What follows belongs to an exercise in optimizing a design on an open flow for small area and a short achievable clock period; a production flow would make more cautious choices.
RTL that was checked went through simulation tests only; none was proved equivalent to the original.
Not every run is shown, and edits may drop behaviour that the tests do not exercise.
Only the layout flow was run in runs 1 to 10; the RTL was not checked for function there.
Power figures rest on the tool's default switching activity, not on a simulated workload.

==> flow/design.v <==
`timescale 1ns / 1ps
module g_inv    (input a, output y);                  assign y = ~a;                             endmodule
module g_buf    (input a, output y);                  assign y = a;                              endmodule
module g_nand2  (input a, b, output y);               assign y = ~(a & b);                       endmodule
module g_nor2   (input a, b, output y);               assign y = ~(a | b);                       endmodule
module g_and2   (input a, b, output y);               assign y = a & b;                          endmodule
module g_or2    (input a, b, output y);               assign y = a | b;                          endmodule
module g_nand2b (input an, b, output y);              assign y = ~(~an & b);                     endmodule
module g_a21oi  (input a1, a2, b1, output y);         assign y = ~((a1 & a2) | b1);              endmodule
module g_o21ai  (input a1, a2, b1, output y);         assign y = ~((a1 | a2) & b1);              endmodule
module g_a21o   (input a1, a2, b1, output y);         assign y = (a1 & a2) | b1;                 endmodule
module g_o21a   (input a1, a2, b1, output y);         assign y = (a1 | a2) & b1;                 endmodule
module g_o22ai  (input a1, a2, b1, b2, output y);     assign y = ~((a1 | a2) & (b1 | b2));       endmodule
module g_xor2   (input a, b, output y);               assign y = a ^ b;                          endmodule
module g_xnor2  (input a, b, output y);               assign y = ~(a ^ b);                       endmodule
module g_mux2i  (input a0, a1, s, output y);          assign y = ~(s ? a1 : a0);                 endmodule
module g_nand3  (input a, b, c, output y);            assign y = ~(a & b & c);                   endmodule
module g_a31oi  (input a1, a2, a3, b1, output y);     assign y = ~((a1 & a2 & a3) | b1);         endmodule
`timescale 1ns / 1ps
module Nbit_ALU(r1, r2, r3, ALUop);
parameter n = 32;
input  [n-1:0] r2, r3;
input  [2:0]   ALUop;
output [n-1:0] r1;
wire x01;
g_xor2 u_x01 (.a(ALUop[0]), .b(ALUop[1]), .y(x01));
wire op1n;
g_inv u_op1n (.a(ALUop[1]), .y(op1n));
wire t0n_d;
g_mux2i u_t0n_d (.a0(ALUop[0]), .a1(ALUop[1]), .s(ALUop[2]), .y(t0n_d));
wire t0n_0;
g_buf u_t0n_0 (.a(t0n_d), .y(t0n_0));
wire t0n_1;
g_buf u_t0n_1 (.a(t0n_d), .y(t0n_1));
wire t1n_d;
g_mux2i u_t1n_d (.a0(x01), .a1(op1n), .s(ALUop[2]), .y(t1n_d));
wire t1n_0;
g_buf u_t1n_0 (.a(t1n_d), .y(t1n_0));
wire t1n_1;
g_buf u_t1n_1 (.a(t1n_d), .y(t1n_1));
wire esn_d;
g_o21a u_esn_d (.a1(ALUop[1]), .a2(ALUop[0]), .b1(ALUop[2]), .y(esn_d));
wire esn_0;
g_buf u_esn_0 (.a(esn_d), .y(esn_0));
wire esn_1;
g_buf u_esn_1 (.a(esn_d), .y(esn_1));
wire ecn_d;
g_nand2b u_ecn_d (.an(ALUop[1]), .b(ALUop[2]), .y(ecn_d));
wire ecn_0;
g_buf u_ecn_0 (.a(ecn_d), .y(ecn_0));
wire ecn_1;
g_buf u_ecn_1 (.a(ecn_d), .y(ecn_1));
wire enn_d;
g_nand2b u_enn_d (.an(ALUop[2]), .b(ALUop[1]), .y(enn_d));
wire enn_0;
g_buf u_enn_0 (.a(enn_d), .y(enn_0));
wire enn_1;
g_buf u_enn_1 (.a(enn_d), .y(enn_1));
wire en_d;
g_inv u_en_d (.a(enn_0), .y(en_d));
wire en_0;
g_buf u_en_0 (.a(en_d), .y(en_0));
wire en_1;
g_buf u_en_1 (.a(en_d), .y(en_1));
wire op01n;
g_nand2 u_op01n (.a(ALUop[0]), .b(ALUop[1]), .y(op01n));
wire sub;
g_nor2 u_sub (.a(ALUop[2]), .b(op01n), .y(sub));
wire op12n;
g_nand2 u_op12n (.a(ALUop[1]), .b(ALUop[2]), .y(op12n));
wire slt;
g_nor2 u_slt (.a(ALUop[0]), .b(op12n), .y(slt));
wire bb0;
g_mux2i u_bb0 (.a0(t0n_0), .a1(t1n_0), .s(r3[0]), .y(bb0));
wire gn0;
g_nand2 u_gn0 (.a(r2[0]), .b(bb0), .y(gn0));
wire tn0;
g_nor2 u_tn0 (.a(r2[0]), .b(bb0), .y(tn0));
wire pn0;
g_nand2b u_pn0 (.an(tn0), .b(gn0), .y(pn0));
wire y0;
g_o22ai u_y0 (.a1(gn0), .a2(ecn_0), .b1(pn0), .b2(esn_0), .y(y0));
wire bb1;
g_mux2i u_bb1 (.a0(t0n_0), .a1(t1n_0), .s(r3[1]), .y(bb1));
wire gn1;
g_nand2 u_gn1 (.a(r2[1]), .b(bb1), .y(gn1));
wire tn1;
g_nor2 u_tn1 (.a(r2[1]), .b(bb1), .y(tn1));
wire pn1;
g_nand2b u_pn1 (.an(tn1), .b(gn1), .y(pn1));
wire y1;
g_o22ai u_y1 (.a1(gn1), .a2(ecn_0), .b1(pn1), .b2(esn_0), .y(y1));
wire bb2;
g_mux2i u_bb2 (.a0(t0n_0), .a1(t1n_0), .s(r3[2]), .y(bb2));
wire gn2;
g_nand2 u_gn2 (.a(r2[2]), .b(bb2), .y(gn2));
wire tn2;
g_nor2 u_tn2 (.a(r2[2]), .b(bb2), .y(tn2));
wire pn2;
g_nand2b u_pn2 (.an(tn2), .b(gn2), .y(pn2));
wire y2;
g_o22ai u_y2 (.a1(gn2), .a2(ecn_0), .b1(pn2), .b2(esn_0), .y(y2));
wire bb3;
g_mux2i u_bb3 (.a0(t0n_0), .a1(t1n_0), .s(r3[3]), .y(bb3));
wire gn3;
g_nand2 u_gn3 (.a(r2[3]), .b(bb3), .y(gn3));
wire tn3;
g_nor2 u_tn3 (.a(r2[3]), .b(bb3), .y(tn3));
wire pn3;
g_nand2b u_pn3 (.an(tn3), .b(gn3), .y(pn3));
wire y3;
g_o22ai u_y3 (.a1(gn3), .a2(ecn_0), .b1(pn3), .b2(esn_0), .y(y3));
wire bb4;
g_mux2i u_bb4 (.a0(t0n_0), .a1(t1n_0), .s(r3[4]), .y(bb4));
wire gn4;
g_nand2 u_gn4 (.a(r2[4]), .b(bb4), .y(gn4));
wire tn4;
g_nor2 u_tn4 (.a(r2[4]), .b(bb4), .y(tn4));
wire pn4;
g_nand2b u_pn4 (.an(tn4), .b(gn4), .y(pn4));
wire y4;
g_o22ai u_y4 (.a1(gn4), .a2(ecn_0), .b1(pn4), .b2(esn_0), .y(y4));
wire bb5;
g_mux2i u_bb5 (.a0(t0n_0), .a1(t1n_0), .s(r3[5]), .y(bb5));
wire gn5;
g_nand2 u_gn5 (.a(r2[5]), .b(bb5), .y(gn5));
wire tn5;
g_nor2 u_tn5 (.a(r2[5]), .b(bb5), .y(tn5));
wire pn5;
g_nand2b u_pn5 (.an(tn5), .b(gn5), .y(pn5));
wire y5;
g_o22ai u_y5 (.a1(gn5), .a2(ecn_0), .b1(pn5), .b2(esn_0), .y(y5));
wire bb6;
g_mux2i u_bb6 (.a0(t0n_0), .a1(t1n_0), .s(r3[6]), .y(bb6));
wire gn6;
g_nand2 u_gn6 (.a(r2[6]), .b(bb6), .y(gn6));
wire tn6;
g_nor2 u_tn6 (.a(r2[6]), .b(bb6), .y(tn6));
wire pn6;
g_nand2b u_pn6 (.an(tn6), .b(gn6), .y(pn6));
wire y6;
g_o22ai u_y6 (.a1(gn6), .a2(ecn_0), .b1(pn6), .b2(esn_0), .y(y6));
wire bb7;
g_mux2i u_bb7 (.a0(t0n_0), .a1(t1n_0), .s(r3[7]), .y(bb7));
wire gn7;
g_nand2 u_gn7 (.a(r2[7]), .b(bb7), .y(gn7));
wire tn7;
g_nor2 u_tn7 (.a(r2[7]), .b(bb7), .y(tn7));
wire pn7;
g_nand2b u_pn7 (.an(tn7), .b(gn7), .y(pn7));
wire y7;
g_o22ai u_y7 (.a1(gn7), .a2(ecn_0), .b1(pn7), .b2(esn_0), .y(y7));
wire bb8;
g_mux2i u_bb8 (.a0(t0n_0), .a1(t1n_0), .s(r3[8]), .y(bb8));
wire gn8;
g_nand2 u_gn8 (.a(r2[8]), .b(bb8), .y(gn8));
wire tn8;
g_nor2 u_tn8 (.a(r2[8]), .b(bb8), .y(tn8));
wire pn8;
g_nand2b u_pn8 (.an(tn8), .b(gn8), .y(pn8));
wire y8;
g_o22ai u_y8 (.a1(gn8), .a2(ecn_0), .b1(pn8), .b2(esn_0), .y(y8));
wire bb9;
g_mux2i u_bb9 (.a0(t0n_0), .a1(t1n_0), .s(r3[9]), .y(bb9));
wire gn9;
g_nand2 u_gn9 (.a(r2[9]), .b(bb9), .y(gn9));
wire tn9;
g_nor2 u_tn9 (.a(r2[9]), .b(bb9), .y(tn9));
wire pn9;
g_nand2b u_pn9 (.an(tn9), .b(gn9), .y(pn9));
wire y9;
g_o22ai u_y9 (.a1(gn9), .a2(ecn_0), .b1(pn9), .b2(esn_0), .y(y9));
wire bb10;
g_mux2i u_bb10 (.a0(t0n_0), .a1(t1n_0), .s(r3[10]), .y(bb10));
wire gn10;
g_nand2 u_gn10 (.a(r2[10]), .b(bb10), .y(gn10));
wire tn10;
g_nor2 u_tn10 (.a(r2[10]), .b(bb10), .y(tn10));
wire pn10;
g_nand2b u_pn10 (.an(tn10), .b(gn10), .y(pn10));
wire y10;
g_o22ai u_y10 (.a1(gn10), .a2(ecn_0), .b1(pn10), .b2(esn_0), .y(y10));
wire bb11;
g_mux2i u_bb11 (.a0(t0n_0), .a1(t1n_0), .s(r3[11]), .y(bb11));
wire gn11;
g_nand2 u_gn11 (.a(r2[11]), .b(bb11), .y(gn11));
wire tn11;
g_nor2 u_tn11 (.a(r2[11]), .b(bb11), .y(tn11));
wire pn11;
g_nand2b u_pn11 (.an(tn11), .b(gn11), .y(pn11));
wire y11;
g_o22ai u_y11 (.a1(gn11), .a2(ecn_0), .b1(pn11), .b2(esn_0), .y(y11));
wire bb12;
g_mux2i u_bb12 (.a0(t0n_0), .a1(t1n_0), .s(r3[12]), .y(bb12));
wire gn12;
g_nand2 u_gn12 (.a(r2[12]), .b(bb12), .y(gn12));
wire tn12;
g_nor2 u_tn12 (.a(r2[12]), .b(bb12), .y(tn12));
wire pn12;
g_nand2b u_pn12 (.an(tn12), .b(gn12), .y(pn12));
wire y12;
g_o22ai u_y12 (.a1(gn12), .a2(ecn_0), .b1(pn12), .b2(esn_0), .y(y12));
wire bb13;
g_mux2i u_bb13 (.a0(t0n_0), .a1(t1n_0), .s(r3[13]), .y(bb13));
wire gn13;
g_nand2 u_gn13 (.a(r2[13]), .b(bb13), .y(gn13));
wire tn13;
g_nor2 u_tn13 (.a(r2[13]), .b(bb13), .y(tn13));
wire pn13;
g_nand2b u_pn13 (.an(tn13), .b(gn13), .y(pn13));
wire y13;
g_o22ai u_y13 (.a1(gn13), .a2(ecn_0), .b1(pn13), .b2(esn_0), .y(y13));
wire bb14;
g_mux2i u_bb14 (.a0(t0n_0), .a1(t1n_0), .s(r3[14]), .y(bb14));
wire gn14;
g_nand2 u_gn14 (.a(r2[14]), .b(bb14), .y(gn14));
wire tn14;
g_nor2 u_tn14 (.a(r2[14]), .b(bb14), .y(tn14));
wire pn14;
g_nand2b u_pn14 (.an(tn14), .b(gn14), .y(pn14));
wire y14;
g_o22ai u_y14 (.a1(gn14), .a2(ecn_0), .b1(pn14), .b2(esn_0), .y(y14));
wire bb15;
g_mux2i u_bb15 (.a0(t0n_0), .a1(t1n_0), .s(r3[15]), .y(bb15));
wire gn15;
g_nand2 u_gn15 (.a(r2[15]), .b(bb15), .y(gn15));
wire tn15;
g_nor2 u_tn15 (.a(r2[15]), .b(bb15), .y(tn15));
wire pn15;
g_nand2b u_pn15 (.an(tn15), .b(gn15), .y(pn15));
wire y15;
g_o22ai u_y15 (.a1(gn15), .a2(ecn_0), .b1(pn15), .b2(esn_0), .y(y15));
wire bb16;
g_mux2i u_bb16 (.a0(t0n_1), .a1(t1n_1), .s(r3[16]), .y(bb16));
wire gn16;
g_nand2 u_gn16 (.a(r2[16]), .b(bb16), .y(gn16));
wire tn16;
g_nor2 u_tn16 (.a(r2[16]), .b(bb16), .y(tn16));
wire pn16;
g_nand2b u_pn16 (.an(tn16), .b(gn16), .y(pn16));
wire y16;
g_o22ai u_y16 (.a1(gn16), .a2(ecn_1), .b1(pn16), .b2(esn_1), .y(y16));
wire bb17;
g_mux2i u_bb17 (.a0(t0n_1), .a1(t1n_1), .s(r3[17]), .y(bb17));
wire gn17;
g_nand2 u_gn17 (.a(r2[17]), .b(bb17), .y(gn17));
wire tn17;
g_nor2 u_tn17 (.a(r2[17]), .b(bb17), .y(tn17));
wire pn17;
g_nand2b u_pn17 (.an(tn17), .b(gn17), .y(pn17));
wire y17;
g_o22ai u_y17 (.a1(gn17), .a2(ecn_1), .b1(pn17), .b2(esn_1), .y(y17));
wire bb18;
g_mux2i u_bb18 (.a0(t0n_1), .a1(t1n_1), .s(r3[18]), .y(bb18));
wire gn18;
g_nand2 u_gn18 (.a(r2[18]), .b(bb18), .y(gn18));
wire tn18;
g_nor2 u_tn18 (.a(r2[18]), .b(bb18), .y(tn18));
wire pn18;
g_nand2b u_pn18 (.an(tn18), .b(gn18), .y(pn18));
wire y18;
g_o22ai u_y18 (.a1(gn18), .a2(ecn_1), .b1(pn18), .b2(esn_1), .y(y18));
wire bb19;
g_mux2i u_bb19 (.a0(t0n_1), .a1(t1n_1), .s(r3[19]), .y(bb19));
wire gn19;
g_nand2 u_gn19 (.a(r2[19]), .b(bb19), .y(gn19));
wire tn19;
g_nor2 u_tn19 (.a(r2[19]), .b(bb19), .y(tn19));
wire pn19;
g_nand2b u_pn19 (.an(tn19), .b(gn19), .y(pn19));
wire y19;
g_o22ai u_y19 (.a1(gn19), .a2(ecn_1), .b1(pn19), .b2(esn_1), .y(y19));
wire bb20;
g_mux2i u_bb20 (.a0(t0n_1), .a1(t1n_1), .s(r3[20]), .y(bb20));
wire gn20;
g_nand2 u_gn20 (.a(r2[20]), .b(bb20), .y(gn20));
wire tn20;
g_nor2 u_tn20 (.a(r2[20]), .b(bb20), .y(tn20));
wire pn20;
g_nand2b u_pn20 (.an(tn20), .b(gn20), .y(pn20));
wire y20;
g_o22ai u_y20 (.a1(gn20), .a2(ecn_1), .b1(pn20), .b2(esn_1), .y(y20));
wire bb21;
g_mux2i u_bb21 (.a0(t0n_1), .a1(t1n_1), .s(r3[21]), .y(bb21));
wire gn21;
g_nand2 u_gn21 (.a(r2[21]), .b(bb21), .y(gn21));
wire tn21;
g_nor2 u_tn21 (.a(r2[21]), .b(bb21), .y(tn21));
wire pn21;
g_nand2b u_pn21 (.an(tn21), .b(gn21), .y(pn21));
wire y21;
g_o22ai u_y21 (.a1(gn21), .a2(ecn_1), .b1(pn21), .b2(esn_1), .y(y21));
wire bb22;
g_mux2i u_bb22 (.a0(t0n_1), .a1(t1n_1), .s(r3[22]), .y(bb22));
wire gn22;
g_nand2 u_gn22 (.a(r2[22]), .b(bb22), .y(gn22));
wire tn22;
g_nor2 u_tn22 (.a(r2[22]), .b(bb22), .y(tn22));
wire pn22;
g_nand2b u_pn22 (.an(tn22), .b(gn22), .y(pn22));
wire y22;
g_o22ai u_y22 (.a1(gn22), .a2(ecn_1), .b1(pn22), .b2(esn_1), .y(y22));
wire bb23;
g_mux2i u_bb23 (.a0(t0n_1), .a1(t1n_1), .s(r3[23]), .y(bb23));
wire gn23;
g_nand2 u_gn23 (.a(r2[23]), .b(bb23), .y(gn23));
wire tn23;
g_nor2 u_tn23 (.a(r2[23]), .b(bb23), .y(tn23));
wire pn23;
g_nand2b u_pn23 (.an(tn23), .b(gn23), .y(pn23));
wire y23;
g_o22ai u_y23 (.a1(gn23), .a2(ecn_1), .b1(pn23), .b2(esn_1), .y(y23));
wire bb24;
g_mux2i u_bb24 (.a0(t0n_1), .a1(t1n_1), .s(r3[24]), .y(bb24));
wire gn24;
g_nand2 u_gn24 (.a(r2[24]), .b(bb24), .y(gn24));
wire tn24;
g_nor2 u_tn24 (.a(r2[24]), .b(bb24), .y(tn24));
wire pn24;
g_nand2b u_pn24 (.an(tn24), .b(gn24), .y(pn24));
wire y24;
g_o22ai u_y24 (.a1(gn24), .a2(ecn_1), .b1(pn24), .b2(esn_1), .y(y24));
wire bb25;
g_mux2i u_bb25 (.a0(t0n_1), .a1(t1n_1), .s(r3[25]), .y(bb25));
wire gn25;
g_nand2 u_gn25 (.a(r2[25]), .b(bb25), .y(gn25));
wire tn25;
g_nor2 u_tn25 (.a(r2[25]), .b(bb25), .y(tn25));
wire pn25;
g_nand2b u_pn25 (.an(tn25), .b(gn25), .y(pn25));
wire y25;
g_o22ai u_y25 (.a1(gn25), .a2(ecn_1), .b1(pn25), .b2(esn_1), .y(y25));
wire bb26;
g_mux2i u_bb26 (.a0(t0n_1), .a1(t1n_1), .s(r3[26]), .y(bb26));
wire gn26;
g_nand2 u_gn26 (.a(r2[26]), .b(bb26), .y(gn26));
wire tn26;
g_nor2 u_tn26 (.a(r2[26]), .b(bb26), .y(tn26));
wire pn26;
g_nand2b u_pn26 (.an(tn26), .b(gn26), .y(pn26));
wire y26;
g_o22ai u_y26 (.a1(gn26), .a2(ecn_1), .b1(pn26), .b2(esn_1), .y(y26));
wire bb27;
g_mux2i u_bb27 (.a0(t0n_1), .a1(t1n_1), .s(r3[27]), .y(bb27));
wire gn27;
g_nand2 u_gn27 (.a(r2[27]), .b(bb27), .y(gn27));
wire tn27;
g_nor2 u_tn27 (.a(r2[27]), .b(bb27), .y(tn27));
wire pn27;
g_nand2b u_pn27 (.an(tn27), .b(gn27), .y(pn27));
wire y27;
g_o22ai u_y27 (.a1(gn27), .a2(ecn_1), .b1(pn27), .b2(esn_1), .y(y27));
wire bb28;
g_mux2i u_bb28 (.a0(t0n_1), .a1(t1n_1), .s(r3[28]), .y(bb28));
wire gn28;
g_nand2 u_gn28 (.a(r2[28]), .b(bb28), .y(gn28));
wire tn28;
g_nor2 u_tn28 (.a(r2[28]), .b(bb28), .y(tn28));
wire pn28;
g_nand2b u_pn28 (.an(tn28), .b(gn28), .y(pn28));
wire y28;
g_o22ai u_y28 (.a1(gn28), .a2(ecn_1), .b1(pn28), .b2(esn_1), .y(y28));
wire bb29;
g_mux2i u_bb29 (.a0(t0n_1), .a1(t1n_1), .s(r3[29]), .y(bb29));
wire gn29;
g_nand2 u_gn29 (.a(r2[29]), .b(bb29), .y(gn29));
wire tn29;
g_nor2 u_tn29 (.a(r2[29]), .b(bb29), .y(tn29));
wire pn29;
g_nand2b u_pn29 (.an(tn29), .b(gn29), .y(pn29));
wire y29;
g_o22ai u_y29 (.a1(gn29), .a2(ecn_1), .b1(pn29), .b2(esn_1), .y(y29));
wire bb30;
g_mux2i u_bb30 (.a0(t0n_1), .a1(t1n_1), .s(r3[30]), .y(bb30));
wire gn30;
g_nand2 u_gn30 (.a(r2[30]), .b(bb30), .y(gn30));
wire tn30;
g_nor2 u_tn30 (.a(r2[30]), .b(bb30), .y(tn30));
wire pn30;
g_nand2b u_pn30 (.an(tn30), .b(gn30), .y(pn30));
wire y30;
g_o22ai u_y30 (.a1(gn30), .a2(ecn_1), .b1(pn30), .b2(esn_1), .y(y30));
wire bb31;
g_mux2i u_bb31 (.a0(t0n_1), .a1(t1n_1), .s(r3[31]), .y(bb31));
wire gn31;
g_nand2 u_gn31 (.a(r2[31]), .b(bb31), .y(gn31));
wire tn31;
g_nor2 u_tn31 (.a(r2[31]), .b(bb31), .y(tn31));
wire pn31;
g_nand2b u_pn31 (.an(tn31), .b(gn31), .y(pn31));
wire y31;
g_o22ai u_y31 (.a1(gn31), .a2(ecn_1), .b1(pn31), .b2(esn_1), .y(y31));
wire G0n;
g_o21a u_G0n (.a1(tn0), .a2(t0n_0), .b1(gn0), .y(G0n));
wire G1_1;
g_o21a u_G1_1 (.a1(tn1), .a2(G0n), .b1(gn1), .y(G1_1));
wire G1_3;
g_o21a u_G1_3 (.a1(tn3), .a2(gn2), .b1(gn3), .y(G1_3));
wire T1_3;
g_or2 u_T1_3 (.a(tn3), .b(tn2), .y(T1_3));
wire G1_5;
g_o21a u_G1_5 (.a1(tn5), .a2(gn4), .b1(gn5), .y(G1_5));
wire T1_5;
g_or2 u_T1_5 (.a(tn5), .b(tn4), .y(T1_5));
wire G1_7;
g_o21a u_G1_7 (.a1(tn7), .a2(gn6), .b1(gn7), .y(G1_7));
wire T1_7;
g_or2 u_T1_7 (.a(tn7), .b(tn6), .y(T1_7));
wire G1_9;
g_o21a u_G1_9 (.a1(tn9), .a2(gn8), .b1(gn9), .y(G1_9));
wire T1_9;
g_or2 u_T1_9 (.a(tn9), .b(tn8), .y(T1_9));
wire G1_11;
g_o21a u_G1_11 (.a1(tn11), .a2(gn10), .b1(gn11), .y(G1_11));
wire T1_11;
g_or2 u_T1_11 (.a(tn11), .b(tn10), .y(T1_11));
wire G1_13;
g_o21a u_G1_13 (.a1(tn13), .a2(gn12), .b1(gn13), .y(G1_13));
wire T1_13;
g_or2 u_T1_13 (.a(tn13), .b(tn12), .y(T1_13));
wire G1_15;
g_o21a u_G1_15 (.a1(tn15), .a2(gn14), .b1(gn15), .y(G1_15));
wire T1_15;
g_or2 u_T1_15 (.a(tn15), .b(tn14), .y(T1_15));
wire G1_17;
g_o21a u_G1_17 (.a1(tn17), .a2(gn16), .b1(gn17), .y(G1_17));
wire T1_17;
g_or2 u_T1_17 (.a(tn17), .b(tn16), .y(T1_17));
wire G1_19;
g_o21a u_G1_19 (.a1(tn19), .a2(gn18), .b1(gn19), .y(G1_19));
wire T1_19;
g_or2 u_T1_19 (.a(tn19), .b(tn18), .y(T1_19));
wire G1_21;
g_o21a u_G1_21 (.a1(tn21), .a2(gn20), .b1(gn21), .y(G1_21));
wire T1_21;
g_or2 u_T1_21 (.a(tn21), .b(tn20), .y(T1_21));
wire G1_23;
g_o21a u_G1_23 (.a1(tn23), .a2(gn22), .b1(gn23), .y(G1_23));
wire T1_23;
g_or2 u_T1_23 (.a(tn23), .b(tn22), .y(T1_23));
wire G1_25;
g_o21a u_G1_25 (.a1(tn25), .a2(gn24), .b1(gn25), .y(G1_25));
wire T1_25;
g_or2 u_T1_25 (.a(tn25), .b(tn24), .y(T1_25));
wire G1_27;
g_o21a u_G1_27 (.a1(tn27), .a2(gn26), .b1(gn27), .y(G1_27));
wire T1_27;
g_or2 u_T1_27 (.a(tn27), .b(tn26), .y(T1_27));
wire G1_29;
g_o21a u_G1_29 (.a1(tn29), .a2(gn28), .b1(gn29), .y(G1_29));
wire T1_29;
g_or2 u_T1_29 (.a(tn29), .b(tn28), .y(T1_29));
wire G2_3;
g_o21ai u_G2_3 (.a1(T1_3), .a2(G1_1), .b1(G1_3), .y(G2_3));
wire G2_5;
g_o21ai u_G2_5 (.a1(T1_5), .a2(G1_3), .b1(G1_5), .y(G2_5));
wire T2_5;
g_nor2 u_T2_5 (.a(T1_5), .b(T1_3), .y(T2_5));
wire G2_7;
g_o21ai u_G2_7 (.a1(T1_7), .a2(G1_5), .b1(G1_7), .y(G2_7));
wire T2_7;
g_nor2 u_T2_7 (.a(T1_7), .b(T1_5), .y(T2_7));
wire G2_9;
g_o21ai u_G2_9 (.a1(T1_9), .a2(G1_7), .b1(G1_9), .y(G2_9));
wire T2_9;
g_nor2 u_T2_9 (.a(T1_9), .b(T1_7), .y(T2_9));
wire G2_11;
g_o21ai u_G2_11 (.a1(T1_11), .a2(G1_9), .b1(G1_11), .y(G2_11));
wire T2_11;
g_nor2 u_T2_11 (.a(T1_11), .b(T1_9), .y(T2_11));
wire G2_13;
g_o21ai u_G2_13 (.a1(T1_13), .a2(G1_11), .b1(G1_13), .y(G2_13));
wire T2_13;
g_nor2 u_T2_13 (.a(T1_13), .b(T1_11), .y(T2_13));
wire G2_15;
g_o21ai u_G2_15 (.a1(T1_15), .a2(G1_13), .b1(G1_15), .y(G2_15));
wire T2_15;
g_nor2 u_T2_15 (.a(T1_15), .b(T1_13), .y(T2_15));
wire G2_17;
g_o21ai u_G2_17 (.a1(T1_17), .a2(G1_15), .b1(G1_17), .y(G2_17));
wire T2_17;
g_nor2 u_T2_17 (.a(T1_17), .b(T1_15), .y(T2_17));
wire G2_19;
g_o21ai u_G2_19 (.a1(T1_19), .a2(G1_17), .b1(G1_19), .y(G2_19));
wire T2_19;
g_nor2 u_T2_19 (.a(T1_19), .b(T1_17), .y(T2_19));
wire G2_21;
g_o21ai u_G2_21 (.a1(T1_21), .a2(G1_19), .b1(G1_21), .y(G2_21));
wire T2_21;
g_nor2 u_T2_21 (.a(T1_21), .b(T1_19), .y(T2_21));
wire G2_23;
g_o21ai u_G2_23 (.a1(T1_23), .a2(G1_21), .b1(G1_23), .y(G2_23));
wire T2_23;
g_nor2 u_T2_23 (.a(T1_23), .b(T1_21), .y(T2_23));
wire G2_25;
g_o21ai u_G2_25 (.a1(T1_25), .a2(G1_23), .b1(G1_25), .y(G2_25));
wire T2_25;
g_nor2 u_T2_25 (.a(T1_25), .b(T1_23), .y(T2_25));
wire G2_27;
g_o21ai u_G2_27 (.a1(T1_27), .a2(G1_25), .b1(G1_27), .y(G2_27));
wire T2_27;
g_nor2 u_T2_27 (.a(T1_27), .b(T1_25), .y(T2_27));
wire G2_29;
g_o21ai u_G2_29 (.a1(T1_29), .a2(G1_27), .b1(G1_29), .y(G2_29));
wire T2_29;
g_nor2 u_T2_29 (.a(T1_29), .b(T1_27), .y(T2_29));
wire n_G1_1;
g_inv u_n_G1_1 (.a(G1_1), .y(n_G1_1));
wire G3_5;
g_a21oi u_G3_5 (.a1(T2_5), .a2(n_G1_1), .b1(G2_5), .y(G3_5));
wire G3_7;
g_a21oi u_G3_7 (.a1(T2_7), .a2(G2_3), .b1(G2_7), .y(G3_7));
wire G3_9;
g_a21oi u_G3_9 (.a1(T2_9), .a2(G2_5), .b1(G2_9), .y(G3_9));
wire T3_9;
g_nand2 u_T3_9 (.a(T2_9), .b(T2_5), .y(T3_9));
wire G3_11;
g_a21oi u_G3_11 (.a1(T2_11), .a2(G2_7), .b1(G2_11), .y(G3_11));
wire T3_11;
g_nand2 u_T3_11 (.a(T2_11), .b(T2_7), .y(T3_11));
wire G3_13;
g_a21oi u_G3_13 (.a1(T2_13), .a2(G2_9), .b1(G2_13), .y(G3_13));
wire T3_13;
g_nand2 u_T3_13 (.a(T2_13), .b(T2_9), .y(T3_13));
wire G3_15;
g_a21oi u_G3_15 (.a1(T2_15), .a2(G2_11), .b1(G2_15), .y(G3_15));
wire T3_15;
g_nand2 u_T3_15 (.a(T2_15), .b(T2_11), .y(T3_15));
wire G3_17;
g_a21oi u_G3_17 (.a1(T2_17), .a2(G2_13), .b1(G2_17), .y(G3_17));
wire T3_17;
g_nand2 u_T3_17 (.a(T2_17), .b(T2_13), .y(T3_17));
wire G3_19;
g_a21oi u_G3_19 (.a1(T2_19), .a2(G2_15), .b1(G2_19), .y(G3_19));
wire T3_19;
g_nand2 u_T3_19 (.a(T2_19), .b(T2_15), .y(T3_19));
wire G3_21;
g_a21oi u_G3_21 (.a1(T2_21), .a2(G2_17), .b1(G2_21), .y(G3_21));
wire T3_21;
g_nand2 u_T3_21 (.a(T2_21), .b(T2_17), .y(T3_21));
wire G3_23;
g_a21oi u_G3_23 (.a1(T2_23), .a2(G2_19), .b1(G2_23), .y(G3_23));
wire T3_23;
g_nand2 u_T3_23 (.a(T2_23), .b(T2_19), .y(T3_23));
wire G3_25;
g_a21oi u_G3_25 (.a1(T2_25), .a2(G2_21), .b1(G2_25), .y(G3_25));
wire T3_25;
g_nand2 u_T3_25 (.a(T2_25), .b(T2_21), .y(T3_25));
wire G3_27;
g_a21oi u_G3_27 (.a1(T2_27), .a2(G2_23), .b1(G2_27), .y(G3_27));
wire T3_27;
g_nand2 u_T3_27 (.a(T2_27), .b(T2_23), .y(T3_27));
wire G3_29;
g_a21oi u_G3_29 (.a1(T2_29), .a2(G2_25), .b1(G2_29), .y(G3_29));
wire T3_29;
g_nand2 u_T3_29 (.a(T2_29), .b(T2_25), .y(T3_29));
wire G4_9;
g_o21ai u_G4_9 (.a1(T3_9), .a2(G1_1), .b1(G3_9), .y(G4_9));
wire n_G2_3;
g_inv u_n_G2_3 (.a(G2_3), .y(n_G2_3));
wire G4_11;
g_o21ai u_G4_11 (.a1(T3_11), .a2(n_G2_3), .b1(G3_11), .y(G4_11));
wire G4_13;
g_o21ai u_G4_13 (.a1(T3_13), .a2(G3_5), .b1(G3_13), .y(G4_13));
wire G4_15;
g_o21a u_G4_15 (.a1(T3_15), .a2(G3_7), .b1(G3_15), .y(G4_15));
wire G4_17;
g_o21ai u_G4_17 (.a1(T3_17), .a2(G3_9), .b1(G3_17), .y(G4_17));
wire T4_17;
g_nor2 u_T4_17 (.a(T3_17), .b(T3_9), .y(T4_17));
wire G4_19;
g_o21ai u_G4_19 (.a1(T3_19), .a2(G3_11), .b1(G3_19), .y(G4_19));
wire T4_19;
g_nor2 u_T4_19 (.a(T3_19), .b(T3_11), .y(T4_19));
wire G4_21;
g_o21ai u_G4_21 (.a1(T3_21), .a2(G3_13), .b1(G3_21), .y(G4_21));
wire T4_21;
g_nor2 u_T4_21 (.a(T3_21), .b(T3_13), .y(T4_21));
wire G4_23;
g_o21ai u_G4_23 (.a1(T3_23), .a2(G3_15), .b1(G3_23), .y(G4_23));
wire T4_23;
g_nor2 u_T4_23 (.a(T3_23), .b(T3_15), .y(T4_23));
wire G4_25;
g_o21ai u_G4_25 (.a1(T3_25), .a2(G3_17), .b1(G3_25), .y(G4_25));
wire T4_25;
g_nor2 u_T4_25 (.a(T3_25), .b(T3_17), .y(T4_25));
wire G4_27;
g_o21ai u_G4_27 (.a1(T3_27), .a2(G3_19), .b1(G3_27), .y(G4_27));
wire T4_27;
g_nor2 u_T4_27 (.a(T3_27), .b(T3_19), .y(T4_27));
wire G4_29;
g_o21ai u_G4_29 (.a1(T3_29), .a2(G3_21), .b1(G3_29), .y(G4_29));
wire T4_29;
g_nor2 u_T4_29 (.a(T3_29), .b(T3_21), .y(T4_29));
wire G5_17;
g_a21oi u_G5_17 (.a1(T4_17), .a2(n_G1_1), .b1(G4_17), .y(G5_17));
wire G5_19;
g_a21oi u_G5_19 (.a1(T4_19), .a2(G2_3), .b1(G4_19), .y(G5_19));
wire n_G3_5;
g_inv u_n_G3_5 (.a(G3_5), .y(n_G3_5));
wire G5_21;
g_a21oi u_G5_21 (.a1(T4_21), .a2(n_G3_5), .b1(G4_21), .y(G5_21));
wire n_G3_7;
g_inv u_n_G3_7 (.a(G3_7), .y(n_G3_7));
wire G5_23;
g_a21oi u_G5_23 (.a1(T4_23), .a2(n_G3_7), .b1(G4_23), .y(G5_23));
wire G5_25;
g_a21oi u_G5_25 (.a1(T4_25), .a2(G4_9), .b1(G4_25), .y(G5_25));
wire G5_27;
g_a21oi u_G5_27 (.a1(T4_27), .a2(G4_11), .b1(G4_27), .y(G5_27));
wire G5_29;
g_a21oi u_G5_29 (.a1(T4_29), .a2(G4_13), .b1(G4_29), .y(G5_29));
wire G6_2;
g_o21ai u_G6_2 (.a1(tn2), .a2(G1_1), .b1(gn2), .y(G6_2));
wire G6_4;
g_o21ai u_G6_4 (.a1(tn4), .a2(n_G2_3), .b1(gn4), .y(G6_4));
wire G6_6;
g_o21ai u_G6_6 (.a1(tn6), .a2(G3_5), .b1(gn6), .y(G6_6));
wire G6_8;
g_o21ai u_G6_8 (.a1(tn8), .a2(G3_7), .b1(gn8), .y(G6_8));
wire n_G4_9;
g_inv u_n_G4_9 (.a(G4_9), .y(n_G4_9));
wire G6_10;
g_o21ai u_G6_10 (.a1(tn10), .a2(n_G4_9), .b1(gn10), .y(G6_10));
wire n_G4_11;
g_inv u_n_G4_11 (.a(G4_11), .y(n_G4_11));
wire G6_12;
g_o21ai u_G6_12 (.a1(tn12), .a2(n_G4_11), .b1(gn12), .y(G6_12));
wire n_G4_13;
g_inv u_n_G4_13 (.a(G4_13), .y(n_G4_13));
wire G6_14;
g_o21ai u_G6_14 (.a1(tn14), .a2(n_G4_13), .b1(gn14), .y(G6_14));
wire G6_16;
g_o21ai u_G6_16 (.a1(tn16), .a2(G4_15), .b1(gn16), .y(G6_16));
wire G6_18;
g_o21ai u_G6_18 (.a1(tn18), .a2(G5_17), .b1(gn18), .y(G6_18));
wire G6_20;
g_o21ai u_G6_20 (.a1(tn20), .a2(G5_19), .b1(gn20), .y(G6_20));
wire G6_22;
g_o21ai u_G6_22 (.a1(tn22), .a2(G5_21), .b1(gn22), .y(G6_22));
wire G6_24;
g_o21ai u_G6_24 (.a1(tn24), .a2(G5_23), .b1(gn24), .y(G6_24));
wire G6_26;
g_o21ai u_G6_26 (.a1(tn26), .a2(G5_25), .b1(gn26), .y(G6_26));
wire G6_28;
g_o21ai u_G6_28 (.a1(tn28), .a2(G5_27), .b1(gn28), .y(G6_28));
wire G6_30;
g_o21ai u_G6_30 (.a1(tn30), .a2(G5_29), .b1(gn30), .y(G6_30));
wire k1;
g_nor2 u_k1 (.a(G0n), .b(enn_0), .y(k1));
g_xor2 u_r1 (.a(y1), .b(k1), .y(r1[1]));
wire k2;
g_nor2 u_k2 (.a(G1_1), .b(enn_0), .y(k2));
g_xor2 u_r2 (.a(y2), .b(k2), .y(r1[2]));
wire kn3;
g_nand2 u_kn3 (.a(G6_2), .b(en_0), .y(kn3));
g_xnor2 u_r3 (.a(y3), .b(kn3), .y(r1[3]));
wire kn4;
g_nand2 u_kn4 (.a(G2_3), .b(en_0), .y(kn4));
g_xnor2 u_r4 (.a(y4), .b(kn4), .y(r1[4]));
wire kn5;
g_nand2 u_kn5 (.a(G6_4), .b(en_0), .y(kn5));
g_xnor2 u_r5 (.a(y5), .b(kn5), .y(r1[5]));
wire k6;
g_nor2 u_k6 (.a(G3_5), .b(enn_0), .y(k6));
g_xor2 u_r6 (.a(y6), .b(k6), .y(r1[6]));
wire kn7;
g_nand2 u_kn7 (.a(G6_6), .b(en_0), .y(kn7));
g_xnor2 u_r7 (.a(y7), .b(kn7), .y(r1[7]));
wire k8;
g_nor2 u_k8 (.a(G3_7), .b(enn_0), .y(k8));
g_xor2 u_r8 (.a(y8), .b(k8), .y(r1[8]));
wire kn9;
g_nand2 u_kn9 (.a(G6_8), .b(en_0), .y(kn9));
g_xnor2 u_r9 (.a(y9), .b(kn9), .y(r1[9]));
wire kn10;
g_nand2 u_kn10 (.a(G4_9), .b(en_0), .y(kn10));
g_xnor2 u_r10 (.a(y10), .b(kn10), .y(r1[10]));
wire kn11;
g_nand2 u_kn11 (.a(G6_10), .b(en_0), .y(kn11));
g_xnor2 u_r11 (.a(y11), .b(kn11), .y(r1[11]));
wire kn12;
g_nand2 u_kn12 (.a(G4_11), .b(en_0), .y(kn12));
g_xnor2 u_r12 (.a(y12), .b(kn12), .y(r1[12]));
wire kn13;
g_nand2 u_kn13 (.a(G6_12), .b(en_0), .y(kn13));
g_xnor2 u_r13 (.a(y13), .b(kn13), .y(r1[13]));
wire kn14;
g_nand2 u_kn14 (.a(G4_13), .b(en_0), .y(kn14));
g_xnor2 u_r14 (.a(y14), .b(kn14), .y(r1[14]));
wire kn15;
g_nand2 u_kn15 (.a(G6_14), .b(en_0), .y(kn15));
g_xnor2 u_r15 (.a(y15), .b(kn15), .y(r1[15]));
wire k16;
g_nor2 u_k16 (.a(G4_15), .b(enn_1), .y(k16));
g_xor2 u_r16 (.a(y16), .b(k16), .y(r1[16]));
wire kn17;
g_nand2 u_kn17 (.a(G6_16), .b(en_1), .y(kn17));
g_xnor2 u_r17 (.a(y17), .b(kn17), .y(r1[17]));
wire k18;
g_nor2 u_k18 (.a(G5_17), .b(enn_1), .y(k18));
g_xor2 u_r18 (.a(y18), .b(k18), .y(r1[18]));
wire kn19;
g_nand2 u_kn19 (.a(G6_18), .b(en_1), .y(kn19));
g_xnor2 u_r19 (.a(y19), .b(kn19), .y(r1[19]));
wire k20;
g_nor2 u_k20 (.a(G5_19), .b(enn_1), .y(k20));
g_xor2 u_r20 (.a(y20), .b(k20), .y(r1[20]));
wire kn21;
g_nand2 u_kn21 (.a(G6_20), .b(en_1), .y(kn21));
g_xnor2 u_r21 (.a(y21), .b(kn21), .y(r1[21]));
wire k22;
g_nor2 u_k22 (.a(G5_21), .b(enn_1), .y(k22));
g_xor2 u_r22 (.a(y22), .b(k22), .y(r1[22]));
wire kn23;
g_nand2 u_kn23 (.a(G6_22), .b(en_1), .y(kn23));
g_xnor2 u_r23 (.a(y23), .b(kn23), .y(r1[23]));
wire k24;
g_nor2 u_k24 (.a(G5_23), .b(enn_1), .y(k24));
g_xor2 u_r24 (.a(y24), .b(k24), .y(r1[24]));
wire kn25;
g_nand2 u_kn25 (.a(G6_24), .b(en_1), .y(kn25));
g_xnor2 u_r25 (.a(y25), .b(kn25), .y(r1[25]));
wire k26;
g_nor2 u_k26 (.a(G5_25), .b(enn_1), .y(k26));
g_xor2 u_r26 (.a(y26), .b(k26), .y(r1[26]));
wire kn27;
g_nand2 u_kn27 (.a(G6_26), .b(en_1), .y(kn27));
g_xnor2 u_r27 (.a(y27), .b(kn27), .y(r1[27]));
wire k28;
g_nor2 u_k28 (.a(G5_27), .b(enn_1), .y(k28));
g_xor2 u_r28 (.a(y28), .b(k28), .y(r1[28]));
wire kn29;
g_nand2 u_kn29 (.a(G6_28), .b(en_1), .y(kn29));
g_xnor2 u_r29 (.a(y29), .b(kn29), .y(r1[29]));
wire k30;
g_nor2 u_k30 (.a(G5_29), .b(enn_1), .y(k30));
g_xor2 u_r30 (.a(y30), .b(k30), .y(r1[30]));
wire kn31;
g_nand2 u_kn31 (.a(G6_30), .b(en_1), .y(kn31));
g_xnor2 u_r31 (.a(y31), .b(kn31), .y(r1[31]));
wire x31n;
g_xor2 u_x31n (.a(pn31), .b(G6_30), .y(x31n));
wire z0n;
g_xnor2 u_z0n (.a(y0), .b(sub), .y(z0n));
g_mux2i u_r0 (.a0(z0n), .a1(x31n), .s(slt), .y(r1[0]));
endmodule
`timescale 1ns / 1ps
module dff(q, d, clk);
input		d, clk;       
output reg	q;            
always @(posedge clk)
q<=d;
endmodule
`timescale 1ns / 1ps
module Nbit_Register(outo, ino, clk);
parameter n = 32;
input [n-1:0] ino;
output [n-1:0] outo;
input clk;
genvar i;
generate
for (i = 0; i < n; i = i + 1) begin: registerblk
dff Dflipflop(.q(outo[i]) , .d(ino[i]), .clk(clk) );
end
endgenerate
endmodule
`timescale 1ns / 1ps
module Nbit_ALU_Register (r2, r3, ALUop, r0, clk);
parameter n = 32;
input[n-1:0] r2, r3;
input[2:0] ALUop;
input clk;
output [n-1:0] r0;
wire[n-1:0] r1;
Nbit_ALU #(n) alu1 (.r1(r1), .r2(r2), .r3(r3), .ALUop(ALUop) );
Nbit_Register #(n) reg1 (.outo(r0), .ino(r1), .clk(clk) );
endmodule
==> flow/flow/run.sh <==
#!/bin/bash
# Standard ORFS layout with two changes: the ports are buffered with buf_1 (instead of the
# delay buffer buffer_ports picks by default), and timing repair aims for a setup slack of
# 10.5 ns, so that it sizes the critical paths for a shorter period than the clock's.
set -euo pipefail
export BUFFER_PORTS_ARGS="-buffer_cell sky130_fd_sc_hd__buf_1"
export SETUP_SLACK_MARGIN=10.5
bash standard.sh > standard.log 2>&1
==> flow/standard.sh <==
#!/bin/bash
# synth_recipe.tcl (not shown) runs the flow's synth.tcl, then flattens the netlist and writes it again
# the make line also repeats each setting of config.mk as NAME=value (left out here)
make -C /OpenROAD-flow-scripts/flow DESIGN_CONFIG=/design/flow/config.mk WORK_HOME=/design/flow/orfs CLKGATE_MAP_FILE= SYNTH_SCRIPT=/design/flow/synth_recipe.tcl "${@:-finish}"
==> flow/config.mk <==
export PLATFORM = sky130hd
export DESIGN_NAME = Nbit_ALU_Register
export DESIGN_NICKNAME = Nbit_ALU_Register
export VERILOG_FILES = /design/flow/design.v
export SDC_FILE = /design/flow/constraint.sdc
export NUM_CORES = 4
export LEC_CHECK = 0
export CAP_MARGIN = 20
export CORE_MARGIN = 2
export CORE_UTILIZATION = 40
export SLEW_MARGIN = 20
export SYNTH_HIERARCHICAL = 1
export SYNTH_MINIMUM_KEEP_SIZE = 0
==> flow/constraint.sdc <==
create_clock -name core_clock -period 15.5 [get_ports {clk}]
set_input_delay 3.1000 -clock core_clock [delete_from_list [all_inputs] [get_ports {clk}]]
set_output_delay 3.1000 -clock core_clock [all_outputs]
set_load 0.01 [all_outputs]
==> impl_metrics.env, run 1 <==
export IMPL_status="complete, no violations"
export IMPL_critical_path_slowest_cell="mux2i_4"
export IMPL_cts_tree="done"
export IMPL_placed_cells=598
export IMPL_worst_path_buf_inv=4
export IMPL_drc_errors=0
export IMPL_slowest_delay_ns=0.24
export IMPL_ys_seq_area_share_pct=22.0
export IMPL_p_int_mw=0.224
export IMPL_drt_iter0_drc=128
export IMPL_switching_share_pct=40.6
export IMPL_coreArea_um2=7140
export IMPL_start_util_pct=40.7
export IMPL_cts_htree_levels=2
export IMPL_place_hpwl_mm=5.79
export IMPL_fmax_mhz=196
export IMPL_arrival_ns=5.34
export IMPL_top_regs="reg1.registerblk.Dflipflop.q x32"
export IMPL_holdPathStages=3
export IMPL_overflow=0
export IMPL_synth_compound_area_share_pct=24.3
export IMPL_synth_area_per_cell_um2=7.11
export IMPL_power_frac_seq_pct=28.0
export IMPL_whs_endpoint="reg1.registerblk[0].Dflipflop.q"
export IMPL_preCtsSetupSlack_ns=9.78
export IMPL_clock_root_buffer="clkbuf_8"
export IMPL_tritoncts_num_buffers=5
export IMPL_cp_max_fo=8
export IMPL_crit_chain="buf_12 -> xor2_4 -> mux2i_4 -> buf_12 -> buf_16 -> mux2i_4 -> nor2_2 -> o21a_1 -> buf_4 -> o21ai_2 -> a21oi_2 -> o21ai_1 -> a21oi_2 -> o21ai_1 -> nand2_1 -> xnor2_1"
export IMPL_dpl_instance_area_um2=3380
export IMPL_yosys_warnings=7
export IMPL_min_from="ALUop[0]"
export IMPL_drv_cap=0
export IMPL_syn_area_um2=2910
export IMPL_synthMuxAreaShare_pct=12.1
export IMPL_fin_cells=627
export IMPL_fp_dieW_um=89.2
export IMPL_largest_register_ff_count=32
export IMPL_drt_wl_total_mm=8.90
export IMPL_finalCritPeriodShare_pct=33.0
export IMPL_n_fill_cell=707
export IMPL_synth_fp_nets=477
export IMPL_diodes=0
export IMPL_slew_violations=0
export IMPL_startpoint_type="input port"
export IMPL_rows=31
export IMPL_post_synth_and_or_nand_nor_area_fraction_pct=27.1
export IMPL_cts_hold_buf=0
export IMPL_grt_pass1_wl_mm=13.3
export IMPL_clkPwrFrac_pct=18.3
export IMPL_nNetsFinal=595
export IMPL_synth_seq_cells=32
export IMPL_dieArea_um2=7960
export IMPL_hold_viol=0
export IMPL_grt_pass1_vias=2957
export IMPL_synth_area_leader_cell="dfxtp_1"
export IMPL_synthTopCellsByArea="dfxtp_1, mux2i_1, nor2_1"
export IMPL_final_antenna_net_count=0
export IMPL_cts_path_max_buffers=2
export IMPL_worstPathRequired_ns=15.72
export IMPL_min_path_type="in2reg"
export IMPL_setup_viol=0
export IMPL_p_per_area_nw_per_um2=92.2
export IMPL_synth_distinct_cells=14
export IMPL_p_sw_mw=0.153
export IMPL_synth_xor_area_share_pct=10.2
export IMPL_rsz0062_at_grt="yes"
[run 1: power by group through the flow]
stage / clock network (mW) / logic, mW / registers [mW]
2_1_floorplan: 0 / 0.105 / 0.117
3_3_place_gp: 0 / 0.155 / 0.107
3_5_place_dp: 0 / 0.155 / 0.107
4_1_cts: 0.0715 / 0.171 / 0.106
5_1_grt: 0.0743 / 0.221 / 0.107
6_report: 0.0688 / 0.202 / 0.105
[run 1: cells by family (layout without fill, tap and decap cells)]
group,after synthesis,in the layout
AOI/OAI and AO/OA,109,109
xor gates and xnor gates,34,34
buffers and inverters,21,140
DFF,32,32
muxes,35,35
and+or+nand+nor,178,178
[run 1: layout by cell type (no fill, tap or decap), types with 15 or more instances in the layout]
cell	netlist	routed
nand2_1	64	62
dfxtp_1	32	32
nand2b_1	34	34
nor2_1	66	43
buf_4	12	17
o22ai_1	32	32
xnor2_1	20	20
o21a_1	18	15
o21ai_1	39	22
a21oi_2	20	17
mux2i_1	35	21
buf_1	0	96
[run 1: Yosys stat by module, one instance, submodules excluded, a selection]
module / cells inside / times used / cell area (µm²) / flip-flops and latches
g_nor2: 1 / 66 / 3.75 / 0
g_nand2: 1 / 64 / 3.75 / 0
g_a21oi: 1 / 20 / 8.76 / 0
g_nand2b: 1 / 34 / 6.26 / 0
g_xnor2: 1 / 20 / 8.76 / 0
g_o21ai: 1 / 39 / 5.00 / 0
g_or2: 1 / 14 / 6.26 / 0
[run 1: synth_stat cells]
cell type,instances
a21oi_2,20
buf_4,12
dfxtp_1,32
inv_1,9
mux2i_1,35
nand2_1,64
nand2b_1,34
nor2_1,66
o21a_1,18
o21ai_1,39
o22ai_1,32
or2_1,14
xnor2_1,20
xor2_1,14
[run 1: what timing repair did]
item                       CTS  global route
gates cloned                 2             1
pin swaps                   13            21
setup endpoints to repair   28            27
buffers inserted            10             8
hold endpoints to repair     0             0
resized for setup           27            80
[run 1: layout make-up]
| type | count | area, µm² | share of cell area, % |
|---|---|---|---|
| multi-input cells | 356 | 2520 | 61.7 |
| repair buffers | 123 | 673 | 16.5 |
| flip-flops and latches | 32 | 641 | 15.7 |
| well taps | 99 | 124 | 3.03 |
| clock buffers | 8 | 90.1 | 2.21 |
| inverters | 9 | 33.8 | 0.828 |
[run 1: layer usage]
metal / routed length [µm] / GRT usage, %
met2: 4280 / 36.6
met3: 457 / 3.88
met1: 4040 / 27.4
met4: 116 / 4.61
met5: 0 / 0
[run 1: worst min-delay path: cells and delay by family]
| kind | cells | cell delay (ns) |
|---|---|---|
| buffers and inverters | 1 | 0.10 |
| multiplexers | 1 | 0.11 |
| AND/OR/NAND/NOR | 1 | 0.05 |
[run 1: per-stage QoR]
step | hold slack (ns) | power (mW) | util [%]
6_report | 3.12 | 0.376 | 57.2
3_3_place_gp | 3.49 | 0.261 | 47.3
5_1_grt | 3.13 | 0.403 | 57.2
3_5_place_dp | 3.49 | 0.262 | 47.3
4_1_cts | 3.12 | 0.348 | 51.8
2_1_floorplan | 3.28 | 0.222 | -
[run 1: worst max-delay path by stage]
stage | start | end | slack (ns) | cells after the start
global placement | ALUop[1] | reg1.registerblk[0].Dflipflop.q | 9.84 | 14
CTS | ALUop[1] | reg1.registerblk[0].Dflipflop.q | 10.41 | 15
finish | ALUop[1] | reg1.registerblk[21].Dflipflop.q | 10.39 | 16
detailed placement | ALUop[1] | reg1.registerblk[0].Dflipflop.q | 9.78 | 15
floorplan | ALUop[0] | reg1.registerblk[29].Dflipflop.q | 10.47 | 14
global route | ALUop[1] | reg1.registerblk[0].Dflipflop.q | 10.24 | 15
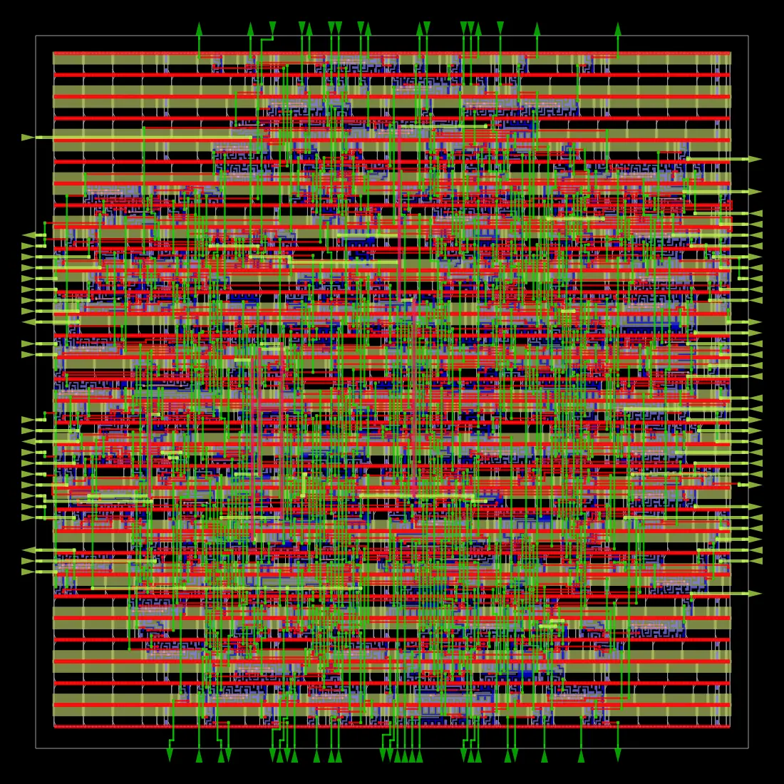
Fig. 1. The routed nets (run 1).
Routed WL per cell: 14.2 µm
Vias: 3193

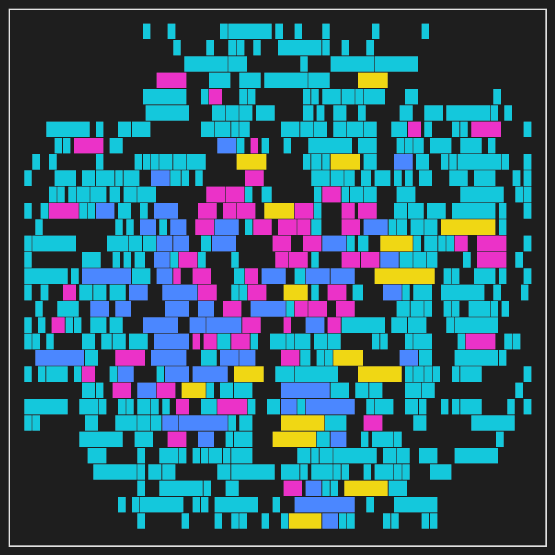
Fig. 2. Cells by drive strength (run 1).
(6 px per µm)
Key: cyan = drive 1 or less [cells 399]; yellow = drive 6 and up [cells 16]; magenta = drive 2 [cells 61]; blue = drive 3 to 4 [cells 52]
finished layout cell area: 4080 µm²
PnR worst setup slack: 10.39 ns
Synth-to-Final Area Change: 40.4%
Non-CTS buffers: 123

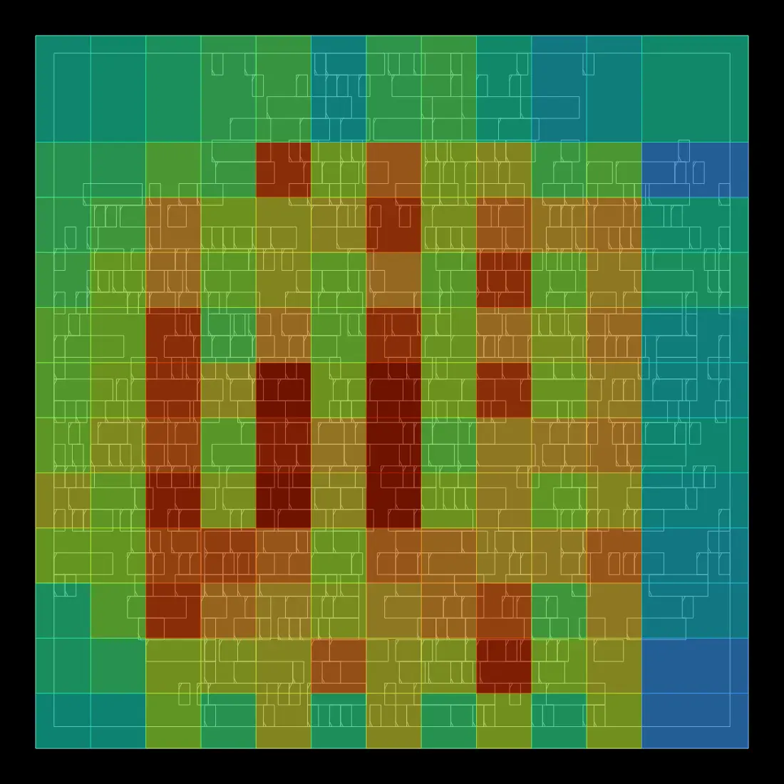
Fig. 3. Track usage over the die (run 1).
GRT Util Overall: 21.1%
Core Util, Final: 57.2%
met2 Use GR: 36.6%
met1 Use GR: 27.4%
met3 Track Usage GR: 3.88%

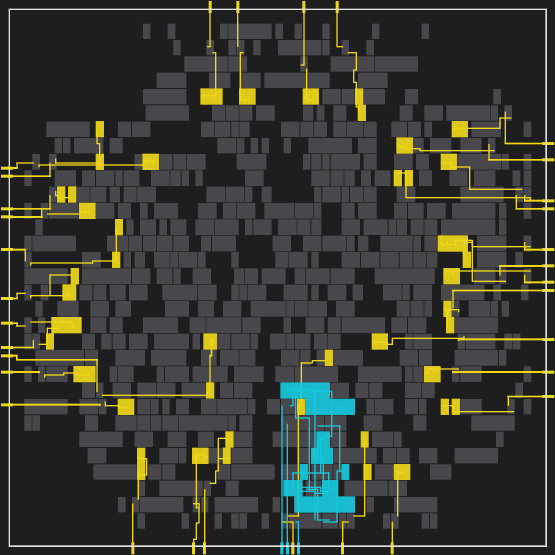
Fig. 4. Nets reached from selected ports (run 1).
(6 px per µm)
Key: yellow = r2 [bits 32, direction input, end cells 64, buffers 32, wire 689 µm]; cyan = ALUop [bits 3, direction input, end cells 11, buffers 5, wire 184 µm]

==> run 1 -> run 2 <==
==> flow/flow/run.sh (replaced) <==
#!/bin/bash
# Standard ORFS layout with two changes: the ports are buffered with buf_1 (instead of the
# delay buffer buffer_ports picks by default), and timing repair aims for a setup slack of
# 11.0 ns, so that it sizes the critical paths for a shorter period than the clock's.
set -euo pipefail
export BUFFER_PORTS_ARGS="-buffer_cell sky130_fd_sc_hd__buf_1"
export SETUP_SLACK_MARGIN=11.0
bash standard.sh > standard.log 2>&1
==> run 2 against run 1 <==
Against the previous run: still clean on timing, DRC and antenna; die area unchanged; fmax decreased by 1.4%; final area increased by 16%; setup slack got worse by 0.074 ns; synthesized cell count unchanged; sequential share of layout area decreased by 2.1 points; worst hold slack improved by 0.082 ns; power increased by 13%; first-iteration DRC count increased by 54%; non-clock buffer count increased by 30; largest power group unchanged.
==> impl_metrics.env, run 2 <==
export IMPL_rows=31
export IMPL_largest_register_ff_count=32
export IMPL_nNetsFinal=625
export IMPL_fp_dieW_um=89.2
export IMPL_drt_iter0_drc=197
export IMPL_hold_viol=0
export IMPL_power_total_mw=0.424
export IMPL_layout_common_cells="buf_1, nand2_1, nor2_1"
export IMPL_yosys_warnings=7
export IMPL_n_fill_cell=587
export IMPL_final_antenna_net_count=0
export IMPL_synth_fp_nets=477
export IMPL_diodes=0
export IMPL_worst_path_buf_inv=4
export IMPL_cp_max_fo=8
export IMPL_synth_seq_cells=32
export IMPL_worstPathRequired_ns=15.68
export IMPL_power_frac_seq_pct=24.8
export IMPL_crit_chain="buf_8 -> xor2_4 -> mux2i_4 -> buf_6 -> buf_16 -> mux2i_2 -> nand2_1 -> o21a_1 -> o21ai_2 -> buf_4 -> a21oi_4 -> o21ai_4 -> a21oi_4 -> o21ai_2 -> xor2_1 -> mux2i_1"
export IMPL_cts_hold_buf=0
export IMPL_status="complete, no violations"
export IMPL_rsz0062_at_grt="yes"
export IMPL_finalCritPeriodShare_pct=33.5
export IMPL_cts_tree="done"
export IMPL_syn_area_um2=2910
export IMPL_switching_share_pct=41.3
export IMPL_place_hpwl_mm=5.85
export IMPL_ys_seq_area_share_pct=22.0
export IMPL_clock_root_buffer="clkbuf_8"
export IMPL_seq_area_um2=641
export IMPL_setup_viol=0
export IMPL_netlist_top_cells_count="nor2_1, nand2_1, o21ai_1"
export IMPL_synth_most_common_cell="nor2_1"
export IMPL_clkPwrFrac_pct=16.5
export IMPL_synth_edff_count=0
export IMPL_drc_errors=0
export IMPL_synthTopCellsByArea="dfxtp_1, mux2i_1, nor2_1"
export IMPL_critical_path_slowest_cell="mux2i_4"
export IMPL_layout_commonest_cell="buf_1"
export IMPL_synth_area_leader_cell="dfxtp_1"
export IMPL_cts_path_max_buffers=2
export IMPL_slew_violations=0
export IMPL_syn_to_final_growth_pct=62.6
export IMPL_synth_area_per_cell_um2=7.11
export IMPL_overflow=0
export IMPL_grt_pass1_wl_mm=14.7
export IMPL_multi_input_area_um2=2860
## run 2: routing by layer
metal	up-vias	track usage, %	part of all wire (%)
met3	25	3.69	6.9
met5	-	0	0
li1	1707	-	-
met1	1657	30.2	40
met4	0	8.28	2.7
met2	155	40.5	50
## run 2: tightest hold or removal path, cell delays in order
cell	delay [ns]
buf_12	0.12
nand2_1	0.07
nor2_1	0.05
mux2i_1	0.11
## run 2: logic make-up (layout without fill, tap and decap cells)
logic type	after synthesis	count (layout)	synth area share, %
buf+inv	21	170	4.26
simple gates	178	178	27.1
compound gates	109	109	24.3
mux	35	35	12.1
xor+xnor	34	34	10.2
flops	32	32	22.0
## run 2: per-stage QoR
step | hold WS, ns | cells | cell area (µm²) | utilization [%]
6_report | 3.20 | 657 | 4730 | 66.2
5_1_grt | 3.22 | 657 | 4730 | 66.2
4_1_cts | 3.18 | 640 | 4120 | 57.7
3_5_place_dp | 3.48 | 598 | 3410 | 47.7
3_3_place_gp | 3.49 | 598 | 3410 | 47.7
2_1_floorplan | 3.28 | 409 | 2970 | -
## run 2: path summary, 6_finish.rpt
check	slack (ns)	cells past startpoint	endpoint	startpoint
max	10.31	16	reg1.registerblk[0].Dflipflop.q	ALUop[0]
min	3.20	4	reg1.registerblk[0].Dflipflop.q	ALUop[1]
## run 2: repair_timing
action | CTS | global route
resized for setup | 77 | 104
endpoints found under the setup margin | 32 | 31
buffers inserted | 31 | 16
endpoints found under the hold margin | 0 | 0
pin swaps | 44 | 57
cloned | 3 | 1
## run 2: power by group through the flow
stage,logic [mW],registers [mW],clock network (mW)
after global routing,0.268,0.107,0.0737
after detailed placement,0.158,0.107,0
after global placement,0.156,0.107,0
final,0.249,0.105,0.0700
after floorplan,0.107,0.117,0
after CTS,0.201,0.105,0.0718
## run 2: per-module statistics from Yosys (local to each module, per instance), excerpt
module / flops+latches / area (µm²) / copies in the design / cells
g_a21oi: 0 / 8.76 / 20 / 1
g_nor2: 0 / 3.75 / 66 / 1
g_o21a: 0 / 7.51 / 18 / 1
g_o22ai: 0 / 6.26 / 32 / 1
g_nand2b: 0 / 6.26 / 34 / 1
g_nand2: 0 / 3.75 / 64 / 1
g_inv: 0 / 3.75 / 9 / 1
g_buf: 0 / 7.51 / 12 / 1
dff: 1 / 20.0 / 32 / 1
g_xnor2: 0 / 8.76 / 20 / 1
g_xor2: 0 / 8.76 / 14 / 1
g_or2: 0 / 6.26 / 14 / 1
g_mux2i: 0 / 10.0 / 35 / 1
g_o21ai: 0 / 5.00 / 39 / 1
## run 2: cell type report
cell class / count / area share [%]
Inverter: 9 / 0.794
Tap cell: 99 / 2.62
Timing Repair Buffer: 153 / 20.7
Multi-Input combinational cell: 356 / 60.5
Clock buffer: 8 / 1.91
Sequential cell: 32 / 13.6
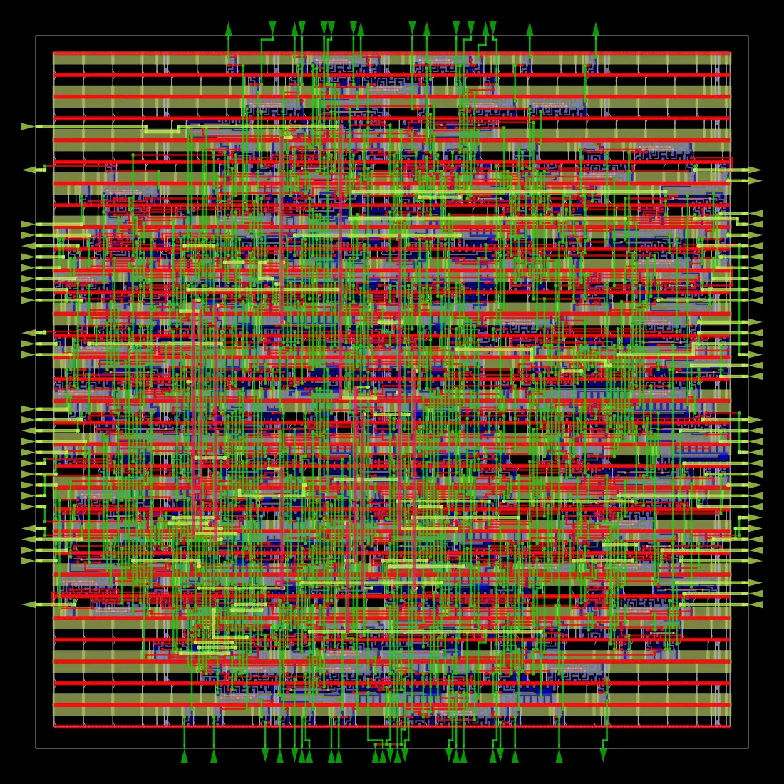
Fig. 5. The routed nets (run 2).
Vias: 3544
metal3 WL: 728 µm
Post-Route WL: 10.5 mm

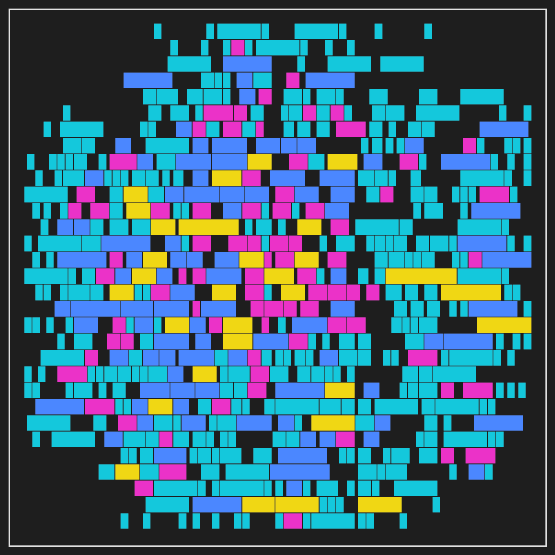
Fig. 6. Cells by drive strength (run 2).
(6 px per µm)
Key: magenta = drive 2 [cells 80]; yellow = drive 6 and up [cells 30]; blue = drive 3 to 4 [cells 95]; cyan = drive 1 or less [cells 353]

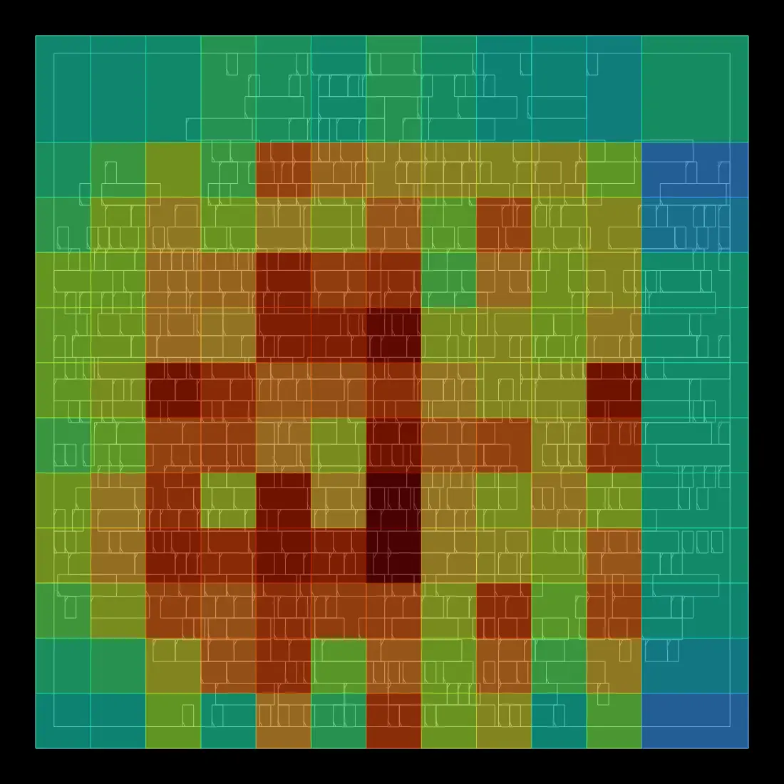
Fig. 7. Track usage over the die (run 2).
GRT Util Overall: 23.7%
met2 Use GR: 40.5%
Core Util, Final: 66.2%
Routed WL per cell: 16.0 µm
GR peak layer: met2

==> run 3: a larger rewrite; changed files in full <==
==> flow/design.v <==
`timescale 1ns / 1ps
module g_inv    (input a, output y);                  assign y = ~a;                             endmodule
module g_buf    (input a, output y);                  assign y = a;                              endmodule
module g_nand2  (input a, b, output y);               assign y = ~(a & b);                       endmodule
module g_nor2   (input a, b, output y);               assign y = ~(a | b);                       endmodule
module g_and2   (input a, b, output y);               assign y = a & b;                          endmodule
module g_or2    (input a, b, output y);               assign y = a | b;                          endmodule
module g_nand2b (input an, b, output y);              assign y = ~(~an & b);                     endmodule
module g_a21oi  (input a1, a2, b1, output y);         assign y = ~((a1 & a2) | b1);              endmodule
module g_o21ai  (input a1, a2, b1, output y);         assign y = ~((a1 | a2) & b1);              endmodule
module g_a21o   (input a1, a2, b1, output y);         assign y = (a1 & a2) | b1;                 endmodule
module g_o21a   (input a1, a2, b1, output y);         assign y = (a1 | a2) & b1;                 endmodule
module g_o22ai  (input a1, a2, b1, b2, output y);     assign y = ~((a1 | a2) & (b1 | b2));       endmodule
module g_xor2   (input a, b, output y);               assign y = a ^ b;                          endmodule
module g_xnor2  (input a, b, output y);               assign y = ~(a ^ b);                       endmodule
module g_mux2i  (input a0, a1, s, output y);          assign y = ~(s ? a1 : a0);                 endmodule
module g_nand3  (input a, b, c, output y);            assign y = ~(a & b & c);                   endmodule
module g_a31oi  (input a1, a2, a3, b1, output y);     assign y = ~((a1 & a2 & a3) | b1);         endmodule
`timescale 1ns / 1ps
module Nbit_ALU(r1, r2, r3, ALUop);
parameter n = 32;
input  [n-1:0] r2, r3;
input  [2:0]   ALUop;
output [n-1:0] r1;
wire x01;
g_xor2 u_x01 (.a(ALUop[0]), .b(ALUop[1]), .y(x01));
wire op1n;
g_inv u_op1n (.a(ALUop[1]), .y(op1n));
wire t0n_d;
g_mux2i u_t0n_d (.a0(ALUop[0]), .a1(ALUop[1]), .s(ALUop[2]), .y(t0n_d));
wire t0n_0;
g_buf u_t0n_0 (.a(t0n_d), .y(t0n_0));
wire t0n_1;
g_buf u_t0n_1 (.a(t0n_d), .y(t0n_1));
wire t1n_d;
g_mux2i u_t1n_d (.a0(x01), .a1(op1n), .s(ALUop[2]), .y(t1n_d));
wire t1n_0;
g_buf u_t1n_0 (.a(t1n_d), .y(t1n_0));
wire t1n_1;
g_buf u_t1n_1 (.a(t1n_d), .y(t1n_1));
wire esn_d;
g_o21a u_esn_d (.a1(ALUop[1]), .a2(ALUop[0]), .b1(ALUop[2]), .y(esn_d));
wire esn_0;
g_buf u_esn_0 (.a(esn_d), .y(esn_0));
wire esn_1;
g_buf u_esn_1 (.a(esn_d), .y(esn_1));
wire ecn_d;
g_nand2b u_ecn_d (.an(ALUop[1]), .b(ALUop[2]), .y(ecn_d));
wire ecn_0;
g_buf u_ecn_0 (.a(ecn_d), .y(ecn_0));
wire ecn_1;
g_buf u_ecn_1 (.a(ecn_d), .y(ecn_1));
wire enn_d;
g_nand2b u_enn_d (.an(ALUop[2]), .b(ALUop[1]), .y(enn_d));
wire enn_0;
g_buf u_enn_0 (.a(enn_d), .y(enn_0));
wire enn_1;
g_buf u_enn_1 (.a(enn_d), .y(enn_1));
wire en_d;
g_inv u_en_d (.a(enn_0), .y(en_d));
wire en_0;
g_buf u_en_0 (.a(en_d), .y(en_0));
wire en_1;
g_buf u_en_1 (.a(en_d), .y(en_1));
wire op01n;
g_nand2 u_op01n (.a(ALUop[0]), .b(ALUop[1]), .y(op01n));
wire sub;
g_nor2 u_sub (.a(ALUop[2]), .b(op01n), .y(sub));
wire op12n;
g_nand2 u_op12n (.a(ALUop[1]), .b(ALUop[2]), .y(op12n));
wire slt;
g_nor2 u_slt (.a(ALUop[0]), .b(op12n), .y(slt));
wire bb0;
g_mux2i u_bb0 (.a0(t0n_0), .a1(t1n_0), .s(r3[0]), .y(bb0));
wire gn0;
g_nand2 u_gn0 (.a(r2[0]), .b(bb0), .y(gn0));
wire tn0;
g_nor2 u_tn0 (.a(r2[0]), .b(bb0), .y(tn0));
wire pn0;
g_nand2b u_pn0 (.an(tn0), .b(gn0), .y(pn0));
wire y0;
g_o22ai u_y0 (.a1(gn0), .a2(ecn_0), .b1(pn0), .b2(esn_0), .y(y0));
wire bb1;
g_mux2i u_bb1 (.a0(t0n_0), .a1(t1n_0), .s(r3[1]), .y(bb1));
wire gn1;
g_nand2 u_gn1 (.a(r2[1]), .b(bb1), .y(gn1));
wire tn1;
g_nor2 u_tn1 (.a(r2[1]), .b(bb1), .y(tn1));
wire pn1;
g_nand2b u_pn1 (.an(tn1), .b(gn1), .y(pn1));
wire y1;
g_o22ai u_y1 (.a1(gn1), .a2(ecn_0), .b1(pn1), .b2(esn_0), .y(y1));
wire bb2;
g_mux2i u_bb2 (.a0(t0n_0), .a1(t1n_0), .s(r3[2]), .y(bb2));
wire gn2;
g_nand2 u_gn2 (.a(r2[2]), .b(bb2), .y(gn2));
wire tn2;
g_nor2 u_tn2 (.a(r2[2]), .b(bb2), .y(tn2));
wire pn2;
g_nand2b u_pn2 (.an(tn2), .b(gn2), .y(pn2));
wire y2;
g_o22ai u_y2 (.a1(gn2), .a2(ecn_0), .b1(pn2), .b2(esn_0), .y(y2));
wire bb3;
g_mux2i u_bb3 (.a0(t0n_0), .a1(t1n_0), .s(r3[3]), .y(bb3));
wire gn3;
g_nand2 u_gn3 (.a(r2[3]), .b(bb3), .y(gn3));
wire tn3;
g_nor2 u_tn3 (.a(r2[3]), .b(bb3), .y(tn3));
wire pn3;
g_nand2b u_pn3 (.an(tn3), .b(gn3), .y(pn3));
wire y3;
g_o22ai u_y3 (.a1(gn3), .a2(ecn_0), .b1(pn3), .b2(esn_0), .y(y3));
wire bb4;
g_mux2i u_bb4 (.a0(t0n_0), .a1(t1n_0), .s(r3[4]), .y(bb4));
wire gn4;
g_nand2 u_gn4 (.a(r2[4]), .b(bb4), .y(gn4));
wire tn4;
g_nor2 u_tn4 (.a(r2[4]), .b(bb4), .y(tn4));
wire pn4;
g_nand2b u_pn4 (.an(tn4), .b(gn4), .y(pn4));
wire y4;
g_o22ai u_y4 (.a1(gn4), .a2(ecn_0), .b1(pn4), .b2(esn_0), .y(y4));
wire bb5;
g_mux2i u_bb5 (.a0(t0n_0), .a1(t1n_0), .s(r3[5]), .y(bb5));
wire gn5;
g_nand2 u_gn5 (.a(r2[5]), .b(bb5), .y(gn5));
wire tn5;
g_nor2 u_tn5 (.a(r2[5]), .b(bb5), .y(tn5));
wire pn5;
g_nand2b u_pn5 (.an(tn5), .b(gn5), .y(pn5));
wire y5;
g_o22ai u_y5 (.a1(gn5), .a2(ecn_0), .b1(pn5), .b2(esn_0), .y(y5));
wire bb6;
g_mux2i u_bb6 (.a0(t0n_0), .a1(t1n_0), .s(r3[6]), .y(bb6));
wire gn6;
g_nand2 u_gn6 (.a(r2[6]), .b(bb6), .y(gn6));
wire tn6;
g_nor2 u_tn6 (.a(r2[6]), .b(bb6), .y(tn6));
wire pn6;
g_nand2b u_pn6 (.an(tn6), .b(gn6), .y(pn6));
wire y6;
g_o22ai u_y6 (.a1(gn6), .a2(ecn_0), .b1(pn6), .b2(esn_0), .y(y6));
wire bb7;
g_mux2i u_bb7 (.a0(t0n_0), .a1(t1n_0), .s(r3[7]), .y(bb7));
wire gn7;
g_nand2 u_gn7 (.a(r2[7]), .b(bb7), .y(gn7));
wire tn7;
g_nor2 u_tn7 (.a(r2[7]), .b(bb7), .y(tn7));
wire pn7;
g_nand2b u_pn7 (.an(tn7), .b(gn7), .y(pn7));
wire y7;
g_o22ai u_y7 (.a1(gn7), .a2(ecn_0), .b1(pn7), .b2(esn_0), .y(y7));
wire bb8;
g_mux2i u_bb8 (.a0(t0n_0), .a1(t1n_0), .s(r3[8]), .y(bb8));
wire gn8;
g_nand2 u_gn8 (.a(r2[8]), .b(bb8), .y(gn8));
wire tn8;
g_nor2 u_tn8 (.a(r2[8]), .b(bb8), .y(tn8));
wire pn8;
g_nand2b u_pn8 (.an(tn8), .b(gn8), .y(pn8));
wire y8;
g_o22ai u_y8 (.a1(gn8), .a2(ecn_0), .b1(pn8), .b2(esn_0), .y(y8));
wire bb9;
g_mux2i u_bb9 (.a0(t0n_0), .a1(t1n_0), .s(r3[9]), .y(bb9));
wire gn9;
g_nand2 u_gn9 (.a(r2[9]), .b(bb9), .y(gn9));
wire tn9;
g_nor2 u_tn9 (.a(r2[9]), .b(bb9), .y(tn9));
wire pn9;
g_nand2b u_pn9 (.an(tn9), .b(gn9), .y(pn9));
wire y9;
g_o22ai u_y9 (.a1(gn9), .a2(ecn_0), .b1(pn9), .b2(esn_0), .y(y9));
wire bb10;
g_mux2i u_bb10 (.a0(t0n_0), .a1(t1n_0), .s(r3[10]), .y(bb10));
wire gn10;
g_nand2 u_gn10 (.a(r2[10]), .b(bb10), .y(gn10));
wire tn10;
g_nor2 u_tn10 (.a(r2[10]), .b(bb10), .y(tn10));
wire pn10;
g_nand2b u_pn10 (.an(tn10), .b(gn10), .y(pn10));
wire y10;
g_o22ai u_y10 (.a1(gn10), .a2(ecn_0), .b1(pn10), .b2(esn_0), .y(y10));
wire bb11;
g_mux2i u_bb11 (.a0(t0n_0), .a1(t1n_0), .s(r3[11]), .y(bb11));
wire gn11;
g_nand2 u_gn11 (.a(r2[11]), .b(bb11), .y(gn11));
wire tn11;
g_nor2 u_tn11 (.a(r2[11]), .b(bb11), .y(tn11));
wire pn11;
g_nand2b u_pn11 (.an(tn11), .b(gn11), .y(pn11));
wire y11;
g_o22ai u_y11 (.a1(gn11), .a2(ecn_0), .b1(pn11), .b2(esn_0), .y(y11));
wire bb12;
g_mux2i u_bb12 (.a0(t0n_0), .a1(t1n_0), .s(r3[12]), .y(bb12));
wire gn12;
g_nand2 u_gn12 (.a(r2[12]), .b(bb12), .y(gn12));
wire tn12;
g_nor2 u_tn12 (.a(r2[12]), .b(bb12), .y(tn12));
wire pn12;
g_nand2b u_pn12 (.an(tn12), .b(gn12), .y(pn12));
wire y12;
g_o22ai u_y12 (.a1(gn12), .a2(ecn_0), .b1(pn12), .b2(esn_0), .y(y12));
wire bb13;
g_mux2i u_bb13 (.a0(t0n_0), .a1(t1n_0), .s(r3[13]), .y(bb13));
wire gn13;
g_nand2 u_gn13 (.a(r2[13]), .b(bb13), .y(gn13));
wire tn13;
g_nor2 u_tn13 (.a(r2[13]), .b(bb13), .y(tn13));
wire pn13;
g_nand2b u_pn13 (.an(tn13), .b(gn13), .y(pn13));
wire y13;
g_o22ai u_y13 (.a1(gn13), .a2(ecn_0), .b1(pn13), .b2(esn_0), .y(y13));
wire bb14;
g_mux2i u_bb14 (.a0(t0n_0), .a1(t1n_0), .s(r3[14]), .y(bb14));
wire gn14;
g_nand2 u_gn14 (.a(r2[14]), .b(bb14), .y(gn14));
wire tn14;
g_nor2 u_tn14 (.a(r2[14]), .b(bb14), .y(tn14));
wire pn14;
g_nand2b u_pn14 (.an(tn14), .b(gn14), .y(pn14));
wire y14;
g_o22ai u_y14 (.a1(gn14), .a2(ecn_0), .b1(pn14), .b2(esn_0), .y(y14));
wire bb15;
g_mux2i u_bb15 (.a0(t0n_0), .a1(t1n_0), .s(r3[15]), .y(bb15));
wire gn15;
g_nand2 u_gn15 (.a(r2[15]), .b(bb15), .y(gn15));
wire tn15;
g_nor2 u_tn15 (.a(r2[15]), .b(bb15), .y(tn15));
wire pn15;
g_nand2b u_pn15 (.an(tn15), .b(gn15), .y(pn15));
wire y15;
g_o22ai u_y15 (.a1(gn15), .a2(ecn_0), .b1(pn15), .b2(esn_0), .y(y15));
wire bb16;
g_mux2i u_bb16 (.a0(t0n_1), .a1(t1n_1), .s(r3[16]), .y(bb16));
wire gn16;
g_nand2 u_gn16 (.a(r2[16]), .b(bb16), .y(gn16));
wire tn16;
g_nor2 u_tn16 (.a(r2[16]), .b(bb16), .y(tn16));
wire pn16;
g_nand2b u_pn16 (.an(tn16), .b(gn16), .y(pn16));
wire y16;
g_o22ai u_y16 (.a1(gn16), .a2(ecn_1), .b1(pn16), .b2(esn_1), .y(y16));
wire bb17;
g_mux2i u_bb17 (.a0(t0n_1), .a1(t1n_1), .s(r3[17]), .y(bb17));
wire gn17;
g_nand2 u_gn17 (.a(r2[17]), .b(bb17), .y(gn17));
wire tn17;
g_nor2 u_tn17 (.a(r2[17]), .b(bb17), .y(tn17));
wire pn17;
g_nand2b u_pn17 (.an(tn17), .b(gn17), .y(pn17));
wire y17;
g_o22ai u_y17 (.a1(gn17), .a2(ecn_1), .b1(pn17), .b2(esn_1), .y(y17));
wire bb18;
g_mux2i u_bb18 (.a0(t0n_1), .a1(t1n_1), .s(r3[18]), .y(bb18));
wire gn18;
g_nand2 u_gn18 (.a(r2[18]), .b(bb18), .y(gn18));
wire tn18;
g_nor2 u_tn18 (.a(r2[18]), .b(bb18), .y(tn18));
wire pn18;
g_nand2b u_pn18 (.an(tn18), .b(gn18), .y(pn18));
wire y18;
g_o22ai u_y18 (.a1(gn18), .a2(ecn_1), .b1(pn18), .b2(esn_1), .y(y18));
wire bb19;
g_mux2i u_bb19 (.a0(t0n_1), .a1(t1n_1), .s(r3[19]), .y(bb19));
wire gn19;
g_nand2 u_gn19 (.a(r2[19]), .b(bb19), .y(gn19));
wire tn19;
g_nor2 u_tn19 (.a(r2[19]), .b(bb19), .y(tn19));
wire pn19;
g_nand2b u_pn19 (.an(tn19), .b(gn19), .y(pn19));
wire y19;
g_o22ai u_y19 (.a1(gn19), .a2(ecn_1), .b1(pn19), .b2(esn_1), .y(y19));
wire bb20;
g_mux2i u_bb20 (.a0(t0n_1), .a1(t1n_1), .s(r3[20]), .y(bb20));
wire gn20;
g_nand2 u_gn20 (.a(r2[20]), .b(bb20), .y(gn20));
wire tn20;
g_nor2 u_tn20 (.a(r2[20]), .b(bb20), .y(tn20));
wire pn20;
g_nand2b u_pn20 (.an(tn20), .b(gn20), .y(pn20));
wire y20;
g_o22ai u_y20 (.a1(gn20), .a2(ecn_1), .b1(pn20), .b2(esn_1), .y(y20));
wire bb21;
g_mux2i u_bb21 (.a0(t0n_1), .a1(t1n_1), .s(r3[21]), .y(bb21));
wire gn21;
g_nand2 u_gn21 (.a(r2[21]), .b(bb21), .y(gn21));
wire tn21;
g_nor2 u_tn21 (.a(r2[21]), .b(bb21), .y(tn21));
wire pn21;
g_nand2b u_pn21 (.an(tn21), .b(gn21), .y(pn21));
wire y21;
g_o22ai u_y21 (.a1(gn21), .a2(ecn_1), .b1(pn21), .b2(esn_1), .y(y21));
wire bb22;
g_mux2i u_bb22 (.a0(t0n_1), .a1(t1n_1), .s(r3[22]), .y(bb22));
wire gn22;
g_nand2 u_gn22 (.a(r2[22]), .b(bb22), .y(gn22));
wire tn22;
g_nor2 u_tn22 (.a(r2[22]), .b(bb22), .y(tn22));
wire pn22;
g_nand2b u_pn22 (.an(tn22), .b(gn22), .y(pn22));
wire y22;
g_o22ai u_y22 (.a1(gn22), .a2(ecn_1), .b1(pn22), .b2(esn_1), .y(y22));
wire bb23;
g_mux2i u_bb23 (.a0(t0n_1), .a1(t1n_1), .s(r3[23]), .y(bb23));
wire gn23;
g_nand2 u_gn23 (.a(r2[23]), .b(bb23), .y(gn23));
wire tn23;
g_nor2 u_tn23 (.a(r2[23]), .b(bb23), .y(tn23));
wire pn23;
g_nand2b u_pn23 (.an(tn23), .b(gn23), .y(pn23));
wire y23;
g_o22ai u_y23 (.a1(gn23), .a2(ecn_1), .b1(pn23), .b2(esn_1), .y(y23));
wire bb24;
g_mux2i u_bb24 (.a0(t0n_1), .a1(t1n_1), .s(r3[24]), .y(bb24));
wire gn24;
g_nand2 u_gn24 (.a(r2[24]), .b(bb24), .y(gn24));
wire tn24;
g_nor2 u_tn24 (.a(r2[24]), .b(bb24), .y(tn24));
wire pn24;
g_nand2b u_pn24 (.an(tn24), .b(gn24), .y(pn24));
wire y24;
g_o22ai u_y24 (.a1(gn24), .a2(ecn_1), .b1(pn24), .b2(esn_1), .y(y24));
wire bb25;
g_mux2i u_bb25 (.a0(t0n_1), .a1(t1n_1), .s(r3[25]), .y(bb25));
wire gn25;
g_nand2 u_gn25 (.a(r2[25]), .b(bb25), .y(gn25));
wire tn25;
g_nor2 u_tn25 (.a(r2[25]), .b(bb25), .y(tn25));
wire pn25;
g_nand2b u_pn25 (.an(tn25), .b(gn25), .y(pn25));
wire y25;
g_o22ai u_y25 (.a1(gn25), .a2(ecn_1), .b1(pn25), .b2(esn_1), .y(y25));
wire bb26;
g_mux2i u_bb26 (.a0(t0n_1), .a1(t1n_1), .s(r3[26]), .y(bb26));
wire gn26;
g_nand2 u_gn26 (.a(r2[26]), .b(bb26), .y(gn26));
wire tn26;
g_nor2 u_tn26 (.a(r2[26]), .b(bb26), .y(tn26));
wire pn26;
g_nand2b u_pn26 (.an(tn26), .b(gn26), .y(pn26));
wire y26;
g_o22ai u_y26 (.a1(gn26), .a2(ecn_1), .b1(pn26), .b2(esn_1), .y(y26));
wire bb27;
g_mux2i u_bb27 (.a0(t0n_1), .a1(t1n_1), .s(r3[27]), .y(bb27));
wire gn27;
g_nand2 u_gn27 (.a(r2[27]), .b(bb27), .y(gn27));
wire tn27;
g_nor2 u_tn27 (.a(r2[27]), .b(bb27), .y(tn27));
wire pn27;
g_nand2b u_pn27 (.an(tn27), .b(gn27), .y(pn27));
wire y27;
g_o22ai u_y27 (.a1(gn27), .a2(ecn_1), .b1(pn27), .b2(esn_1), .y(y27));
wire bb28;
g_mux2i u_bb28 (.a0(t0n_1), .a1(t1n_1), .s(r3[28]), .y(bb28));
wire gn28;
g_nand2 u_gn28 (.a(r2[28]), .b(bb28), .y(gn28));
wire tn28;
g_nor2 u_tn28 (.a(r2[28]), .b(bb28), .y(tn28));
wire pn28;
g_nand2b u_pn28 (.an(tn28), .b(gn28), .y(pn28));
wire y28;
g_o22ai u_y28 (.a1(gn28), .a2(ecn_1), .b1(pn28), .b2(esn_1), .y(y28));
wire bb29;
g_mux2i u_bb29 (.a0(t0n_1), .a1(t1n_1), .s(r3[29]), .y(bb29));
wire gn29;
g_nand2 u_gn29 (.a(r2[29]), .b(bb29), .y(gn29));
wire tn29;
g_nor2 u_tn29 (.a(r2[29]), .b(bb29), .y(tn29));
wire pn29;
g_nand2b u_pn29 (.an(tn29), .b(gn29), .y(pn29));
wire y29;
g_o22ai u_y29 (.a1(gn29), .a2(ecn_1), .b1(pn29), .b2(esn_1), .y(y29));
wire bb30;
g_mux2i u_bb30 (.a0(t0n_1), .a1(t1n_1), .s(r3[30]), .y(bb30));
wire gn30;
g_nand2 u_gn30 (.a(r2[30]), .b(bb30), .y(gn30));
wire tn30;
g_nor2 u_tn30 (.a(r2[30]), .b(bb30), .y(tn30));
wire pn30;
g_nand2b u_pn30 (.an(tn30), .b(gn30), .y(pn30));
wire y30;
g_o22ai u_y30 (.a1(gn30), .a2(ecn_1), .b1(pn30), .b2(esn_1), .y(y30));
wire bb31;
g_mux2i u_bb31 (.a0(t0n_1), .a1(t1n_1), .s(r3[31]), .y(bb31));
wire gn31;
g_nand2 u_gn31 (.a(r2[31]), .b(bb31), .y(gn31));
wire tn31;
g_nor2 u_tn31 (.a(r2[31]), .b(bb31), .y(tn31));
wire pn31;
g_nand2b u_pn31 (.an(tn31), .b(gn31), .y(pn31));
wire y31;
g_o22ai u_y31 (.a1(gn31), .a2(ecn_1), .b1(pn31), .b2(esn_1), .y(y31));
wire G0n;
g_o21a u_G0n (.a1(tn0), .a2(t0n_0), .b1(gn0), .y(G0n));
wire G1_1;
g_o21ai u_G1_1 (.a1(tn1), .a2(G0n), .b1(gn1), .y(G1_1));
wire G1_3;
g_o21ai u_G1_3 (.a1(tn3), .a2(gn2), .b1(gn3), .y(G1_3));
wire T1_3;
g_nor2 u_T1_3 (.a(tn3), .b(tn2), .y(T1_3));
wire G1_5;
g_o21ai u_G1_5 (.a1(tn5), .a2(gn4), .b1(gn5), .y(G1_5));
wire T1_5;
g_nor2 u_T1_5 (.a(tn5), .b(tn4), .y(T1_5));
wire G1_7;
g_o21ai u_G1_7 (.a1(tn7), .a2(gn6), .b1(gn7), .y(G1_7));
wire T1_7;
g_nor2 u_T1_7 (.a(tn7), .b(tn6), .y(T1_7));
wire G1_9;
g_o21ai u_G1_9 (.a1(tn9), .a2(gn8), .b1(gn9), .y(G1_9));
wire T1_9;
g_nor2 u_T1_9 (.a(tn9), .b(tn8), .y(T1_9));
wire G1_11;
g_o21ai u_G1_11 (.a1(tn11), .a2(gn10), .b1(gn11), .y(G1_11));
wire T1_11;
g_nor2 u_T1_11 (.a(tn11), .b(tn10), .y(T1_11));
wire G1_13;
g_o21ai u_G1_13 (.a1(tn13), .a2(gn12), .b1(gn13), .y(G1_13));
wire T1_13;
g_nor2 u_T1_13 (.a(tn13), .b(tn12), .y(T1_13));
wire G1_15;
g_o21ai u_G1_15 (.a1(tn15), .a2(gn14), .b1(gn15), .y(G1_15));
wire T1_15;
g_nor2 u_T1_15 (.a(tn15), .b(tn14), .y(T1_15));
wire G1_17;
g_o21ai u_G1_17 (.a1(tn17), .a2(gn16), .b1(gn17), .y(G1_17));
wire T1_17;
g_nor2 u_T1_17 (.a(tn17), .b(tn16), .y(T1_17));
wire G1_19;
g_o21ai u_G1_19 (.a1(tn19), .a2(gn18), .b1(gn19), .y(G1_19));
wire T1_19;
g_nor2 u_T1_19 (.a(tn19), .b(tn18), .y(T1_19));
wire G1_21;
g_o21ai u_G1_21 (.a1(tn21), .a2(gn20), .b1(gn21), .y(G1_21));
wire T1_21;
g_nor2 u_T1_21 (.a(tn21), .b(tn20), .y(T1_21));
wire G1_23;
g_o21ai u_G1_23 (.a1(tn23), .a2(gn22), .b1(gn23), .y(G1_23));
wire T1_23;
g_nor2 u_T1_23 (.a(tn23), .b(tn22), .y(T1_23));
wire G1_25;
g_o21ai u_G1_25 (.a1(tn25), .a2(gn24), .b1(gn25), .y(G1_25));
wire T1_25;
g_nor2 u_T1_25 (.a(tn25), .b(tn24), .y(T1_25));
wire G1_27;
g_o21ai u_G1_27 (.a1(tn27), .a2(gn26), .b1(gn27), .y(G1_27));
wire T1_27;
g_nor2 u_T1_27 (.a(tn27), .b(tn26), .y(T1_27));
wire G1_29;
g_o21ai u_G1_29 (.a1(tn29), .a2(gn28), .b1(gn29), .y(G1_29));
wire T1_29;
g_nor2 u_T1_29 (.a(tn29), .b(tn28), .y(T1_29));
wire G2_3;
g_a21o u_G2_3 (.a1(T1_3), .a2(G1_1), .b1(G1_3), .y(G2_3));
wire G2_5;
g_a21oi u_G2_5 (.a1(T1_5), .a2(G1_3), .b1(G1_5), .y(G2_5));
wire T2_5;
g_nand2 u_T2_5 (.a(T1_5), .b(T1_3), .y(T2_5));
wire G2_7;
g_a21oi u_G2_7 (.a1(T1_7), .a2(G1_5), .b1(G1_7), .y(G2_7));
wire T2_7;
g_nand2 u_T2_7 (.a(T1_7), .b(T1_5), .y(T2_7));
wire G2_9;
g_a21oi u_G2_9 (.a1(T1_9), .a2(G1_7), .b1(G1_9), .y(G2_9));
wire T2_9;
g_nand2 u_T2_9 (.a(T1_9), .b(T1_7), .y(T2_9));
wire G2_11;
g_a21oi u_G2_11 (.a1(T1_11), .a2(G1_9), .b1(G1_11), .y(G2_11));
wire T2_11;
g_nand2 u_T2_11 (.a(T1_11), .b(T1_9), .y(T2_11));
wire G2_13;
g_a21oi u_G2_13 (.a1(T1_13), .a2(G1_11), .b1(G1_13), .y(G2_13));
wire T2_13;
g_nand2 u_T2_13 (.a(T1_13), .b(T1_11), .y(T2_13));
wire G2_15;
g_a21oi u_G2_15 (.a1(T1_15), .a2(G1_13), .b1(G1_15), .y(G2_15));
wire T2_15;
g_nand2 u_T2_15 (.a(T1_15), .b(T1_13), .y(T2_15));
wire G2_17;
g_a21oi u_G2_17 (.a1(T1_17), .a2(G1_15), .b1(G1_17), .y(G2_17));
wire T2_17;
g_nand2 u_T2_17 (.a(T1_17), .b(T1_15), .y(T2_17));
wire G2_19;
g_a21oi u_G2_19 (.a1(T1_19), .a2(G1_17), .b1(G1_19), .y(G2_19));
wire T2_19;
g_nand2 u_T2_19 (.a(T1_19), .b(T1_17), .y(T2_19));
wire G2_21;
g_a21oi u_G2_21 (.a1(T1_21), .a2(G1_19), .b1(G1_21), .y(G2_21));
wire T2_21;
g_nand2 u_T2_21 (.a(T1_21), .b(T1_19), .y(T2_21));
wire G2_23;
g_a21oi u_G2_23 (.a1(T1_23), .a2(G1_21), .b1(G1_23), .y(G2_23));
wire T2_23;
g_nand2 u_T2_23 (.a(T1_23), .b(T1_21), .y(T2_23));
wire G2_25;
g_a21oi u_G2_25 (.a1(T1_25), .a2(G1_23), .b1(G1_25), .y(G2_25));
wire T2_25;
g_nand2 u_T2_25 (.a(T1_25), .b(T1_23), .y(T2_25));
wire G2_27;
g_a21oi u_G2_27 (.a1(T1_27), .a2(G1_25), .b1(G1_27), .y(G2_27));
wire T2_27;
g_nand2 u_T2_27 (.a(T1_27), .b(T1_25), .y(T2_27));
wire G2_29;
g_a21oi u_G2_29 (.a1(T1_29), .a2(G1_27), .b1(G1_29), .y(G2_29));
wire T2_29;
g_nand2 u_T2_29 (.a(T1_29), .b(T1_27), .y(T2_29));
wire n_G1_1;
g_inv u_n_G1_1 (.a(G1_1), .y(n_G1_1));
wire G3_5;
g_o21ai u_G3_5 (.a1(T2_5), .a2(n_G1_1), .b1(G2_5), .y(G3_5));
wire n_G2_3;
g_inv u_n_G2_3 (.a(G2_3), .y(n_G2_3));
wire G3_7;
g_o21ai u_G3_7 (.a1(T2_7), .a2(n_G2_3), .b1(G2_7), .y(G3_7));
wire G3_9;
g_o21ai u_G3_9 (.a1(T2_9), .a2(G2_5), .b1(G2_9), .y(G3_9));
wire T3_9;
g_nor2 u_T3_9 (.a(T2_9), .b(T2_5), .y(T3_9));
wire G3_11;
g_o21ai u_G3_11 (.a1(T2_11), .a2(G2_7), .b1(G2_11), .y(G3_11));
wire T3_11;
g_nor2 u_T3_11 (.a(T2_11), .b(T2_7), .y(T3_11));
wire G3_13;
g_o21ai u_G3_13 (.a1(T2_13), .a2(G2_9), .b1(G2_13), .y(G3_13));
wire T3_13;
g_nor2 u_T3_13 (.a(T2_13), .b(T2_9), .y(T3_13));
wire G3_15;
g_o21ai u_G3_15 (.a1(T2_15), .a2(G2_11), .b1(G2_15), .y(G3_15));
wire T3_15;
g_nor2 u_T3_15 (.a(T2_15), .b(T2_11), .y(T3_15));
wire G3_17;
g_o21ai u_G3_17 (.a1(T2_17), .a2(G2_13), .b1(G2_17), .y(G3_17));
wire T3_17;
g_nor2 u_T3_17 (.a(T2_17), .b(T2_13), .y(T3_17));
wire G3_19;
g_o21ai u_G3_19 (.a1(T2_19), .a2(G2_15), .b1(G2_19), .y(G3_19));
wire T3_19;
g_nor2 u_T3_19 (.a(T2_19), .b(T2_15), .y(T3_19));
wire G3_21;
g_o21ai u_G3_21 (.a1(T2_21), .a2(G2_17), .b1(G2_21), .y(G3_21));
wire T3_21;
g_nor2 u_T3_21 (.a(T2_21), .b(T2_17), .y(T3_21));
wire G3_23;
g_o21ai u_G3_23 (.a1(T2_23), .a2(G2_19), .b1(G2_23), .y(G3_23));
wire T3_23;
g_nor2 u_T3_23 (.a(T2_23), .b(T2_19), .y(T3_23));
wire G3_25;
g_o21ai u_G3_25 (.a1(T2_25), .a2(G2_21), .b1(G2_25), .y(G3_25));
wire T3_25;
g_nor2 u_T3_25 (.a(T2_25), .b(T2_21), .y(T3_25));
wire G3_27;
g_o21ai u_G3_27 (.a1(T2_27), .a2(G2_23), .b1(G2_27), .y(G3_27));
wire T3_27;
g_nor2 u_T3_27 (.a(T2_27), .b(T2_23), .y(T3_27));
wire G3_29;
g_o21ai u_G3_29 (.a1(T2_29), .a2(G2_25), .b1(G2_29), .y(G3_29));
wire T3_29;
g_nor2 u_T3_29 (.a(T2_29), .b(T2_25), .y(T3_29));
wire G4_9;
g_a21o u_G4_9 (.a1(T3_9), .a2(G1_1), .b1(G3_9), .y(G4_9));
wire G4_11;
g_a21o u_G4_11 (.a1(T3_11), .a2(G2_3), .b1(G3_11), .y(G4_11));
wire G4_13;
g_a21o u_G4_13 (.a1(T3_13), .a2(G3_5), .b1(G3_13), .y(G4_13));
wire G4_15;
g_a21o u_G4_15 (.a1(T3_15), .a2(G3_7), .b1(G3_15), .y(G4_15));
wire G4_17;
g_a21oi u_G4_17 (.a1(T3_17), .a2(G3_9), .b1(G3_17), .y(G4_17));
wire T4_17;
g_nand2 u_T4_17 (.a(T3_17), .b(T3_9), .y(T4_17));
wire G4_19;
g_a21oi u_G4_19 (.a1(T3_19), .a2(G3_11), .b1(G3_19), .y(G4_19));
wire T4_19;
g_nand2 u_T4_19 (.a(T3_19), .b(T3_11), .y(T4_19));
wire G4_21;
g_a21oi u_G4_21 (.a1(T3_21), .a2(G3_13), .b1(G3_21), .y(G4_21));
wire T4_21;
g_nand2 u_T4_21 (.a(T3_21), .b(T3_13), .y(T4_21));
wire G4_23;
g_a21oi u_G4_23 (.a1(T3_23), .a2(G3_15), .b1(G3_23), .y(G4_23));
wire T4_23;
g_nand2 u_T4_23 (.a(T3_23), .b(T3_15), .y(T4_23));
wire G4_25;
g_a21oi u_G4_25 (.a1(T3_25), .a2(G3_17), .b1(G3_25), .y(G4_25));
wire T4_25;
g_nand2 u_T4_25 (.a(T3_25), .b(T3_17), .y(T4_25));
wire G4_27;
g_a21oi u_G4_27 (.a1(T3_27), .a2(G3_19), .b1(G3_27), .y(G4_27));
wire T4_27;
g_nand2 u_T4_27 (.a(T3_27), .b(T3_19), .y(T4_27));
wire G4_29;
g_a21oi u_G4_29 (.a1(T3_29), .a2(G3_21), .b1(G3_29), .y(G4_29));
wire T4_29;
g_nand2 u_T4_29 (.a(T3_29), .b(T3_21), .y(T4_29));
wire G5_17;
g_o21ai u_G5_17 (.a1(T4_17), .a2(n_G1_1), .b1(G4_17), .y(G5_17));
wire G5_19;
g_o21ai u_G5_19 (.a1(T4_19), .a2(n_G2_3), .b1(G4_19), .y(G5_19));
wire n_G3_5;
g_inv u_n_G3_5 (.a(G3_5), .y(n_G3_5));
wire G5_21;
g_o21ai u_G5_21 (.a1(T4_21), .a2(n_G3_5), .b1(G4_21), .y(G5_21));
wire n_G3_7;
g_inv u_n_G3_7 (.a(G3_7), .y(n_G3_7));
wire G5_23;
g_o21ai u_G5_23 (.a1(T4_23), .a2(n_G3_7), .b1(G4_23), .y(G5_23));
wire n_G4_9;
g_inv u_n_G4_9 (.a(G4_9), .y(n_G4_9));
wire G5_25;
g_o21ai u_G5_25 (.a1(T4_25), .a2(n_G4_9), .b1(G4_25), .y(G5_25));
wire n_G4_11;
g_inv u_n_G4_11 (.a(G4_11), .y(n_G4_11));
wire G5_27;
g_o21ai u_G5_27 (.a1(T4_27), .a2(n_G4_11), .b1(G4_27), .y(G5_27));
wire n_G4_13;
g_inv u_n_G4_13 (.a(G4_13), .y(n_G4_13));
wire G5_29;
g_o21ai u_G5_29 (.a1(T4_29), .a2(n_G4_13), .b1(G4_29), .y(G5_29));
wire G6_2;
g_o21ai u_G6_2 (.a1(tn2), .a2(n_G1_1), .b1(gn2), .y(G6_2));
wire G6_4;
g_o21ai u_G6_4 (.a1(tn4), .a2(n_G2_3), .b1(gn4), .y(G6_4));
wire G6_6;
g_o21ai u_G6_6 (.a1(tn6), .a2(n_G3_5), .b1(gn6), .y(G6_6));
wire G6_8;
g_o21ai u_G6_8 (.a1(tn8), .a2(n_G3_7), .b1(gn8), .y(G6_8));
wire G6_10;
g_o21ai u_G6_10 (.a1(tn10), .a2(n_G4_9), .b1(gn10), .y(G6_10));
wire G6_12;
g_o21ai u_G6_12 (.a1(tn12), .a2(n_G4_11), .b1(gn12), .y(G6_12));
wire G6_14;
g_o21ai u_G6_14 (.a1(tn14), .a2(n_G4_13), .b1(gn14), .y(G6_14));
wire n_G4_15;
g_inv u_n_G4_15 (.a(G4_15), .y(n_G4_15));
wire G6_16;
g_o21ai u_G6_16 (.a1(tn16), .a2(n_G4_15), .b1(gn16), .y(G6_16));
wire n_G5_17;
g_inv u_n_G5_17 (.a(G5_17), .y(n_G5_17));
wire G6_18;
g_o21ai u_G6_18 (.a1(tn18), .a2(n_G5_17), .b1(gn18), .y(G6_18));
wire n_G5_19;
g_inv u_n_G5_19 (.a(G5_19), .y(n_G5_19));
wire G6_20;
g_o21ai u_G6_20 (.a1(tn20), .a2(n_G5_19), .b1(gn20), .y(G6_20));
wire n_G5_21;
g_inv u_n_G5_21 (.a(G5_21), .y(n_G5_21));
wire G6_22;
g_o21ai u_G6_22 (.a1(tn22), .a2(n_G5_21), .b1(gn22), .y(G6_22));
wire n_G5_23;
g_inv u_n_G5_23 (.a(G5_23), .y(n_G5_23));
wire G6_24;
g_o21ai u_G6_24 (.a1(tn24), .a2(n_G5_23), .b1(gn24), .y(G6_24));
wire n_G5_25;
g_inv u_n_G5_25 (.a(G5_25), .y(n_G5_25));
wire G6_26;
g_o21ai u_G6_26 (.a1(tn26), .a2(n_G5_25), .b1(gn26), .y(G6_26));
wire n_G5_27;
g_inv u_n_G5_27 (.a(G5_27), .y(n_G5_27));
wire G6_28;
g_o21ai u_G6_28 (.a1(tn28), .a2(n_G5_27), .b1(gn28), .y(G6_28));
wire n_G5_29;
g_inv u_n_G5_29 (.a(G5_29), .y(n_G5_29));
wire G6_30;
g_o21ai u_G6_30 (.a1(tn30), .a2(n_G5_29), .b1(gn30), .y(G6_30));
wire k1;
g_nor2 u_k1 (.a(G0n), .b(enn_0), .y(k1));
g_xor2 u_r1 (.a(y1), .b(k1), .y(r1[1]));
wire kn2;
g_nand2 u_kn2 (.a(G1_1), .b(en_0), .y(kn2));
g_xnor2 u_r2 (.a(y2), .b(kn2), .y(r1[2]));
wire kn3;
g_nand2 u_kn3 (.a(G6_2), .b(en_0), .y(kn3));
g_xnor2 u_r3 (.a(y3), .b(kn3), .y(r1[3]));
wire kn4;
g_nand2 u_kn4 (.a(G2_3), .b(en_0), .y(kn4));
g_xnor2 u_r4 (.a(y4), .b(kn4), .y(r1[4]));
wire kn5;
g_nand2 u_kn5 (.a(G6_4), .b(en_0), .y(kn5));
g_xnor2 u_r5 (.a(y5), .b(kn5), .y(r1[5]));
wire kn6;
g_nand2 u_kn6 (.a(G3_5), .b(en_0), .y(kn6));
g_xnor2 u_r6 (.a(y6), .b(kn6), .y(r1[6]));
wire kn7;
g_nand2 u_kn7 (.a(G6_6), .b(en_0), .y(kn7));
g_xnor2 u_r7 (.a(y7), .b(kn7), .y(r1[7]));
wire kn8;
g_nand2 u_kn8 (.a(G3_7), .b(en_0), .y(kn8));
g_xnor2 u_r8 (.a(y8), .b(kn8), .y(r1[8]));
wire kn9;
g_nand2 u_kn9 (.a(G6_8), .b(en_0), .y(kn9));
g_xnor2 u_r9 (.a(y9), .b(kn9), .y(r1[9]));
wire kn10;
g_nand2 u_kn10 (.a(G4_9), .b(en_0), .y(kn10));
g_xnor2 u_r10 (.a(y10), .b(kn10), .y(r1[10]));
wire kn11;
g_nand2 u_kn11 (.a(G6_10), .b(en_0), .y(kn11));
g_xnor2 u_r11 (.a(y11), .b(kn11), .y(r1[11]));
wire kn12;
g_nand2 u_kn12 (.a(G4_11), .b(en_0), .y(kn12));
g_xnor2 u_r12 (.a(y12), .b(kn12), .y(r1[12]));
wire kn13;
g_nand2 u_kn13 (.a(G6_12), .b(en_0), .y(kn13));
g_xnor2 u_r13 (.a(y13), .b(kn13), .y(r1[13]));
wire kn14;
g_nand2 u_kn14 (.a(G4_13), .b(en_0), .y(kn14));
g_xnor2 u_r14 (.a(y14), .b(kn14), .y(r1[14]));
wire kn15;
g_nand2 u_kn15 (.a(G6_14), .b(en_0), .y(kn15));
g_xnor2 u_r15 (.a(y15), .b(kn15), .y(r1[15]));
wire kn16;
g_nand2 u_kn16 (.a(G4_15), .b(en_1), .y(kn16));
g_xnor2 u_r16 (.a(y16), .b(kn16), .y(r1[16]));
wire kn17;
g_nand2 u_kn17 (.a(G6_16), .b(en_1), .y(kn17));
g_xnor2 u_r17 (.a(y17), .b(kn17), .y(r1[17]));
wire kn18;
g_nand2 u_kn18 (.a(G5_17), .b(en_1), .y(kn18));
g_xnor2 u_r18 (.a(y18), .b(kn18), .y(r1[18]));
wire kn19;
g_nand2 u_kn19 (.a(G6_18), .b(en_1), .y(kn19));
g_xnor2 u_r19 (.a(y19), .b(kn19), .y(r1[19]));
wire kn20;
g_nand2 u_kn20 (.a(G5_19), .b(en_1), .y(kn20));
g_xnor2 u_r20 (.a(y20), .b(kn20), .y(r1[20]));
wire kn21;
g_nand2 u_kn21 (.a(G6_20), .b(en_1), .y(kn21));
g_xnor2 u_r21 (.a(y21), .b(kn21), .y(r1[21]));
wire kn22;
g_nand2 u_kn22 (.a(G5_21), .b(en_1), .y(kn22));
g_xnor2 u_r22 (.a(y22), .b(kn22), .y(r1[22]));
wire kn23;
g_nand2 u_kn23 (.a(G6_22), .b(en_1), .y(kn23));
g_xnor2 u_r23 (.a(y23), .b(kn23), .y(r1[23]));
wire kn24;
g_nand2 u_kn24 (.a(G5_23), .b(en_1), .y(kn24));
g_xnor2 u_r24 (.a(y24), .b(kn24), .y(r1[24]));
wire kn25;
g_nand2 u_kn25 (.a(G6_24), .b(en_1), .y(kn25));
g_xnor2 u_r25 (.a(y25), .b(kn25), .y(r1[25]));
wire kn26;
g_nand2 u_kn26 (.a(G5_25), .b(en_1), .y(kn26));
g_xnor2 u_r26 (.a(y26), .b(kn26), .y(r1[26]));
wire kn27;
g_nand2 u_kn27 (.a(G6_26), .b(en_1), .y(kn27));
g_xnor2 u_r27 (.a(y27), .b(kn27), .y(r1[27]));
wire kn28;
g_nand2 u_kn28 (.a(G5_27), .b(en_1), .y(kn28));
g_xnor2 u_r28 (.a(y28), .b(kn28), .y(r1[28]));
wire kn29;
g_nand2 u_kn29 (.a(G6_28), .b(en_1), .y(kn29));
g_xnor2 u_r29 (.a(y29), .b(kn29), .y(r1[29]));
wire kn30;
g_nand2 u_kn30 (.a(G5_29), .b(en_1), .y(kn30));
g_xnor2 u_r30 (.a(y30), .b(kn30), .y(r1[30]));
wire kn31;
g_nand2 u_kn31 (.a(G6_30), .b(en_1), .y(kn31));
g_xnor2 u_r31 (.a(y31), .b(kn31), .y(r1[31]));
wire x31n;
g_xor2 u_x31n (.a(pn31), .b(G6_30), .y(x31n));
wire z0n;
g_xnor2 u_z0n (.a(y0), .b(sub), .y(z0n));
g_mux2i u_r0 (.a0(z0n), .a1(x31n), .s(slt), .y(r1[0]));
endmodule
`timescale 1ns / 1ps
module dff(q, d, clk);
input		d, clk;       
output reg	q;            
always @(posedge clk)
q<=d;
endmodule
`timescale 1ns / 1ps
module Nbit_Register(outo, ino, clk);
parameter n = 32;
input [n-1:0] ino;
output [n-1:0] outo;
input clk;
genvar i;
generate
for (i = 0; i < n; i = i + 1) begin: registerblk
dff Dflipflop(.q(outo[i]) , .d(ino[i]), .clk(clk) );
end
endgenerate
endmodule
`timescale 1ns / 1ps
module Nbit_ALU_Register (r2, r3, ALUop, r0, clk);
parameter n = 32;
input[n-1:0] r2, r3;
input[2:0] ALUop;
input clk;
output [n-1:0] r0;
wire[n-1:0] r1;
Nbit_ALU #(n) alu1 (.r1(r1), .r2(r2), .r3(r3), .ALUop(ALUop) );
Nbit_Register #(n) reg1 (.outo(r0), .ino(r1), .clk(clk) );
endmodule
==> flow/flow/run.sh <==
#!/bin/bash
# Standard ORFS layout; the only change is the cell used to buffer the ports
# (a plain buf_1 instead of the delay buffer buffer_ports picks by default).
set -euo pipefail
export BUFFER_PORTS_ARGS="-buffer_cell sky130_fd_sc_hd__buf_1"
bash standard.sh > standard.log 2>&1
==> run 3 against run 2 <==
Against the previous run: clock power is 0.7% lower; first-iteration DRC count decreased by 47%; synthesized area decreased by 1.4%; final area down 28%; highest routed layer unchanged.
==> impl_metrics.env, run 3 <==
export IMPL_status="complete, no violations"
export IMPL_synth_xor_area_share_pct=10.4
export IMPL_synth_most_common_cell="nand2_1"
export IMPL_finish_utilization_pct=49.7
export IMPL_cts_path_max_buffers=2
export IMPL_die_h_um=88.7
export IMPL_tritoncts_num_buffers=5
export IMPL_post_synth_and_or_nand_nor_area_fraction_pct=26.3
export IMPL_dpl_instance_area_um2=3320
export IMPL_holdPathStages=3
export IMPL_worstMarginPinSlew_ns=0.939
export IMPL_gp_routability_congestion=0.851
export IMPL_worstPathRequired_ns=15.68
export IMPL_clock_sinks=32
export IMPL_ir_drop_uv=35.7
export IMPL_drc_errors=0
export IMPL_ys_seq_area_share_pct=22.3
export IMPL_drtPass1Iterations=5
export IMPL_leakagePower_nw=1.42
export IMPL_final_cell_area_um2=3410
export IMPL_async_flop_share_pct=0
export IMPL_fmax_mhz=171
export IMPL_crit_chain="buf_1 -> xor2_1 -> mux2i_2 -> buf_4 -> mux2i_1 -> nor2_1 -> o21a_1 -> o21ai_1 -> inv_1 -> o21ai_1 -> a21o_1 -> inv_1 -> o21ai_1 -> inv_1 -> o21ai_1 -> nand2_1 -> xnor2_1"
export IMPL_hold_viol=0
export IMPL_synth_fa_ha_area_share_pct=0
export IMPL_grt_pass1_wl_mm=12.8
export IMPL_coreArea_um2=6870
export IMPL_cts_htree_levels=2
export IMPL_min_path_type="in2reg"
export IMPL_grt_antenna_before_repair=0
export IMPL_critical_path_slowest_cell="o21ai_1"
export IMPL_crit_top_cell="o21ai_1"
export IMPL_synth_compound_area_share_pct=23.7
export IMPL_top_regs="reg1.registerblk.Dflipflop.q x32"
export IMPL_synthFlopType="dfxtp_1"
export IMPL_cts_tree="done"
export IMPL_arrival_ns=6.03
export IMPL_synth_edff_count=0
export IMPL_cp_max_fo=32
export IMPL_whs_endpoint="reg1.registerblk[0].Dflipflop.q"
export IMPL_worstSetupEndpointType="flip-flop"
export IMPL_drive_gt1_share_pct=6.59
export IMPL_setup_viol=0
export IMPL_layout_min_cycle_time_ns=5.85
export IMPL_drv_cap=0
export IMPL_clk_pin_slew_ns=0.07
export IMPL_syn_area_um2=2870
export IMPL_drt_iter0_drc=104
export IMPL_final_antenna_net_count=0
export IMPL_multi_input_area_um2=2090
export IMPL_synth_top_family_by_area="simple AND/OR/NAND/NOR gates"
export IMPL_viasPerCell=5.02
export IMPL_top_register="reg1.registerblk.Dflipflop.q"
export IMPL_synth_area_per_cell_um2=6.89
export IMPL_crit_start="ALUop[1]"
export IMPL_ctsResizeCount=0
export IMPL_io_pins=100
export IMPL_startpoint_type="input port"
export IMPL_fp_dieW_um=88.7
export IMPL_slew_violations=0
export IMPL_synth_fp_nets=484
export IMPL_netlist_top_cells_count="nand2_1, nor2_1, o21ai_1"
export IMPL_min_from="ALUop[0]"
export IMPL_crit_type="in2reg"
export IMPL_syn_to_final_growth_pct=19.1
export IMPL_grt_start_max_net_pins=34
export IMPL_start_util_pct=41.7
export IMPL_via_count=3071
export IMPL_rsz0062_at_grt="no"
export IMPL_synthMuxAreaShare_pct=12.2
export IMPL_largest_register_ff_count=32
export IMPL_p_per_area_nw_per_um2=96.2
export IMPL_seq_area_um2=641
export IMPL_placed_cells=604
export IMPL_overflow=0
export IMPL_whs_ns=3.22
export IMPL_n_fill_cell=781
export IMPL_synthTopCellsByArea="dfxtp_1, mux2i_1, nand2_1"
export IMPL_fin_cells=612
export IMPL_cts_hold_buf=0
export IMPL_place_hpwl_mm=6.01
export IMPL_synth_distinct_cells=14
export IMPL_dieArea_um2=7860
export IMPL_nNetsFinal=583
export IMPL_synthCells=416
export IMPL_postCtsSetupRepairBufs=0
export IMPL_finalCritPeriodShare_pct=37.7
export IMPL_relSlewSlack_pct=37.3
export IMPL_layout_commonest_cell="buf_1"
export IMPL_layout_common_cells="buf_1, nand2_1, nor2_1"
export IMPL_slowest_delay_ns=0.30
export IMPL_diodes=0
export IMPL_finalSetupTns_ns=0
export IMPL_rows=30
export IMPL_synth_area_leader_cell="dfxtp_1"
export IMPL_yosys_warnings=7
export IMPL_synth_seq_cells=32
export IMPL_clock_root_buffer="clkbuf_8"
export IMPL_io_buffer_count=99
export IMPL_grt_pass1_vias=2875
export IMPL_synth_top_cell_area_share_pct=22.3
==> run 3: cell count changes in the layout (fill, tap and decap cells not counted), sizes merged, moves of 14 or more <==
cell	before	now
o21a	18	2
nand2	64	84
or2	14	0
buf	151	103
==> run 3: worst max path at each step <==
stage                                             to  depth (start not counted)
global placement    reg1.registerblk[31].Dflipflop.q                         17
detailed placement  reg1.registerblk[31].Dflipflop.q                         17
finish              reg1.registerblk[31].Dflipflop.q                         17
floorplan            reg1.registerblk[0].Dflipflop.q                         16
CTS                 reg1.registerblk[31].Dflipflop.q                         17
global route        reg1.registerblk[31].Dflipflop.q                         17
==> run 3: cell type report <==
cell class,instances,area share (%)
multi-input cells,356,61.1
inverters,17,1.87
clock buffers,6,2.42
well taps,96,3.52
repair buffers,103,12.0
clock inverters,2,0.293
flip-flops and latches,32,18.8
==> run 3: worst max-delay path: cells and delay by family <==
family / cells / cell delay, ns
mux: 2 / 0.32
simple gates: 2 / 0.18
compound gates: 6 / 1.23
xor+xnor: 2 / 0.41
buf+inv: 5 / 0.76
==> run 3: stage by stage <==
| stage | power [mW] | worst slack [ns] |
|---|---|---|
| finish | 0.328 | 9.65 |
| global placement | 0.258 | 9.55 |
| detailed placement | 0.261 | 9.33 |
| global route | 0.356 | 9.33 |
| floorplan | 0.219 | 10.21 |
| CTS | 0.332 | 9.62 |
==> run 3: report_power, final <==
group	total, mW	switching [mW]	internal (mW)
Combinational	0.154	0.0951	0.0590
Clock	0.0695	0.0340	0.0355
Sequential	0.105	0.00432	0.101
==> run 3: kinds of logic after synthesis <==
logic type,count (synthesis)
multiplexers,35
AND/OR/NAND/NOR,178
flip-flops,32
AO/OA/AOI/OAI,109
buffers and inverters,28
XOR/XNOR,34
==> run 3: per-layer routing <==
layer	GRT usage, %	part of all wire [%]	vias up
met5	0	0	-
met4	5.65	1.2	0
met3	3.73	5.0	8
met2	35.0	48	77
met1	25.9	46	1375
li1	-	-	1611
==> run 3: modules after synthesis, one instance, submodules excluded, excerpt <==
module | cells inside | flops+latches
g_mux2i | 1 | 0
g_nand2 | 1 | 0
g_xor2 | 1 | 0
g_buf | 1 | 0
g_nand2b | 1 | 0
g_inv | 1 | 0
g_o21ai | 1 | 0
dff | 1 | 1
g_a21oi | 1 | 0
g_xnor2 | 1 | 0
g_o21a | 1 | 0
g_nor2 | 1 | 0
g_o22ai | 1 | 0
g_a21o | 1 | 0
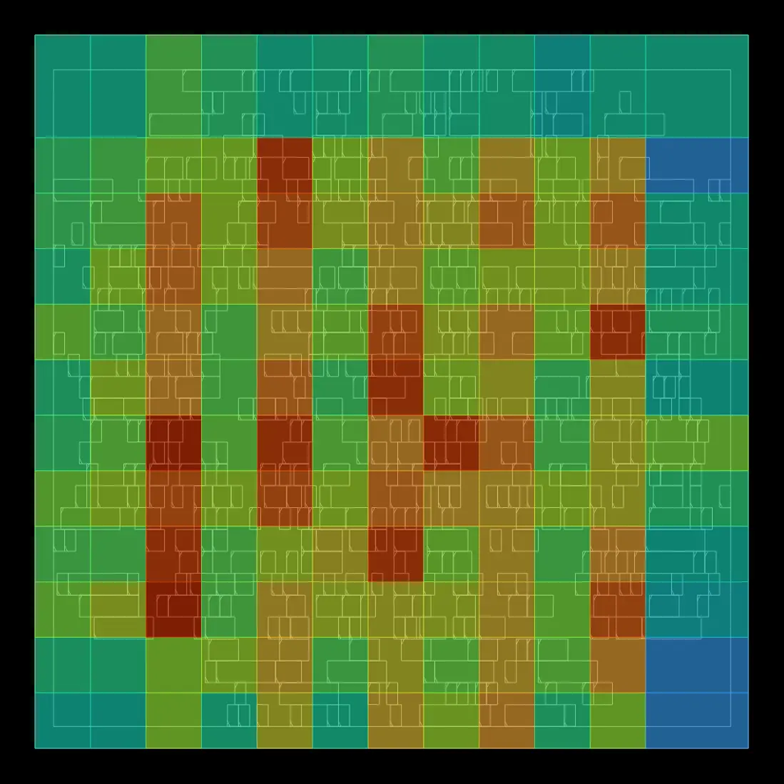
Fig. 8. Track usage over the die (run 3).
met1 Use GR: 25.9%
met3 Track Usage GR: 3.73%
Routed WL per cell: 12.8 µm
GRT Util Overall: 20.3%

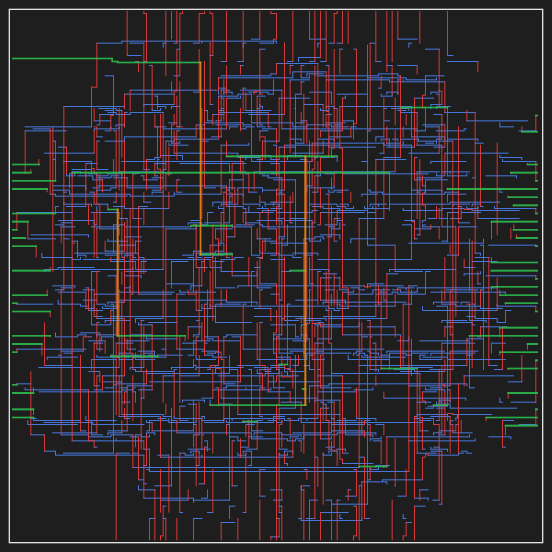
Fig. 9. Routed metal, one color a layer (run 3).
(6 px per µm)
Key: orange = met4 [wire length 94.5 µm]; red = met2 [wire length 3760 µm]; blue = met1 [wire length 3610 µm]; green = met3 [wire length 389 µm]

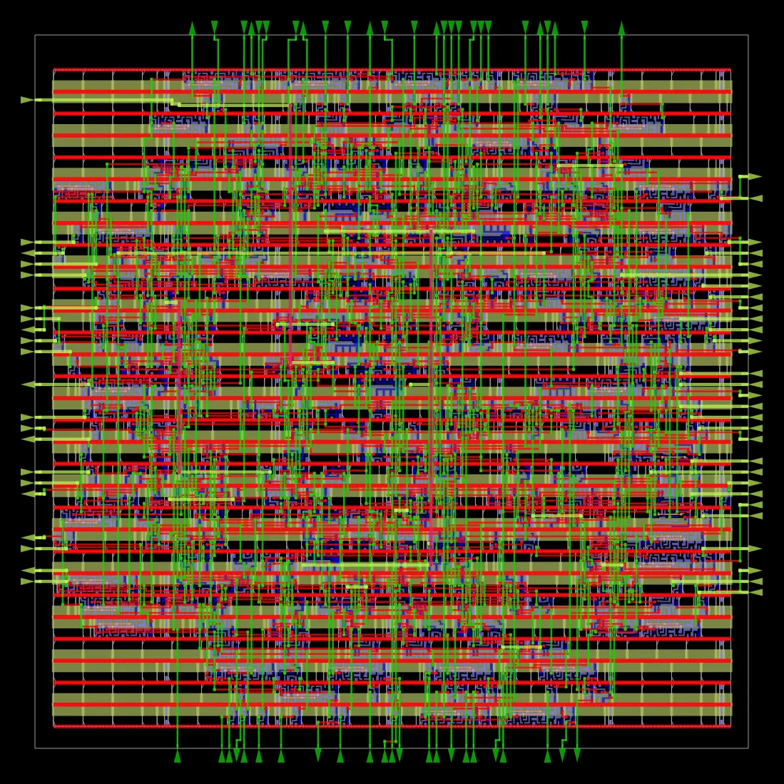
Fig. 10. The routed nets (run 3).
metal3 WL: 389 µm
met2 WL: 3.76 mm
M1 wire length: 3.61 mm
Post-Route WL: 7.86 mm

==> run 3 -> run 4 <==
--- a/flow/design.v
+++ b/flow/design.v
@@ -449,11 +449,7 @@
 wire G1_29;
-g_o21ai u_G1_29 (.a1(tn29), .a2(gn28), .b1(gn29), .y(G1_29));
+g_o21a u_G1_29 (.a1(tn29), .a2(gn28), .b1(gn29), .y(G1_29));
 wire T1_29;
-g_nor2 u_T1_29 (.a(tn29), .b(tn28), .y(T1_29));
+g_or2 u_T1_29 (.a(tn29), .b(tn28), .y(T1_29));
 wire G2_3;
-g_a21o u_G2_3 (.a1(T1_3), .a2(G1_1), .b1(G1_3), .y(G2_3));
-wire G2_5;
-g_a21oi u_G2_5 (.a1(T1_5), .a2(G1_3), .b1(G1_5), .y(G2_5));
-wire T2_5;
-g_nand2 u_T2_5 (.a(T1_5), .b(T1_3), .y(T2_5));
+g_a21oi u_G2_3 (.a1(T1_3), .a2(G1_1), .b1(G1_3), .y(G2_3));
 wire G2_7;
@@ -462,6 +458,2 @@
 g_nand2 u_T2_7 (.a(T1_7), .b(T1_5), .y(T2_7));
-wire G2_9;
-g_a21oi u_G2_9 (.a1(T1_9), .a2(G1_7), .b1(G1_9), .y(G2_9));
-wire T2_9;
-g_nand2 u_T2_9 (.a(T1_9), .b(T1_7), .y(T2_9));
 wire G2_11;
@@ -470,6 +462,2 @@
 g_nand2 u_T2_11 (.a(T1_11), .b(T1_9), .y(T2_11));
-wire G2_13;
-g_a21oi u_G2_13 (.a1(T1_13), .a2(G1_11), .b1(G1_13), .y(G2_13));
-wire T2_13;
-g_nand2 u_T2_13 (.a(T1_13), .b(T1_11), .y(T2_13));
 wire G2_15;
@@ -478,6 +466,2 @@
 g_nand2 u_T2_15 (.a(T1_15), .b(T1_13), .y(T2_15));
-wire G2_17;
-g_a21oi u_G2_17 (.a1(T1_17), .a2(G1_15), .b1(G1_17), .y(G2_17));
-wire T2_17;
-g_nand2 u_T2_17 (.a(T1_17), .b(T1_15), .y(T2_17));
 wire G2_19;
@@ -486,6 +470,2 @@
 g_nand2 u_T2_19 (.a(T1_19), .b(T1_17), .y(T2_19));
-wire G2_21;
-g_a21oi u_G2_21 (.a1(T1_21), .a2(G1_19), .b1(G1_21), .y(G2_21));
-wire T2_21;
-g_nand2 u_T2_21 (.a(T1_21), .b(T1_19), .y(T2_21));
 wire G2_23;
@@ -494,34 +474,20 @@
 g_nand2 u_T2_23 (.a(T1_23), .b(T1_21), .y(T2_23));
-wire G2_25;
-g_a21oi u_G2_25 (.a1(T1_25), .a2(G1_23), .b1(G1_25), .y(G2_25));
-wire T2_25;
-g_nand2 u_T2_25 (.a(T1_25), .b(T1_23), .y(T2_25));
 wire G2_27;
-g_a21oi u_G2_27 (.a1(T1_27), .a2(G1_25), .b1(G1_27), .y(G2_27));
+g_a21o u_G2_27 (.a1(T1_27), .a2(G1_25), .b1(G1_27), .y(G2_27));
 wire T2_27;
-g_nand2 u_T2_27 (.a(T1_27), .b(T1_25), .y(T2_27));
-wire G2_29;
-g_a21oi u_G2_29 (.a1(T1_29), .a2(G1_27), .b1(G1_29), .y(G2_29));
-wire T2_29;
-g_nand2 u_T2_29 (.a(T1_29), .b(T1_27), .y(T2_29));
-wire n_G1_1;
-g_inv u_n_G1_1 (.a(G1_1), .y(n_G1_1));
-wire G3_5;
-g_o21ai u_G3_5 (.a1(T2_5), .a2(n_G1_1), .b1(G2_5), .y(G3_5));
+g_and2 u_T2_27 (.a(T1_27), .b(T1_25), .y(T2_27));
 wire n_G2_3;
 g_inv u_n_G2_3 (.a(G2_3), .y(n_G2_3));
+wire G3_5;
+g_a21o u_G3_5 (.a1(T1_5), .a2(n_G2_3), .b1(G1_5), .y(G3_5));
 wire G3_7;
-g_o21ai u_G3_7 (.a1(T2_7), .a2(n_G2_3), .b1(G2_7), .y(G3_7));
-wire G3_9;
-g_o21ai u_G3_9 (.a1(T2_9), .a2(G2_5), .b1(G2_9), .y(G3_9));
-wire T3_9;
-g_nor2 u_T3_9 (.a(T2_9), .b(T2_5), .y(T3_9));
-wire G3_11;
-g_o21ai u_G3_11 (.a1(T2_11), .a2(G2_7), .b1(G2_11), .y(G3_11));
-wire T3_11;
-g_nor2 u_T3_11 (.a(T2_11), .b(T2_7), .y(T3_11));
+g_o21ai u_G3_7 (.a1(T2_7), .a2(G2_3), .b1(G2_7), .y(G3_7));
+wire n_G2_11;
+g_inv u_n_G2_11 (.a(G2_11), .y(n_G2_11));
 wire G3_13;
-g_o21ai u_G3_13 (.a1(T2_13), .a2(G2_9), .b1(G2_13), .y(G3_13));
+g_a21o u_G3_13 (.a1(T1_13), .a2(n_G2_11), .b1(G1_13), .y(G3_13));
+wire n_T2_11;
+g_inv u_n_T2_11 (.a(T2_11), .y(n_T2_11));
 wire T3_13;
-g_nor2 u_T3_13 (.a(T2_13), .b(T2_9), .y(T3_13));
+g_and2 u_T3_13 (.a(T1_13), .b(n_T2_11), .y(T3_13));
 wire G3_15;
@@ -530,14 +496,10 @@
 g_nor2 u_T3_15 (.a(T2_15), .b(T2_11), .y(T3_15));
-wire G3_17;
-g_o21ai u_G3_17 (.a1(T2_17), .a2(G2_13), .b1(G2_17), .y(G3_17));
-wire T3_17;
-g_nor2 u_T3_17 (.a(T2_17), .b(T2_13), .y(T3_17));
-wire G3_19;
-g_o21ai u_G3_19 (.a1(T2_19), .a2(G2_15), .b1(G2_19), .y(G3_19));
-wire T3_19;
-g_nor2 u_T3_19 (.a(T2_19), .b(T2_15), .y(T3_19));
+wire n_G2_19;
+g_inv u_n_G2_19 (.a(G2_19), .y(n_G2_19));
 wire G3_21;
-g_o21ai u_G3_21 (.a1(T2_21), .a2(G2_17), .b1(G2_21), .y(G3_21));
+g_a21oi u_G3_21 (.a1(T1_21), .a2(n_G2_19), .b1(G1_21), .y(G3_21));
+wire n_T2_19;
+g_inv u_n_T2_19 (.a(T2_19), .y(n_T2_19));
 wire T3_21;
-g_nor2 u_T3_21 (.a(T2_21), .b(T2_17), .y(T3_21));
+g_nand2 u_T3_21 (.a(T1_21), .b(n_T2_19), .y(T3_21));
 wire G3_23;
@@ -546,74 +508,50 @@
 g_nor2 u_T3_23 (.a(T2_23), .b(T2_19), .y(T3_23));
-wire G3_25;
-g_o21ai u_G3_25 (.a1(T2_25), .a2(G2_21), .b1(G2_25), .y(G3_25));
-wire T3_25;
-g_nor2 u_T3_25 (.a(T2_25), .b(T2_21), .y(T3_25));
-wire G3_27;
-g_o21ai u_G3_27 (.a1(T2_27), .a2(G2_23), .b1(G2_27), .y(G3_27));
-wire T3_27;
-g_nor2 u_T3_27 (.a(T2_27), .b(T2_23), .y(T3_27));
+wire n_G1_29;
+g_inv u_n_G1_29 (.a(G1_29), .y(n_G1_29));
+wire n_T1_29;
+g_inv u_n_T1_29 (.a(T1_29), .y(n_T1_29));
 wire G3_29;
-g_o21ai u_G3_29 (.a1(T2_29), .a2(G2_25), .b1(G2_29), .y(G3_29));
+g_a21o u_G3_29 (.a1(n_T1_29), .a2(G2_27), .b1(n_G1_29), .y(G3_29));
 wire T3_29;
-g_nor2 u_T3_29 (.a(T2_29), .b(T2_25), .y(T3_29));
+g_and2 u_T3_29 (.a(n_T1_29), .b(T2_27), .y(T3_29));
 wire G4_9;
-g_a21o u_G4_9 (.a1(T3_9), .a2(G1_1), .b1(G3_9), .y(G4_9));
+g_a21o u_G4_9 (.a1(T1_9), .a2(G3_7), .b1(G1_9), .y(G4_9));
+wire n_G3_7;
+g_inv u_n_G3_7 (.a(G3_7), .y(n_G3_7));
 wire G4_11;
-g_a21o u_G4_11 (.a1(T3_11), .a2(G2_3), .b1(G3_11), .y(G4_11));
+g_o21ai u_G4_11 (.a1(T2_11), .a2(n_G3_7), .b1(G2_11), .y(G4_11));
 wire G4_13;
-g_a21o u_G4_13 (.a1(T3_13), .a2(G3_5), .b1(G3_13), .y(G4_13));
+g_a21o u_G4_13 (.a1(T3_13), .a2(G3_7), .b1(G3_13), .y(G4_13));
 wire G4_15;
-g_a21o u_G4_15 (.a1(T3_15), .a2(G3_7), .b1(G3_15), .y(G4_15));
-wire G4_17;
-g_a21oi u_G4_17 (.a1(T3_17), .a2(G3_9), .b1(G3_17), .y(G4_17));
-wire T4_17;
-g_nand2 u_T4_17 (.a(T3_17), .b(T3_9), .y(T4_17));
-wire G4_19;
-g_a21oi u_G4_19 (.a1(T3_19), .a2(G3_11), .b1(G3_19), .y(G4_19));
-wire T4_19;
-g_nand2 u_T4_19 (.a(T3_19), .b(T3_11), .y(T4_19));
-wire G4_21;
-g_a21oi u_G4_21 (.a1(T3_21), .a2(G3_13), .b1(G3_21), .y(G4_21));
-wire T4_21;
-g_nand2 u_T4_21 (.a(T3_21), .b(T3_13), .y(T4_21));
-wire G4_23;
-g_a21oi u_G4_23 (.a1(T3_23), .a2(G3_15), .b1(G3_23), .y(G4_23));
-wire T4_23;
-g_nand2 u_T4_23 (.a(T3_23), .b(T3_15), .y(T4_23));
+g_a21oi u_G4_15 (.a1(T3_15), .a2(G3_7), .b1(G3_15), .y(G4_15));
 wire G4_25;
-g_a21oi u_G4_25 (.a1(T3_25), .a2(G3_17), .b1(G3_25), .y(G4_25));
+g_a21oi u_G4_25 (.a1(T1_25), .a2(G3_23), .b1(G1_25), .y(G4_25));
 wire T4_25;
-g_nand2 u_T4_25 (.a(T3_25), .b(T3_17), .y(T4_25));
+g_nand2 u_T4_25 (.a(T1_25), .b(T3_23), .y(T4_25));
 wire G4_27;
-g_a21oi u_G4_27 (.a1(T3_27), .a2(G3_19), .b1(G3_27), .y(G4_27));
+g_a21oi u_G4_27 (.a1(T2_27), .a2(G3_23), .b1(G2_27), .y(G4_27));
 wire T4_27;
-g_nand2 u_T4_27 (.a(T3_27), .b(T3_19), .y(T4_27));
+g_nand2 u_T4_27 (.a(T2_27), .b(T3_23), .y(T4_27));
 wire G4_29;
-g_a21oi u_G4_29 (.a1(T3_29), .a2(G3_21), .b1(G3_29), .y(G4_29));
+g_a21oi u_G4_29 (.a1(T3_29), .a2(G3_23), .b1(G3_29), .y(G4_29));
 wire T4_29;
-g_nand2 u_T4_29 (.a(T3_29), .b(T3_21), .y(T4_29));
+g_nand2 u_T4_29 (.a(T3_29), .b(T3_23), .y(T4_29));
+wire n_G4_15;
+g_inv u_n_G4_15 (.a(G4_15), .y(n_G4_15));
 wire G5_17;
-g_o21ai u_G5_17 (.a1(T4_17), .a2(n_G1_1), .b1(G4_17), .y(G5_17));
+g_a21o u_G5_17 (.a1(T1_17), .a2(n_G4_15), .b1(G1_17), .y(G5_17));
 wire G5_19;
-g_o21ai u_G5_19 (.a1(T4_19), .a2(n_G2_3), .b1(G4_19), .y(G5_19));
-wire n_G3_5;
-g_inv u_n_G3_5 (.a(G3_5), .y(n_G3_5));
+g_o21ai u_G5_19 (.a1(T2_19), .a2(G4_15), .b1(G2_19), .y(G5_19));
 wire G5_21;
-g_o21ai u_G5_21 (.a1(T4_21), .a2(n_G3_5), .b1(G4_21), .y(G5_21));
-wire n_G3_7;
-g_inv u_n_G3_7 (.a(G3_7), .y(n_G3_7));
+g_o21ai u_G5_21 (.a1(T3_21), .a2(G4_15), .b1(G3_21), .y(G5_21));
 wire G5_23;
-g_o21ai u_G5_23 (.a1(T4_23), .a2(n_G3_7), .b1(G4_23), .y(G5_23));
-wire n_G4_9;
-g_inv u_n_G4_9 (.a(G4_9), .y(n_G4_9));
+g_a21o u_G5_23 (.a1(T3_23), .a2(n_G4_15), .b1(G3_23), .y(G5_23));
 wire G5_25;
-g_o21ai u_G5_25 (.a1(T4_25), .a2(n_G4_9), .b1(G4_25), .y(G5_25));
-wire n_G4_11;
-g_inv u_n_G4_11 (.a(G4_11), .y(n_G4_11));
+g_o21ai u_G5_25 (.a1(T4_25), .a2(G4_15), .b1(G4_25), .y(G5_25));
 wire G5_27;
-g_o21ai u_G5_27 (.a1(T4_27), .a2(n_G4_11), .b1(G4_27), .y(G5_27));
-wire n_G4_13;
-g_inv u_n_G4_13 (.a(G4_13), .y(n_G4_13));
+g_o21ai u_G5_27 (.a1(T4_27), .a2(G4_15), .b1(G4_27), .y(G5_27));
 wire G5_29;
-g_o21ai u_G5_29 (.a1(T4_29), .a2(n_G4_13), .b1(G4_29), .y(G5_29));
+g_o21ai u_G5_29 (.a1(T4_29), .a2(G4_15), .b1(G4_29), .y(G5_29));
+wire n_G1_1;
+g_inv u_n_G1_1 (.a(G1_1), .y(n_G1_1));
 wire G6_2;
@@ -621,3 +559,5 @@
 wire G6_4;
-g_o21ai u_G6_4 (.a1(tn4), .a2(n_G2_3), .b1(gn4), .y(G6_4));
+g_o21ai u_G6_4 (.a1(tn4), .a2(G2_3), .b1(gn4), .y(G6_4));
+wire n_G3_5;
+g_inv u_n_G3_5 (.a(G3_5), .y(n_G3_5));
 wire G6_6;
@@ -626,12 +566,16 @@
 g_o21ai u_G6_8 (.a1(tn8), .a2(n_G3_7), .b1(gn8), .y(G6_8));
+wire n_G4_9;
+g_inv u_n_G4_9 (.a(G4_9), .y(n_G4_9));
 wire G6_10;
 g_o21ai u_G6_10 (.a1(tn10), .a2(n_G4_9), .b1(gn10), .y(G6_10));
+wire n_G4_11;
+g_inv u_n_G4_11 (.a(G4_11), .y(n_G4_11));
 wire G6_12;
 g_o21ai u_G6_12 (.a1(tn12), .a2(n_G4_11), .b1(gn12), .y(G6_12));
+wire n_G4_13;
+g_inv u_n_G4_13 (.a(G4_13), .y(n_G4_13));
 wire G6_14;
 g_o21ai u_G6_14 (.a1(tn14), .a2(n_G4_13), .b1(gn14), .y(G6_14));
-wire n_G4_15;
-g_inv u_n_G4_15 (.a(G4_15), .y(n_G4_15));
 wire G6_16;
-g_o21ai u_G6_16 (.a1(tn16), .a2(n_G4_15), .b1(gn16), .y(G6_16));
+g_o21ai u_G6_16 (.a1(tn16), .a2(G4_15), .b1(gn16), .y(G6_16));
 wire n_G5_17;
@@ -673,5 +617,5 @@
 g_xnor2 u_r3 (.a(y3), .b(kn3), .y(r1[3]));
-wire kn4;
-g_nand2 u_kn4 (.a(G2_3), .b(en_0), .y(kn4));
-g_xnor2 u_r4 (.a(y4), .b(kn4), .y(r1[4]));
+wire k4;
+g_nor2 u_k4 (.a(G2_3), .b(enn_0), .y(k4));
+g_xor2 u_r4 (.a(y4), .b(k4), .y(r1[4]));
 wire kn5;
@@ -709,5 +653,5 @@
 g_xnor2 u_r15 (.a(y15), .b(kn15), .y(r1[15]));
-wire kn16;
-g_nand2 u_kn16 (.a(G4_15), .b(en_1), .y(kn16));
-g_xnor2 u_r16 (.a(y16), .b(kn16), .y(r1[16]));
+wire k16;
+g_nor2 u_k16 (.a(G4_15), .b(enn_1), .y(k16));
+g_xor2 u_r16 (.a(y16), .b(k16), .y(r1[16]));
 wire kn17;
==> run 4 against run 3 <==
Against the previous run: die area shrank 4.4%; critical path depth shrank 3; worst hold slack gained 0.011 ns; final cell count shrank 7.5%; non-clock buffer count shrank 2; synthesized area shrank 4.6%; final area shrank 4.8%; clock-buffer cell count is the same; sequential power is essentially flat; largest power group unchanged.
==> impl_metrics.env, run 4 <==
export IMPL_status="complete, no violations"
export IMPL_preCtsSetupSlack_ns=8.92
export IMPL_synthCells=389
export IMPL_die_h_um=86.7
export IMPL_ctsResizeCount=0
export IMPL_startpoint_type="input port"
export IMPL_grt_pass1_vias=2588
export IMPL_dieArea_um2=7510
export IMPL_clock_root_buffer="clkbuf_8"
export IMPL_tritoncts_num_buffers=5
export IMPL_grt_antenna_before_repair=0
export IMPL_cts_tree="done"
export IMPL_worstMarginPinSlew_ns=1.01
export IMPL_clock_sinks=32
export IMPL_viasPerCell=4.96
export IMPL_async_flop_share_pct=0
export IMPL_crit_chain="buf_1 -> mux2i_4 -> mux2i_1 -> nor2_1 -> o21a_1 -> o21ai_1 -> a21oi_2 -> o21ai_1 -> a21oi_2 -> o21ai_1 -> inv_1 -> o21ai_1 -> xor2_1 -> mux2i_1"
export IMPL_fin_cells=566
export IMPL_clk_pin_slew_ns=0.07
export IMPL_diodes=0
export IMPL_drtPass1Iterations=5
export IMPL_synth_fp_nets=457
export IMPL_yosys_warnings=7
export IMPL_wl_per_cell_um=12.2
export IMPL_critical_path_slowest_cell="mux2i_4"
export IMPL_rsz0062_at_grt="no"
export IMPL_crit_end="reg1.registerblk[0].Dflipflop.q"
export IMPL_dpl_instance_area_um2=3160
export IMPL_netlist_top_cells_count="nand2_1, nor2_1, o21ai_1"
export IMPL_synth_distinct_cells=16
export IMPL_cts_hold_buf=0
export IMPL_hold_viol=0
export IMPL_slowest_delay_ns=0.92
export IMPL_nNetsFinal=553
export IMPL_synthFlopType="dfxtp_1"
export IMPL_cp_max_fo=33
export IMPL_synth_area_per_cell_um2=7.03
export IMPL_drive_gt1_share_pct=4.73
export IMPL_worstSetupEndpointType="flip-flop"
export IMPL_synthTopCellsByArea="dfxtp_1, mux2i_1, nand2_1"
export IMPL_start_util_pct=40.7
export IMPL_worstPathRequired_ns=15.72
export IMPL_grt_pass1_wl_mm=11.2
export IMPL_synth_most_common_cell="nand2_1"
export IMPL_power_frac_seq_pct=33.6
export IMPL_synth_seq_cells=32
export IMPL_power_total_mw=0.312
export IMPL_cts_htree_levels=2
export IMPL_p_comb_share_pct=44.0
export IMPL_switching_share_pct=38.9
export IMPL_top_regs="reg1.registerblk.Dflipflop.q x32"
export IMPL_syn_area_um2=2730
export IMPL_crit_top_cell="o21ai_1"
export IMPL_clkPwrFrac_pct=22.4
export IMPL_p_sw_mw=0.121
export IMPL_layout_commonest_cell="buf_1"
export IMPL_io_buffer_count=99
export IMPL_drv_cap=0
export IMPL_layout_common_cells="buf_1, nand2_1, nor2_1"
export IMPL_postCtsSetupRepairBufs=0
export IMPL_p_int_mw=0.191
export IMPL_slew_violations=0
export IMPL_fp_dieW_um=86.7
export IMPL_leakagePower_nw=1.42
export IMPL_setup_viol=0
export IMPL_rows=30
export IMPL_min_path_type="in2reg"
export IMPL_finalCritPeriodShare_pct=40.3
export IMPL_crit_start="ALUop[2]"
==> run 4: cell count changes after synthesis, sizes merged, moves of 3 or more <==
cell / before / now
and2: 0 / 3
a21o: 5 / 8
a21oi: 20 / 11
nor2: 60 / 52
o21ai: 50 / 38
inv: 17 / 23
nand2: 84 / 71
==> run 4: how the worst min path moves through the flow <==
| stage | from | end | slack [ns] | cells after the start |
|---|---|---|---|---|
| final | r2[31] | reg1.registerblk[31].Dflipflop.q | 3.23 | 4 |
| after global placement | reg1.registerblk[5].Dflipflop.q | r0[5] | 3.49 | 1 |
| after detailed placement | reg1.registerblk[9].Dflipflop.q | r0[9] | 3.49 | 1 |
| after floorplan | ALUop[0] | reg1.registerblk[0].Dflipflop.q | 3.28 | 2 |
| after global routing | r2[25] | reg1.registerblk[25].Dflipflop.q | 3.26 | 4 |
| after CTS | r2[31] | reg1.registerblk[31].Dflipflop.q | 3.22 | 4 |
==> run 4: cells by family after synthesis <==
family | share of synthesized area [%]
flip-flops | 23.4
XOR/XNOR | 10.9
buffers and inverters | 6.45
multiplexers | 12.8
AO/OA/AOI/OAI | 20.8
AND/OR/NAND/NOR | 25.6
==> run 4: power groups by stage <==
stage | combinational [mW] | clock, mW | sequential, mW
2_1_floorplan | 0.0919 | 0 | 0.117
3_3_place_gp | 0.136 | 0 | 0.107
3_5_place_dp | 0.138 | 0 | 0.107
4_1_cts | 0.139 | 0.0728 | 0.105
5_1_grt | 0.156 | 0.0745 | 0.106
6_report | 0.137 | 0.0699 | 0.105
==> run 4: per-module statistics from Yosys (local to each module, per instance), excerpt <==
module	cell area [µm²]	cells	times used	flops+latches
g_mux2i	10.0	1	35	0
g_xnor2	8.76	1	29	0
g_a21oi	8.76	1	11	0
g_xor2	8.76	1	5	0
g_buf	7.51	1	12	0
g_a21o	7.51	1	8	0
g_or2	6.26	1	1	0
g_and2	6.26	1	3	0
g_nand2b	6.26	1	34	0
g_o22ai	6.26	1	32	0
g_o21ai	5.00	1	38	0
g_nand2	3.75	1	71	0
g_inv	3.75	1	23	0
==> run 4: area by class of cell <==
cell class	instances	area (µm²)
clock buffers	6	82.6
clock inverters	2	10.0
fillers	715	3470
inverters	23	86.3
multi-input cells	322	1940
flip-flops and latches	32	641
well taps	80	100
repair buffers	101	387
==> run 4: metal layers <==
layer | GRT usage (%) | routed length, µm | up-vias
met2 | 31.7 | 3190 | 61
met4 | 5.40 | 80 | 0
met5 | 0 | 0 | -
met3 | 3.14 | 293 | 6
li1 | - | - | 1503
met1 | 24.0 | 3340 | 1239
==> run 4: critical path: cells and delay by family <==
family	cells	cell delay [ns]
multiplexers	3	1.25
buffers and inverters	2	0.43
AND/OR/NAND/NOR	1	0.18
AO/OA/AOI/OAI	7	1.32
XOR/XNOR	1	0.17
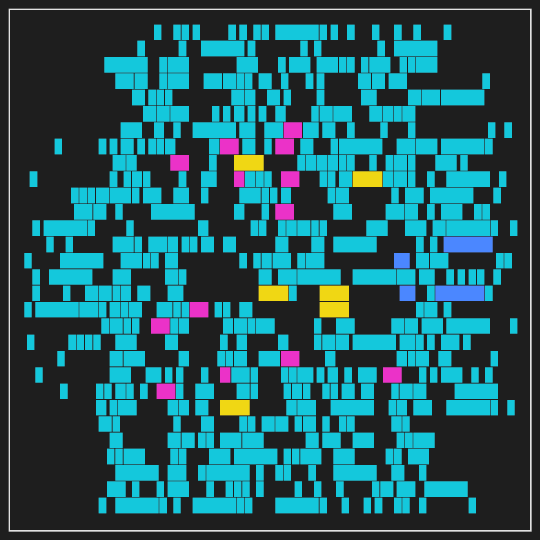
Fig. 11. Cells by drive strength (run 4).
(6 px per µm)
Key: blue = drive 3 to 4 [cells 4]; cyan = drive 1 or less [cells 463]; magenta = drive 2 [cells 13]; yellow = drive 6 and up [cells 6]
PnR worst setup slack: 9.25 ns
finished layout cell area: 3250 µm²
Non-CTS buffers: 101
Synth-to-Final Area Change: 18.8%

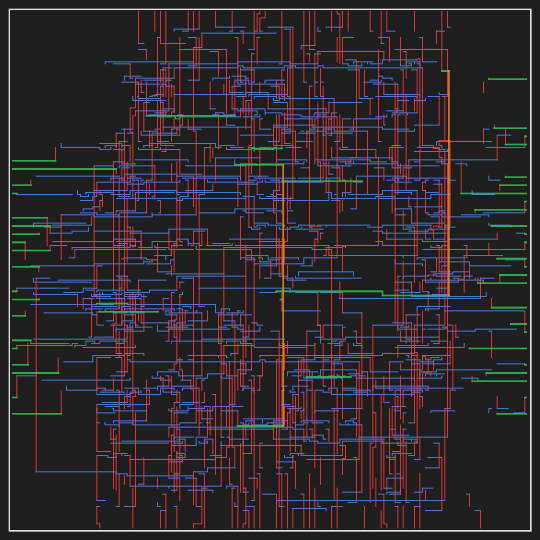
Fig. 12. Routed metal, one color a layer (run 4).
(6 px per µm)
Key: orange = met4 [wire length 80.9 µm]; blue = met1 [wire length 3340 µm]; red = met2 [wire length 3190 µm]; green = met3 [wire length 293 µm]

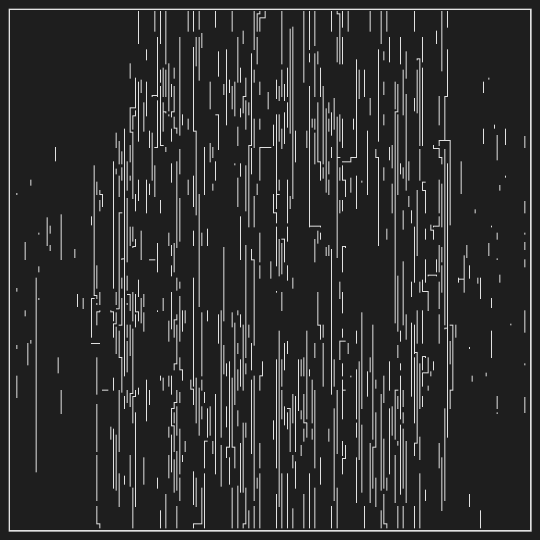
Fig. 13. M2 wires (run 4).
(6 px per µm)
The layer holds 46% of the routed length. The longest straight run is 45.6 µm. The layer carries 3190 µm of wire.
Vias: 2809
met2 Use GR: 31.7%
Post-Route WL: 6.90 mm

==> run 4 -> run 5 <==
--- a/flow/design.v
+++ b/flow/design.v
@@ -18,2 +18,3 @@
 module g_a31oi  (input a1, a2, a3, b1, output y);     assign y = ~((a1 & a2 & a3) | b1);         endmodule
+module g_a32oi  (input a1, a2, a3, b1, b2, output y); assign y = ~((a1 & a2 & a3) | (b1 & b2));   endmodule
 `timescale 1ns / 1ps
@@ -449,5 +450,5 @@
 wire G1_29;
-g_o21a u_G1_29 (.a1(tn29), .a2(gn28), .b1(gn29), .y(G1_29));
+g_o21ai u_G1_29 (.a1(tn29), .a2(gn28), .b1(gn29), .y(G1_29));
 wire T1_29;
-g_or2 u_T1_29 (.a(tn29), .b(tn28), .y(T1_29));
+g_nor2 u_T1_29 (.a(tn29), .b(tn28), .y(T1_29));
 wire G2_3;
@@ -475,19 +476,7 @@
 wire G2_27;
-g_a21o u_G2_27 (.a1(T1_27), .a2(G1_25), .b1(G1_27), .y(G2_27));
+g_a21oi u_G2_27 (.a1(T1_27), .a2(G1_25), .b1(G1_27), .y(G2_27));
 wire T2_27;
-g_and2 u_T2_27 (.a(T1_27), .b(T1_25), .y(T2_27));
-wire n_G2_3;
-g_inv u_n_G2_3 (.a(G2_3), .y(n_G2_3));
-wire G3_5;
-g_a21o u_G3_5 (.a1(T1_5), .a2(n_G2_3), .b1(G1_5), .y(G3_5));
+g_nand2 u_T2_27 (.a(T1_27), .b(T1_25), .y(T2_27));
 wire G3_7;
 g_o21ai u_G3_7 (.a1(T2_7), .a2(G2_3), .b1(G2_7), .y(G3_7));
-wire n_G2_11;
-g_inv u_n_G2_11 (.a(G2_11), .y(n_G2_11));
-wire G3_13;
-g_a21o u_G3_13 (.a1(T1_13), .a2(n_G2_11), .b1(G1_13), .y(G3_13));
-wire n_T2_11;
-g_inv u_n_T2_11 (.a(T2_11), .y(n_T2_11));
-wire T3_13;
-g_and2 u_T3_13 (.a(T1_13), .b(n_T2_11), .y(T3_13));
 wire G3_15;
@@ -496,10 +485,2 @@
 g_nor2 u_T3_15 (.a(T2_15), .b(T2_11), .y(T3_15));
-wire n_G2_19;
-g_inv u_n_G2_19 (.a(G2_19), .y(n_G2_19));
-wire G3_21;
-g_a21oi u_G3_21 (.a1(T1_21), .a2(n_G2_19), .b1(G1_21), .y(G3_21));
-wire n_T2_19;
-g_inv u_n_T2_19 (.a(T2_19), .y(n_T2_19));
-wire T3_21;
-g_nand2 u_T3_21 (.a(T1_21), .b(n_T2_19), .y(T3_21));
 wire G3_23;
@@ -508,2 +489,48 @@
 g_nor2 u_T3_23 (.a(T2_23), .b(T2_19), .y(T3_23));
+wire G4_15;
+g_a21oi u_G4_15 (.a1(T3_15), .a2(G3_7), .b1(G3_15), .y(G4_15));
+wire n_G3_23;
+g_inv u_n_G3_23 (.a(G3_23), .y(n_G3_23));
+wire n_T3_23;
+g_inv u_n_T3_23 (.a(T3_23), .y(n_T3_23));
+wire G5_23;
+g_o21ai u_G5_23 (.a1(n_T3_23), .a2(G4_15), .b1(n_G3_23), .y(G5_23));
+wire n_G2_11;
+g_inv u_n_G2_11 (.a(G2_11), .y(n_G2_11));
+wire n_T2_11;
+g_inv u_n_T2_11 (.a(T2_11), .y(n_T2_11));
+wire G6_11;
+g_a21oi u_G6_11 (.a1(n_T2_11), .a2(G3_7), .b1(n_G2_11), .y(G6_11));
+wire G6_19;
+g_o21ai u_G6_19 (.a1(T2_19), .a2(G4_15), .b1(G2_19), .y(G6_19));
+wire n_G2_27;
+g_inv u_n_G2_27 (.a(G2_27), .y(n_G2_27));
+wire n_T2_27;
+g_inv u_n_T2_27 (.a(T2_27), .y(n_T2_27));
+wire G6_27;
+g_a21oi u_G6_27 (.a1(n_T2_27), .a2(G5_23), .b1(n_G2_27), .y(G6_27));
+wire n_G1_5;
+g_inv u_n_G1_5 (.a(G1_5), .y(n_G1_5));
+wire n_T1_5;
+g_inv u_n_T1_5 (.a(T1_5), .y(n_T1_5));
+wire G7_5;
+g_o21ai u_G7_5 (.a1(n_T1_5), .a2(G2_3), .b1(n_G1_5), .y(G7_5));
+wire G7_9;
+g_a21oi u_G7_9 (.a1(T1_9), .a2(G3_7), .b1(G1_9), .y(G7_9));
+wire n_G1_13;
+g_inv u_n_G1_13 (.a(G1_13), .y(n_G1_13));
+wire n_T1_13;
+g_inv u_n_T1_13 (.a(T1_13), .y(n_T1_13));
+wire G7_13;
+g_o21ai u_G7_13 (.a1(n_T1_13), .a2(G6_11), .b1(n_G1_13), .y(G7_13));
+wire n_G1_17;
+g_inv u_n_G1_17 (.a(G1_17), .y(n_G1_17));
+wire n_T1_17;
+g_inv u_n_T1_17 (.a(T1_17), .y(n_T1_17));
+wire G7_17;
+g_o21ai u_G7_17 (.a1(n_T1_17), .a2(G4_15), .b1(n_G1_17), .y(G7_17));
+wire G7_21;
+g_a21oi u_G7_21 (.a1(T1_21), .a2(G6_19), .b1(G1_21), .y(G7_21));
+wire G7_25;
+g_a21oi u_G7_25 (.a1(T1_25), .a2(G5_23), .b1(G1_25), .y(G7_25));
 wire n_G1_29;
@@ -512,98 +539,66 @@
 g_inv u_n_T1_29 (.a(T1_29), .y(n_T1_29));
-wire G3_29;
-g_a21o u_G3_29 (.a1(n_T1_29), .a2(G2_27), .b1(n_G1_29), .y(G3_29));
-wire T3_29;
-g_and2 u_T3_29 (.a(n_T1_29), .b(T2_27), .y(T3_29));
-wire G4_9;
-g_a21o u_G4_9 (.a1(T1_9), .a2(G3_7), .b1(G1_9), .y(G4_9));
-wire n_G3_7;
-g_inv u_n_G3_7 (.a(G3_7), .y(n_G3_7));
-wire G4_11;
-g_o21ai u_G4_11 (.a1(T2_11), .a2(n_G3_7), .b1(G2_11), .y(G4_11));
-wire G4_13;
-g_a21o u_G4_13 (.a1(T3_13), .a2(G3_7), .b1(G3_13), .y(G4_13));
-wire G4_15;
-g_a21oi u_G4_15 (.a1(T3_15), .a2(G3_7), .b1(G3_15), .y(G4_15));
-wire G4_25;
-g_a21oi u_G4_25 (.a1(T1_25), .a2(G3_23), .b1(G1_25), .y(G4_25));
-wire T4_25;
-g_nand2 u_T4_25 (.a(T1_25), .b(T3_23), .y(T4_25));
-wire G4_27;
-g_a21oi u_G4_27 (.a1(T2_27), .a2(G3_23), .b1(G2_27), .y(G4_27));
-wire T4_27;
-g_nand2 u_T4_27 (.a(T2_27), .b(T3_23), .y(T4_27));
-wire G4_29;
-g_a21oi u_G4_29 (.a1(T3_29), .a2(G3_23), .b1(G3_29), .y(G4_29));
-wire T4_29;
-g_nand2 u_T4_29 (.a(T3_29), .b(T3_23), .y(T4_29));
-wire n_G4_15;
-g_inv u_n_G4_15 (.a(G4_15), .y(n_G4_15));
-wire G5_17;
-g_a21o u_G5_17 (.a1(T1_17), .a2(n_G4_15), .b1(G1_17), .y(G5_17));
-wire G5_19;
-g_o21ai u_G5_19 (.a1(T2_19), .a2(G4_15), .b1(G2_19), .y(G5_19));
-wire G5_21;
-g_o21ai u_G5_21 (.a1(T3_21), .a2(G4_15), .b1(G3_21), .y(G5_21));
-wire G5_23;
-g_a21o u_G5_23 (.a1(T3_23), .a2(n_G4_15), .b1(G3_23), .y(G5_23));
-wire G5_25;
-g_o21ai u_G5_25 (.a1(T4_25), .a2(G4_15), .b1(G4_25), .y(G5_25));
-wire G5_27;
-g_o21ai u_G5_27 (.a1(T4_27), .a2(G4_15), .b1(G4_27), .y(G5_27));
-wire G5_29;
-g_o21ai u_G5_29 (.a1(T4_29), .a2(G4_15), .b1(G4_29), .y(G5_29));
-wire n_G1_1;
-g_inv u_n_G1_1 (.a(G1_1), .y(n_G1_1));
-wire G6_2;
-g_o21ai u_G6_2 (.a1(tn2), .a2(n_G1_1), .b1(gn2), .y(G6_2));
-wire G6_4;
-g_o21ai u_G6_4 (.a1(tn4), .a2(G2_3), .b1(gn4), .y(G6_4));
-wire n_G3_5;
-g_inv u_n_G3_5 (.a(G3_5), .y(n_G3_5));
-wire G6_6;
-g_o21ai u_G6_6 (.a1(tn6), .a2(n_G3_5), .b1(gn6), .y(G6_6));
-wire G6_8;
-g_o21ai u_G6_8 (.a1(tn8), .a2(n_G3_7), .b1(gn8), .y(G6_8));
-wire n_G4_9;
-g_inv u_n_G4_9 (.a(G4_9), .y(n_G4_9));
-wire G6_10;
-g_o21ai u_G6_10 (.a1(tn10), .a2(n_G4_9), .b1(gn10), .y(G6_10));
-wire n_G4_11;
-g_inv u_n_G4_11 (.a(G4_11), .y(n_G4_11));
-wire G6_12;
-g_o21ai u_G6_12 (.a1(tn12), .a2(n_G4_11), .b1(gn12), .y(G6_12));
-wire n_G4_13;
-g_inv u_n_G4_13 (.a(G4_13), .y(n_G4_13));
-wire G6_14;
-g_o21ai u_G6_14 (.a1(tn14), .a2(n_G4_13), .b1(gn14), .y(G6_14));
-wire G6_16;
-g_o21ai u_G6_16 (.a1(tn16), .a2(G4_15), .b1(gn16), .y(G6_16));
-wire n_G5_17;
-g_inv u_n_G5_17 (.a(G5_17), .y(n_G5_17));
-wire G6_18;
-g_o21ai u_G6_18 (.a1(tn18), .a2(n_G5_17), .b1(gn18), .y(G6_18));
-wire n_G5_19;
-g_inv u_n_G5_19 (.a(G5_19), .y(n_G5_19));
-wire G6_20;
-g_o21ai u_G6_20 (.a1(tn20), .a2(n_G5_19), .b1(gn20), .y(G6_20));
-wire n_G5_21;
-g_inv u_n_G5_21 (.a(G5_21), .y(n_G5_21));
-wire G6_22;
-g_o21ai u_G6_22 (.a1(tn22), .a2(n_G5_21), .b1(gn22), .y(G6_22));
-wire n_G5_23;
-g_inv u_n_G5_23 (.a(G5_23), .y(n_G5_23));
-wire G6_24;
-g_o21ai u_G6_24 (.a1(tn24), .a2(n_G5_23), .b1(gn24), .y(G6_24));
-wire n_G5_25;
-g_inv u_n_G5_25 (.a(G5_25), .y(n_G5_25));
-wire G6_26;
-g_o21ai u_G6_26 (.a1(tn26), .a2(n_G5_25), .b1(gn26), .y(G6_26));
-wire n_G5_27;
-g_inv u_n_G5_27 (.a(G5_27), .y(n_G5_27));
-wire G6_28;
-g_o21ai u_G6_28 (.a1(tn28), .a2(n_G5_27), .b1(gn28), .y(G6_28));
-wire n_G5_29;
-g_inv u_n_G5_29 (.a(G5_29), .y(n_G5_29));
-wire G6_30;
-g_o21ai u_G6_30 (.a1(tn30), .a2(n_G5_29), .b1(gn30), .y(G6_30));
+wire G7_29;
+g_o21ai u_G7_29 (.a1(n_T1_29), .a2(G6_27), .b1(n_G1_29), .y(G7_29));
+wire n_gn2;
+g_inv u_n_gn2 (.a(gn2), .y(n_gn2));
+wire n_tn2;
+g_inv u_n_tn2 (.a(tn2), .y(n_tn2));
+wire kn3;
+g_a32oi u_kn3 (.a1(n_tn2), .a2(G1_1), .a3(en_0), .b1(n_gn2), .b2(en_0), .y(kn3));
+wire G8_4;
+g_o21ai u_G8_4 (.a1(tn4), .a2(G2_3), .b1(gn4), .y(G8_4));
+wire n_gn6;
+g_inv u_n_gn6 (.a(gn6), .y(n_gn6));
+wire n_tn6;
+g_inv u_n_tn6 (.a(tn6), .y(n_tn6));
+wire kn7;
+g_a32oi u_kn7 (.a1(n_tn6), .a2(G7_5), .a3(en_0), .b1(n_gn6), .b2(en_0), .y(kn7));
+wire n_gn8;
+g_inv u_n_gn8 (.a(gn8), .y(n_gn8));
+wire n_tn8;
+g_inv u_n_tn8 (.a(tn8), .y(n_tn8));
+wire kn9;
+g_a32oi u_kn9 (.a1(n_tn8), .a2(G3_7), .a3(en_0), .b1(n_gn8), .b2(en_0), .y(kn9));
+wire G8_10;
+g_o21ai u_G8_10 (.a1(tn10), .a2(G7_9), .b1(gn10), .y(G8_10));
+wire G8_12;
+g_o21ai u_G8_12 (.a1(tn12), .a2(G6_11), .b1(gn12), .y(G8_12));
+wire n_gn14;
+g_inv u_n_gn14 (.a(gn14), .y(n_gn14));
+wire n_tn14;
+g_inv u_n_tn14 (.a(tn14), .y(n_tn14));
+wire kn15;
+g_a32oi u_kn15 (.a1(n_tn14), .a2(G7_13), .a3(en_0), .b1(n_gn14), .b2(en_0), .y(kn15));
+wire G8_16;
+g_o21ai u_G8_16 (.a1(tn16), .a2(G4_15), .b1(gn16), .y(G8_16));
+wire n_gn18;
+g_inv u_n_gn18 (.a(gn18), .y(n_gn18));
+wire n_tn18;
+g_inv u_n_tn18 (.a(tn18), .y(n_tn18));
+wire kn19;
+g_a32oi u_kn19 (.a1(n_tn18), .a2(G7_17), .a3(en_1), .b1(n_gn18), .b2(en_1), .y(kn19));
+wire n_gn20;
+g_inv u_n_gn20 (.a(gn20), .y(n_gn20));
+wire n_tn20;
+g_inv u_n_tn20 (.a(tn20), .y(n_tn20));
+wire kn21;
+g_a32oi u_kn21 (.a1(n_tn20), .a2(G6_19), .a3(en_1), .b1(n_gn20), .b2(en_1), .y(kn21));
+wire G8_22;
+g_o21ai u_G8_22 (.a1(tn22), .a2(G7_21), .b1(gn22), .y(G8_22));
+wire n_gn24;
+g_inv u_n_gn24 (.a(gn24), .y(n_gn24));
+wire n_tn24;
+g_inv u_n_tn24 (.a(tn24), .y(n_tn24));
+wire kn25;
+g_a32oi u_kn25 (.a1(n_tn24), .a2(G5_23), .a3(en_1), .b1(n_gn24), .b2(en_1), .y(kn25));
+wire G8_26;
+g_o21ai u_G8_26 (.a1(tn26), .a2(G7_25), .b1(gn26), .y(G8_26));
+wire G8_28;
+g_o21ai u_G8_28 (.a1(tn28), .a2(G6_27), .b1(gn28), .y(G8_28));
+wire n_gn30;
+g_inv u_n_gn30 (.a(gn30), .y(n_gn30));
+wire n_tn30;
+g_inv u_n_tn30 (.a(tn30), .y(n_tn30));
+wire G8_30;
+g_a21oi u_G8_30 (.a1(n_tn30), .a2(G7_29), .b1(n_gn30), .y(G8_30));
 wire k1;
@@ -614,4 +609,2 @@
 g_xnor2 u_r2 (.a(y2), .b(kn2), .y(r1[2]));
-wire kn3;
-g_nand2 u_kn3 (.a(G6_2), .b(en_0), .y(kn3));
 g_xnor2 u_r3 (.a(y3), .b(kn3), .y(r1[3]));
@@ -621,9 +614,7 @@
 wire kn5;
-g_nand2 u_kn5 (.a(G6_4), .b(en_0), .y(kn5));
+g_nand2 u_kn5 (.a(G8_4), .b(en_0), .y(kn5));
 g_xnor2 u_r5 (.a(y5), .b(kn5), .y(r1[5]));
 wire kn6;
-g_nand2 u_kn6 (.a(G3_5), .b(en_0), .y(kn6));
+g_nand2 u_kn6 (.a(G7_5), .b(en_0), .y(kn6));
 g_xnor2 u_r6 (.a(y6), .b(kn6), .y(r1[6]));
-wire kn7;
-g_nand2 u_kn7 (.a(G6_6), .b(en_0), .y(kn7));
 g_xnor2 u_r7 (.a(y7), .b(kn7), .y(r1[7]));
@@ -632,22 +623,18 @@
 g_xnor2 u_r8 (.a(y8), .b(kn8), .y(r1[8]));
-wire kn9;
-g_nand2 u_kn9 (.a(G6_8), .b(en_0), .y(kn9));
 g_xnor2 u_r9 (.a(y9), .b(kn9), .y(r1[9]));
-wire kn10;
-g_nand2 u_kn10 (.a(G4_9), .b(en_0), .y(kn10));
-g_xnor2 u_r10 (.a(y10), .b(kn10), .y(r1[10]));
+wire k10;
+g_nor2 u_k10 (.a(G7_9), .b(enn_0), .y(k10));
+g_xor2 u_r10 (.a(y10), .b(k10), .y(r1[10]));
 wire kn11;
-g_nand2 u_kn11 (.a(G6_10), .b(en_0), .y(kn11));
+g_nand2 u_kn11 (.a(G8_10), .b(en_0), .y(kn11));
 g_xnor2 u_r11 (.a(y11), .b(kn11), .y(r1[11]));
-wire kn12;
-g_nand2 u_kn12 (.a(G4_11), .b(en_0), .y(kn12));
-g_xnor2 u_r12 (.a(y12), .b(kn12), .y(r1[12]));
+wire k12;
+g_nor2 u_k12 (.a(G6_11), .b(enn_0), .y(k12));
+g_xor2 u_r12 (.a(y12), .b(k12), .y(r1[12]));
 wire kn13;
-g_nand2 u_kn13 (.a(G6_12), .b(en_0), .y(kn13));
+g_nand2 u_kn13 (.a(G8_12), .b(en_0), .y(kn13));
 g_xnor2 u_r13 (.a(y13), .b(kn13), .y(r1[13]));
 wire kn14;
-g_nand2 u_kn14 (.a(G4_13), .b(en_0), .y(kn14));
+g_nand2 u_kn14 (.a(G7_13), .b(en_0), .y(kn14));
 g_xnor2 u_r14 (.a(y14), .b(kn14), .y(r1[14]));
-wire kn15;
-g_nand2 u_kn15 (.a(G6_14), .b(en_0), .y(kn15));
 g_xnor2 u_r15 (.a(y15), .b(kn15), .y(r1[15]));
@@ -657,21 +644,17 @@
 wire kn17;
-g_nand2 u_kn17 (.a(G6_16), .b(en_1), .y(kn17));
+g_nand2 u_kn17 (.a(G8_16), .b(en_1), .y(kn17));
 g_xnor2 u_r17 (.a(y17), .b(kn17), .y(r1[17]));
 wire kn18;
-g_nand2 u_kn18 (.a(G5_17), .b(en_1), .y(kn18));
+g_nand2 u_kn18 (.a(G7_17), .b(en_1), .y(kn18));
 g_xnor2 u_r18 (.a(y18), .b(kn18), .y(r1[18]));
-wire kn19;
-g_nand2 u_kn19 (.a(G6_18), .b(en_1), .y(kn19));
 g_xnor2 u_r19 (.a(y19), .b(kn19), .y(r1[19]));
 wire kn20;
-g_nand2 u_kn20 (.a(G5_19), .b(en_1), .y(kn20));
+g_nand2 u_kn20 (.a(G6_19), .b(en_1), .y(kn20));
 g_xnor2 u_r20 (.a(y20), .b(kn20), .y(r1[20]));
-wire kn21;
-g_nand2 u_kn21 (.a(G6_20), .b(en_1), .y(kn21));
 g_xnor2 u_r21 (.a(y21), .b(kn21), .y(r1[21]));
-wire kn22;
-g_nand2 u_kn22 (.a(G5_21), .b(en_1), .y(kn22));
-g_xnor2 u_r22 (.a(y22), .b(kn22), .y(r1[22]));
+wire k22;
+g_nor2 u_k22 (.a(G7_21), .b(enn_1), .y(k22));
+g_xor2 u_r22 (.a(y22), .b(k22), .y(r1[22]));
 wire kn23;
-g_nand2 u_kn23 (.a(G6_22), .b(en_1), .y(kn23));
+g_nand2 u_kn23 (.a(G8_22), .b(en_1), .y(kn23));
 g_xnor2 u_r23 (.a(y23), .b(kn23), .y(r1[23]));
@@ -680,25 +663,23 @@
 g_xnor2 u_r24 (.a(y24), .b(kn24), .y(r1[24]));
-wire kn25;
-g_nand2 u_kn25 (.a(G6_24), .b(en_1), .y(kn25));
 g_xnor2 u_r25 (.a(y25), .b(kn25), .y(r1[25]));
-wire kn26;
-g_nand2 u_kn26 (.a(G5_25), .b(en_1), .y(kn26));
-g_xnor2 u_r26 (.a(y26), .b(kn26), .y(r1[26]));
+wire k26;
+g_nor2 u_k26 (.a(G7_25), .b(enn_1), .y(k26));
+g_xor2 u_r26 (.a(y26), .b(k26), .y(r1[26]));
 wire kn27;
-g_nand2 u_kn27 (.a(G6_26), .b(en_1), .y(kn27));
+g_nand2 u_kn27 (.a(G8_26), .b(en_1), .y(kn27));
 g_xnor2 u_r27 (.a(y27), .b(kn27), .y(r1[27]));
-wire kn28;
-g_nand2 u_kn28 (.a(G5_27), .b(en_1), .y(kn28));
-g_xnor2 u_r28 (.a(y28), .b(kn28), .y(r1[28]));
+wire k28;
+g_nor2 u_k28 (.a(G6_27), .b(enn_1), .y(k28));
+g_xor2 u_r28 (.a(y28), .b(k28), .y(r1[28]));
 wire kn29;
-g_nand2 u_kn29 (.a(G6_28), .b(en_1), .y(kn29));
+g_nand2 u_kn29 (.a(G8_28), .b(en_1), .y(kn29));
 g_xnor2 u_r29 (.a(y29), .b(kn29), .y(r1[29]));
 wire kn30;
-g_nand2 u_kn30 (.a(G5_29), .b(en_1), .y(kn30));
+g_nand2 u_kn30 (.a(G7_29), .b(en_1), .y(kn30));
 g_xnor2 u_r30 (.a(y30), .b(kn30), .y(r1[30]));
-wire kn31;
-g_nand2 u_kn31 (.a(G6_30), .b(en_1), .y(kn31));
-g_xnor2 u_r31 (.a(y31), .b(kn31), .y(r1[31]));
+wire k31;
+g_nor2 u_k31 (.a(G8_30), .b(enn_1), .y(k31));
+g_xor2 u_r31 (.a(y31), .b(k31), .y(r1[31]));
 wire x31n;
-g_xor2 u_x31n (.a(pn31), .b(G6_30), .y(x31n));
+g_xnor2 u_x31n (.a(pn31), .b(G8_30), .y(x31n));
 wire z0n;
==> run 5 against run 4 <==
Against the previous run: synthesized area is 1.5% lower; synthesized cell count shrank 2.6%; final area decreased by 1.3%; combinational power shrank 4%; non-clock buffer count unchanged; power down 2.4%; critical path depth up 2; setup slack lost 0.29 ns.
==> impl_metrics.env, run 5 <==
export IMPL_layout_min_cycle_time_ns=6.54
export IMPL_p_per_area_nw_per_um2=95.1
export IMPL_async_flop_share_pct=0
export IMPL_top_register="reg1.registerblk.Dflipflop.q"
export IMPL_drt_wl_total_mm=6.90
export IMPL_hold_viol=0
export IMPL_wl_per_cell_um=12.5
export IMPL_io_pins=100
export IMPL_synth_seq_cells=32
export IMPL_drive_gt1_share_pct=5.46
export IMPL_synth_area_leader_cell="dfxtp_1"
export IMPL_ir_drop_uv=35.9
export IMPL_overflow=0
export IMPL_wl_met3_um=347
export IMPL_clock_root_buffer="clkbuf_8"
export IMPL_layout_commonest_cell="buf_1"
export IMPL_relSlewSlack_pct=35.3
export IMPL_start_util_pct=41.9
export IMPL_fp_dieW_um=86.1
export IMPL_ys_seq_area_share_pct=23.8
export IMPL_drtPass1Iterations=4
export IMPL_ctsResizeCount=0
export IMPL_clock_sinks=32
export IMPL_tritoncts_num_buffers=5
export IMPL_worstSetupEndpointType="flip-flop"
export IMPL_leakagePower_nw=1.40
export IMPL_synth_top_cell_area_share_pct=23.8
export IMPL_netlist_top_cells_count="nor2_1, nand2_1, mux2i_1"
export IMPL_wl_met1_mm=3.28
export IMPL_grt_use_total_pct=18.4
export IMPL_synth_fp_nets=447
export IMPL_syn_area_um2=2690
export IMPL_finalCritPeriodShare_pct=42.2
export IMPL_status="complete, no violations"
export IMPL_die_h_um=86.1
export IMPL_cts_path_max_buffers=2
export IMPL_postCtsSetupRepairBufs=0
export IMPL_grt_pass1_vias=2372
export IMPL_grt_antenna_before_repair=0
export IMPL_place_hpwl_mm=4.99
export IMPL_worstPathRequired_ns=15.67
export IMPL_layout_common_cells="buf_1, nor2_1, nand2_1"
export IMPL_drt_iter0_drc=116
export IMPL_synth_edff_count=0
export IMPL_clk_pin_slew_ns=0.07
export IMPL_diodes=0
export IMPL_top_regs="reg1.registerblk.Dflipflop.q x32"
export IMPL_worstMarginPinSlew_ns=0.950
export IMPL_viasPerCell=4.96
export IMPL_via_count=2742
export IMPL_rows=29
export IMPL_grt_start_max_net_pins=34
export IMPL_startpoint_type="input port"
export IMPL_yosys_warnings=7
export IMPL_final_antenna_net_count=0
export IMPL_synth_distinct_cells=14
export IMPL_gp_routability_congestion=0.837
export IMPL_finish_utilization_pct=49.9
export IMPL_wl_met2_mm=3.17
export IMPL_arrival_ns=6.71
export IMPL_routed_top_layer="met4"
export IMPL_synth_most_common_cell="nor2_1"
export IMPL_cts_tree="done"
export IMPL_drc_errors=0
export IMPL_setup_viol=0
export IMPL_min_path_type="in2reg"
export IMPL_drv_cap=0
export IMPL_synth_area_per_cell_um2=7.11
export IMPL_crit_type="in2reg"
export IMPL_finalSetupTns_ns=0
export IMPL_synthCells=379
export IMPL_whs_ns=3.23
export IMPL_grt_pass1_wl_mm=10.9
export IMPL_coreArea_um2=6420
export IMPL_io_buffer_count=99
export IMPL_synthTopCellsByArea="dfxtp_1, mux2i_1, nor2_1"
export IMPL_slew_violations=0
export IMPL_cts_hold_buf=0
export IMPL_synthFlopType="dfxtp_1"
export IMPL_nNetsFinal=543
export IMPL_cts_htree_levels=2
export IMPL_dieArea_um2=7410
export IMPL_fmax_mhz=153
export IMPL_cp_max_fo=32
export IMPL_largest_register_ff_count=32
export IMPL_rsz0062_at_grt="no"
-- run 5: changes by cell type after synthesis, moves of 5 or more --
| cell | previous run | this run |
|---|---|---|
| nand2_1 | 71 | 55 |
| a21o_1 | 8 | 0 |
| xnor2_1 | 29 | 24 |
| nor2_1 | 52 | 59 |
| o21ai_1 | 38 | 31 |
| xor2_1 | 5 | 10 |
| a32oi_1 | 0 | 7 |
| inv_1 | 23 | 32 |
-- run 5: cell families (layout without fill, tap and decap cells) --
group	count (synthesis)	after routing	share of synthesized area (%)
flops	32	32	23.8
xor+xnor	34	34	11.1
buf+inv	44	141	7.80
mux	35	35	13.0
simple gates	148	148	23.8
compound gates	86	86	20.6
-- run 5: power breakdown --
| part | internal (mW) | total [mW] | switching (mW) | leakage [nW] |
|---|---|---|---|---|
| Sequential | 0.101 | 0.106 | 0.00506 | 0.270 |
| Combinational | 0.0515 | 0.131 | 0.0791 | 1.08 |
| Clock | 0.0355 | 0.0685 | 0.0330 | 0.0510 |
-- run 5: stage by stage --
step	cell area [µm²]	instances	setup WS, ns	total power [mW]
after detailed placement	3110	545	8.65	0.238
after floorplan	2690	379	9.81	0.203
after global placement	3110	545	8.81	0.237
after global routing	3200	553	8.61	0.329
final	3200	553	8.96	0.305
after CTS	3200	553	8.93	0.308
-- run 5: worst paths after layout --
path	slack, ns	end	depth (start not counted)	from
worst min-delay path	3.23	reg1.registerblk[7].Dflipflop.q	4	r2[7]
worst max-delay path	8.96	reg1.registerblk[31].Dflipflop.q	16	ALUop[1]
-- run 5: per-module statistics from Yosys (local to each module, per instance), excerpt --
module / flip-flops and latches / cells
g_buf: 0 / 1
g_a21oi: 0 / 1
g_mux2i: 0 / 1
g_xnor2: 0 / 1
dff: 1 / 1
g_nor2: 0 / 1
g_nand2: 0 / 1
g_o21a: 0 / 1
g_nand2b: 0 / 1
g_a32oi: 0 / 1
-- run 5: cell type report --
cell class	count	area (µm²)
repair buffers	101	387
multi-input cells	303	1870
clock inverters	2	10.0
inverters	32	120
clock buffers	6	82.6
fillers	686	3220
flip-flops and latches	32	641
well taps	77	96.3
-- run 5: per-layer routing --
layer / vias up / global-route usage (%)
met5: - / 0
met3: 10 / 3.75
met2: 77 / 29.2
met4: 0 / 6.78
li1: 1467 / -
met1: 1188 / 24.5
-- run 5: worst max-delay path, stage by stage --
cell and delay (ns):
buf_1 0.30, xor2_1 0.16, mux2i_4 0.75, mux2i_1 0.22, nor2_1 0.18, o21a_1 0.15, o21ai_1 0.13, a21oi_2 0.24
o21ai_1 0.22, a21oi_2 0.29, o21ai_1 0.20, a21oi_2 0.21, o21ai_1 0.12, a21oi_2 0.18, nor2_1 0.07, xor2_1 0.17
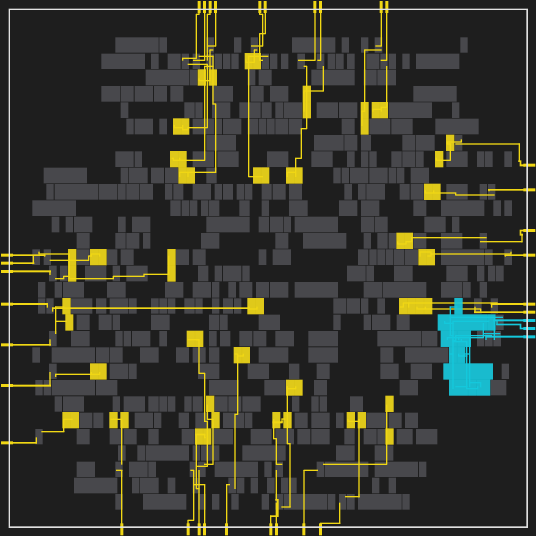
Fig. 14. Nets reached from selected ports (run 5).
(6 px per µm)
Key: yellow = r2 [bits 32, direction input, end cells 64, buffers 32, wire 771 µm]; cyan = ALUop [bits 3, direction input, end cells 11, buffers 3, wire 103 µm]

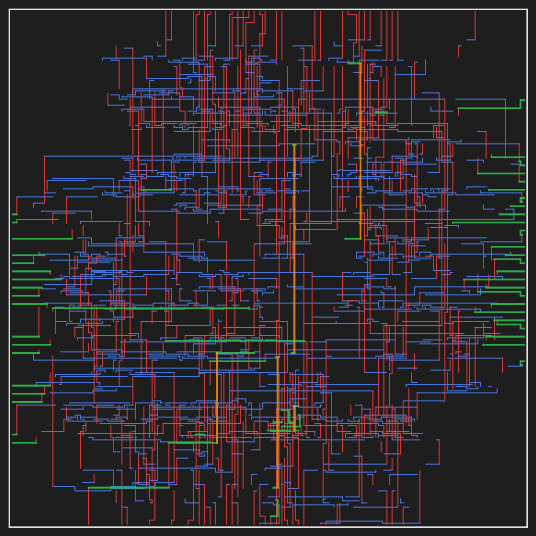
Fig. 15. Routed metal, one color a layer (run 5).
(6 px per µm)
Key: green = met3 [wire length 347 µm]; orange = met4 [wire length 105 µm]; red = met2 [wire length 3170 µm]; blue = met1 [wire length 3280 µm]

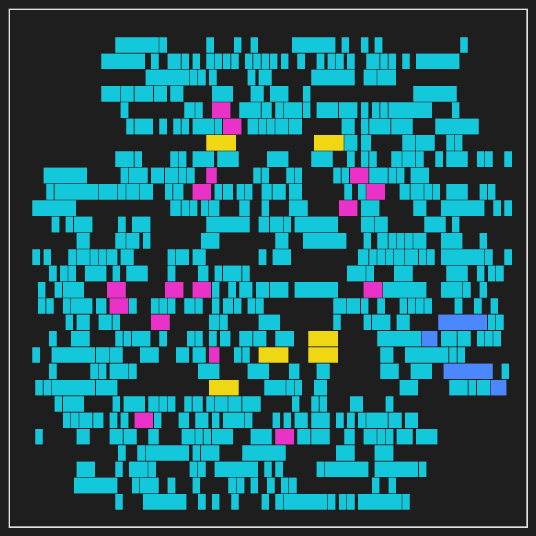
Fig. 16. Cells by drive strength (run 5).
(6 px per µm)
Key: yellow = drive 6 and up [cells 6]; magenta = drive 2 [cells 16]; blue = drive 3 to 4 [cells 4]; cyan = drive 1 or less [cells 450]
PnR worst setup slack: 8.96 ns
finished layout cell area: 3200 µm²
Synth-to-Final Area Change: 19.0%

==> run 5 -> run 6 <==
--- a/flow/config.mk
+++ b/flow/config.mk
@@ -10,2 +10,3 @@
 export CORE_UTILIZATION = 40
+export GPL_TIMING_DRIVEN = 0
 export SLEW_MARGIN = 20
==> run 6 against run 5 <==
Against the previous run: global-route usage hardly changed; worst hold slack better by 0.0078 ns; clock power is 1% lower; wire length is 1.4% lower; sequential share of layout area is 0.31 points lower; highest routed layer unchanged; synthesized area stayed put; die area stayed put.
==> impl_metrics.env, run 6 <==
export IMPL_synth_distinct_cells=14
export IMPL_diodes=0
export IMPL_cp_max_fo=16
export IMPL_crit_type="in2reg"
export IMPL_fp_dieW_um=86.1
export IMPL_slew_violations=0
export IMPL_cts_htree_levels=2
export IMPL_hold_viol=0
export IMPL_fin_ws_ns=9.21
export IMPL_grt_antenna_before_repair=0
export IMPL_syn_to_final_growth_pct=20.8
export IMPL_top_register="reg1.registerblk.Dflipflop.q"
export IMPL_top_regs="reg1.registerblk.Dflipflop.q x32"
export IMPL_synth_area_leader_cell="dfxtp_1"
export IMPL_drive_gt1_share_pct=7.00
export IMPL_ctsResizeCount=0
export IMPL_synth_area_per_cell_um2=7.11
export IMPL_p_per_area_nw_per_um2=94.1
export IMPL_synth_fp_nets=447
export IMPL_synth_top_cell_area_share_pct=23.8
export IMPL_yosys_warnings=7
export IMPL_cts_hold_buf=0
export IMPL_layout_common_cells="buf_1, nor2_1, nand2_1"
export IMPL_place_hpwl_mm=5.08
export IMPL_synthTopCellsByArea="dfxtp_1, mux2i_1, nor2_1"
export IMPL_postCtsSetupRepairBufs=0
export IMPL_dieArea_um2=7410
export IMPL_grt_use_total_pct=18.4
export IMPL_synthFlopType="dfxtp_1"
export IMPL_coreArea_um2=6420
export IMPL_synth_edff_count=0
export IMPL_min_path_type="in2reg"
export IMPL_fmax_mhz=159
export IMPL_arrival_ns=6.45
export IMPL_n_fill_cell=690
export IMPL_status="complete, no violations"
export IMPL_ir_drop_uv=37.0
export IMPL_clk_pin_slew_ns=0.07
export IMPL_die_h_um=86.1
export IMPL_layout_commonest_cell="buf_1"
export IMPL_async_flop_share_pct=0
export IMPL_nNetsFinal=553
export IMPL_grt_pass1_wl_mm=10.8
export IMPL_clock_root_buffer="clkbuf_8"
export IMPL_startpoint_type="input port"
export IMPL_synthCells=379
export IMPL_worstPathRequired_ns=15.67
export IMPL_finish_utilization_pct=50.7
export IMPL_grt_pass1_vias=2384
export IMPL_worstSetupEndpointType="flip-flop"
export IMPL_syn_area_um2=2690
export IMPL_final_antenna_net_count=0
export IMPL_netlist_top_cells_count="nor2_1, nand2_1, mux2i_1"
export IMPL_tritoncts_num_buffers=5
export IMPL_synth_seq_cells=32
export IMPL_viasPerCell=4.85
export IMPL_wl_per_cell_um=12.1
-- run 6: cell types whose count changed in the layout (fill, tap and decap cells not counted) --
cell	previous run	this run
buf_4	2	12
mux2i_4	2	0
mux2i_1	33	35
-- run 6: worst paths after layout --
| path | cells after the start | slack (ns) | from | end |
|---|---|---|---|---|
| max | 17 | 9.21 | ALUop[1] | reg1.registerblk[0].Dflipflop.q |
| min | 4 | 3.24 | r2[19] | reg1.registerblk[19].Dflipflop.q |
-- run 6: worst max-delay path: stages --
cell and delay (ns):
buf_1 0.28, xor2_1 0.18, mux2i_1 0.10, buf_4 0.22, mux2i_1 0.19, nor2_1 0.09, o21a_1 0.18, o21ai_1 0.25
a21oi_2 0.13, o21ai_1 0.45, a21oi_2 0.18, o21ai_1 0.40, a21oi_2 0.13, o21ai_1 0.22, a21oi_2 0.09, xnor2_1 0.16
mux2i_1 0.09
-- run 6: stage by stage --
stage                     hold slack [ns]  cell area, µm²  total power, mW
after floorplan                      3.28            2690            0.203
after global placement               3.49            3160            0.238
after detailed placement             3.49            3160            0.240
after CTS                            3.23            3250            0.310
after global routing                 3.27            3250            0.332
final                                3.24            3250            0.306
-- run 6: final cells by class --
type	count	area [µm²]	share of cell area (%)
multi-input cells	303	1840	56.6
flip-flops and latches	32	641	19.7
clock buffers	6	82.6	2.54
well taps	77	96.3	2.96
repair buffers	99	372	11.4
inverters	32	120	3.69
plain buffers	12	90.1	2.77
clock inverters	2	10.0	0.308
-- run 6: per-layer routing --
| metal | up-vias | wire length (µm) | global-route usage (%) |
|---|---|---|---|
| li1 | 1485 | - | - |
| met1 | 1181 | 3230 | 24.6 |
| met2 | 60 | 3210 | 29.5 |
| met3 | 2 | 320 | 4.04 |
| met4 | 0 | 41 | 5.63 |
| met5 | - | 0 | 0 |
-- run 6: power by group --
group / internal [mW] / switching, mW
logic: 0.0533 / 0.0796
registers: 0.101 / 0.00472
clock network: 0.0354 / 0.0324
-- run 6: Yosys stat by module, one instance, submodules excluded, excerpt --
module / flops+latches / cells inside / area [µm²]
g_buf: 0 / 1 / 7.51
g_nand2b: 0 / 1 / 6.26
g_o21ai: 0 / 1 / 5.00
dff: 1 / 1 / 20.0
g_xnor2: 0 / 1 / 8.76
g_a32oi: 0 / 1 / 8.76
g_a21oi: 0 / 1 / 8.76
g_o21a: 0 / 1 / 7.51
g_nor2: 0 / 1 / 3.75
g_xor2: 0 / 1 / 8.76
g_o22ai: 0 / 1 / 6.26
g_nand2: 0 / 1 / 3.75
g_mux2i: 0 / 1 / 10.0
-- run 6: cells by family (layout without fill, tap and decap cells) --
family | count (synthesis) | in the layout | share of synthesized area (%)
and+or+nand+nor | 148 | 148 | 23.8
AOI/OAI and AO/OA | 86 | 86 | 20.6
buffers and inverters | 44 | 151 | 7.80
muxes | 35 | 35 | 13.0
xor gates and xnor gates | 34 | 34 | 11.1
DFF | 32 | 32 | 23.8
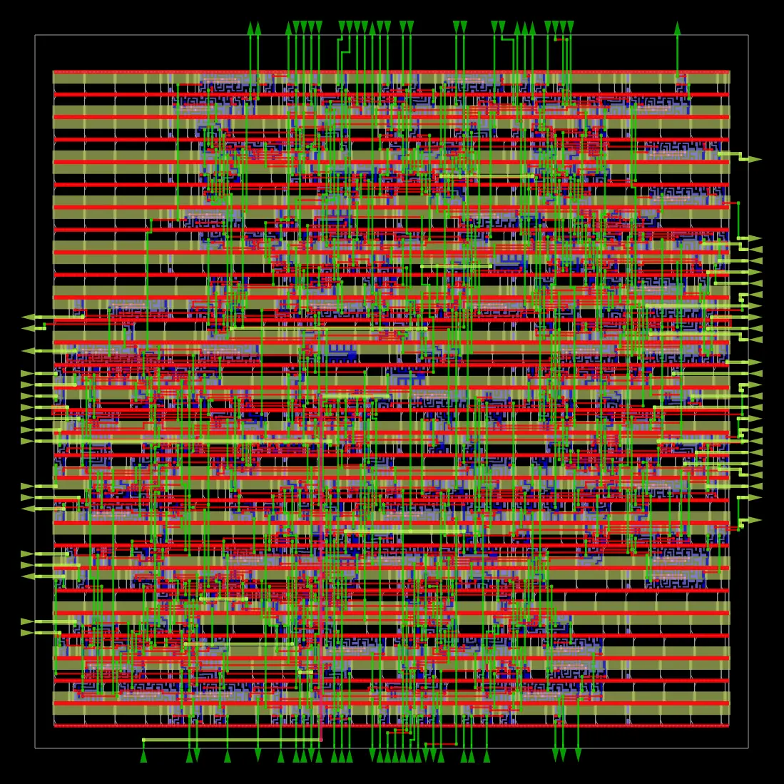
Fig. 17. The routed nets (run 6).
top sig layer: met4
M1 wire length: 3.23 mm

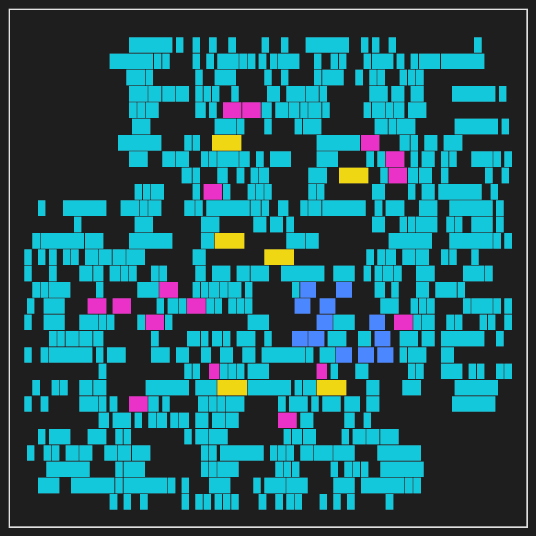
Fig. 18. Cells by drive strength (run 6).
(6 px per µm)
Key: yellow = drive 6 and up [cells 6]; blue = drive 3 to 4 [cells 12]; magenta = drive 2 [cells 16]; cyan = drive 1 or less [cells 452]

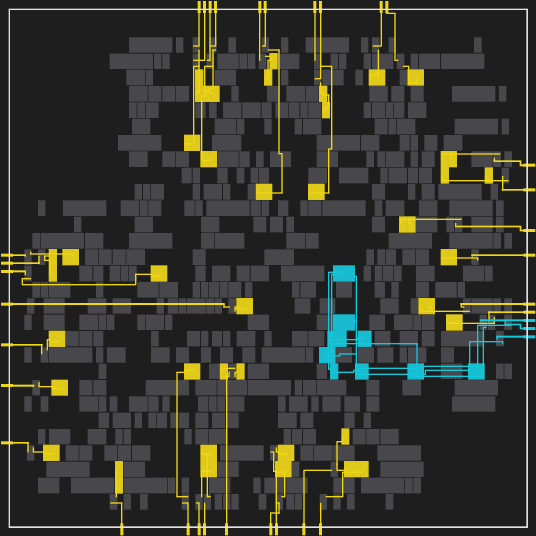
Fig. 19. Nets reached from selected ports (run 6).
(6 px per µm)
Key: yellow = r2 [bits 32, direction input, end cells 64, buffers 32, wire 610 µm]; cyan = ALUop [bits 3, direction input, end cells 11, buffers 3, wire 190 µm]
PortBufs: 99
Boundary Pins: 100

==> run 6 -> run 7 <==
==> flow/flow/run.sh (replaced) <==
#!/bin/bash
# Standard ORFS layout with two changes: the ports are buffered with buf_1 (instead of the
# delay buffer buffer_ports picks by default), and timing repair aims for a setup slack of
# 9.9 ns, so that it sizes the critical paths for a shorter period than the clock's.
set -euo pipefail
export BUFFER_PORTS_ARGS="-buffer_cell sky130_fd_sc_hd__buf_1"
export SETUP_SLACK_MARGIN=9.9
bash standard.sh > standard.log 2>&1
--- a/flow/config.mk
+++ b/flow/config.mk
@@ -9,3 +9,4 @@
 export CORE_MARGIN = 2
-export CORE_UTILIZATION = 40
+export CORE_UTILIZATION = 60
+export CTS_BUF_LIST = sky130_fd_sc_hd__clkbuf_4
 export GPL_TIMING_DRIVEN = 0
==> run 7 against run 6 <==
Against the previous run: setup slack gained 0.85 ns; sequential share of layout area is 0.38 points lower; synthesized area did not move; die area down 32%; combinational power up 9%; critical path type unchanged.
==> impl_metrics.env, run 7 <==
export IMPL_min_path_type="in2reg"
export IMPL_grt_pass1_vias=2634
export IMPL_synthCells=379
export IMPL_yosys_warnings=7
export IMPL_layout_commonest_cell="buf_1"
export IMPL_worstPathRequired_ns=15.72
export IMPL_n_fill_cell=368
export IMPL_cp_max_fo=8
export IMPL_netlist_top_cells_count="nor2_1, nand2_1, mux2i_1"
export IMPL_status="complete, no violations"
export IMPL_arrival_ns=5.66
export IMPL_cts_htree_levels=2
export IMPL_synth_area_leader_cell="dfxtp_1"
export IMPL_tritoncts_num_buffers=5
export IMPL_dieArea_um2=5040
export IMPL_synth_fp_nets=447
export IMPL_syn_area_um2=2690
export IMPL_wl_per_cell_um=12.6
export IMPL_io_buffer_count=99
export IMPL_ir_drop_uv=52.6
export IMPL_grt_use_met1_pct=36.0
export IMPL_cts_hold_buf=0
export IMPL_critical_path_slowest_cell="mux2i_2"
export IMPL_slowest_delay_ns=0.25
export IMPL_startpoint_type="input port"
export IMPL_drive_gt1_share_pct=10.3
export IMPL_power_total_mw=0.295
export IMPL_synth_seq_cells=32
export IMPL_crit_cells=17
export IMPL_synth_distinct_cells=14
export IMPL_synth_top_cell_area_share_pct=23.8
export IMPL_coreArea_um2=4350
export IMPL_grt_use_met2_pct=46.1
export IMPL_syn_to_final_growth_pct=23.2
export IMPL_die_h_um=71.0
export IMPL_hold_viol=0
export IMPL_grtUsageMet3_pct=5.13
export IMPL_p_int_mw=0.177
export IMPL_nNetsFinal=563
export IMPL_clock_root_buffer="clkbuf_4"
export IMPL_top_register="reg1.registerblk.Dflipflop.q"
export IMPL_worst_path_buf_inv=3
==> run 7: cell counts after synthesis <==
No cell type changed its count.
==> run 7: Yosys stat by module (local to each module, per instance), excerpt <==
module | times used | area [µm²] | flops+latches | cells
g_xnor2 | 24 | 8.76 | 0 | 1
g_nor2 | 59 | 3.75 | 0 | 1
g_buf | 12 | 7.51 | 0 | 1
g_o21a | 2 | 7.51 | 0 | 1
g_a32oi | 7 | 8.76 | 0 | 1
g_o22ai | 32 | 6.26 | 0 | 1
g_o21ai | 31 | 5.00 | 0 | 1
==> run 7: cell families (layout without fill, tap and decap cells) <==
| kind of cell | count (synthesis) | after routing | share of synthesized area [%] |
|---|---|---|---|
| AO/OA/AOI/OAI | 86 | 86 | 20.6 |
| XOR/XNOR | 34 | 34 | 11.1 |
| flip-flops | 32 | 32 | 23.8 |
| AND/OR/NAND/NOR | 148 | 148 | 23.8 |
| buffers and inverters | 44 | 160 | 7.80 |
| multiplexers | 35 | 35 | 13.0 |
==> run 7: cell type report <==
class	count	area (µm²)	area share (%)
Buffer	12	97.6	2.94
Clock buffer	5	37.5	1.13
Clock inverter	2	7.51	0.226
Inverter	32	120	3.62
Multi-Input combinational cell	303	1900	57.2
Sequential cell	32	641	19.3
Tap cell	52	65.1	1.96
Timing Repair Buffer	109	450	13.6
==> run 7: per-layer routing <==
metal	wire length (µm)	vias up	part of all wire, %
li1	-	1522	-
met1	3030	1292	44
met2	3300	119	48
met3	489	8	7.1
met4	53	0	0.77
met5	0	-	0
==> run 7: power by group through the flow <==
stage	clock network (mW)	logic, mW	registers (mW)
after detailed placement	0	0.132	0.107
after global routing	0.0489	0.161	0.106
after CTS	0.0464	0.137	0.105
final	0.0447	0.145	0.105
after global placement	0	0.130	0.107
after floorplan	0	0.0864	0.117
==> run 7: repair_timing <==
| item | in CTS | in global routing |
|---|---|---|
| resized for setup | 4 | 12 |
| buffers inserted | 2 | 7 |
| setup endpoints to repair | 9 | 10 |
| gates cloned | 0 | 1 |
| pin swaps | 2 | 4 |
==> run 7: worst paths after layout <==
path                  from                               to  slack (ns)
setup / recovery  ALUop[1]  reg1.registerblk[0].Dflipflop.q       10.06
hold / removal    ALUop[0]  reg1.registerblk[0].Dflipflop.q        3.16
==> run 7: stage by stage <==
stage	hold slack (ns)	setup WS, ns
2_1_floorplan	3.28	9.91
3_3_place_gp	3.49	9.17
3_5_place_dp	3.48	9.14
4_1_cts	3.17	9.90
5_1_grt	3.17	9.90
6_report	3.16	10.06
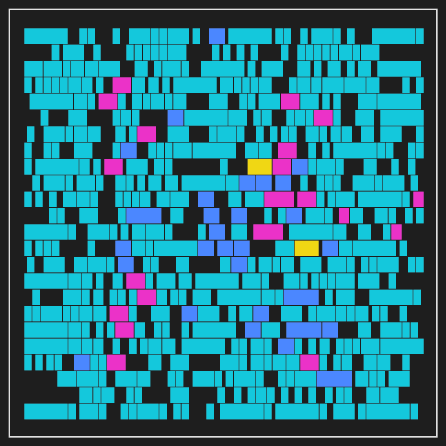
Fig. 20. Cells by drive strength (run 7).
(6 px per µm)
Key: blue = drive 3 to 4 [cells 29]; magenta = drive 2 [cells 20]; yellow = drive 6 and up [cells 2]; cyan = drive 1 or less [cells 444]
PnR worst setup slack: 10.06 ns
finished layout cell area: 3320 µm²

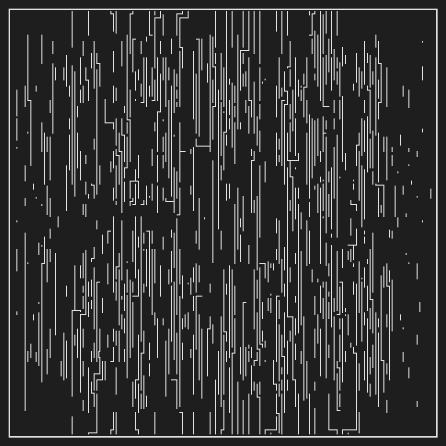
Fig. 21. M2 wires (run 7).
(6 px per µm)
The longest straight run is 29.6 µm. The layer holds 48% of the routed length. The layer carries 3300 µm of wire. The wires run mostly vertical.

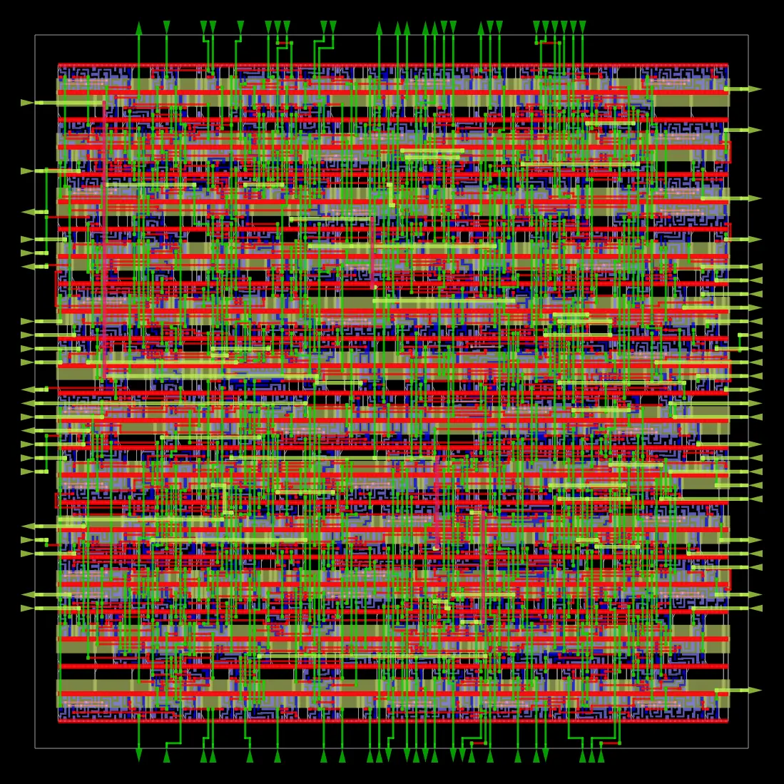
Fig. 22. The routed nets (run 7).
met2 WL: 3.30 mm
Post-Route WL: 6.87 mm
GRT Util Overall: 27.4%

==> run 7 -> run 8 <==
--- a/flow/design.v
+++ b/flow/design.v
@@ -25,6 +25,4 @@
 output [n-1:0] r1;
-wire x01;
-g_xor2 u_x01 (.a(ALUop[0]), .b(ALUop[1]), .y(x01));
-wire op1n;
-g_inv u_op1n (.a(ALUop[1]), .y(op1n));
+wire o02n;
+g_nor2 u_o02n (.a(ALUop[0]), .b(ALUop[2]), .y(o02n));
 wire t0n_d;
@@ -36,3 +34,3 @@
 wire t1n_d;
-g_mux2i u_t1n_d (.a0(x01), .a1(op1n), .s(ALUop[2]), .y(t1n_d));
+g_xor2 u_t1n_d (.a(ALUop[1]), .b(o02n), .y(t1n_d));
 wire t1n_0;
@@ -393,4 +391,6 @@
 g_o22ai u_y31 (.a1(gn31), .a2(ecn_1), .b1(pn31), .b2(esn_1), .y(y31));
+wire t0p;
+g_inv u_t0p (.a(t0n_d), .y(t0p));
 wire G0n;
-g_o21a u_G0n (.a1(tn0), .a2(t0n_0), .b1(gn0), .y(G0n));
+g_mux2i u_G0n (.a0(t0p), .a1(r2[0]), .s(r3[0]), .y(G0n));
 wire G1_1;
==> flow/flow/run.sh (replaced) <==
#!/bin/bash
# Standard ORFS layout with two changes: the ports are buffered with buf_1 (instead of the
# delay buffer buffer_ports picks by default), and timing repair aims for a setup slack of
# 10.1 ns, so that it sizes the critical paths for a shorter period than the clock's.
set -euo pipefail
export BUFFER_PORTS_ARGS="-buffer_cell sky130_fd_sc_hd__buf_1"
export SETUP_SLACK_MARGIN=10.1
bash standard.sh > standard.log 2>&1
==> run 8 against run 7 <==
Against the previous run: die area decreased by 0.13%; via count decreased by 2.0%; power increased by 0.91%; worst hold slack got worse by 0.012 ns; clock power decreased by 1%; fmax increased by 3.6%; global-route usage decreased by 0.67 points; synthesized area decreased by 0.14%; sequential share of layout area decreased by 0.31 points; non-clock buffer count decreased by 2; critical path type unchanged; critical endpoint is now reg1.registerblk[31].Dflipflop.q; largest cell class unchanged.
==> impl_metrics.env, run 8 <==
export IMPL_status="complete, no violations"
export IMPL_largest_register_ff_count=32
export IMPL_grt_start_max_net_pins=17
export IMPL_io_buffer_count=99
export IMPL_synth_top_cell_area_share_pct=23.8
export IMPL_min_path_type="in2reg"
export IMPL_synth_compound_area_share_pct=20.3
export IMPL_grt_pass1_wl_mm=11.0
export IMPL_synth_distinct_cells=14
export IMPL_startpoint_type="input port"
export IMPL_cts_path_max_buffers=2
export IMPL_grt_pass1_vias=2630
export IMPL_top_register="reg1.registerblk.Dflipflop.q"
export IMPL_fp_dieW_um=71.0
export IMPL_slowest_delay_ns=0.23
export IMPL_critPathTopFamily="compound AO/OA/AOI/OAI gates"
export IMPL_syn_area_um2=2690
export IMPL_yosys_warnings=7
export IMPL_cp_max_fo=8
export IMPL_nNetsFinal=561
export IMPL_coreArea_um2=4320
export IMPL_finalSetupTns_ns=0
export IMPL_ys_seq_area_share_pct=23.8
export IMPL_synth_top_family_by_area="simple AND/OR/NAND/NOR gates"
export IMPL_holdPathStages=3
export IMPL_finish_utilization_pct=78.0
export IMPL_synth_area_per_cell_um2=7.10
export IMPL_syn_to_final_growth_pct=25.3
export IMPL_synth_seq_cells=32
export IMPL_synthCells=379
export IMPL_routed_top_layer="met4"
export IMPL_finalCritPeriodShare_pct=33.9
export IMPL_netlist_top_cells_count="nor2_1, nand2_1, mux2i_1"
export IMPL_worstPathRequired_ns=15.73
export IMPL_synth_fa_ha_area_share_pct=0
export IMPL_rsz0062_at_grt="no"
export IMPL_cts_htree_levels=2
export IMPL_synthMuxAreaShare_pct=13.0
export IMPL_synth_most_common_cell="nor2_1"
export IMPL_start_util_pct=62.2
export IMPL_drv_cap=0
export IMPL_hold_viol=0
export IMPL_drive_gt1_share_pct=13.2
export IMPL_worstMarginPinSlew_ns=0.247
export IMPL_worstSetupEndpointType="flip-flop"
export IMPL_place_hpwl_mm=4.79
export IMPL_async_flop_share_pct=0
export IMPL_layout_commonest_cell="buf_1"
export IMPL_dieArea_um2=5040
export IMPL_arrival_ns=5.48
export IMPL_worst_path_buf_inv=2
export IMPL_critical_path_slowest_cell="xor2_2"
export IMPL_rows=24
export IMPL_ir_drop_uv=49.6
export IMPL_post_synth_and_or_nand_nor_area_fraction_pct=24.0
export IMPL_relSlewSlack_pct=83.1
export IMPL_die_h_um=71.0
export IMPL_synth_xor_area_share_pct=11.1
export IMPL_clock_root_buffer="clkbuf_4"
export IMPL_tritoncts_num_buffers=5
export IMPL_clk_pin_slew_ns=0.10
export IMPL_top_regs="reg1.registerblk.Dflipflop.q x32"
export IMPL_synth_fp_nets=447
export IMPL_crit_cells=16
export IMPL_layout_min_cycle_time_ns=5.25
export IMPL_synth_area_leader_cell="dfxtp_1"
## run 8: routing by layer
layer / GRT usage [%] / up-vias
li1: - / 1492
met1: 34.1 / 1282
met2: 46.3 / 98
met3: 4.56 / 9
met5: 0 / -
met4: 7.55 / 0
## run 8: worst paths after layout
check             slack [ns]  startpoint                          endpoint
setup / recovery       10.25    ALUop[0]  reg1.registerblk[31].Dflipflop.q
hold / removal          3.15    ALUop[0]   reg1.registerblk[0].Dflipflop.q
## run 8: where the power goes
| part | internal, mW | total, mW | switching [mW] |
|---|---|---|---|
| clock network | 0.0151 | 0.0442 | 0.0291 |
| logic | 0.0617 | 0.149 | 0.0869 |
| registers | 0.101 | 0.105 | 0.00458 |
| total | 0.177 | 0.298 | 0.121 |
## run 8: layout make-up
| cell class | instances | area (µm²) |
|---|---|---|
| plain buffers | 12 | 109 |
| clock buffers | 5 | 37.5 |
| fillers | 362 | 952 |
| inverters | 32 | 120 |
| multi-input cells | 303 | 1960 |
| flip-flops and latches | 32 | 641 |
| well taps | 52 | 65.1 |
| repair buffers | 107 | 438 |
## run 8: kinds of logic (layout without fill, tap and decap cells)
logic type,count (synthesis),after routing
flip-flops,32,32
buffers and inverters,44,156
AO/OA/AOI/OAI,85,85
XOR/XNOR,34,34
multiplexers,35,35
AND/OR/NAND/NOR,149,149
## run 8: modules after synthesis, one instance, submodules excluded, a selection
module	area, µm²	cells	flip-flops and latches
g_o21ai	5.00	1	0
g_inv	3.75	1	0
g_nand2	3.75	1	0
g_mux2i	10.0	1	0
g_buf	7.51	1	0
g_nor2	3.75	1	0
g_a21oi	8.76	1	0
g_o21a	7.51	1	0
g_a32oi	8.76	1	0
g_o22ai	6.26	1	0
g_xnor2	8.76	1	0
## run 8: what timing repair did
item | in CTS | in global routing
setup endpoints to repair | 9 | 10
hold buffers | 0 | 0
buffers inserted | 2 | 5
gates cloned | 0 | 1
pin swaps | 3 | 16
resized for setup | 9 | 31
## run 8: metrics by stage
stage / std cells / power (mW) / setup slack (ns) / instance area (µm²) / hold slack [ns]
after floorplan: 379 / 0.203 / 10.12 / 2690 / 3.28
after global placement: 530 / 0.235 / 9.36 / 3130 / 3.49
after detailed placement: 530 / 0.239 / 9.31 / 3130 / 3.48
after CTS: 537 / 0.287 / 10.11 / 3230 / 3.16
after global routing: 543 / 0.316 / 10.05 / 3370 / 3.21
final: 543 / 0.298 / 10.25 / 3370 / 3.15
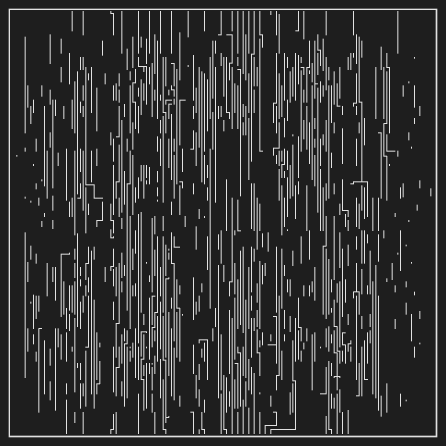
Fig. 23. M2 wires (run 8).
(6 px per µm)
463 nets have wire on it. The longest straight run is 26.5 µm. The wires run mostly vertical. The layer holds 48% of the routed length.

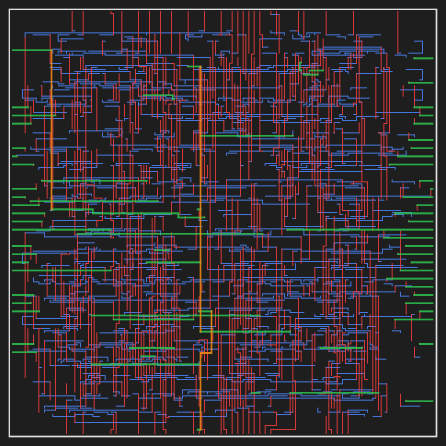
Fig. 24. Routed metal, one color a layer (run 8).
(6 px per µm)
Key: green = met3 [wire length 493 µm]; orange = met4 [wire length 92.3 µm]; red = met2 [wire length 3340 µm]; blue = met1 [wire length 3020 µm]
GRT Util Overall: 26.7%
Vias: 2881
Routed WL per cell: 12.8 µm
Post-Route WL: 6.94 mm

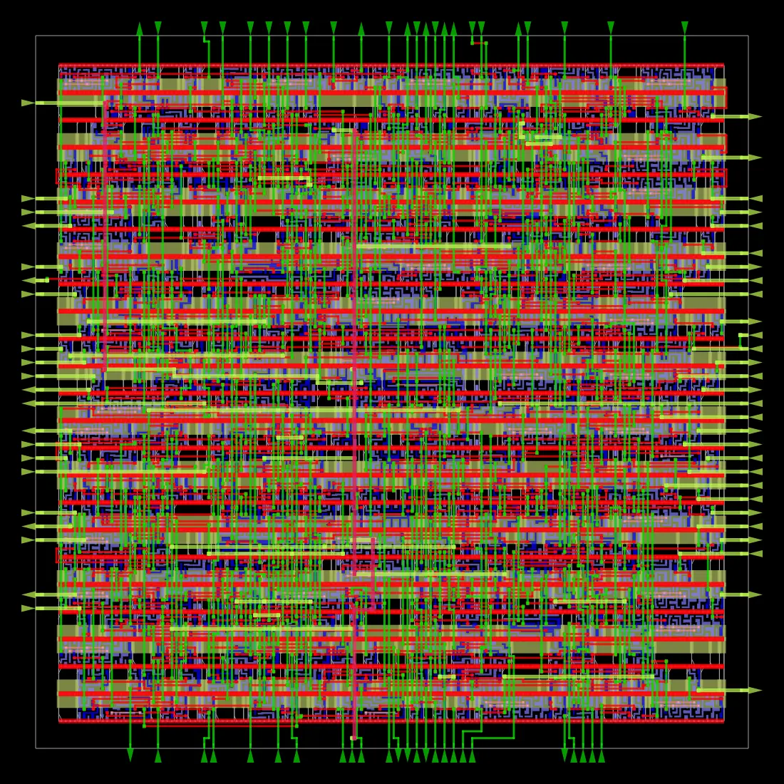
Fig. 25. The routed nets (run 8).
M1 wire length: 3.02 mm
met2 WL: 3.34 mm
metal3 WL: 492 µm

==> run 8 -> run 9 <==
--- a/flow/design.v
+++ b/flow/design.v
@@ -25,4 +25,6 @@
 output [n-1:0] r1;
-wire o02n;
-g_nor2 u_o02n (.a(ALUop[0]), .b(ALUop[2]), .y(o02n));
+wire x01;
+g_xor2 u_x01 (.a(ALUop[0]), .b(ALUop[1]), .y(x01));
+wire op1n;
+g_inv u_op1n (.a(ALUop[1]), .y(op1n));
 wire t0n_d;
@@ -34,3 +36,3 @@
 wire t1n_d;
-g_xor2 u_t1n_d (.a(ALUop[1]), .b(o02n), .y(t1n_d));
+g_mux2i u_t1n_d (.a0(x01), .a1(op1n), .s(ALUop[2]), .y(t1n_d));
 wire t1n_0;
@@ -391,6 +393,4 @@
 g_o22ai u_y31 (.a1(gn31), .a2(ecn_1), .b1(pn31), .b2(esn_1), .y(y31));
-wire t0p;
-g_inv u_t0p (.a(t0n_d), .y(t0p));
 wire G0n;
-g_mux2i u_G0n (.a0(t0p), .a1(r2[0]), .s(r3[0]), .y(G0n));
+g_o21a u_G0n (.a1(tn0), .a2(t0n_0), .b1(gn0), .y(G0n));
 wire G1_1;
@@ -545,4 +545,4 @@
 g_inv u_n_tn2 (.a(tn2), .y(n_tn2));
-wire kn3;
-g_a32oi u_kn3 (.a1(n_tn2), .a2(G1_1), .a3(en_0), .b1(n_gn2), .b2(en_0), .y(kn3));
+wire G8_2;
+g_a21oi u_G8_2 (.a1(n_tn2), .a2(G1_1), .b1(n_gn2), .y(G8_2));
 wire G8_4;
@@ -553,4 +553,4 @@
 g_inv u_n_tn6 (.a(tn6), .y(n_tn6));
-wire kn7;
-g_a32oi u_kn7 (.a1(n_tn6), .a2(G7_5), .a3(en_0), .b1(n_gn6), .b2(en_0), .y(kn7));
+wire G8_6;
+g_a21oi u_G8_6 (.a1(n_tn6), .a2(G7_5), .b1(n_gn6), .y(G8_6));
 wire n_gn8;
@@ -559,4 +559,4 @@
 g_inv u_n_tn8 (.a(tn8), .y(n_tn8));
-wire kn9;
-g_a32oi u_kn9 (.a1(n_tn8), .a2(G3_7), .a3(en_0), .b1(n_gn8), .b2(en_0), .y(kn9));
+wire G8_8;
+g_a21oi u_G8_8 (.a1(n_tn8), .a2(G3_7), .b1(n_gn8), .y(G8_8));
 wire G8_10;
@@ -569,4 +569,4 @@
 g_inv u_n_tn14 (.a(tn14), .y(n_tn14));
-wire kn15;
-g_a32oi u_kn15 (.a1(n_tn14), .a2(G7_13), .a3(en_0), .b1(n_gn14), .b2(en_0), .y(kn15));
+wire G8_14;
+g_a21oi u_G8_14 (.a1(n_tn14), .a2(G7_13), .b1(n_gn14), .y(G8_14));
 wire G8_16;
@@ -577,4 +577,4 @@
 g_inv u_n_tn18 (.a(tn18), .y(n_tn18));
-wire kn19;
-g_a32oi u_kn19 (.a1(n_tn18), .a2(G7_17), .a3(en_1), .b1(n_gn18), .b2(en_1), .y(kn19));
+wire G8_18;
+g_a21oi u_G8_18 (.a1(n_tn18), .a2(G7_17), .b1(n_gn18), .y(G8_18));
 wire n_gn20;
@@ -583,4 +583,4 @@
 g_inv u_n_tn20 (.a(tn20), .y(n_tn20));
-wire kn21;
-g_a32oi u_kn21 (.a1(n_tn20), .a2(G6_19), .a3(en_1), .b1(n_gn20), .b2(en_1), .y(kn21));
+wire G8_20;
+g_a21oi u_G8_20 (.a1(n_tn20), .a2(G6_19), .b1(n_gn20), .y(G8_20));
 wire G8_22;
@@ -591,4 +591,4 @@
 g_inv u_n_tn24 (.a(tn24), .y(n_tn24));
-wire kn25;
-g_a32oi u_kn25 (.a1(n_tn24), .a2(G5_23), .a3(en_1), .b1(n_gn24), .b2(en_1), .y(kn25));
+wire G8_24;
+g_a21oi u_G8_24 (.a1(n_tn24), .a2(G5_23), .b1(n_gn24), .y(G8_24));
 wire G8_26;
@@ -609,3 +609,5 @@
 g_xnor2 u_r2 (.a(y2), .b(kn2), .y(r1[2]));
-g_xnor2 u_r3 (.a(y3), .b(kn3), .y(r1[3]));
+wire k3;
+g_nor2 u_k3 (.a(G8_2), .b(enn_0), .y(k3));
+g_xor2 u_r3 (.a(y3), .b(k3), .y(r1[3]));
 wire k4;
@@ -619,3 +621,5 @@
 g_xnor2 u_r6 (.a(y6), .b(kn6), .y(r1[6]));
-g_xnor2 u_r7 (.a(y7), .b(kn7), .y(r1[7]));
+wire k7;
+g_nor2 u_k7 (.a(G8_6), .b(enn_0), .y(k7));
+g_xor2 u_r7 (.a(y7), .b(k7), .y(r1[7]));
 wire kn8;
@@ -623,3 +627,5 @@
 g_xnor2 u_r8 (.a(y8), .b(kn8), .y(r1[8]));
-g_xnor2 u_r9 (.a(y9), .b(kn9), .y(r1[9]));
+wire k9;
+g_nor2 u_k9 (.a(G8_8), .b(enn_0), .y(k9));
+g_xor2 u_r9 (.a(y9), .b(k9), .y(r1[9]));
 wire k10;
@@ -639,3 +645,5 @@
 g_xnor2 u_r14 (.a(y14), .b(kn14), .y(r1[14]));
-g_xnor2 u_r15 (.a(y15), .b(kn15), .y(r1[15]));
+wire k15;
+g_nor2 u_k15 (.a(G8_14), .b(enn_0), .y(k15));
+g_xor2 u_r15 (.a(y15), .b(k15), .y(r1[15]));
 wire k16;
@@ -649,3 +657,5 @@
 g_xnor2 u_r18 (.a(y18), .b(kn18), .y(r1[18]));
-g_xnor2 u_r19 (.a(y19), .b(kn19), .y(r1[19]));
+wire k19;
+g_nor2 u_k19 (.a(G8_18), .b(enn_1), .y(k19));
+g_xor2 u_r19 (.a(y19), .b(k19), .y(r1[19]));
 wire kn20;
@@ -653,3 +663,5 @@
 g_xnor2 u_r20 (.a(y20), .b(kn20), .y(r1[20]));
-g_xnor2 u_r21 (.a(y21), .b(kn21), .y(r1[21]));
+wire k21;
+g_nor2 u_k21 (.a(G8_20), .b(enn_1), .y(k21));
+g_xor2 u_r21 (.a(y21), .b(k21), .y(r1[21]));
 wire k22;
@@ -663,3 +675,5 @@
 g_xnor2 u_r24 (.a(y24), .b(kn24), .y(r1[24]));
-g_xnor2 u_r25 (.a(y25), .b(kn25), .y(r1[25]));
+wire k25;
+g_nor2 u_k25 (.a(G8_24), .b(enn_1), .y(k25));
+g_xor2 u_r25 (.a(y25), .b(k25), .y(r1[25]));
 wire k26;
==> flow/flow/run.sh (replaced) <==
#!/bin/bash
# Standard ORFS layout; the only change is the cell used to buffer the ports
# (a plain buf_1 instead of the delay buffer buffer_ports picks by default).
set -euo pipefail
export BUFFER_PORTS_ARGS="-buffer_cell sky130_fd_sc_hd__buf_1"
bash standard.sh > standard.log 2>&1
--- a/flow/config.mk
+++ b/flow/config.mk
@@ -9,5 +9,3 @@
 export CORE_MARGIN = 2
-export CORE_UTILIZATION = 60
-export CTS_BUF_LIST = sky130_fd_sc_hd__clkbuf_4
-export GPL_TIMING_DRIVEN = 0
+export CORE_UTILIZATION = 40
 export SLEW_MARGIN = 20
==> run 9 against run 8 <==
Against the previous run: still clean on timing, DRC and antenna; setup slack got worse by 1.4 ns; final cell count is 3.5% higher; wire length up 2.0%; global-route usage fell by 8.3 points; core utilization shrank 30 points; power up 4.4%; sequential share of layout area rose by 0.79 points; first-iteration DRC count shrank 31%; die area up 48%; worst hold slack improved by 0.084 ns; clock power up 64%; final area is 4.0% lower; highest routed layer unchanged.
==> impl_metrics.env, run 9 <==
export IMPL_cts_tree="done"
export IMPL_synth_top_cell_area_share_pct=23.6
export IMPL_drtPass1Iterations=4
export IMPL_worstSetupEndpointType="flip-flop"
export IMPL_fin_ws_ns=8.86
export IMPL_n_fill_cell=706
export IMPL_worstMarginPinSlew_ns=0.941
export IMPL_critical_path_slowest_cell="mux2i_4"
export IMPL_top_regs="reg1.registerblk.Dflipflop.q x32"
export IMPL_drt_wl_total_mm=7.08
export IMPL_netlist_top_cells_count="nor2_1, nand2_1, mux2i_1"
export IMPL_grt_busiest_layer="met2"
export IMPL_wl_per_cell_um=12.6
export IMPL_grt_pass1_wl_mm=11.1
export IMPL_synth_seq_cells=32
export IMPL_syn_area_um2=2720
export IMPL_viasPerCell=4.96
export IMPL_nNetsFinal=550
export IMPL_ir_drop_uv=38.0
export IMPL_synth_distinct_cells=13
export IMPL_drv_cap=0
export IMPL_crit_type="in2reg"
export IMPL_ctsResizeCount=0
export IMPL_synth_area_leader_cell="dfxtp_1"
export IMPL_slowest_delay_ns=0.88
export IMPL_grt_pass1_vias=2497
export IMPL_synth_area_per_cell_um2=7.05
export IMPL_start_util_pct=40.7
export IMPL_largest_register_ff_count=32
export IMPL_synth_fp_nets=454
export IMPL_cts_hold_buf=0
export IMPL_dieArea_um2=7480
export IMPL_layout_min_cycle_time_ns=6.64
export IMPL_fmax_mhz=151
export IMPL_rows=30
export IMPL_grt_use_met1_pct=23.7
export IMPL_async_flop_share_pct=0
export IMPL_synthFlopType="dfxtp_1"
export IMPL_synth_most_common_cell="nor2_1"
export IMPL_arrival_ns=6.81
export IMPL_relSlewSlack_pct=35.9
export IMPL_final_antenna_net_count=0
export IMPL_leakagePower_nw=1.45
export IMPL_syn_to_final_growth_pct=19.0
export IMPL_synthCells=386
export IMPL_ys_seq_area_share_pct=23.6
export IMPL_grt_start_max_net_pins=34
export IMPL_cts_htree_levels=2
export IMPL_cp_max_fo=33
export IMPL_synth_edff_count=0
export IMPL_setup_viol=0
export IMPL_startpoint_type="input port"
export IMPL_grtUsageMet3_pct=3.71
export IMPL_finalSetupTns_ns=0
export IMPL_coreArea_um2=6680
export IMPL_drive_gt1_share_pct=6.64
export IMPL_fp_dieW_um=86.5
export IMPL_diodes=0
export IMPL_clock_root_buffer="clkbuf_8"
export IMPL_cts_path_max_buffers=2
export IMPL_tritoncts_num_buffers=5
export IMPL_place_hpwl_mm=5.08
export IMPL_rsz0062_at_grt="no"
export IMPL_status="complete, no violations"
export IMPL_postCtsSetupRepairBufs=0
export IMPL_die_h_um=86.5
export IMPL_synthTopCellsByArea="dfxtp_1, mux2i_1, nor2_1"
export IMPL_layout_commonest_cell="buf_1"
export IMPL_clock_sinks=32
export IMPL_preCtsSetupSlack_ns=8.61
export IMPL_worstPathRequired_ns=15.67
export IMPL_hold_viol=0
export IMPL_layout_common_cells="buf_1, nor2_1, nand2_1"
export IMPL_overflow=0
export IMPL_crit_chain="buf_1 -> mux2i_4 -> mux2i_1 -> nor2_1 -> o21a_1 -> o21ai_1 -> a21oi_2 -> o21ai_1 -> a21oi_2 -> o21ai_1 -> a21oi_2 -> o21ai_1 -> a21oi_2 -> nor2_1 -> xor2_1"
export IMPL_worst_path_buf_inv=1
export IMPL_gp_routability_congestion=0.835
export IMPL_whs_ns=3.24
export IMPL_drc_errors=0
export IMPL_io_pins=100
export IMPL_drt_iter0_drc=124
export IMPL_fin_cells=562
export IMPL_top_register="reg1.registerblk.Dflipflop.q"
export IMPL_yosys_warnings=7
export IMPL_io_buffer_count=99
export IMPL_clk_pin_slew_ns=0.07
export IMPL_finalCritPeriodShare_pct=42.8
export IMPL_slew_violations=0
export IMPL_placed_cells=555
export IMPL_min_path_type="in2reg"
export IMPL_critPathTopFamily="compound AO/OA/AOI/OAI gates"
export IMPL_p_per_area_nw_per_um2=96.1
export IMPL_grt_antenna_before_repair=0
==> run 9: cell count changes after synthesis <==
cell,previous run,this run
xnor2_1,24,17
a21oi_2,14,21
a32oi_1,7,0
o21a_1,1,2
xor2_1,10,17
nor2_1,60,66
==> run 9: path summary, 6_finish.rpt <==
path | start | end | slack (ns) | cells past startpoint
worst max-delay path | ALUop[2] | reg1.registerblk[31].Dflipflop.q | 8.86 | 15
worst min-delay path | r2[17] | reg1.registerblk[17].Dflipflop.q | 3.24 | 4
==> run 9: cell families (layout without fill, tap and decap cells) <==
kind of cell           after synthesis  in the layout  synth area share [%]
buffers and inverters               44            140                  7.73
AO/OA/AOI/OAI                       86             86                  20.4
multiplexers                        35             35                  12.9
flip-flops                          32             32                  23.6
XOR/XNOR                            34             34                  10.9
AND/OR/NAND/NOR                    155            155                  24.5
==> run 9: power breakdown <==
part / switching (mW) / internal (mW)
Sequential: 0.00493 / 0.100
Combinational: 0.0816 / 0.0517
Clock: 0.0329 / 0.0396
Total: 0.119 / 0.192
==> run 9: metrics by stage <==
stage | cell area (µm²) | total power, mW
floorplan | 2720 | 0.204
global placement | 3140 | 0.238
detailed placement | 3140 | 0.240
CTS | 3240 | 0.314
global route | 3240 | 0.333
finish | 3240 | 0.311
==> run 9: Yosys stat by module, one instance, submodules excluded, a selection <==
| module | area [µm²] | cells inside | times used | flip-flops and latches |
|---|---|---|---|---|
| g_o21a | 7.51 | 1 | 2 | 0 |
| g_inv | 3.75 | 1 | 32 | 0 |
| g_xor2 | 8.76 | 1 | 17 | 0 |
| g_xnor2 | 8.76 | 1 | 17 | 0 |
| g_buf | 7.51 | 1 | 12 | 0 |
| g_o22ai | 6.26 | 1 | 32 | 0 |
| g_mux2i | 10.0 | 1 | 35 | 0 |
| dff | 20.0 | 1 | 32 | 1 |
| g_a21oi | 8.76 | 1 | 21 | 0 |
| g_nand2b | 6.26 | 1 | 34 | 0 |
| g_nand2 | 3.75 | 1 | 55 | 0 |
| g_o21ai | 5.00 | 1 | 31 | 0 |
| g_nor2 | 3.75 | 1 | 66 | 0 |
==> run 9: routing by layer <==
layer	routed length [µm]	vias to the layer above	share of wire, %
met5	0	-	0
met4	87	0	1.2
met3	335	8	4.7
met2	3380	67	48
met1	3280	1234	46
li1	-	1476	-
==> run 9: area by class of cell <==
cell class / instances / area (µm²) / share of cell area [%]
Timing Repair Buffer: 101 / 387 / 11.9
Tap cell: 80 / 100 / 3.09
Sequential cell: 32 / 641 / 19.8
Multi-Input combinational cell: 310 / 1890 / 58.5
Inverter: 32 / 120 / 3.71
Clock buffer: 7 / 96.3 / 2.98
==> run 9: worst min-delay path, cell delays in order <==
cell	delay [ns]
buf_1	0.09
nand2_1	0.10
o22ai_1	0.09
xnor2_1	0.12
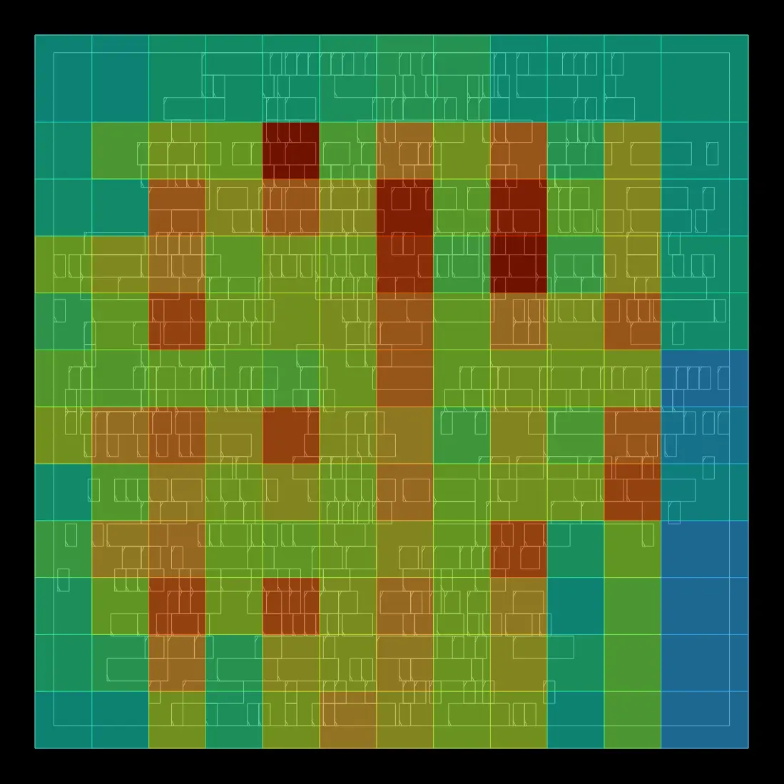
Fig. 26. Track usage over the die (run 9).
met2 Use GR: 30.9%
Core Util, Final: 48.5%

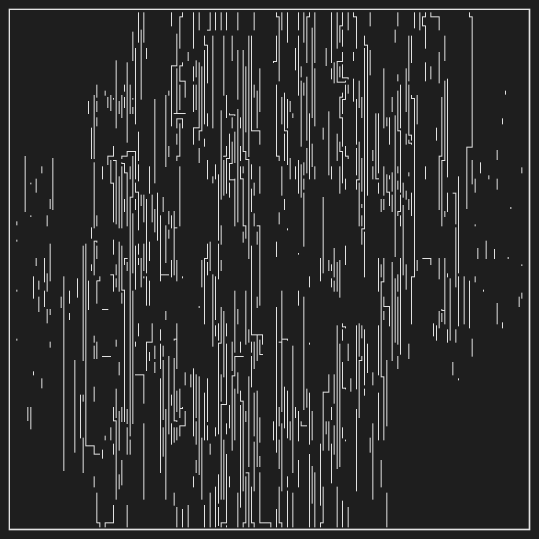
Fig. 27. M2 wires (run 9).
(6 px per µm)
The longest straight run is 39.8 µm. The layer holds 48% of the routed length. 440 nets have wire on it. The layer carries 3380 µm of wire. The wires run mostly vertical.

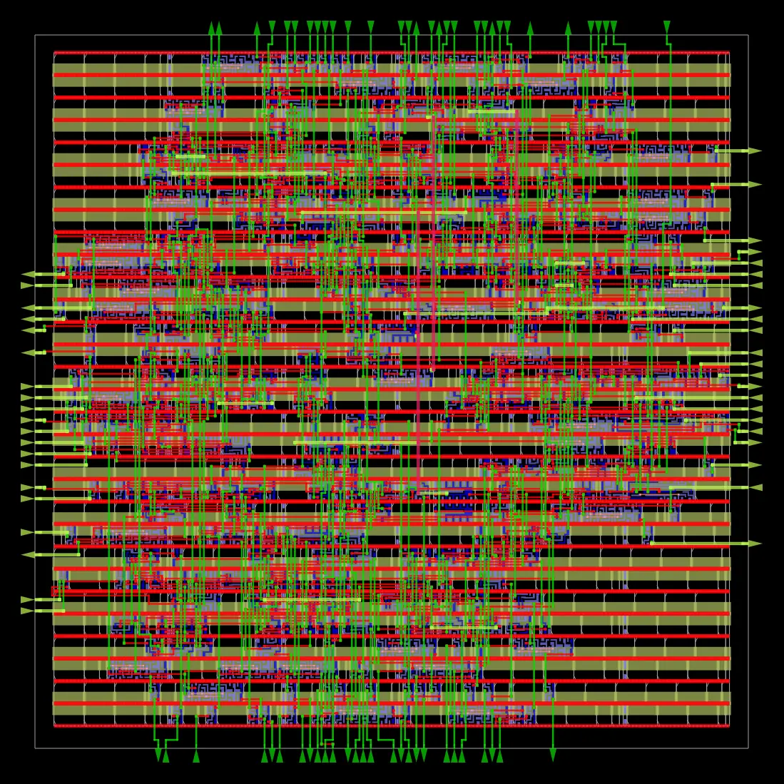
Fig. 28. The routed nets (run 9).
metal3 WL: 335 µm
M1 wire length: 3.28 mm
Vias: 2785
met2 WL: 3.38 mm
GRT Util Overall: 18.4%

--- run 10: outline of the changes from run 9 ---
flow/design.v: 733 -> 773 lines; modules unchanged: 21
  Nbit_ALU: edited, 682 -> 722 lines
==> run 10 against run 9 <==
Against the previous run: highest routed layer unchanged; largest cell class unchanged; power grew 0.69%; core utilization is 0.78 points higher; die area increased by 3.3%; still clean on timing, DRC and antenna; critical endpoint unchanged; fmax grew 2.1%.
==> impl_metrics.env, run 10 <==
export IMPL_status="complete, no violations"
export IMPL_n_fill_cell=734
export IMPL_fp_dieW_um=87.9
export IMPL_gp_routability_congestion=0.840
export IMPL_p_per_area_nw_per_um2=93.6
export IMPL_synth_fp_nets=474
export IMPL_clock_sinks=32
export IMPL_worst_path_buf_inv=1
export IMPL_rows=30
export IMPL_io_buffer_count=99
export IMPL_p_int_mw=0.190
export IMPL_clk_pin_slew_ns=0.07
export IMPL_netlist_top_cells_count="nor2_1, nand2_1, inv_1"
export IMPL_fin_cells=599
export IMPL_synth_edff_count=0
export IMPL_leakagePower_nw=1.50
export IMPL_crit_type="in2reg"
export IMPL_coreArea_um2=6790
export IMPL_synth_seq_cells=32
export IMPL_layout_min_cycle_time_ns=6.50
export IMPL_die_h_um=87.9
export IMPL_dieArea_um2=7720
export IMPL_setup_viol=0
export IMPL_cp_max_fo=32
export IMPL_top_register="reg1.registerblk.Dflipflop.q"
export IMPL_crit_chain="buf_1 -> mux2i_4 -> mux2i_1 -> nor2_1 -> o21a_1 -> o21ai_1 -> a21oi_2 -> o21ai_1 -> a21oi_2 -> o21ai_1 -> a21oi_2 -> nor2_1 -> xor2_1"
export IMPL_synth_distinct_cells=13
export IMPL_power_total_mw=0.313
export IMPL_layout_commonest_cell="buf_1"
export IMPL_synth_most_common_cell="nor2_1"
export IMPL_drtPass1Iterations=4
export IMPL_synth_area_per_cell_um2=6.93
export IMPL_grt_pass1_wl_mm=11.6
export IMPL_syn_to_final_growth_pct=18.9
export IMPL_drv_cap=0
export IMPL_diodes=0
export IMPL_dpl_instance_area_um2=3260
export IMPL_synthCells=406
export IMPL_postCtsSetupRepairBufs=0
export IMPL_start_util_pct=41.4
export IMPL_nNetsFinal=570
export IMPL_p_comb_share_pct=44.5
export IMPL_viasPerCell=4.82
export IMPL_ys_seq_area_share_pct=22.8
export IMPL_cts_htree_levels=2
export IMPL_synthFlopType="dfxtp_1"
export IMPL_final_cell_area_um2=3350
export IMPL_clkPwrFrac_pct=21.7
export IMPL_yosys_warnings=7
export IMPL_worstPathRequired_ns=15.67
export IMPL_relSlewSlack_pct=34.3
export IMPL_critPathTopFamily="compound AO/OA/AOI/OAI gates"
export IMPL_synth_area_leader_cell="dfxtp_1"
export IMPL_p_sw_mw=0.123
export IMPL_final_antenna_net_count=0
export IMPL_drive_gt1_share_pct=6.76
export IMPL_power_frac_seq_pct=33.8
export IMPL_cts_path_max_buffers=2
export IMPL_startpoint_type="input port"
export IMPL_overflow=0
export IMPL_placed_cells=591
export IMPL_syn_area_um2=2810
export IMPL_worstMarginPinSlew_ns=0.965
export IMPL_min_path_type="in2reg"
export IMPL_arrival_ns=6.67
export IMPL_switching_share_pct=39.2
export IMPL_tritoncts_num_buffers=5
export IMPL_slowest_delay_ns=0.89
export IMPL_cts_tree="done"
export IMPL_top_regs="reg1.registerblk.Dflipflop.q x32"
run 10: cells by family (layout without fill, tap and decap cells):
| logic type | after synthesis | in the layout | synth area share [%] |
|---|---|---|---|
| AO/OA/AOI/OAI | 92 | 92 | 21.2 |
| XOR/XNOR | 34 | 34 | 10.6 |
| flip-flops | 32 | 32 | 22.8 |
| buffers and inverters | 52 | 149 | 8.54 |
| AND/OR/NAND/NOR | 161 | 161 | 24.5 |
| multiplexers | 35 | 35 | 12.5 |
run 10: metal layers:
metal	track usage, %	up-vias	share of wire, %	routed length [µm]
li1	-	1530	-	-
met1	22.8	1285	44	3230
met2	33.7	64	50	3620
met3	3.96	6	4.8	348
met4	5.45	0	1.1	80
met5	0	-	0	0
run 10: final cells by class:
| cell class | count | area, µm² | share of cell area, % |
|---|---|---|---|
| Clock buffer | 8 | 90.1 | 2.69 |
| Inverter | 40 | 150 | 4.49 |
| Multi-Input combinational cell | 322 | 1960 | 58.5 |
| Sequential cell | 32 | 641 | 19.1 |
| Tap cell | 96 | 120 | 3.59 |
| Timing Repair Buffer | 101 | 387 | 11.6 |
run 10: final timing paths:
| kind | endpoint | cells after the start | slack (ns) | from |
|---|---|---|---|---|
| worst max-delay path | reg1.registerblk[31].Dflipflop.q | 13 | 9.00 | ALUop[2] |
| worst min-delay path | reg1.registerblk[21].Dflipflop.q | 4 | 3.24 | r2[21] |
run 10: power groups by stage:
stage	Sequential (mW)	Combinational (mW)	Clock, mW
global placement	0.108	0.138	0
finish	0.106	0.140	0.0679
detailed placement	0.108	0.140	0
CTS	0.106	0.141	0.0696
global route	0.107	0.157	0.0734
floorplan	0.117	0.0930	0
run 10: tightest hold or removal path, delay by kind of cell:
kind	cells	cell delay, ns
XOR/XNOR	1	0.12
AND/OR/NAND/NOR	1	0.10
buffers and inverters	1	0.09
AO/OA/AOI/OAI	1	0.09
run 10: through the flow:
step / setup slack, ns / utilization [%]
3_5_place_dp: 8.67 / 47.9
4_1_cts: 8.96 / 49.2
2_1_floorplan: 9.99 / -
5_1_grt: 8.56 / 49.2
3_3_place_gp: 8.83 / 47.9
6_report: 9.00 / 49.2
run 10: Yosys stat by module (local to each module, per instance), excerpt:
| module | flip-flops and latches | times used |
|---|---|---|
| g_o22ai | 0 | 32 |
| g_mux2i | 0 | 35 |
| g_nand2b | 0 | 34 |
| g_buf | 0 | 12 |
| dff | 1 | 32 |
| g_inv | 0 | 40 |
| g_xnor2 | 0 | 17 |
| g_o21ai | 0 | 34 |
| g_nand2 | 0 | 58 |
| g_nor2 | 0 | 69 |
| g_xor2 | 0 | 17 |
| g_a21oi | 0 | 24 |
| g_o21a | 0 | 2 |
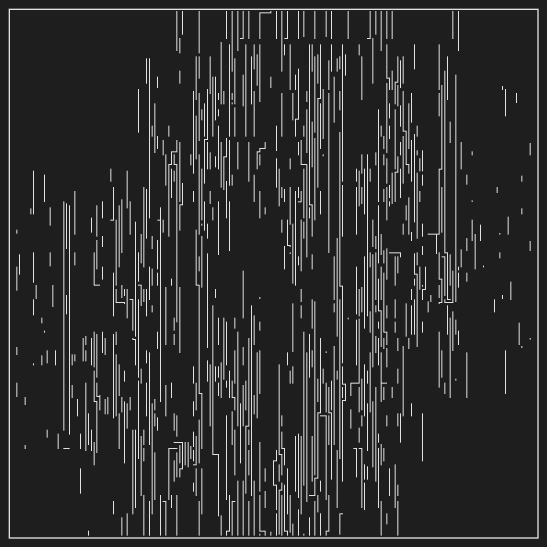
Fig. 29. M2 wires (run 10).
(6 px per µm)
456 nets have wire on it. The layer carries 3620 µm of wire.
met2 Use GR: 33.7%
Vias: 2885
Post-Route WL: 7.28 mm

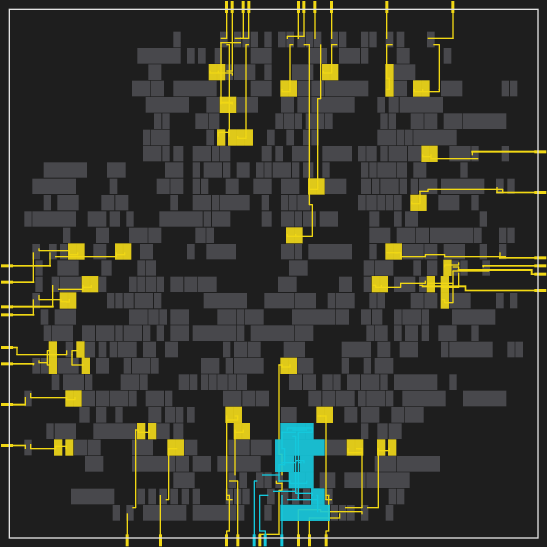
Fig. 30. Nets reached from selected ports (run 10).
(6 px per µm)
Key: cyan = ALUop [bits 3, direction input, end cells 11, buffers 3, wire 95.4 µm]; yellow = r2 [bits 32, direction input, end cells 64, buffers 32, wire 687 µm]

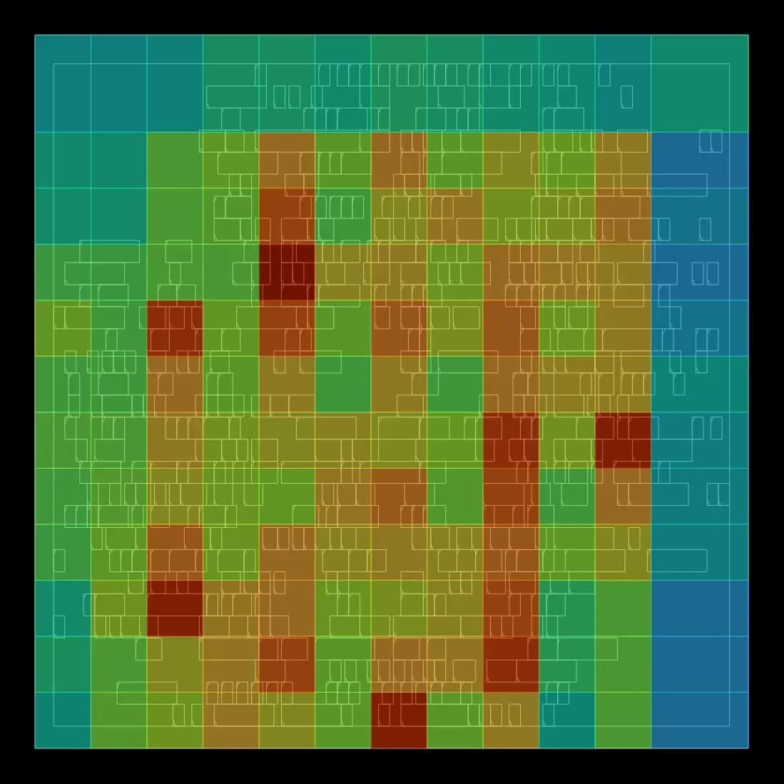
Fig. 31. Track usage over the die (run 10).
Core Util, Final: 49.2%
met1 Use GR: 22.8%
GRT Util Overall: 18.9%
met3 Track Usage GR: 3.96%
Routed WL per cell: 12.1 µm

==> run 10 -> run 11 <==
--- a/flow/design.v
+++ b/flow/design.v
@@ -577,4 +577,4 @@
 g_inv u_n_tn2 (.a(tn2), .y(n_tn2));
-wire G6_2;
-g_a21oi u_G6_2 (.a1(n_tn2), .a2(G1_1), .b1(n_gn2), .y(G6_2));
+wire kn3;
+g_a32oi u_kn3 (.a1(n_tn2), .a2(G1_1), .a3(en_0), .b1(n_gn2), .b2(en_0), .y(kn3));
 wire G6_4;
@@ -585,4 +585,4 @@
 g_inv u_n_tn6 (.a(tn6), .y(n_tn6));
-wire G6_6;
-g_a21oi u_G6_6 (.a1(n_tn6), .a2(G3_5), .b1(n_gn6), .y(G6_6));
+wire kn7;
+g_a32oi u_kn7 (.a1(n_tn6), .a2(G3_5), .a3(en_0), .b1(n_gn6), .b2(en_0), .y(kn7));
 wire n_gn8;
@@ -591,4 +591,4 @@
 g_inv u_n_tn8 (.a(tn8), .y(n_tn8));
-wire G6_8;
-g_a21oi u_G6_8 (.a1(n_tn8), .a2(G3_7), .b1(n_gn8), .y(G6_8));
+wire kn9;
+g_a32oi u_kn9 (.a1(n_tn8), .a2(G3_7), .a3(en_0), .b1(n_gn8), .b2(en_0), .y(kn9));
 wire G6_10;
@@ -605,4 +605,4 @@
 g_inv u_n_tn18 (.a(tn18), .y(n_tn18));
-wire G6_18;
-g_a21oi u_G6_18 (.a1(n_tn18), .a2(G5_17), .b1(n_gn18), .y(G6_18));
+wire kn19;
+g_a32oi u_kn19 (.a1(n_tn18), .a2(G5_17), .a3(en_1), .b1(n_gn18), .b2(en_1), .y(kn19));
 wire n_gn20;
@@ -611,4 +611,4 @@
 g_inv u_n_tn20 (.a(tn20), .y(n_tn20));
-wire G6_20;
-g_a21oi u_G6_20 (.a1(n_tn20), .a2(G5_19), .b1(n_gn20), .y(G6_20));
+wire kn21;
+g_a32oi u_kn21 (.a1(n_tn20), .a2(G5_19), .a3(en_1), .b1(n_gn20), .b2(en_1), .y(kn21));
 wire n_gn22;
@@ -617,4 +617,4 @@
 g_inv u_n_tn22 (.a(tn22), .y(n_tn22));
-wire G6_22;
-g_a21oi u_G6_22 (.a1(n_tn22), .a2(G5_21), .b1(n_gn22), .y(G6_22));
+wire kn23;
+g_a32oi u_kn23 (.a1(n_tn22), .a2(G5_21), .a3(en_1), .b1(n_gn22), .b2(en_1), .y(kn23));
 wire n_gn24;
@@ -623,4 +623,4 @@
 g_inv u_n_tn24 (.a(tn24), .y(n_tn24));
-wire G6_24;
-g_a21oi u_G6_24 (.a1(n_tn24), .a2(G5_23), .b1(n_gn24), .y(G6_24));
+wire kn25;
+g_a32oi u_kn25 (.a1(n_tn24), .a2(G5_23), .a3(en_1), .b1(n_gn24), .b2(en_1), .y(kn25));
 wire n_gn26;
@@ -629,4 +629,4 @@
 g_inv u_n_tn26 (.a(tn26), .y(n_tn26));
-wire G6_26;
-g_a21oi u_G6_26 (.a1(n_tn26), .a2(G5_25), .b1(n_gn26), .y(G6_26));
+wire kn27;
+g_a32oi u_kn27 (.a1(n_tn26), .a2(G5_25), .a3(en_1), .b1(n_gn26), .b2(en_1), .y(kn27));
 wire n_gn28;
@@ -635,4 +635,4 @@
 g_inv u_n_tn28 (.a(tn28), .y(n_tn28));
-wire G6_28;
-g_a21oi u_G6_28 (.a1(n_tn28), .a2(G5_27), .b1(n_gn28), .y(G6_28));
+wire kn29;
+g_a32oi u_kn29 (.a1(n_tn28), .a2(G5_27), .a3(en_1), .b1(n_gn28), .b2(en_1), .y(kn29));
 wire n_gn30;
@@ -649,5 +649,3 @@
 g_xnor2 u_r2 (.a(y2), .b(kn2), .y(r1[2]));
-wire k3;
-g_nor2 u_k3 (.a(G6_2), .b(enn_0), .y(k3));
-g_xor2 u_r3 (.a(y3), .b(k3), .y(r1[3]));
+g_xnor2 u_r3 (.a(y3), .b(kn3), .y(r1[3]));
 wire k4;
@@ -661,5 +659,3 @@
 g_xnor2 u_r6 (.a(y6), .b(kn6), .y(r1[6]));
-wire k7;
-g_nor2 u_k7 (.a(G6_6), .b(enn_0), .y(k7));
-g_xor2 u_r7 (.a(y7), .b(k7), .y(r1[7]));
+g_xnor2 u_r7 (.a(y7), .b(kn7), .y(r1[7]));
 wire kn8;
@@ -667,5 +663,3 @@
 g_xnor2 u_r8 (.a(y8), .b(kn8), .y(r1[8]));
-wire k9;
-g_nor2 u_k9 (.a(G6_8), .b(enn_0), .y(k9));
-g_xor2 u_r9 (.a(y9), .b(k9), .y(r1[9]));
+g_xnor2 u_r9 (.a(y9), .b(kn9), .y(r1[9]));
 wire k10;
@@ -697,5 +691,3 @@
 g_xnor2 u_r18 (.a(y18), .b(kn18), .y(r1[18]));
-wire k19;
-g_nor2 u_k19 (.a(G6_18), .b(enn_1), .y(k19));
-g_xor2 u_r19 (.a(y19), .b(k19), .y(r1[19]));
+g_xnor2 u_r19 (.a(y19), .b(kn19), .y(r1[19]));
 wire kn20;
@@ -703,5 +695,3 @@
 g_xnor2 u_r20 (.a(y20), .b(kn20), .y(r1[20]));
-wire k21;
-g_nor2 u_k21 (.a(G6_20), .b(enn_1), .y(k21));
-g_xor2 u_r21 (.a(y21), .b(k21), .y(r1[21]));
+g_xnor2 u_r21 (.a(y21), .b(kn21), .y(r1[21]));
 wire kn22;
@@ -709,5 +699,3 @@
 g_xnor2 u_r22 (.a(y22), .b(kn22), .y(r1[22]));
-wire k23;
-g_nor2 u_k23 (.a(G6_22), .b(enn_1), .y(k23));
-g_xor2 u_r23 (.a(y23), .b(k23), .y(r1[23]));
+g_xnor2 u_r23 (.a(y23), .b(kn23), .y(r1[23]));
 wire kn24;
@@ -715,5 +703,3 @@
 g_xnor2 u_r24 (.a(y24), .b(kn24), .y(r1[24]));
-wire k25;
-g_nor2 u_k25 (.a(G6_24), .b(enn_1), .y(k25));
-g_xor2 u_r25 (.a(y25), .b(k25), .y(r1[25]));
+g_xnor2 u_r25 (.a(y25), .b(kn25), .y(r1[25]));
 wire kn26;
@@ -721,5 +707,3 @@
 g_xnor2 u_r26 (.a(y26), .b(kn26), .y(r1[26]));
-wire k27;
-g_nor2 u_k27 (.a(G6_26), .b(enn_1), .y(k27));
-g_xor2 u_r27 (.a(y27), .b(k27), .y(r1[27]));
+g_xnor2 u_r27 (.a(y27), .b(kn27), .y(r1[27]));
 wire kn28;
@@ -727,5 +711,3 @@
 g_xnor2 u_r28 (.a(y28), .b(kn28), .y(r1[28]));
-wire k29;
-g_nor2 u_k29 (.a(G6_28), .b(enn_1), .y(k29));
-g_xor2 u_r29 (.a(y29), .b(k29), .y(r1[29]));
+g_xnor2 u_r29 (.a(y29), .b(kn29), .y(r1[29]));
 wire kn30;
==> run 11 against run 10 <==
Against the previous run: power is 4.5% higher; worst hold slack worse by 0.0088 ns; fmax is 1.2% higher; global-route usage is 0.40 points higher; non-clock buffer count stayed put; combinational power hardly changed; synthesized area is 1.2% lower; wire length is 0.34% higher; clock-buffer cell count is 3 lower; clock power is 23% higher; final cell count is 4.2% lower; critical path type unchanged; critical endpoint unchanged; largest cell class unchanged; highest routed layer unchanged.
==> impl_metrics.env, run 11 <==
export IMPL_status="complete, no violations"
export IMPL_place_hpwl_mm=5.32
export IMPL_grt_use_met1_pct=24.4
export IMPL_start_util_pct=41.1
export IMPL_layout_min_cycle_time_ns=6.42
export IMPL_coreArea_um2=6760
export IMPL_setup_viol=0
export IMPL_largest_register_ff_count=32
export IMPL_drc_errors=0
export IMPL_clock_root_buffer="clkbuf_8"
export IMPL_min_from="r2[21]"
export IMPL_worstPathRequired_ns=15.68
export IMPL_tritoncts_num_buffers=5
export IMPL_drt_iter0_drc=140
export IMPL_power_total_mw=0.327
export IMPL_layout_commonest_cell="buf_1"
export IMPL_synth_area_leader_cell="dfxtp_1"
export IMPL_cts_htree_levels=2
export IMPL_min_path_type="in2reg"
export IMPL_viasPerCell=5.02
export IMPL_grt_pass1_wl_mm=11.7
export IMPL_slew_violations=0
export IMPL_finalSetupTns_ns=0
export IMPL_drtPass1Iterations=5
export IMPL_io_buffer_count=99
export IMPL_layout_common_cells="buf_1, nor2_1, nand2_1"
export IMPL_io_pins=100
export IMPL_drive_gt1_share_pct=5.47
export IMPL_drv_cap=0
export IMPL_nNetsFinal=561
export IMPL_crit_start="ALUop[2]"
export IMPL_startpoint_type="input port"
export IMPL_grt_start_max_net_pins=34
export IMPL_synth_top_cell_area_share_pct=23.0
export IMPL_worstMarginPinSlew_ns=1.01
export IMPL_fmax_mhz=156
export IMPL_postCtsSetupRepairBufs=0
export IMPL_cts_tree="done"
export IMPL_cts_hold_buf=0
export IMPL_synth_most_common_cell="nor2_1"
export IMPL_p_per_area_nw_per_um2=98.8
export IMPL_final_antenna_net_count=0
export IMPL_fp_dieW_um=87.4
export IMPL_clock_sinks=32
export IMPL_synth_area_per_cell_um2=7.00
export IMPL_synth_edff_count=0
export IMPL_drt_wl_total_mm=7.30
export IMPL_ys_seq_area_share_pct=23.0
export IMPL_async_flop_share_pct=0
export IMPL_top_regs="reg1.registerblk.Dflipflop.q x32"
export IMPL_top_register="reg1.registerblk.Dflipflop.q"
export IMPL_arrival_ns=6.60
export IMPL_grt_busiest_layer="met2"
export IMPL_grt_pass1_vias=2635
export IMPL_ir_drop_uv=46.2
export IMPL_synth_seq_cells=32
export IMPL_netlist_top_cells_count="nor2_1, nand2_1, inv_1"
export IMPL_die_h_um=87.4
export IMPL_syn_to_final_growth_pct=19.2
export IMPL_clk_pin_slew_ns=0.08
export IMPL_rsz0062_at_grt="no"
export IMPL_worstSetupEndpointType="flip-flop"
export IMPL_ctsResizeCount=0
export IMPL_cts_path_max_buffers=2
export IMPL_via_count=2884
export IMPL_dieArea_um2=7630
export IMPL_synthTopCellsByArea="dfxtp_1, mux2i_1, xnor2_1"
export IMPL_finalCritPeriodShare_pct=41.4
export IMPL_synth_distinct_cells=14
export IMPL_synthCells=397
export IMPL_overflow=0
export IMPL_synthFlopType="dfxtp_1"
export IMPL_leakagePower_nw=1.45
export IMPL_relSlewSlack_pct=31.3
export IMPL_rows=30
export IMPL_hold_viol=0
export IMPL_crit_type="in2reg"
export IMPL_yosys_warnings=7
export IMPL_synth_fp_nets=465
export IMPL_grt_antenna_before_repair=0
export IMPL_cp_max_fo=32
export IMPL_diodes=0
export IMPL_syn_area_um2=2780
export IMPL_gp_routability_congestion=0.831
[run 11: cell types whose count changed after synthesis, sizes merged]
cell,previous run,this run
a21oi,24,15
xnor2,17,26
nor2,69,60
a32oi,0,9
xor2,17,8
[run 11: kinds of logic (layout without fill, tap and decap cells)]
family / Yosys count / after routing / share of synthesized area (%)
and+or+nand+nor: 152 / 152 / 23.6
AOI/OAI and AO/OA: 92 / 92 / 21.4
buffers and inverters: 52 / 149 / 8.64
muxes: 35 / 35 / 12.6
xor gates and xnor gates: 34 / 34 / 10.7
DFF: 32 / 32 / 23.0
[run 11: worst paths after layout]
kind	to	slack, ns	cells after the start
hold / removal	reg1.registerblk[21].Dflipflop.q	3.23	4
setup / recovery	reg1.registerblk[31].Dflipflop.q	9.08	13
[run 11: through the flow]
step                      std cells  hold WS (ns)  cell area, µm²  worst slack (ns)
after floorplan                 397          3.28            2780             10.07
after global placement          566          3.49            3200              8.93
after detailed placement        566          3.49            3200              8.79
after CTS                       574          3.23            3310              9.10
after global routing            574          3.26            3310              8.80
final                           574          3.23            3310              9.08
[run 11: metal layers]
| layer | up-vias | wire, µm |
|---|---|---|
| met4 | 0 | 106 |
| met2 | 77 | 3520 |
| li1 | 1525 | - |
| met5 | - | 0 |
| met3 | 9 | 363 |
| met1 | 1273 | 3310 |
[run 11: report_power, final]
group	switching [mW]	total (mW)	leakage (nW)	internal, mW
combinational	0.0845	0.138	1.12	0.0534
clock	0.0360	0.0836	0.0541	0.0476
sequential	0.00502	0.106	0.270	0.101
[run 11: critical path: stages]
cell and delay (ns):
buf_1 0.35, mux2i_4 0.92, mux2i_1 0.22, nor2_1 0.18, o21a_1 0.14, o21ai_1 0.12
a21oi_2 0.22, o21ai_1 0.25, a21oi_2 0.48, o21ai_1 0.18, a21oi_2 0.18, nor2_1 0.06
xor2_1 0.17
[run 11: per-module statistics from Yosys, one instance, submodules excluded, excerpt]
module | flip-flops and latches | cell area, µm² | cells inside
dff | 1 | 20.0 | 1
g_xnor2 | 0 | 8.76 | 1
g_nor2 | 0 | 3.75 | 1
g_o22ai | 0 | 6.26 | 1
g_xor2 | 0 | 8.76 | 1
g_mux2i | 0 | 10.0 | 1
g_inv | 0 | 3.75 | 1
[run 11: area by class of cell]
| class | count | area (µm²) |
|---|---|---|
| fillers | 705 | 3440 |
| multi-input cells | 313 | 1920 |
| flip-flops and latches | 32 | 641 |
| repair buffers | 101 | 387 |
| inverters | 40 | 150 |
| well taps | 80 | 100 |
| clock buffers | 5 | 68.8 |
| clock inverters | 3 | 42.5 |
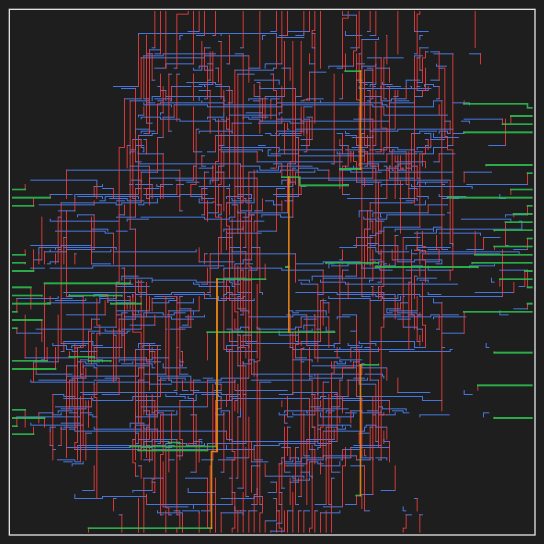
Fig. 32. Routed metal, one color a layer (run 11).
(6 px per µm)
Key: red = met2 [wire length 3520 µm]; green = met3 [wire length 363 µm]; blue = met1 [wire length 3310 µm]; orange = met4 [wire length 106 µm]

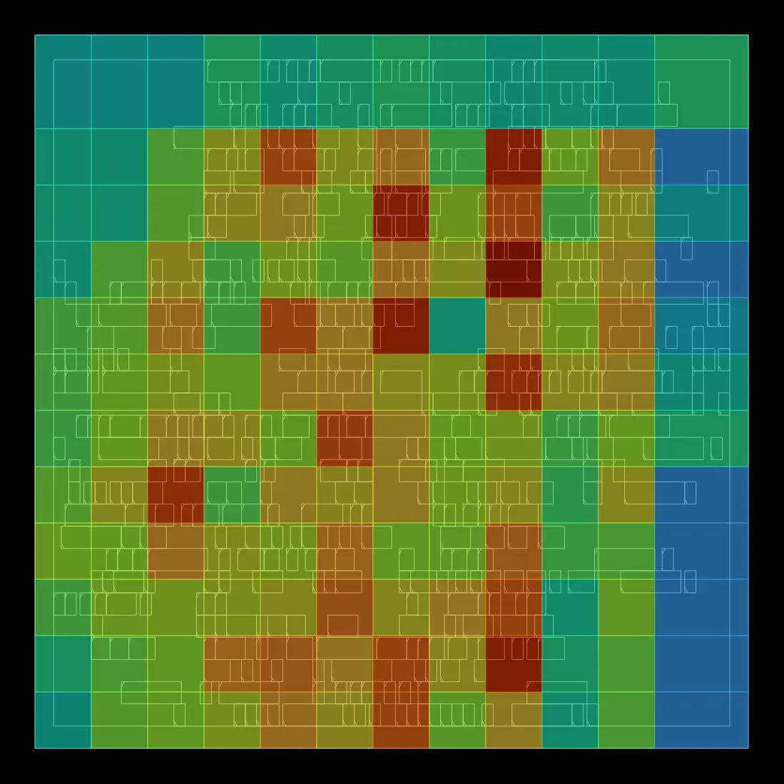
Fig. 33. Track usage over the die (run 11).
GRT Util Overall: 19.3%
met2 Use GR: 33.2%
Routed WL per cell: 12.7 µm
met3 Track Usage GR: 3.41%
Core Util, Final: 49.0%

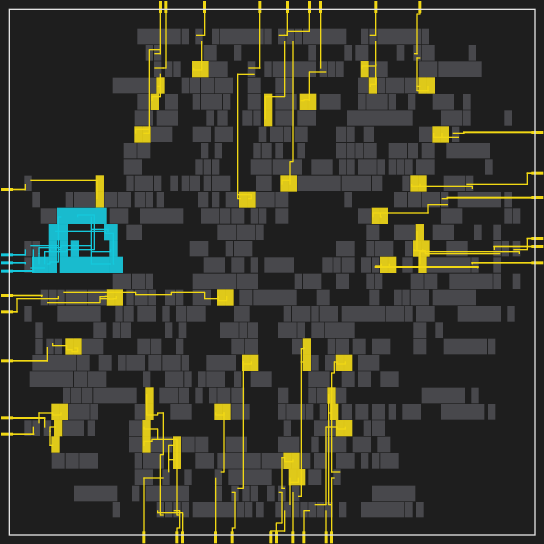
Fig. 34. Nets reached from selected ports (run 11).
(6 px per µm)
Key: cyan = ALUop [bits 3, direction input, end cells 11, buffers 3, wire 94.5 µm]; yellow = r2 [bits 32, direction input, end cells 64, buffers 32, wire 740 µm]

==> run 11 -> run 12 <==
--- a/flow/config.mk
+++ b/flow/config.mk
@@ -10,2 +10,3 @@
 export CORE_UTILIZATION = 40
+export GPL_TIMING_DRIVEN = 0
 export SLEW_MARGIN = 20
==> run 12 against run 11 <==
Against the previous run: fmax is 8.2% higher; die area stayed put; core utilization is 0.96 points higher; non-clock buffer count is 10 higher; combinational power hardly changed; worst hold slack worse by 0.027 ns; power is 2.1% higher; critical path type unchanged.
==> impl_metrics.env, run 12 <==
export IMPL_fmax_mhz=169
export IMPL_synth_fp_nets=465
export IMPL_clk_pin_slew_ns=0.07
export IMPL_drtPass1Iterations=4
export IMPL_dieArea_um2=7630
export IMPL_layout_min_cycle_time_ns=5.93
export IMPL_ys_seq_area_share_pct=23.0
export IMPL_setup_viol=0
export IMPL_p_per_area_nw_per_um2=99.0
export IMPL_diodes=0
export IMPL_synth_area_leader_cell="dfxtp_1"
export IMPL_drc_errors=0
export IMPL_synth_area_per_cell_um2=7.00
export IMPL_netlist_top_cells_count="nor2_1, nand2_1, inv_1"
export IMPL_viasPerCell=4.97
export IMPL_clock_sinks=32
export IMPL_overflow=0
export IMPL_crit_chain="buf_1 -> xor2_1 -> mux2i_1 -> buf_4 -> mux2i_1 -> nor2_1 -> o21a_1 -> o21ai_1 -> a21oi_2 -> o21ai_1 -> a21oi_2 -> o21ai_1 -> a21oi_2 -> xnor2_1 -> mux2i_1"
export IMPL_status="complete, no violations"
export IMPL_fin_cells=584
export IMPL_grt_pass1_vias=2640
export IMPL_leakagePower_nw=1.51
export IMPL_synth_seq_cells=32
export IMPL_async_flop_share_pct=0
export IMPL_grtUsageMet3_pct=3.98
export IMPL_synth_edff_count=0
export IMPL_whs_ns=3.21
export IMPL_cts_htree_levels=2
export IMPL_synthCells=397
export IMPL_cp_max_fo=16
export IMPL_slowest_delay_ns=0.52
export IMPL_top_register="reg1.registerblk.Dflipflop.q"
export IMPL_clock_root_buffer="clkbuf_8"
export IMPL_rsz0062_at_grt="no"
export IMPL_largest_register_ff_count=32
export IMPL_finalSetupTns_ns=0
export IMPL_arrival_ns=6.11
export IMPL_fp_dieW_um=87.4
export IMPL_placed_cells=576
export IMPL_die_h_um=87.4
export IMPL_io_pins=100
export IMPL_syn_area_um2=2780
export IMPL_tritoncts_num_buffers=5
export IMPL_drt_iter0_drc=103
export IMPL_synthFlopType="dfxtp_1"
export IMPL_worstSetupEndpointType="flip-flop"
export IMPL_worstPathRequired_ns=15.68
export IMPL_layout_common_cells="buf_1, nor2_1, nand2_1"
export IMPL_io_buffer_count=99
export IMPL_slew_violations=0
-- run 12: cell counts after synthesis --
Identical to the previous run, type by type.
-- run 12: modules after synthesis, one instance, submodules excluded, excerpt --
module    times used  flip-flops and latches  area (µm²)
g_nand2b          34                       0        6.26
g_buf             12                       0        7.51
g_xor2             8                       0        8.76
g_nor2            60                       0        3.75
g_o21a             2                       0        7.51
g_nand2           58                       0        3.75
g_a32oi            9                       0        8.76
g_mux2i           35                       0        10.0
g_a21oi           15                       0        8.76
g_inv             40                       0        3.75
dff               32                       1        20.0
g_o22ai           32                       0        6.26
g_o21ai           34                       0        5.00
-- run 12: per-layer routing --
metal  share of wire (%)  wire (µm)  vias up
li1                    -          -     1547
met4                 1.4         98        0
met3                 5.5        394       10
met1                  47       3360     1273
met2                  46       3260       75
met5                   0          0        -
-- run 12: where the power goes --
| part | total [mW] | internal (mW) | switching, mW |
|---|---|---|---|
| combinational | 0.139 | 0.0551 | 0.0837 |
| sequential | 0.105 | 0.101 | 0.00462 |
| clock | 0.0900 | 0.0567 | 0.0333 |
-- run 12: area by class of cell --
cell class                 instances  area, µm²
tap                               80        100
multi-input combinational        313       1900
sequential                        32        641
fill                             718       3380
buffer                            12       90.1
timing repair buffer              99        372
inverter                          40        150
clock inverter                     1       30.0
clock buffer                       7       96.3
-- run 12: final timing paths --
kind | end | startpoint | cells after the start | slack (ns)
max | reg1.registerblk[0].Dflipflop.q | ALUop[1] | 15 | 9.57
min | reg1.registerblk[0].Dflipflop.q | ALUop[0] | 3 | 3.21
-- run 12: cell families after synthesis --
logic type             synth area share, %
XOR/XNOR                              10.7
buffers and inverters                 8.64
AND/OR/NAND/NOR                       23.6
multiplexers                          12.6
AO/OA/AOI/OAI                         21.4
flip-flops                            23.0
-- run 12: stage by stage --
step | power, mW | utilization [%] | worst slack, ns | area, µm²
floorplan | 0.208 | - | 10.07 | 2780
detailed placement | 0.246 | 48.1 | 9.22 | 3250
global placement | 0.245 | 48.1 | 9.25 | 3250
CTS | 0.338 | 50.0 | 9.52 | 3380
finish | 0.334 | 50.0 | 9.57 | 3380
global route | 0.359 | 50.0 | 9.22 | 3380
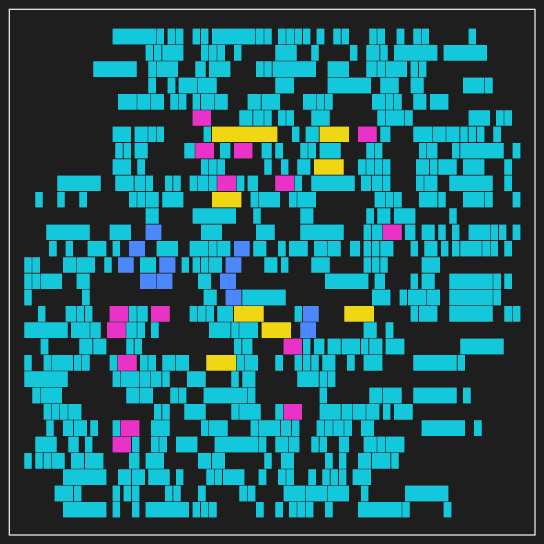
Fig. 35. Cells by drive strength (run 12).
(6 px per µm)
Key: yellow = drive 6 and up [cells 8]; blue = drive 3 to 4 [cells 12]; magenta = drive 2 [cells 15]; cyan = drive 1 or less [cells 469]

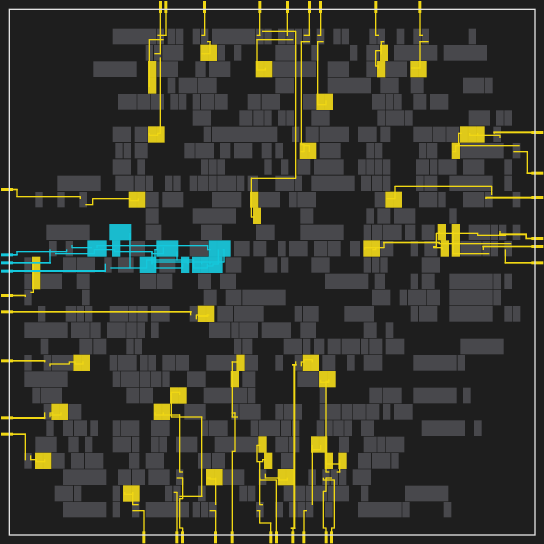
Fig. 36. Nets reached from selected ports (run 12).
(6 px per µm)
Key: yellow = r2 [bits 32, direction input, end cells 64, buffers 32, wire 656 µm]; cyan = ALUop [bits 3, direction input, end cells 11, buffers 3, wire 137 µm]

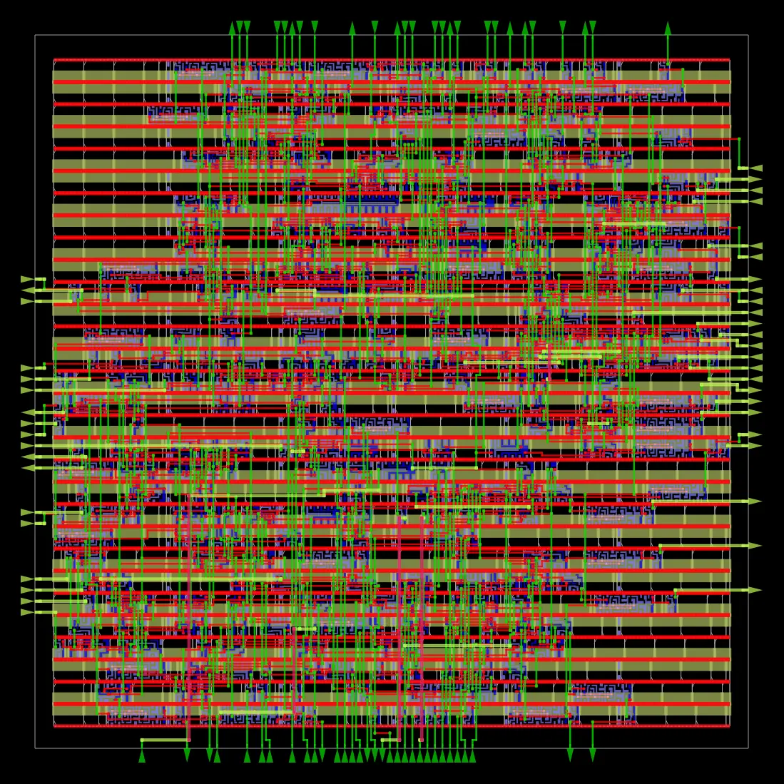
Fig. 37. The routed nets (run 12).
Vias: 2905
Routed WL per cell: 12.2 µm
M1 wire length: 3.36 mm
GRT Util Overall: 18.7%

==> run 12 -> run 13 <==
==> flow/flow/run.sh (replaced) <==
#!/bin/bash
# Standard ORFS layout with two changes: the ports are buffered with buf_1 (instead of the
# delay buffer buffer_ports picks by default), and timing repair aims for a setup slack of
# 9.9 ns, so that it sizes the critical paths for a shorter period than the clock's.
set -euo pipefail
export BUFFER_PORTS_ARGS="-buffer_cell sky130_fd_sc_hd__buf_1"
export SETUP_SLACK_MARGIN=9.9
bash standard.sh > standard.log 2>&1
==> run 13 against run 12 <==
Against the previous run: global-route usage rose by 0.18 points; die area did not move; combinational power rose by 5%; worst hold slack improved by 0.0032 ns.
==> impl_metrics.env, run 13 <==
export IMPL_wl_met3_um=370
export IMPL_netlist_top_cells_count="nor2_1, nand2_1, inv_1"
export IMPL_drc_errors=0
export IMPL_io_pins=100
export IMPL_synthFlopType="dfxtp_1"
export IMPL_overflow=0
export IMPL_cp_max_fo=16
export IMPL_io_buffer_count=99
export IMPL_dieArea_um2=7630
export IMPL_ys_seq_area_share_pct=23.0
export IMPL_routed_top_layer="met4"
export IMPL_wl_met1_mm=3.38
export IMPL_slew_violations=0
export IMPL_fmax_mhz=186
export IMPL_whs_endpoint="reg1.registerblk[0].Dflipflop.q"
export IMPL_die_h_um=87.4
export IMPL_power_total_mw=0.342
export IMPL_diodes=0
export IMPL_n_fill_cell=709
export IMPL_synth_fp_nets=465
export IMPL_layout_min_cycle_time_ns=5.37
export IMPL_holdPathStages=3
export IMPL_grt_pass1_vias=2660
export IMPL_drt_iter0_drc=96
export IMPL_arrival_ns=5.54
export IMPL_setup_viol=0
export IMPL_synth_seq_cells=32
export IMPL_tritoncts_num_buffers=5
export IMPL_async_flop_share_pct=0
export IMPL_layout_common_cells="buf_1, nor2_1, nand2_1"
export IMPL_finish_utilization_pct=51.0
export IMPL_grt_use_total_pct=18.9
export IMPL_clock_root_buffer="clkbuf_8"
export IMPL_largest_register_ff_count=32
export IMPL_finalSetupTns_ns=0
export IMPL_status="complete, no violations"
export IMPL_worstPathRequired_ns=15.67
export IMPL_synth_area_leader_cell="dfxtp_1"
export IMPL_fp_dieW_um=87.4
export IMPL_cts_htree_levels=2
export IMPL_clock_sinks=32
export IMPL_syn_area_um2=2780
## run 13: cell counts after synthesis
No cell type changed its count.
## run 13: through the flow
step | area (µm²) | std cells | hold slack, ns | setup WS [ns]
after floorplan | 2780 | 397 | 3.28 | 10.07
after global routing | 3450 | 588 | 3.26 | 9.91
after CTS | 3400 | 585 | 3.21 | 9.97
after detailed placement | 3250 | 576 | 3.49 | 9.22
after global placement | 3250 | 576 | 3.49 | 9.25
final | 3450 | 588 | 3.21 | 10.13
## run 13: power breakdown
part	leakage [nW]	switching (mW)	internal (mW)
clock	0.0645	0.0336	0.0568
sequential	0.270	0.00464	0.101
combinational	1.21	0.0858	0.0600
## run 13: what timing repair did
| item | CTS | global route |
|---|---|---|
| endpoints found under the setup margin | 17 | 9 |
| resized for setup | 3 | 3 |
| hold endpoints to repair | 0 | 0 |
| pin swaps | 1 | 2 |
| setup buffers | 1 | 3 |
## run 13: final cells by class
class	count	area, µm²	area share, %
Timing Repair Buffer	103	417	12.1
Inverter	40	150	4.36
Buffer	12	90.1	2.61
Sequential cell	32	641	18.6
Clock buffer	7	96.3	2.80
Tap cell	80	100	2.90
Multi-Input combinational cell	313	1920	55.8
Clock inverter	1	30.0	0.871
## run 13: logic make-up (layout without fill, tap and decap cells)
| logic type | Yosys count | after routing | synth area share [%] |
|---|---|---|---|
| AND/OR/NAND/NOR | 152 | 152 | 23.6 |
| multiplexers | 35 | 35 | 12.6 |
| buffers and inverters | 52 | 163 | 8.64 |
| XOR/XNOR | 34 | 34 | 10.7 |
| flip-flops | 32 | 32 | 23.0 |
| AO/OA/AOI/OAI | 92 | 92 | 21.4 |
## run 13: worst max-delay path by stage
stage / startpoint / to / slack, ns / cells after the start
5_1_grt: ALUop[1] / reg1.registerblk[27].Dflipflop.q / 9.91 / 15
6_report: ALUop[1] / reg1.registerblk[21].Dflipflop.q / 10.13 / 15
3_3_place_gp: ALUop[1] / reg1.registerblk[0].Dflipflop.q / 9.25 / 15
3_5_place_dp: ALUop[1] / reg1.registerblk[0].Dflipflop.q / 9.22 / 15
4_1_cts: ALUop[1] / reg1.registerblk[0].Dflipflop.q / 9.97 / 15
2_1_floorplan: ALUop[0] / reg1.registerblk[0].Dflipflop.q / 10.07 / 14
## run 13: modules after synthesis (local to each module, per instance), excerpt
module    copies in the design  cell area [µm²]
g_inv                       40             3.75
g_o22ai                     32             6.26
g_buf                       12             7.51
g_a21oi                     15             8.76
g_xor2                       8             8.76
g_nor2                      60             3.75
g_xnor2                     26             8.76
g_a32oi                      9             8.76
g_nand2b                    34             6.26
dff                         32             20.0
g_nand2                     58             3.75
g_mux2i                     35             10.0
g_o21ai                     34             5.00
g_o21a                       2             7.51
## run 13: routing by layer
metal | track usage [%] | vias to the layer above
met3 | 3.98 | 6
met4 | 5.73 | 0
met1 | 24.4 | 1287
li1 | - | 1550
met5 | 0 | -
met2 | 31.4 | 72
## run 13: worst max-delay path, stage by stage
cell and delay, ns:
clkbuf_2 0.14, xor2_1 0.17, mux2i_1 0.18, buf_4 0.25, mux2i_1 0.12, nor2_1 0.14
o21a_1 0.16, o21ai_2 0.10, a21oi_2 0.27, o21ai_4 0.10, a21oi_4 0.22, buf_12 0.14
o21ai_1 0.09, a32oi_1 0.24, xnor2_1 0.11
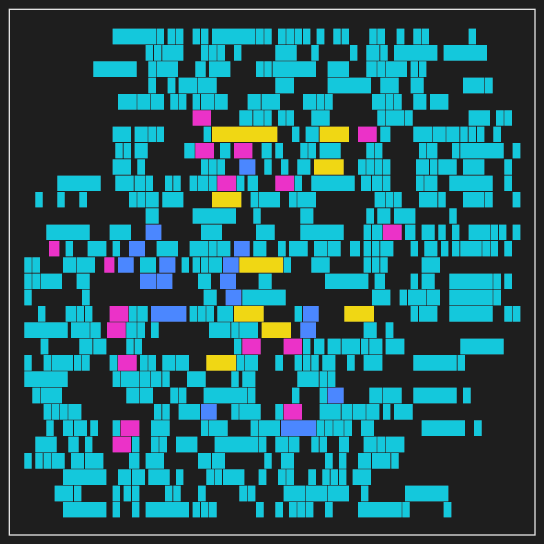
Fig. 38. Cells by drive strength (run 13).
(6 px per µm)
Key: yellow = drive 6 and up [cells 9]; cyan = drive 1 or less [cells 465]; magenta = drive 2 [cells 17]; blue = drive 3 to 4 [cells 17]
Synth-to-Final Area Change: 23.9%
finished layout cell area: 3450 µm²
PnR worst setup slack: 10.13 ns

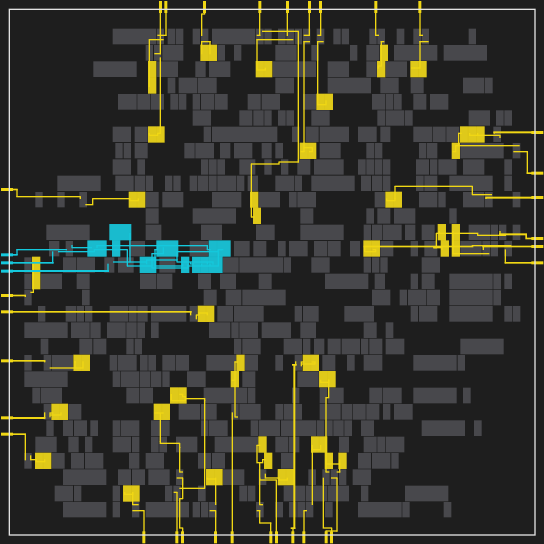
Fig. 39. Nets reached from selected ports (run 13).
(6 px per µm)
Key: cyan = ALUop [bits 3, direction input, end cells 11, buffers 3, wire 140 µm]; yellow = r2 [bits 32, direction input, end cells 64, buffers 32, wire 659 µm]

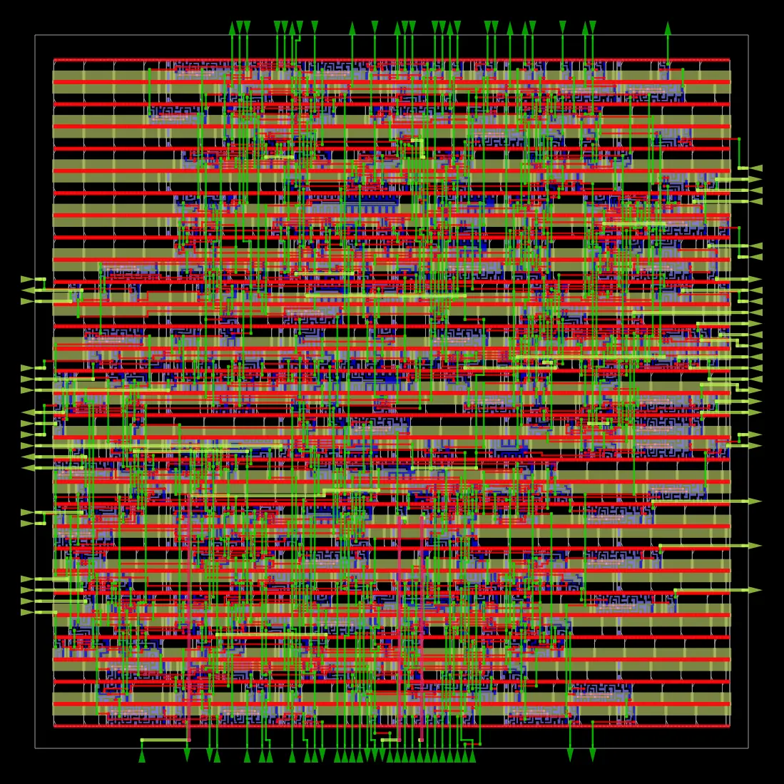
Fig. 40. The routed nets (run 13).
Routed WL per cell: 12.1 µm
met2 WL: 3.27 mm

re-timing with driven ports:
The flow's constraints put no driver on any port. The routed layouts listed below were extracted and timed again, unchanged, in two steps. Step 1 assumes that a clkbuf_16 drives the clock port and a buf_2 every other input. Step 2, shift: input delay + t, output delay - t, t = (earliest + latest rising clock arrival at the registers) / 2. This alone moves slack from input paths to output paths. Slacks: ideal / step 1 / step 2; pairs: ideal / step 1.
run | t, ns | setup WS [ns] | worst hold slack (ns) | worst setup path at the end | cell pins on the clock port's net
run 1 | 0.316 | 10.387 / 10.362 / 10.046 | 3.120 / 3.142 / 3.458 | input to register | 1
run 2 | 0.318 | 10.313 / 10.298 / 9.980 | 3.203 / 3.220 / 3.508 | input to register | 1
run 3 | 0.319 | 9.650 / 9.655 / 9.336 | 3.222 / 3.216 / 3.505 | input to register | 1
run 4 | 0.320 | 9.253 / 9.259 / 8.939 | 3.233 / 3.222 / 3.507 | input to register | 1
run 5 | 0.310 | 8.964 / 8.963 / 8.653 | 3.235 / 3.227 / 3.507 | input to register | 1
run 6 | 0.310 | 9.214 / 9.220 / 8.909 | 3.243 / 3.232 / 3.506 | input to register | 1
run 7 | 0.358 | 10.059 / 10.063 / 9.705 | 3.164 / 3.161 / 3.508 | input to register | 1
run 8 | 0.367 | 10.249 / 10.249 / 9.882 | 3.152 / 3.153 / 3.516 | input to register | 1
run 9 | 0.310 | 8.863 / 8.862 / 8.552 | 3.236 / 3.233 / 3.510 | input to register | 1
run 10 | 0.310 | 8.999 / 9.002 / 8.692 | 3.243 / 3.236 / 3.510 | input to register | 1
run 11 | 0.315 | 9.078 / 9.083 / 8.768 | 3.234 / 3.227 / 3.505 | input to register | 1
run 12 | 0.309 | 9.567 / 9.569 / 9.259 | 3.207 / 3.203 / 3.506 | input to register | 1
run 13 | 0.309 | 10.130 / 10.134 / 9.825 | 3.210 / 3.205 / 3.505 | input to register | 1
After both steps setup and hold are still met in every run listed. The setup slack of run 8, which loses most, moves by 0.000 ns with the drivers and by -0.367 ns with both steps.
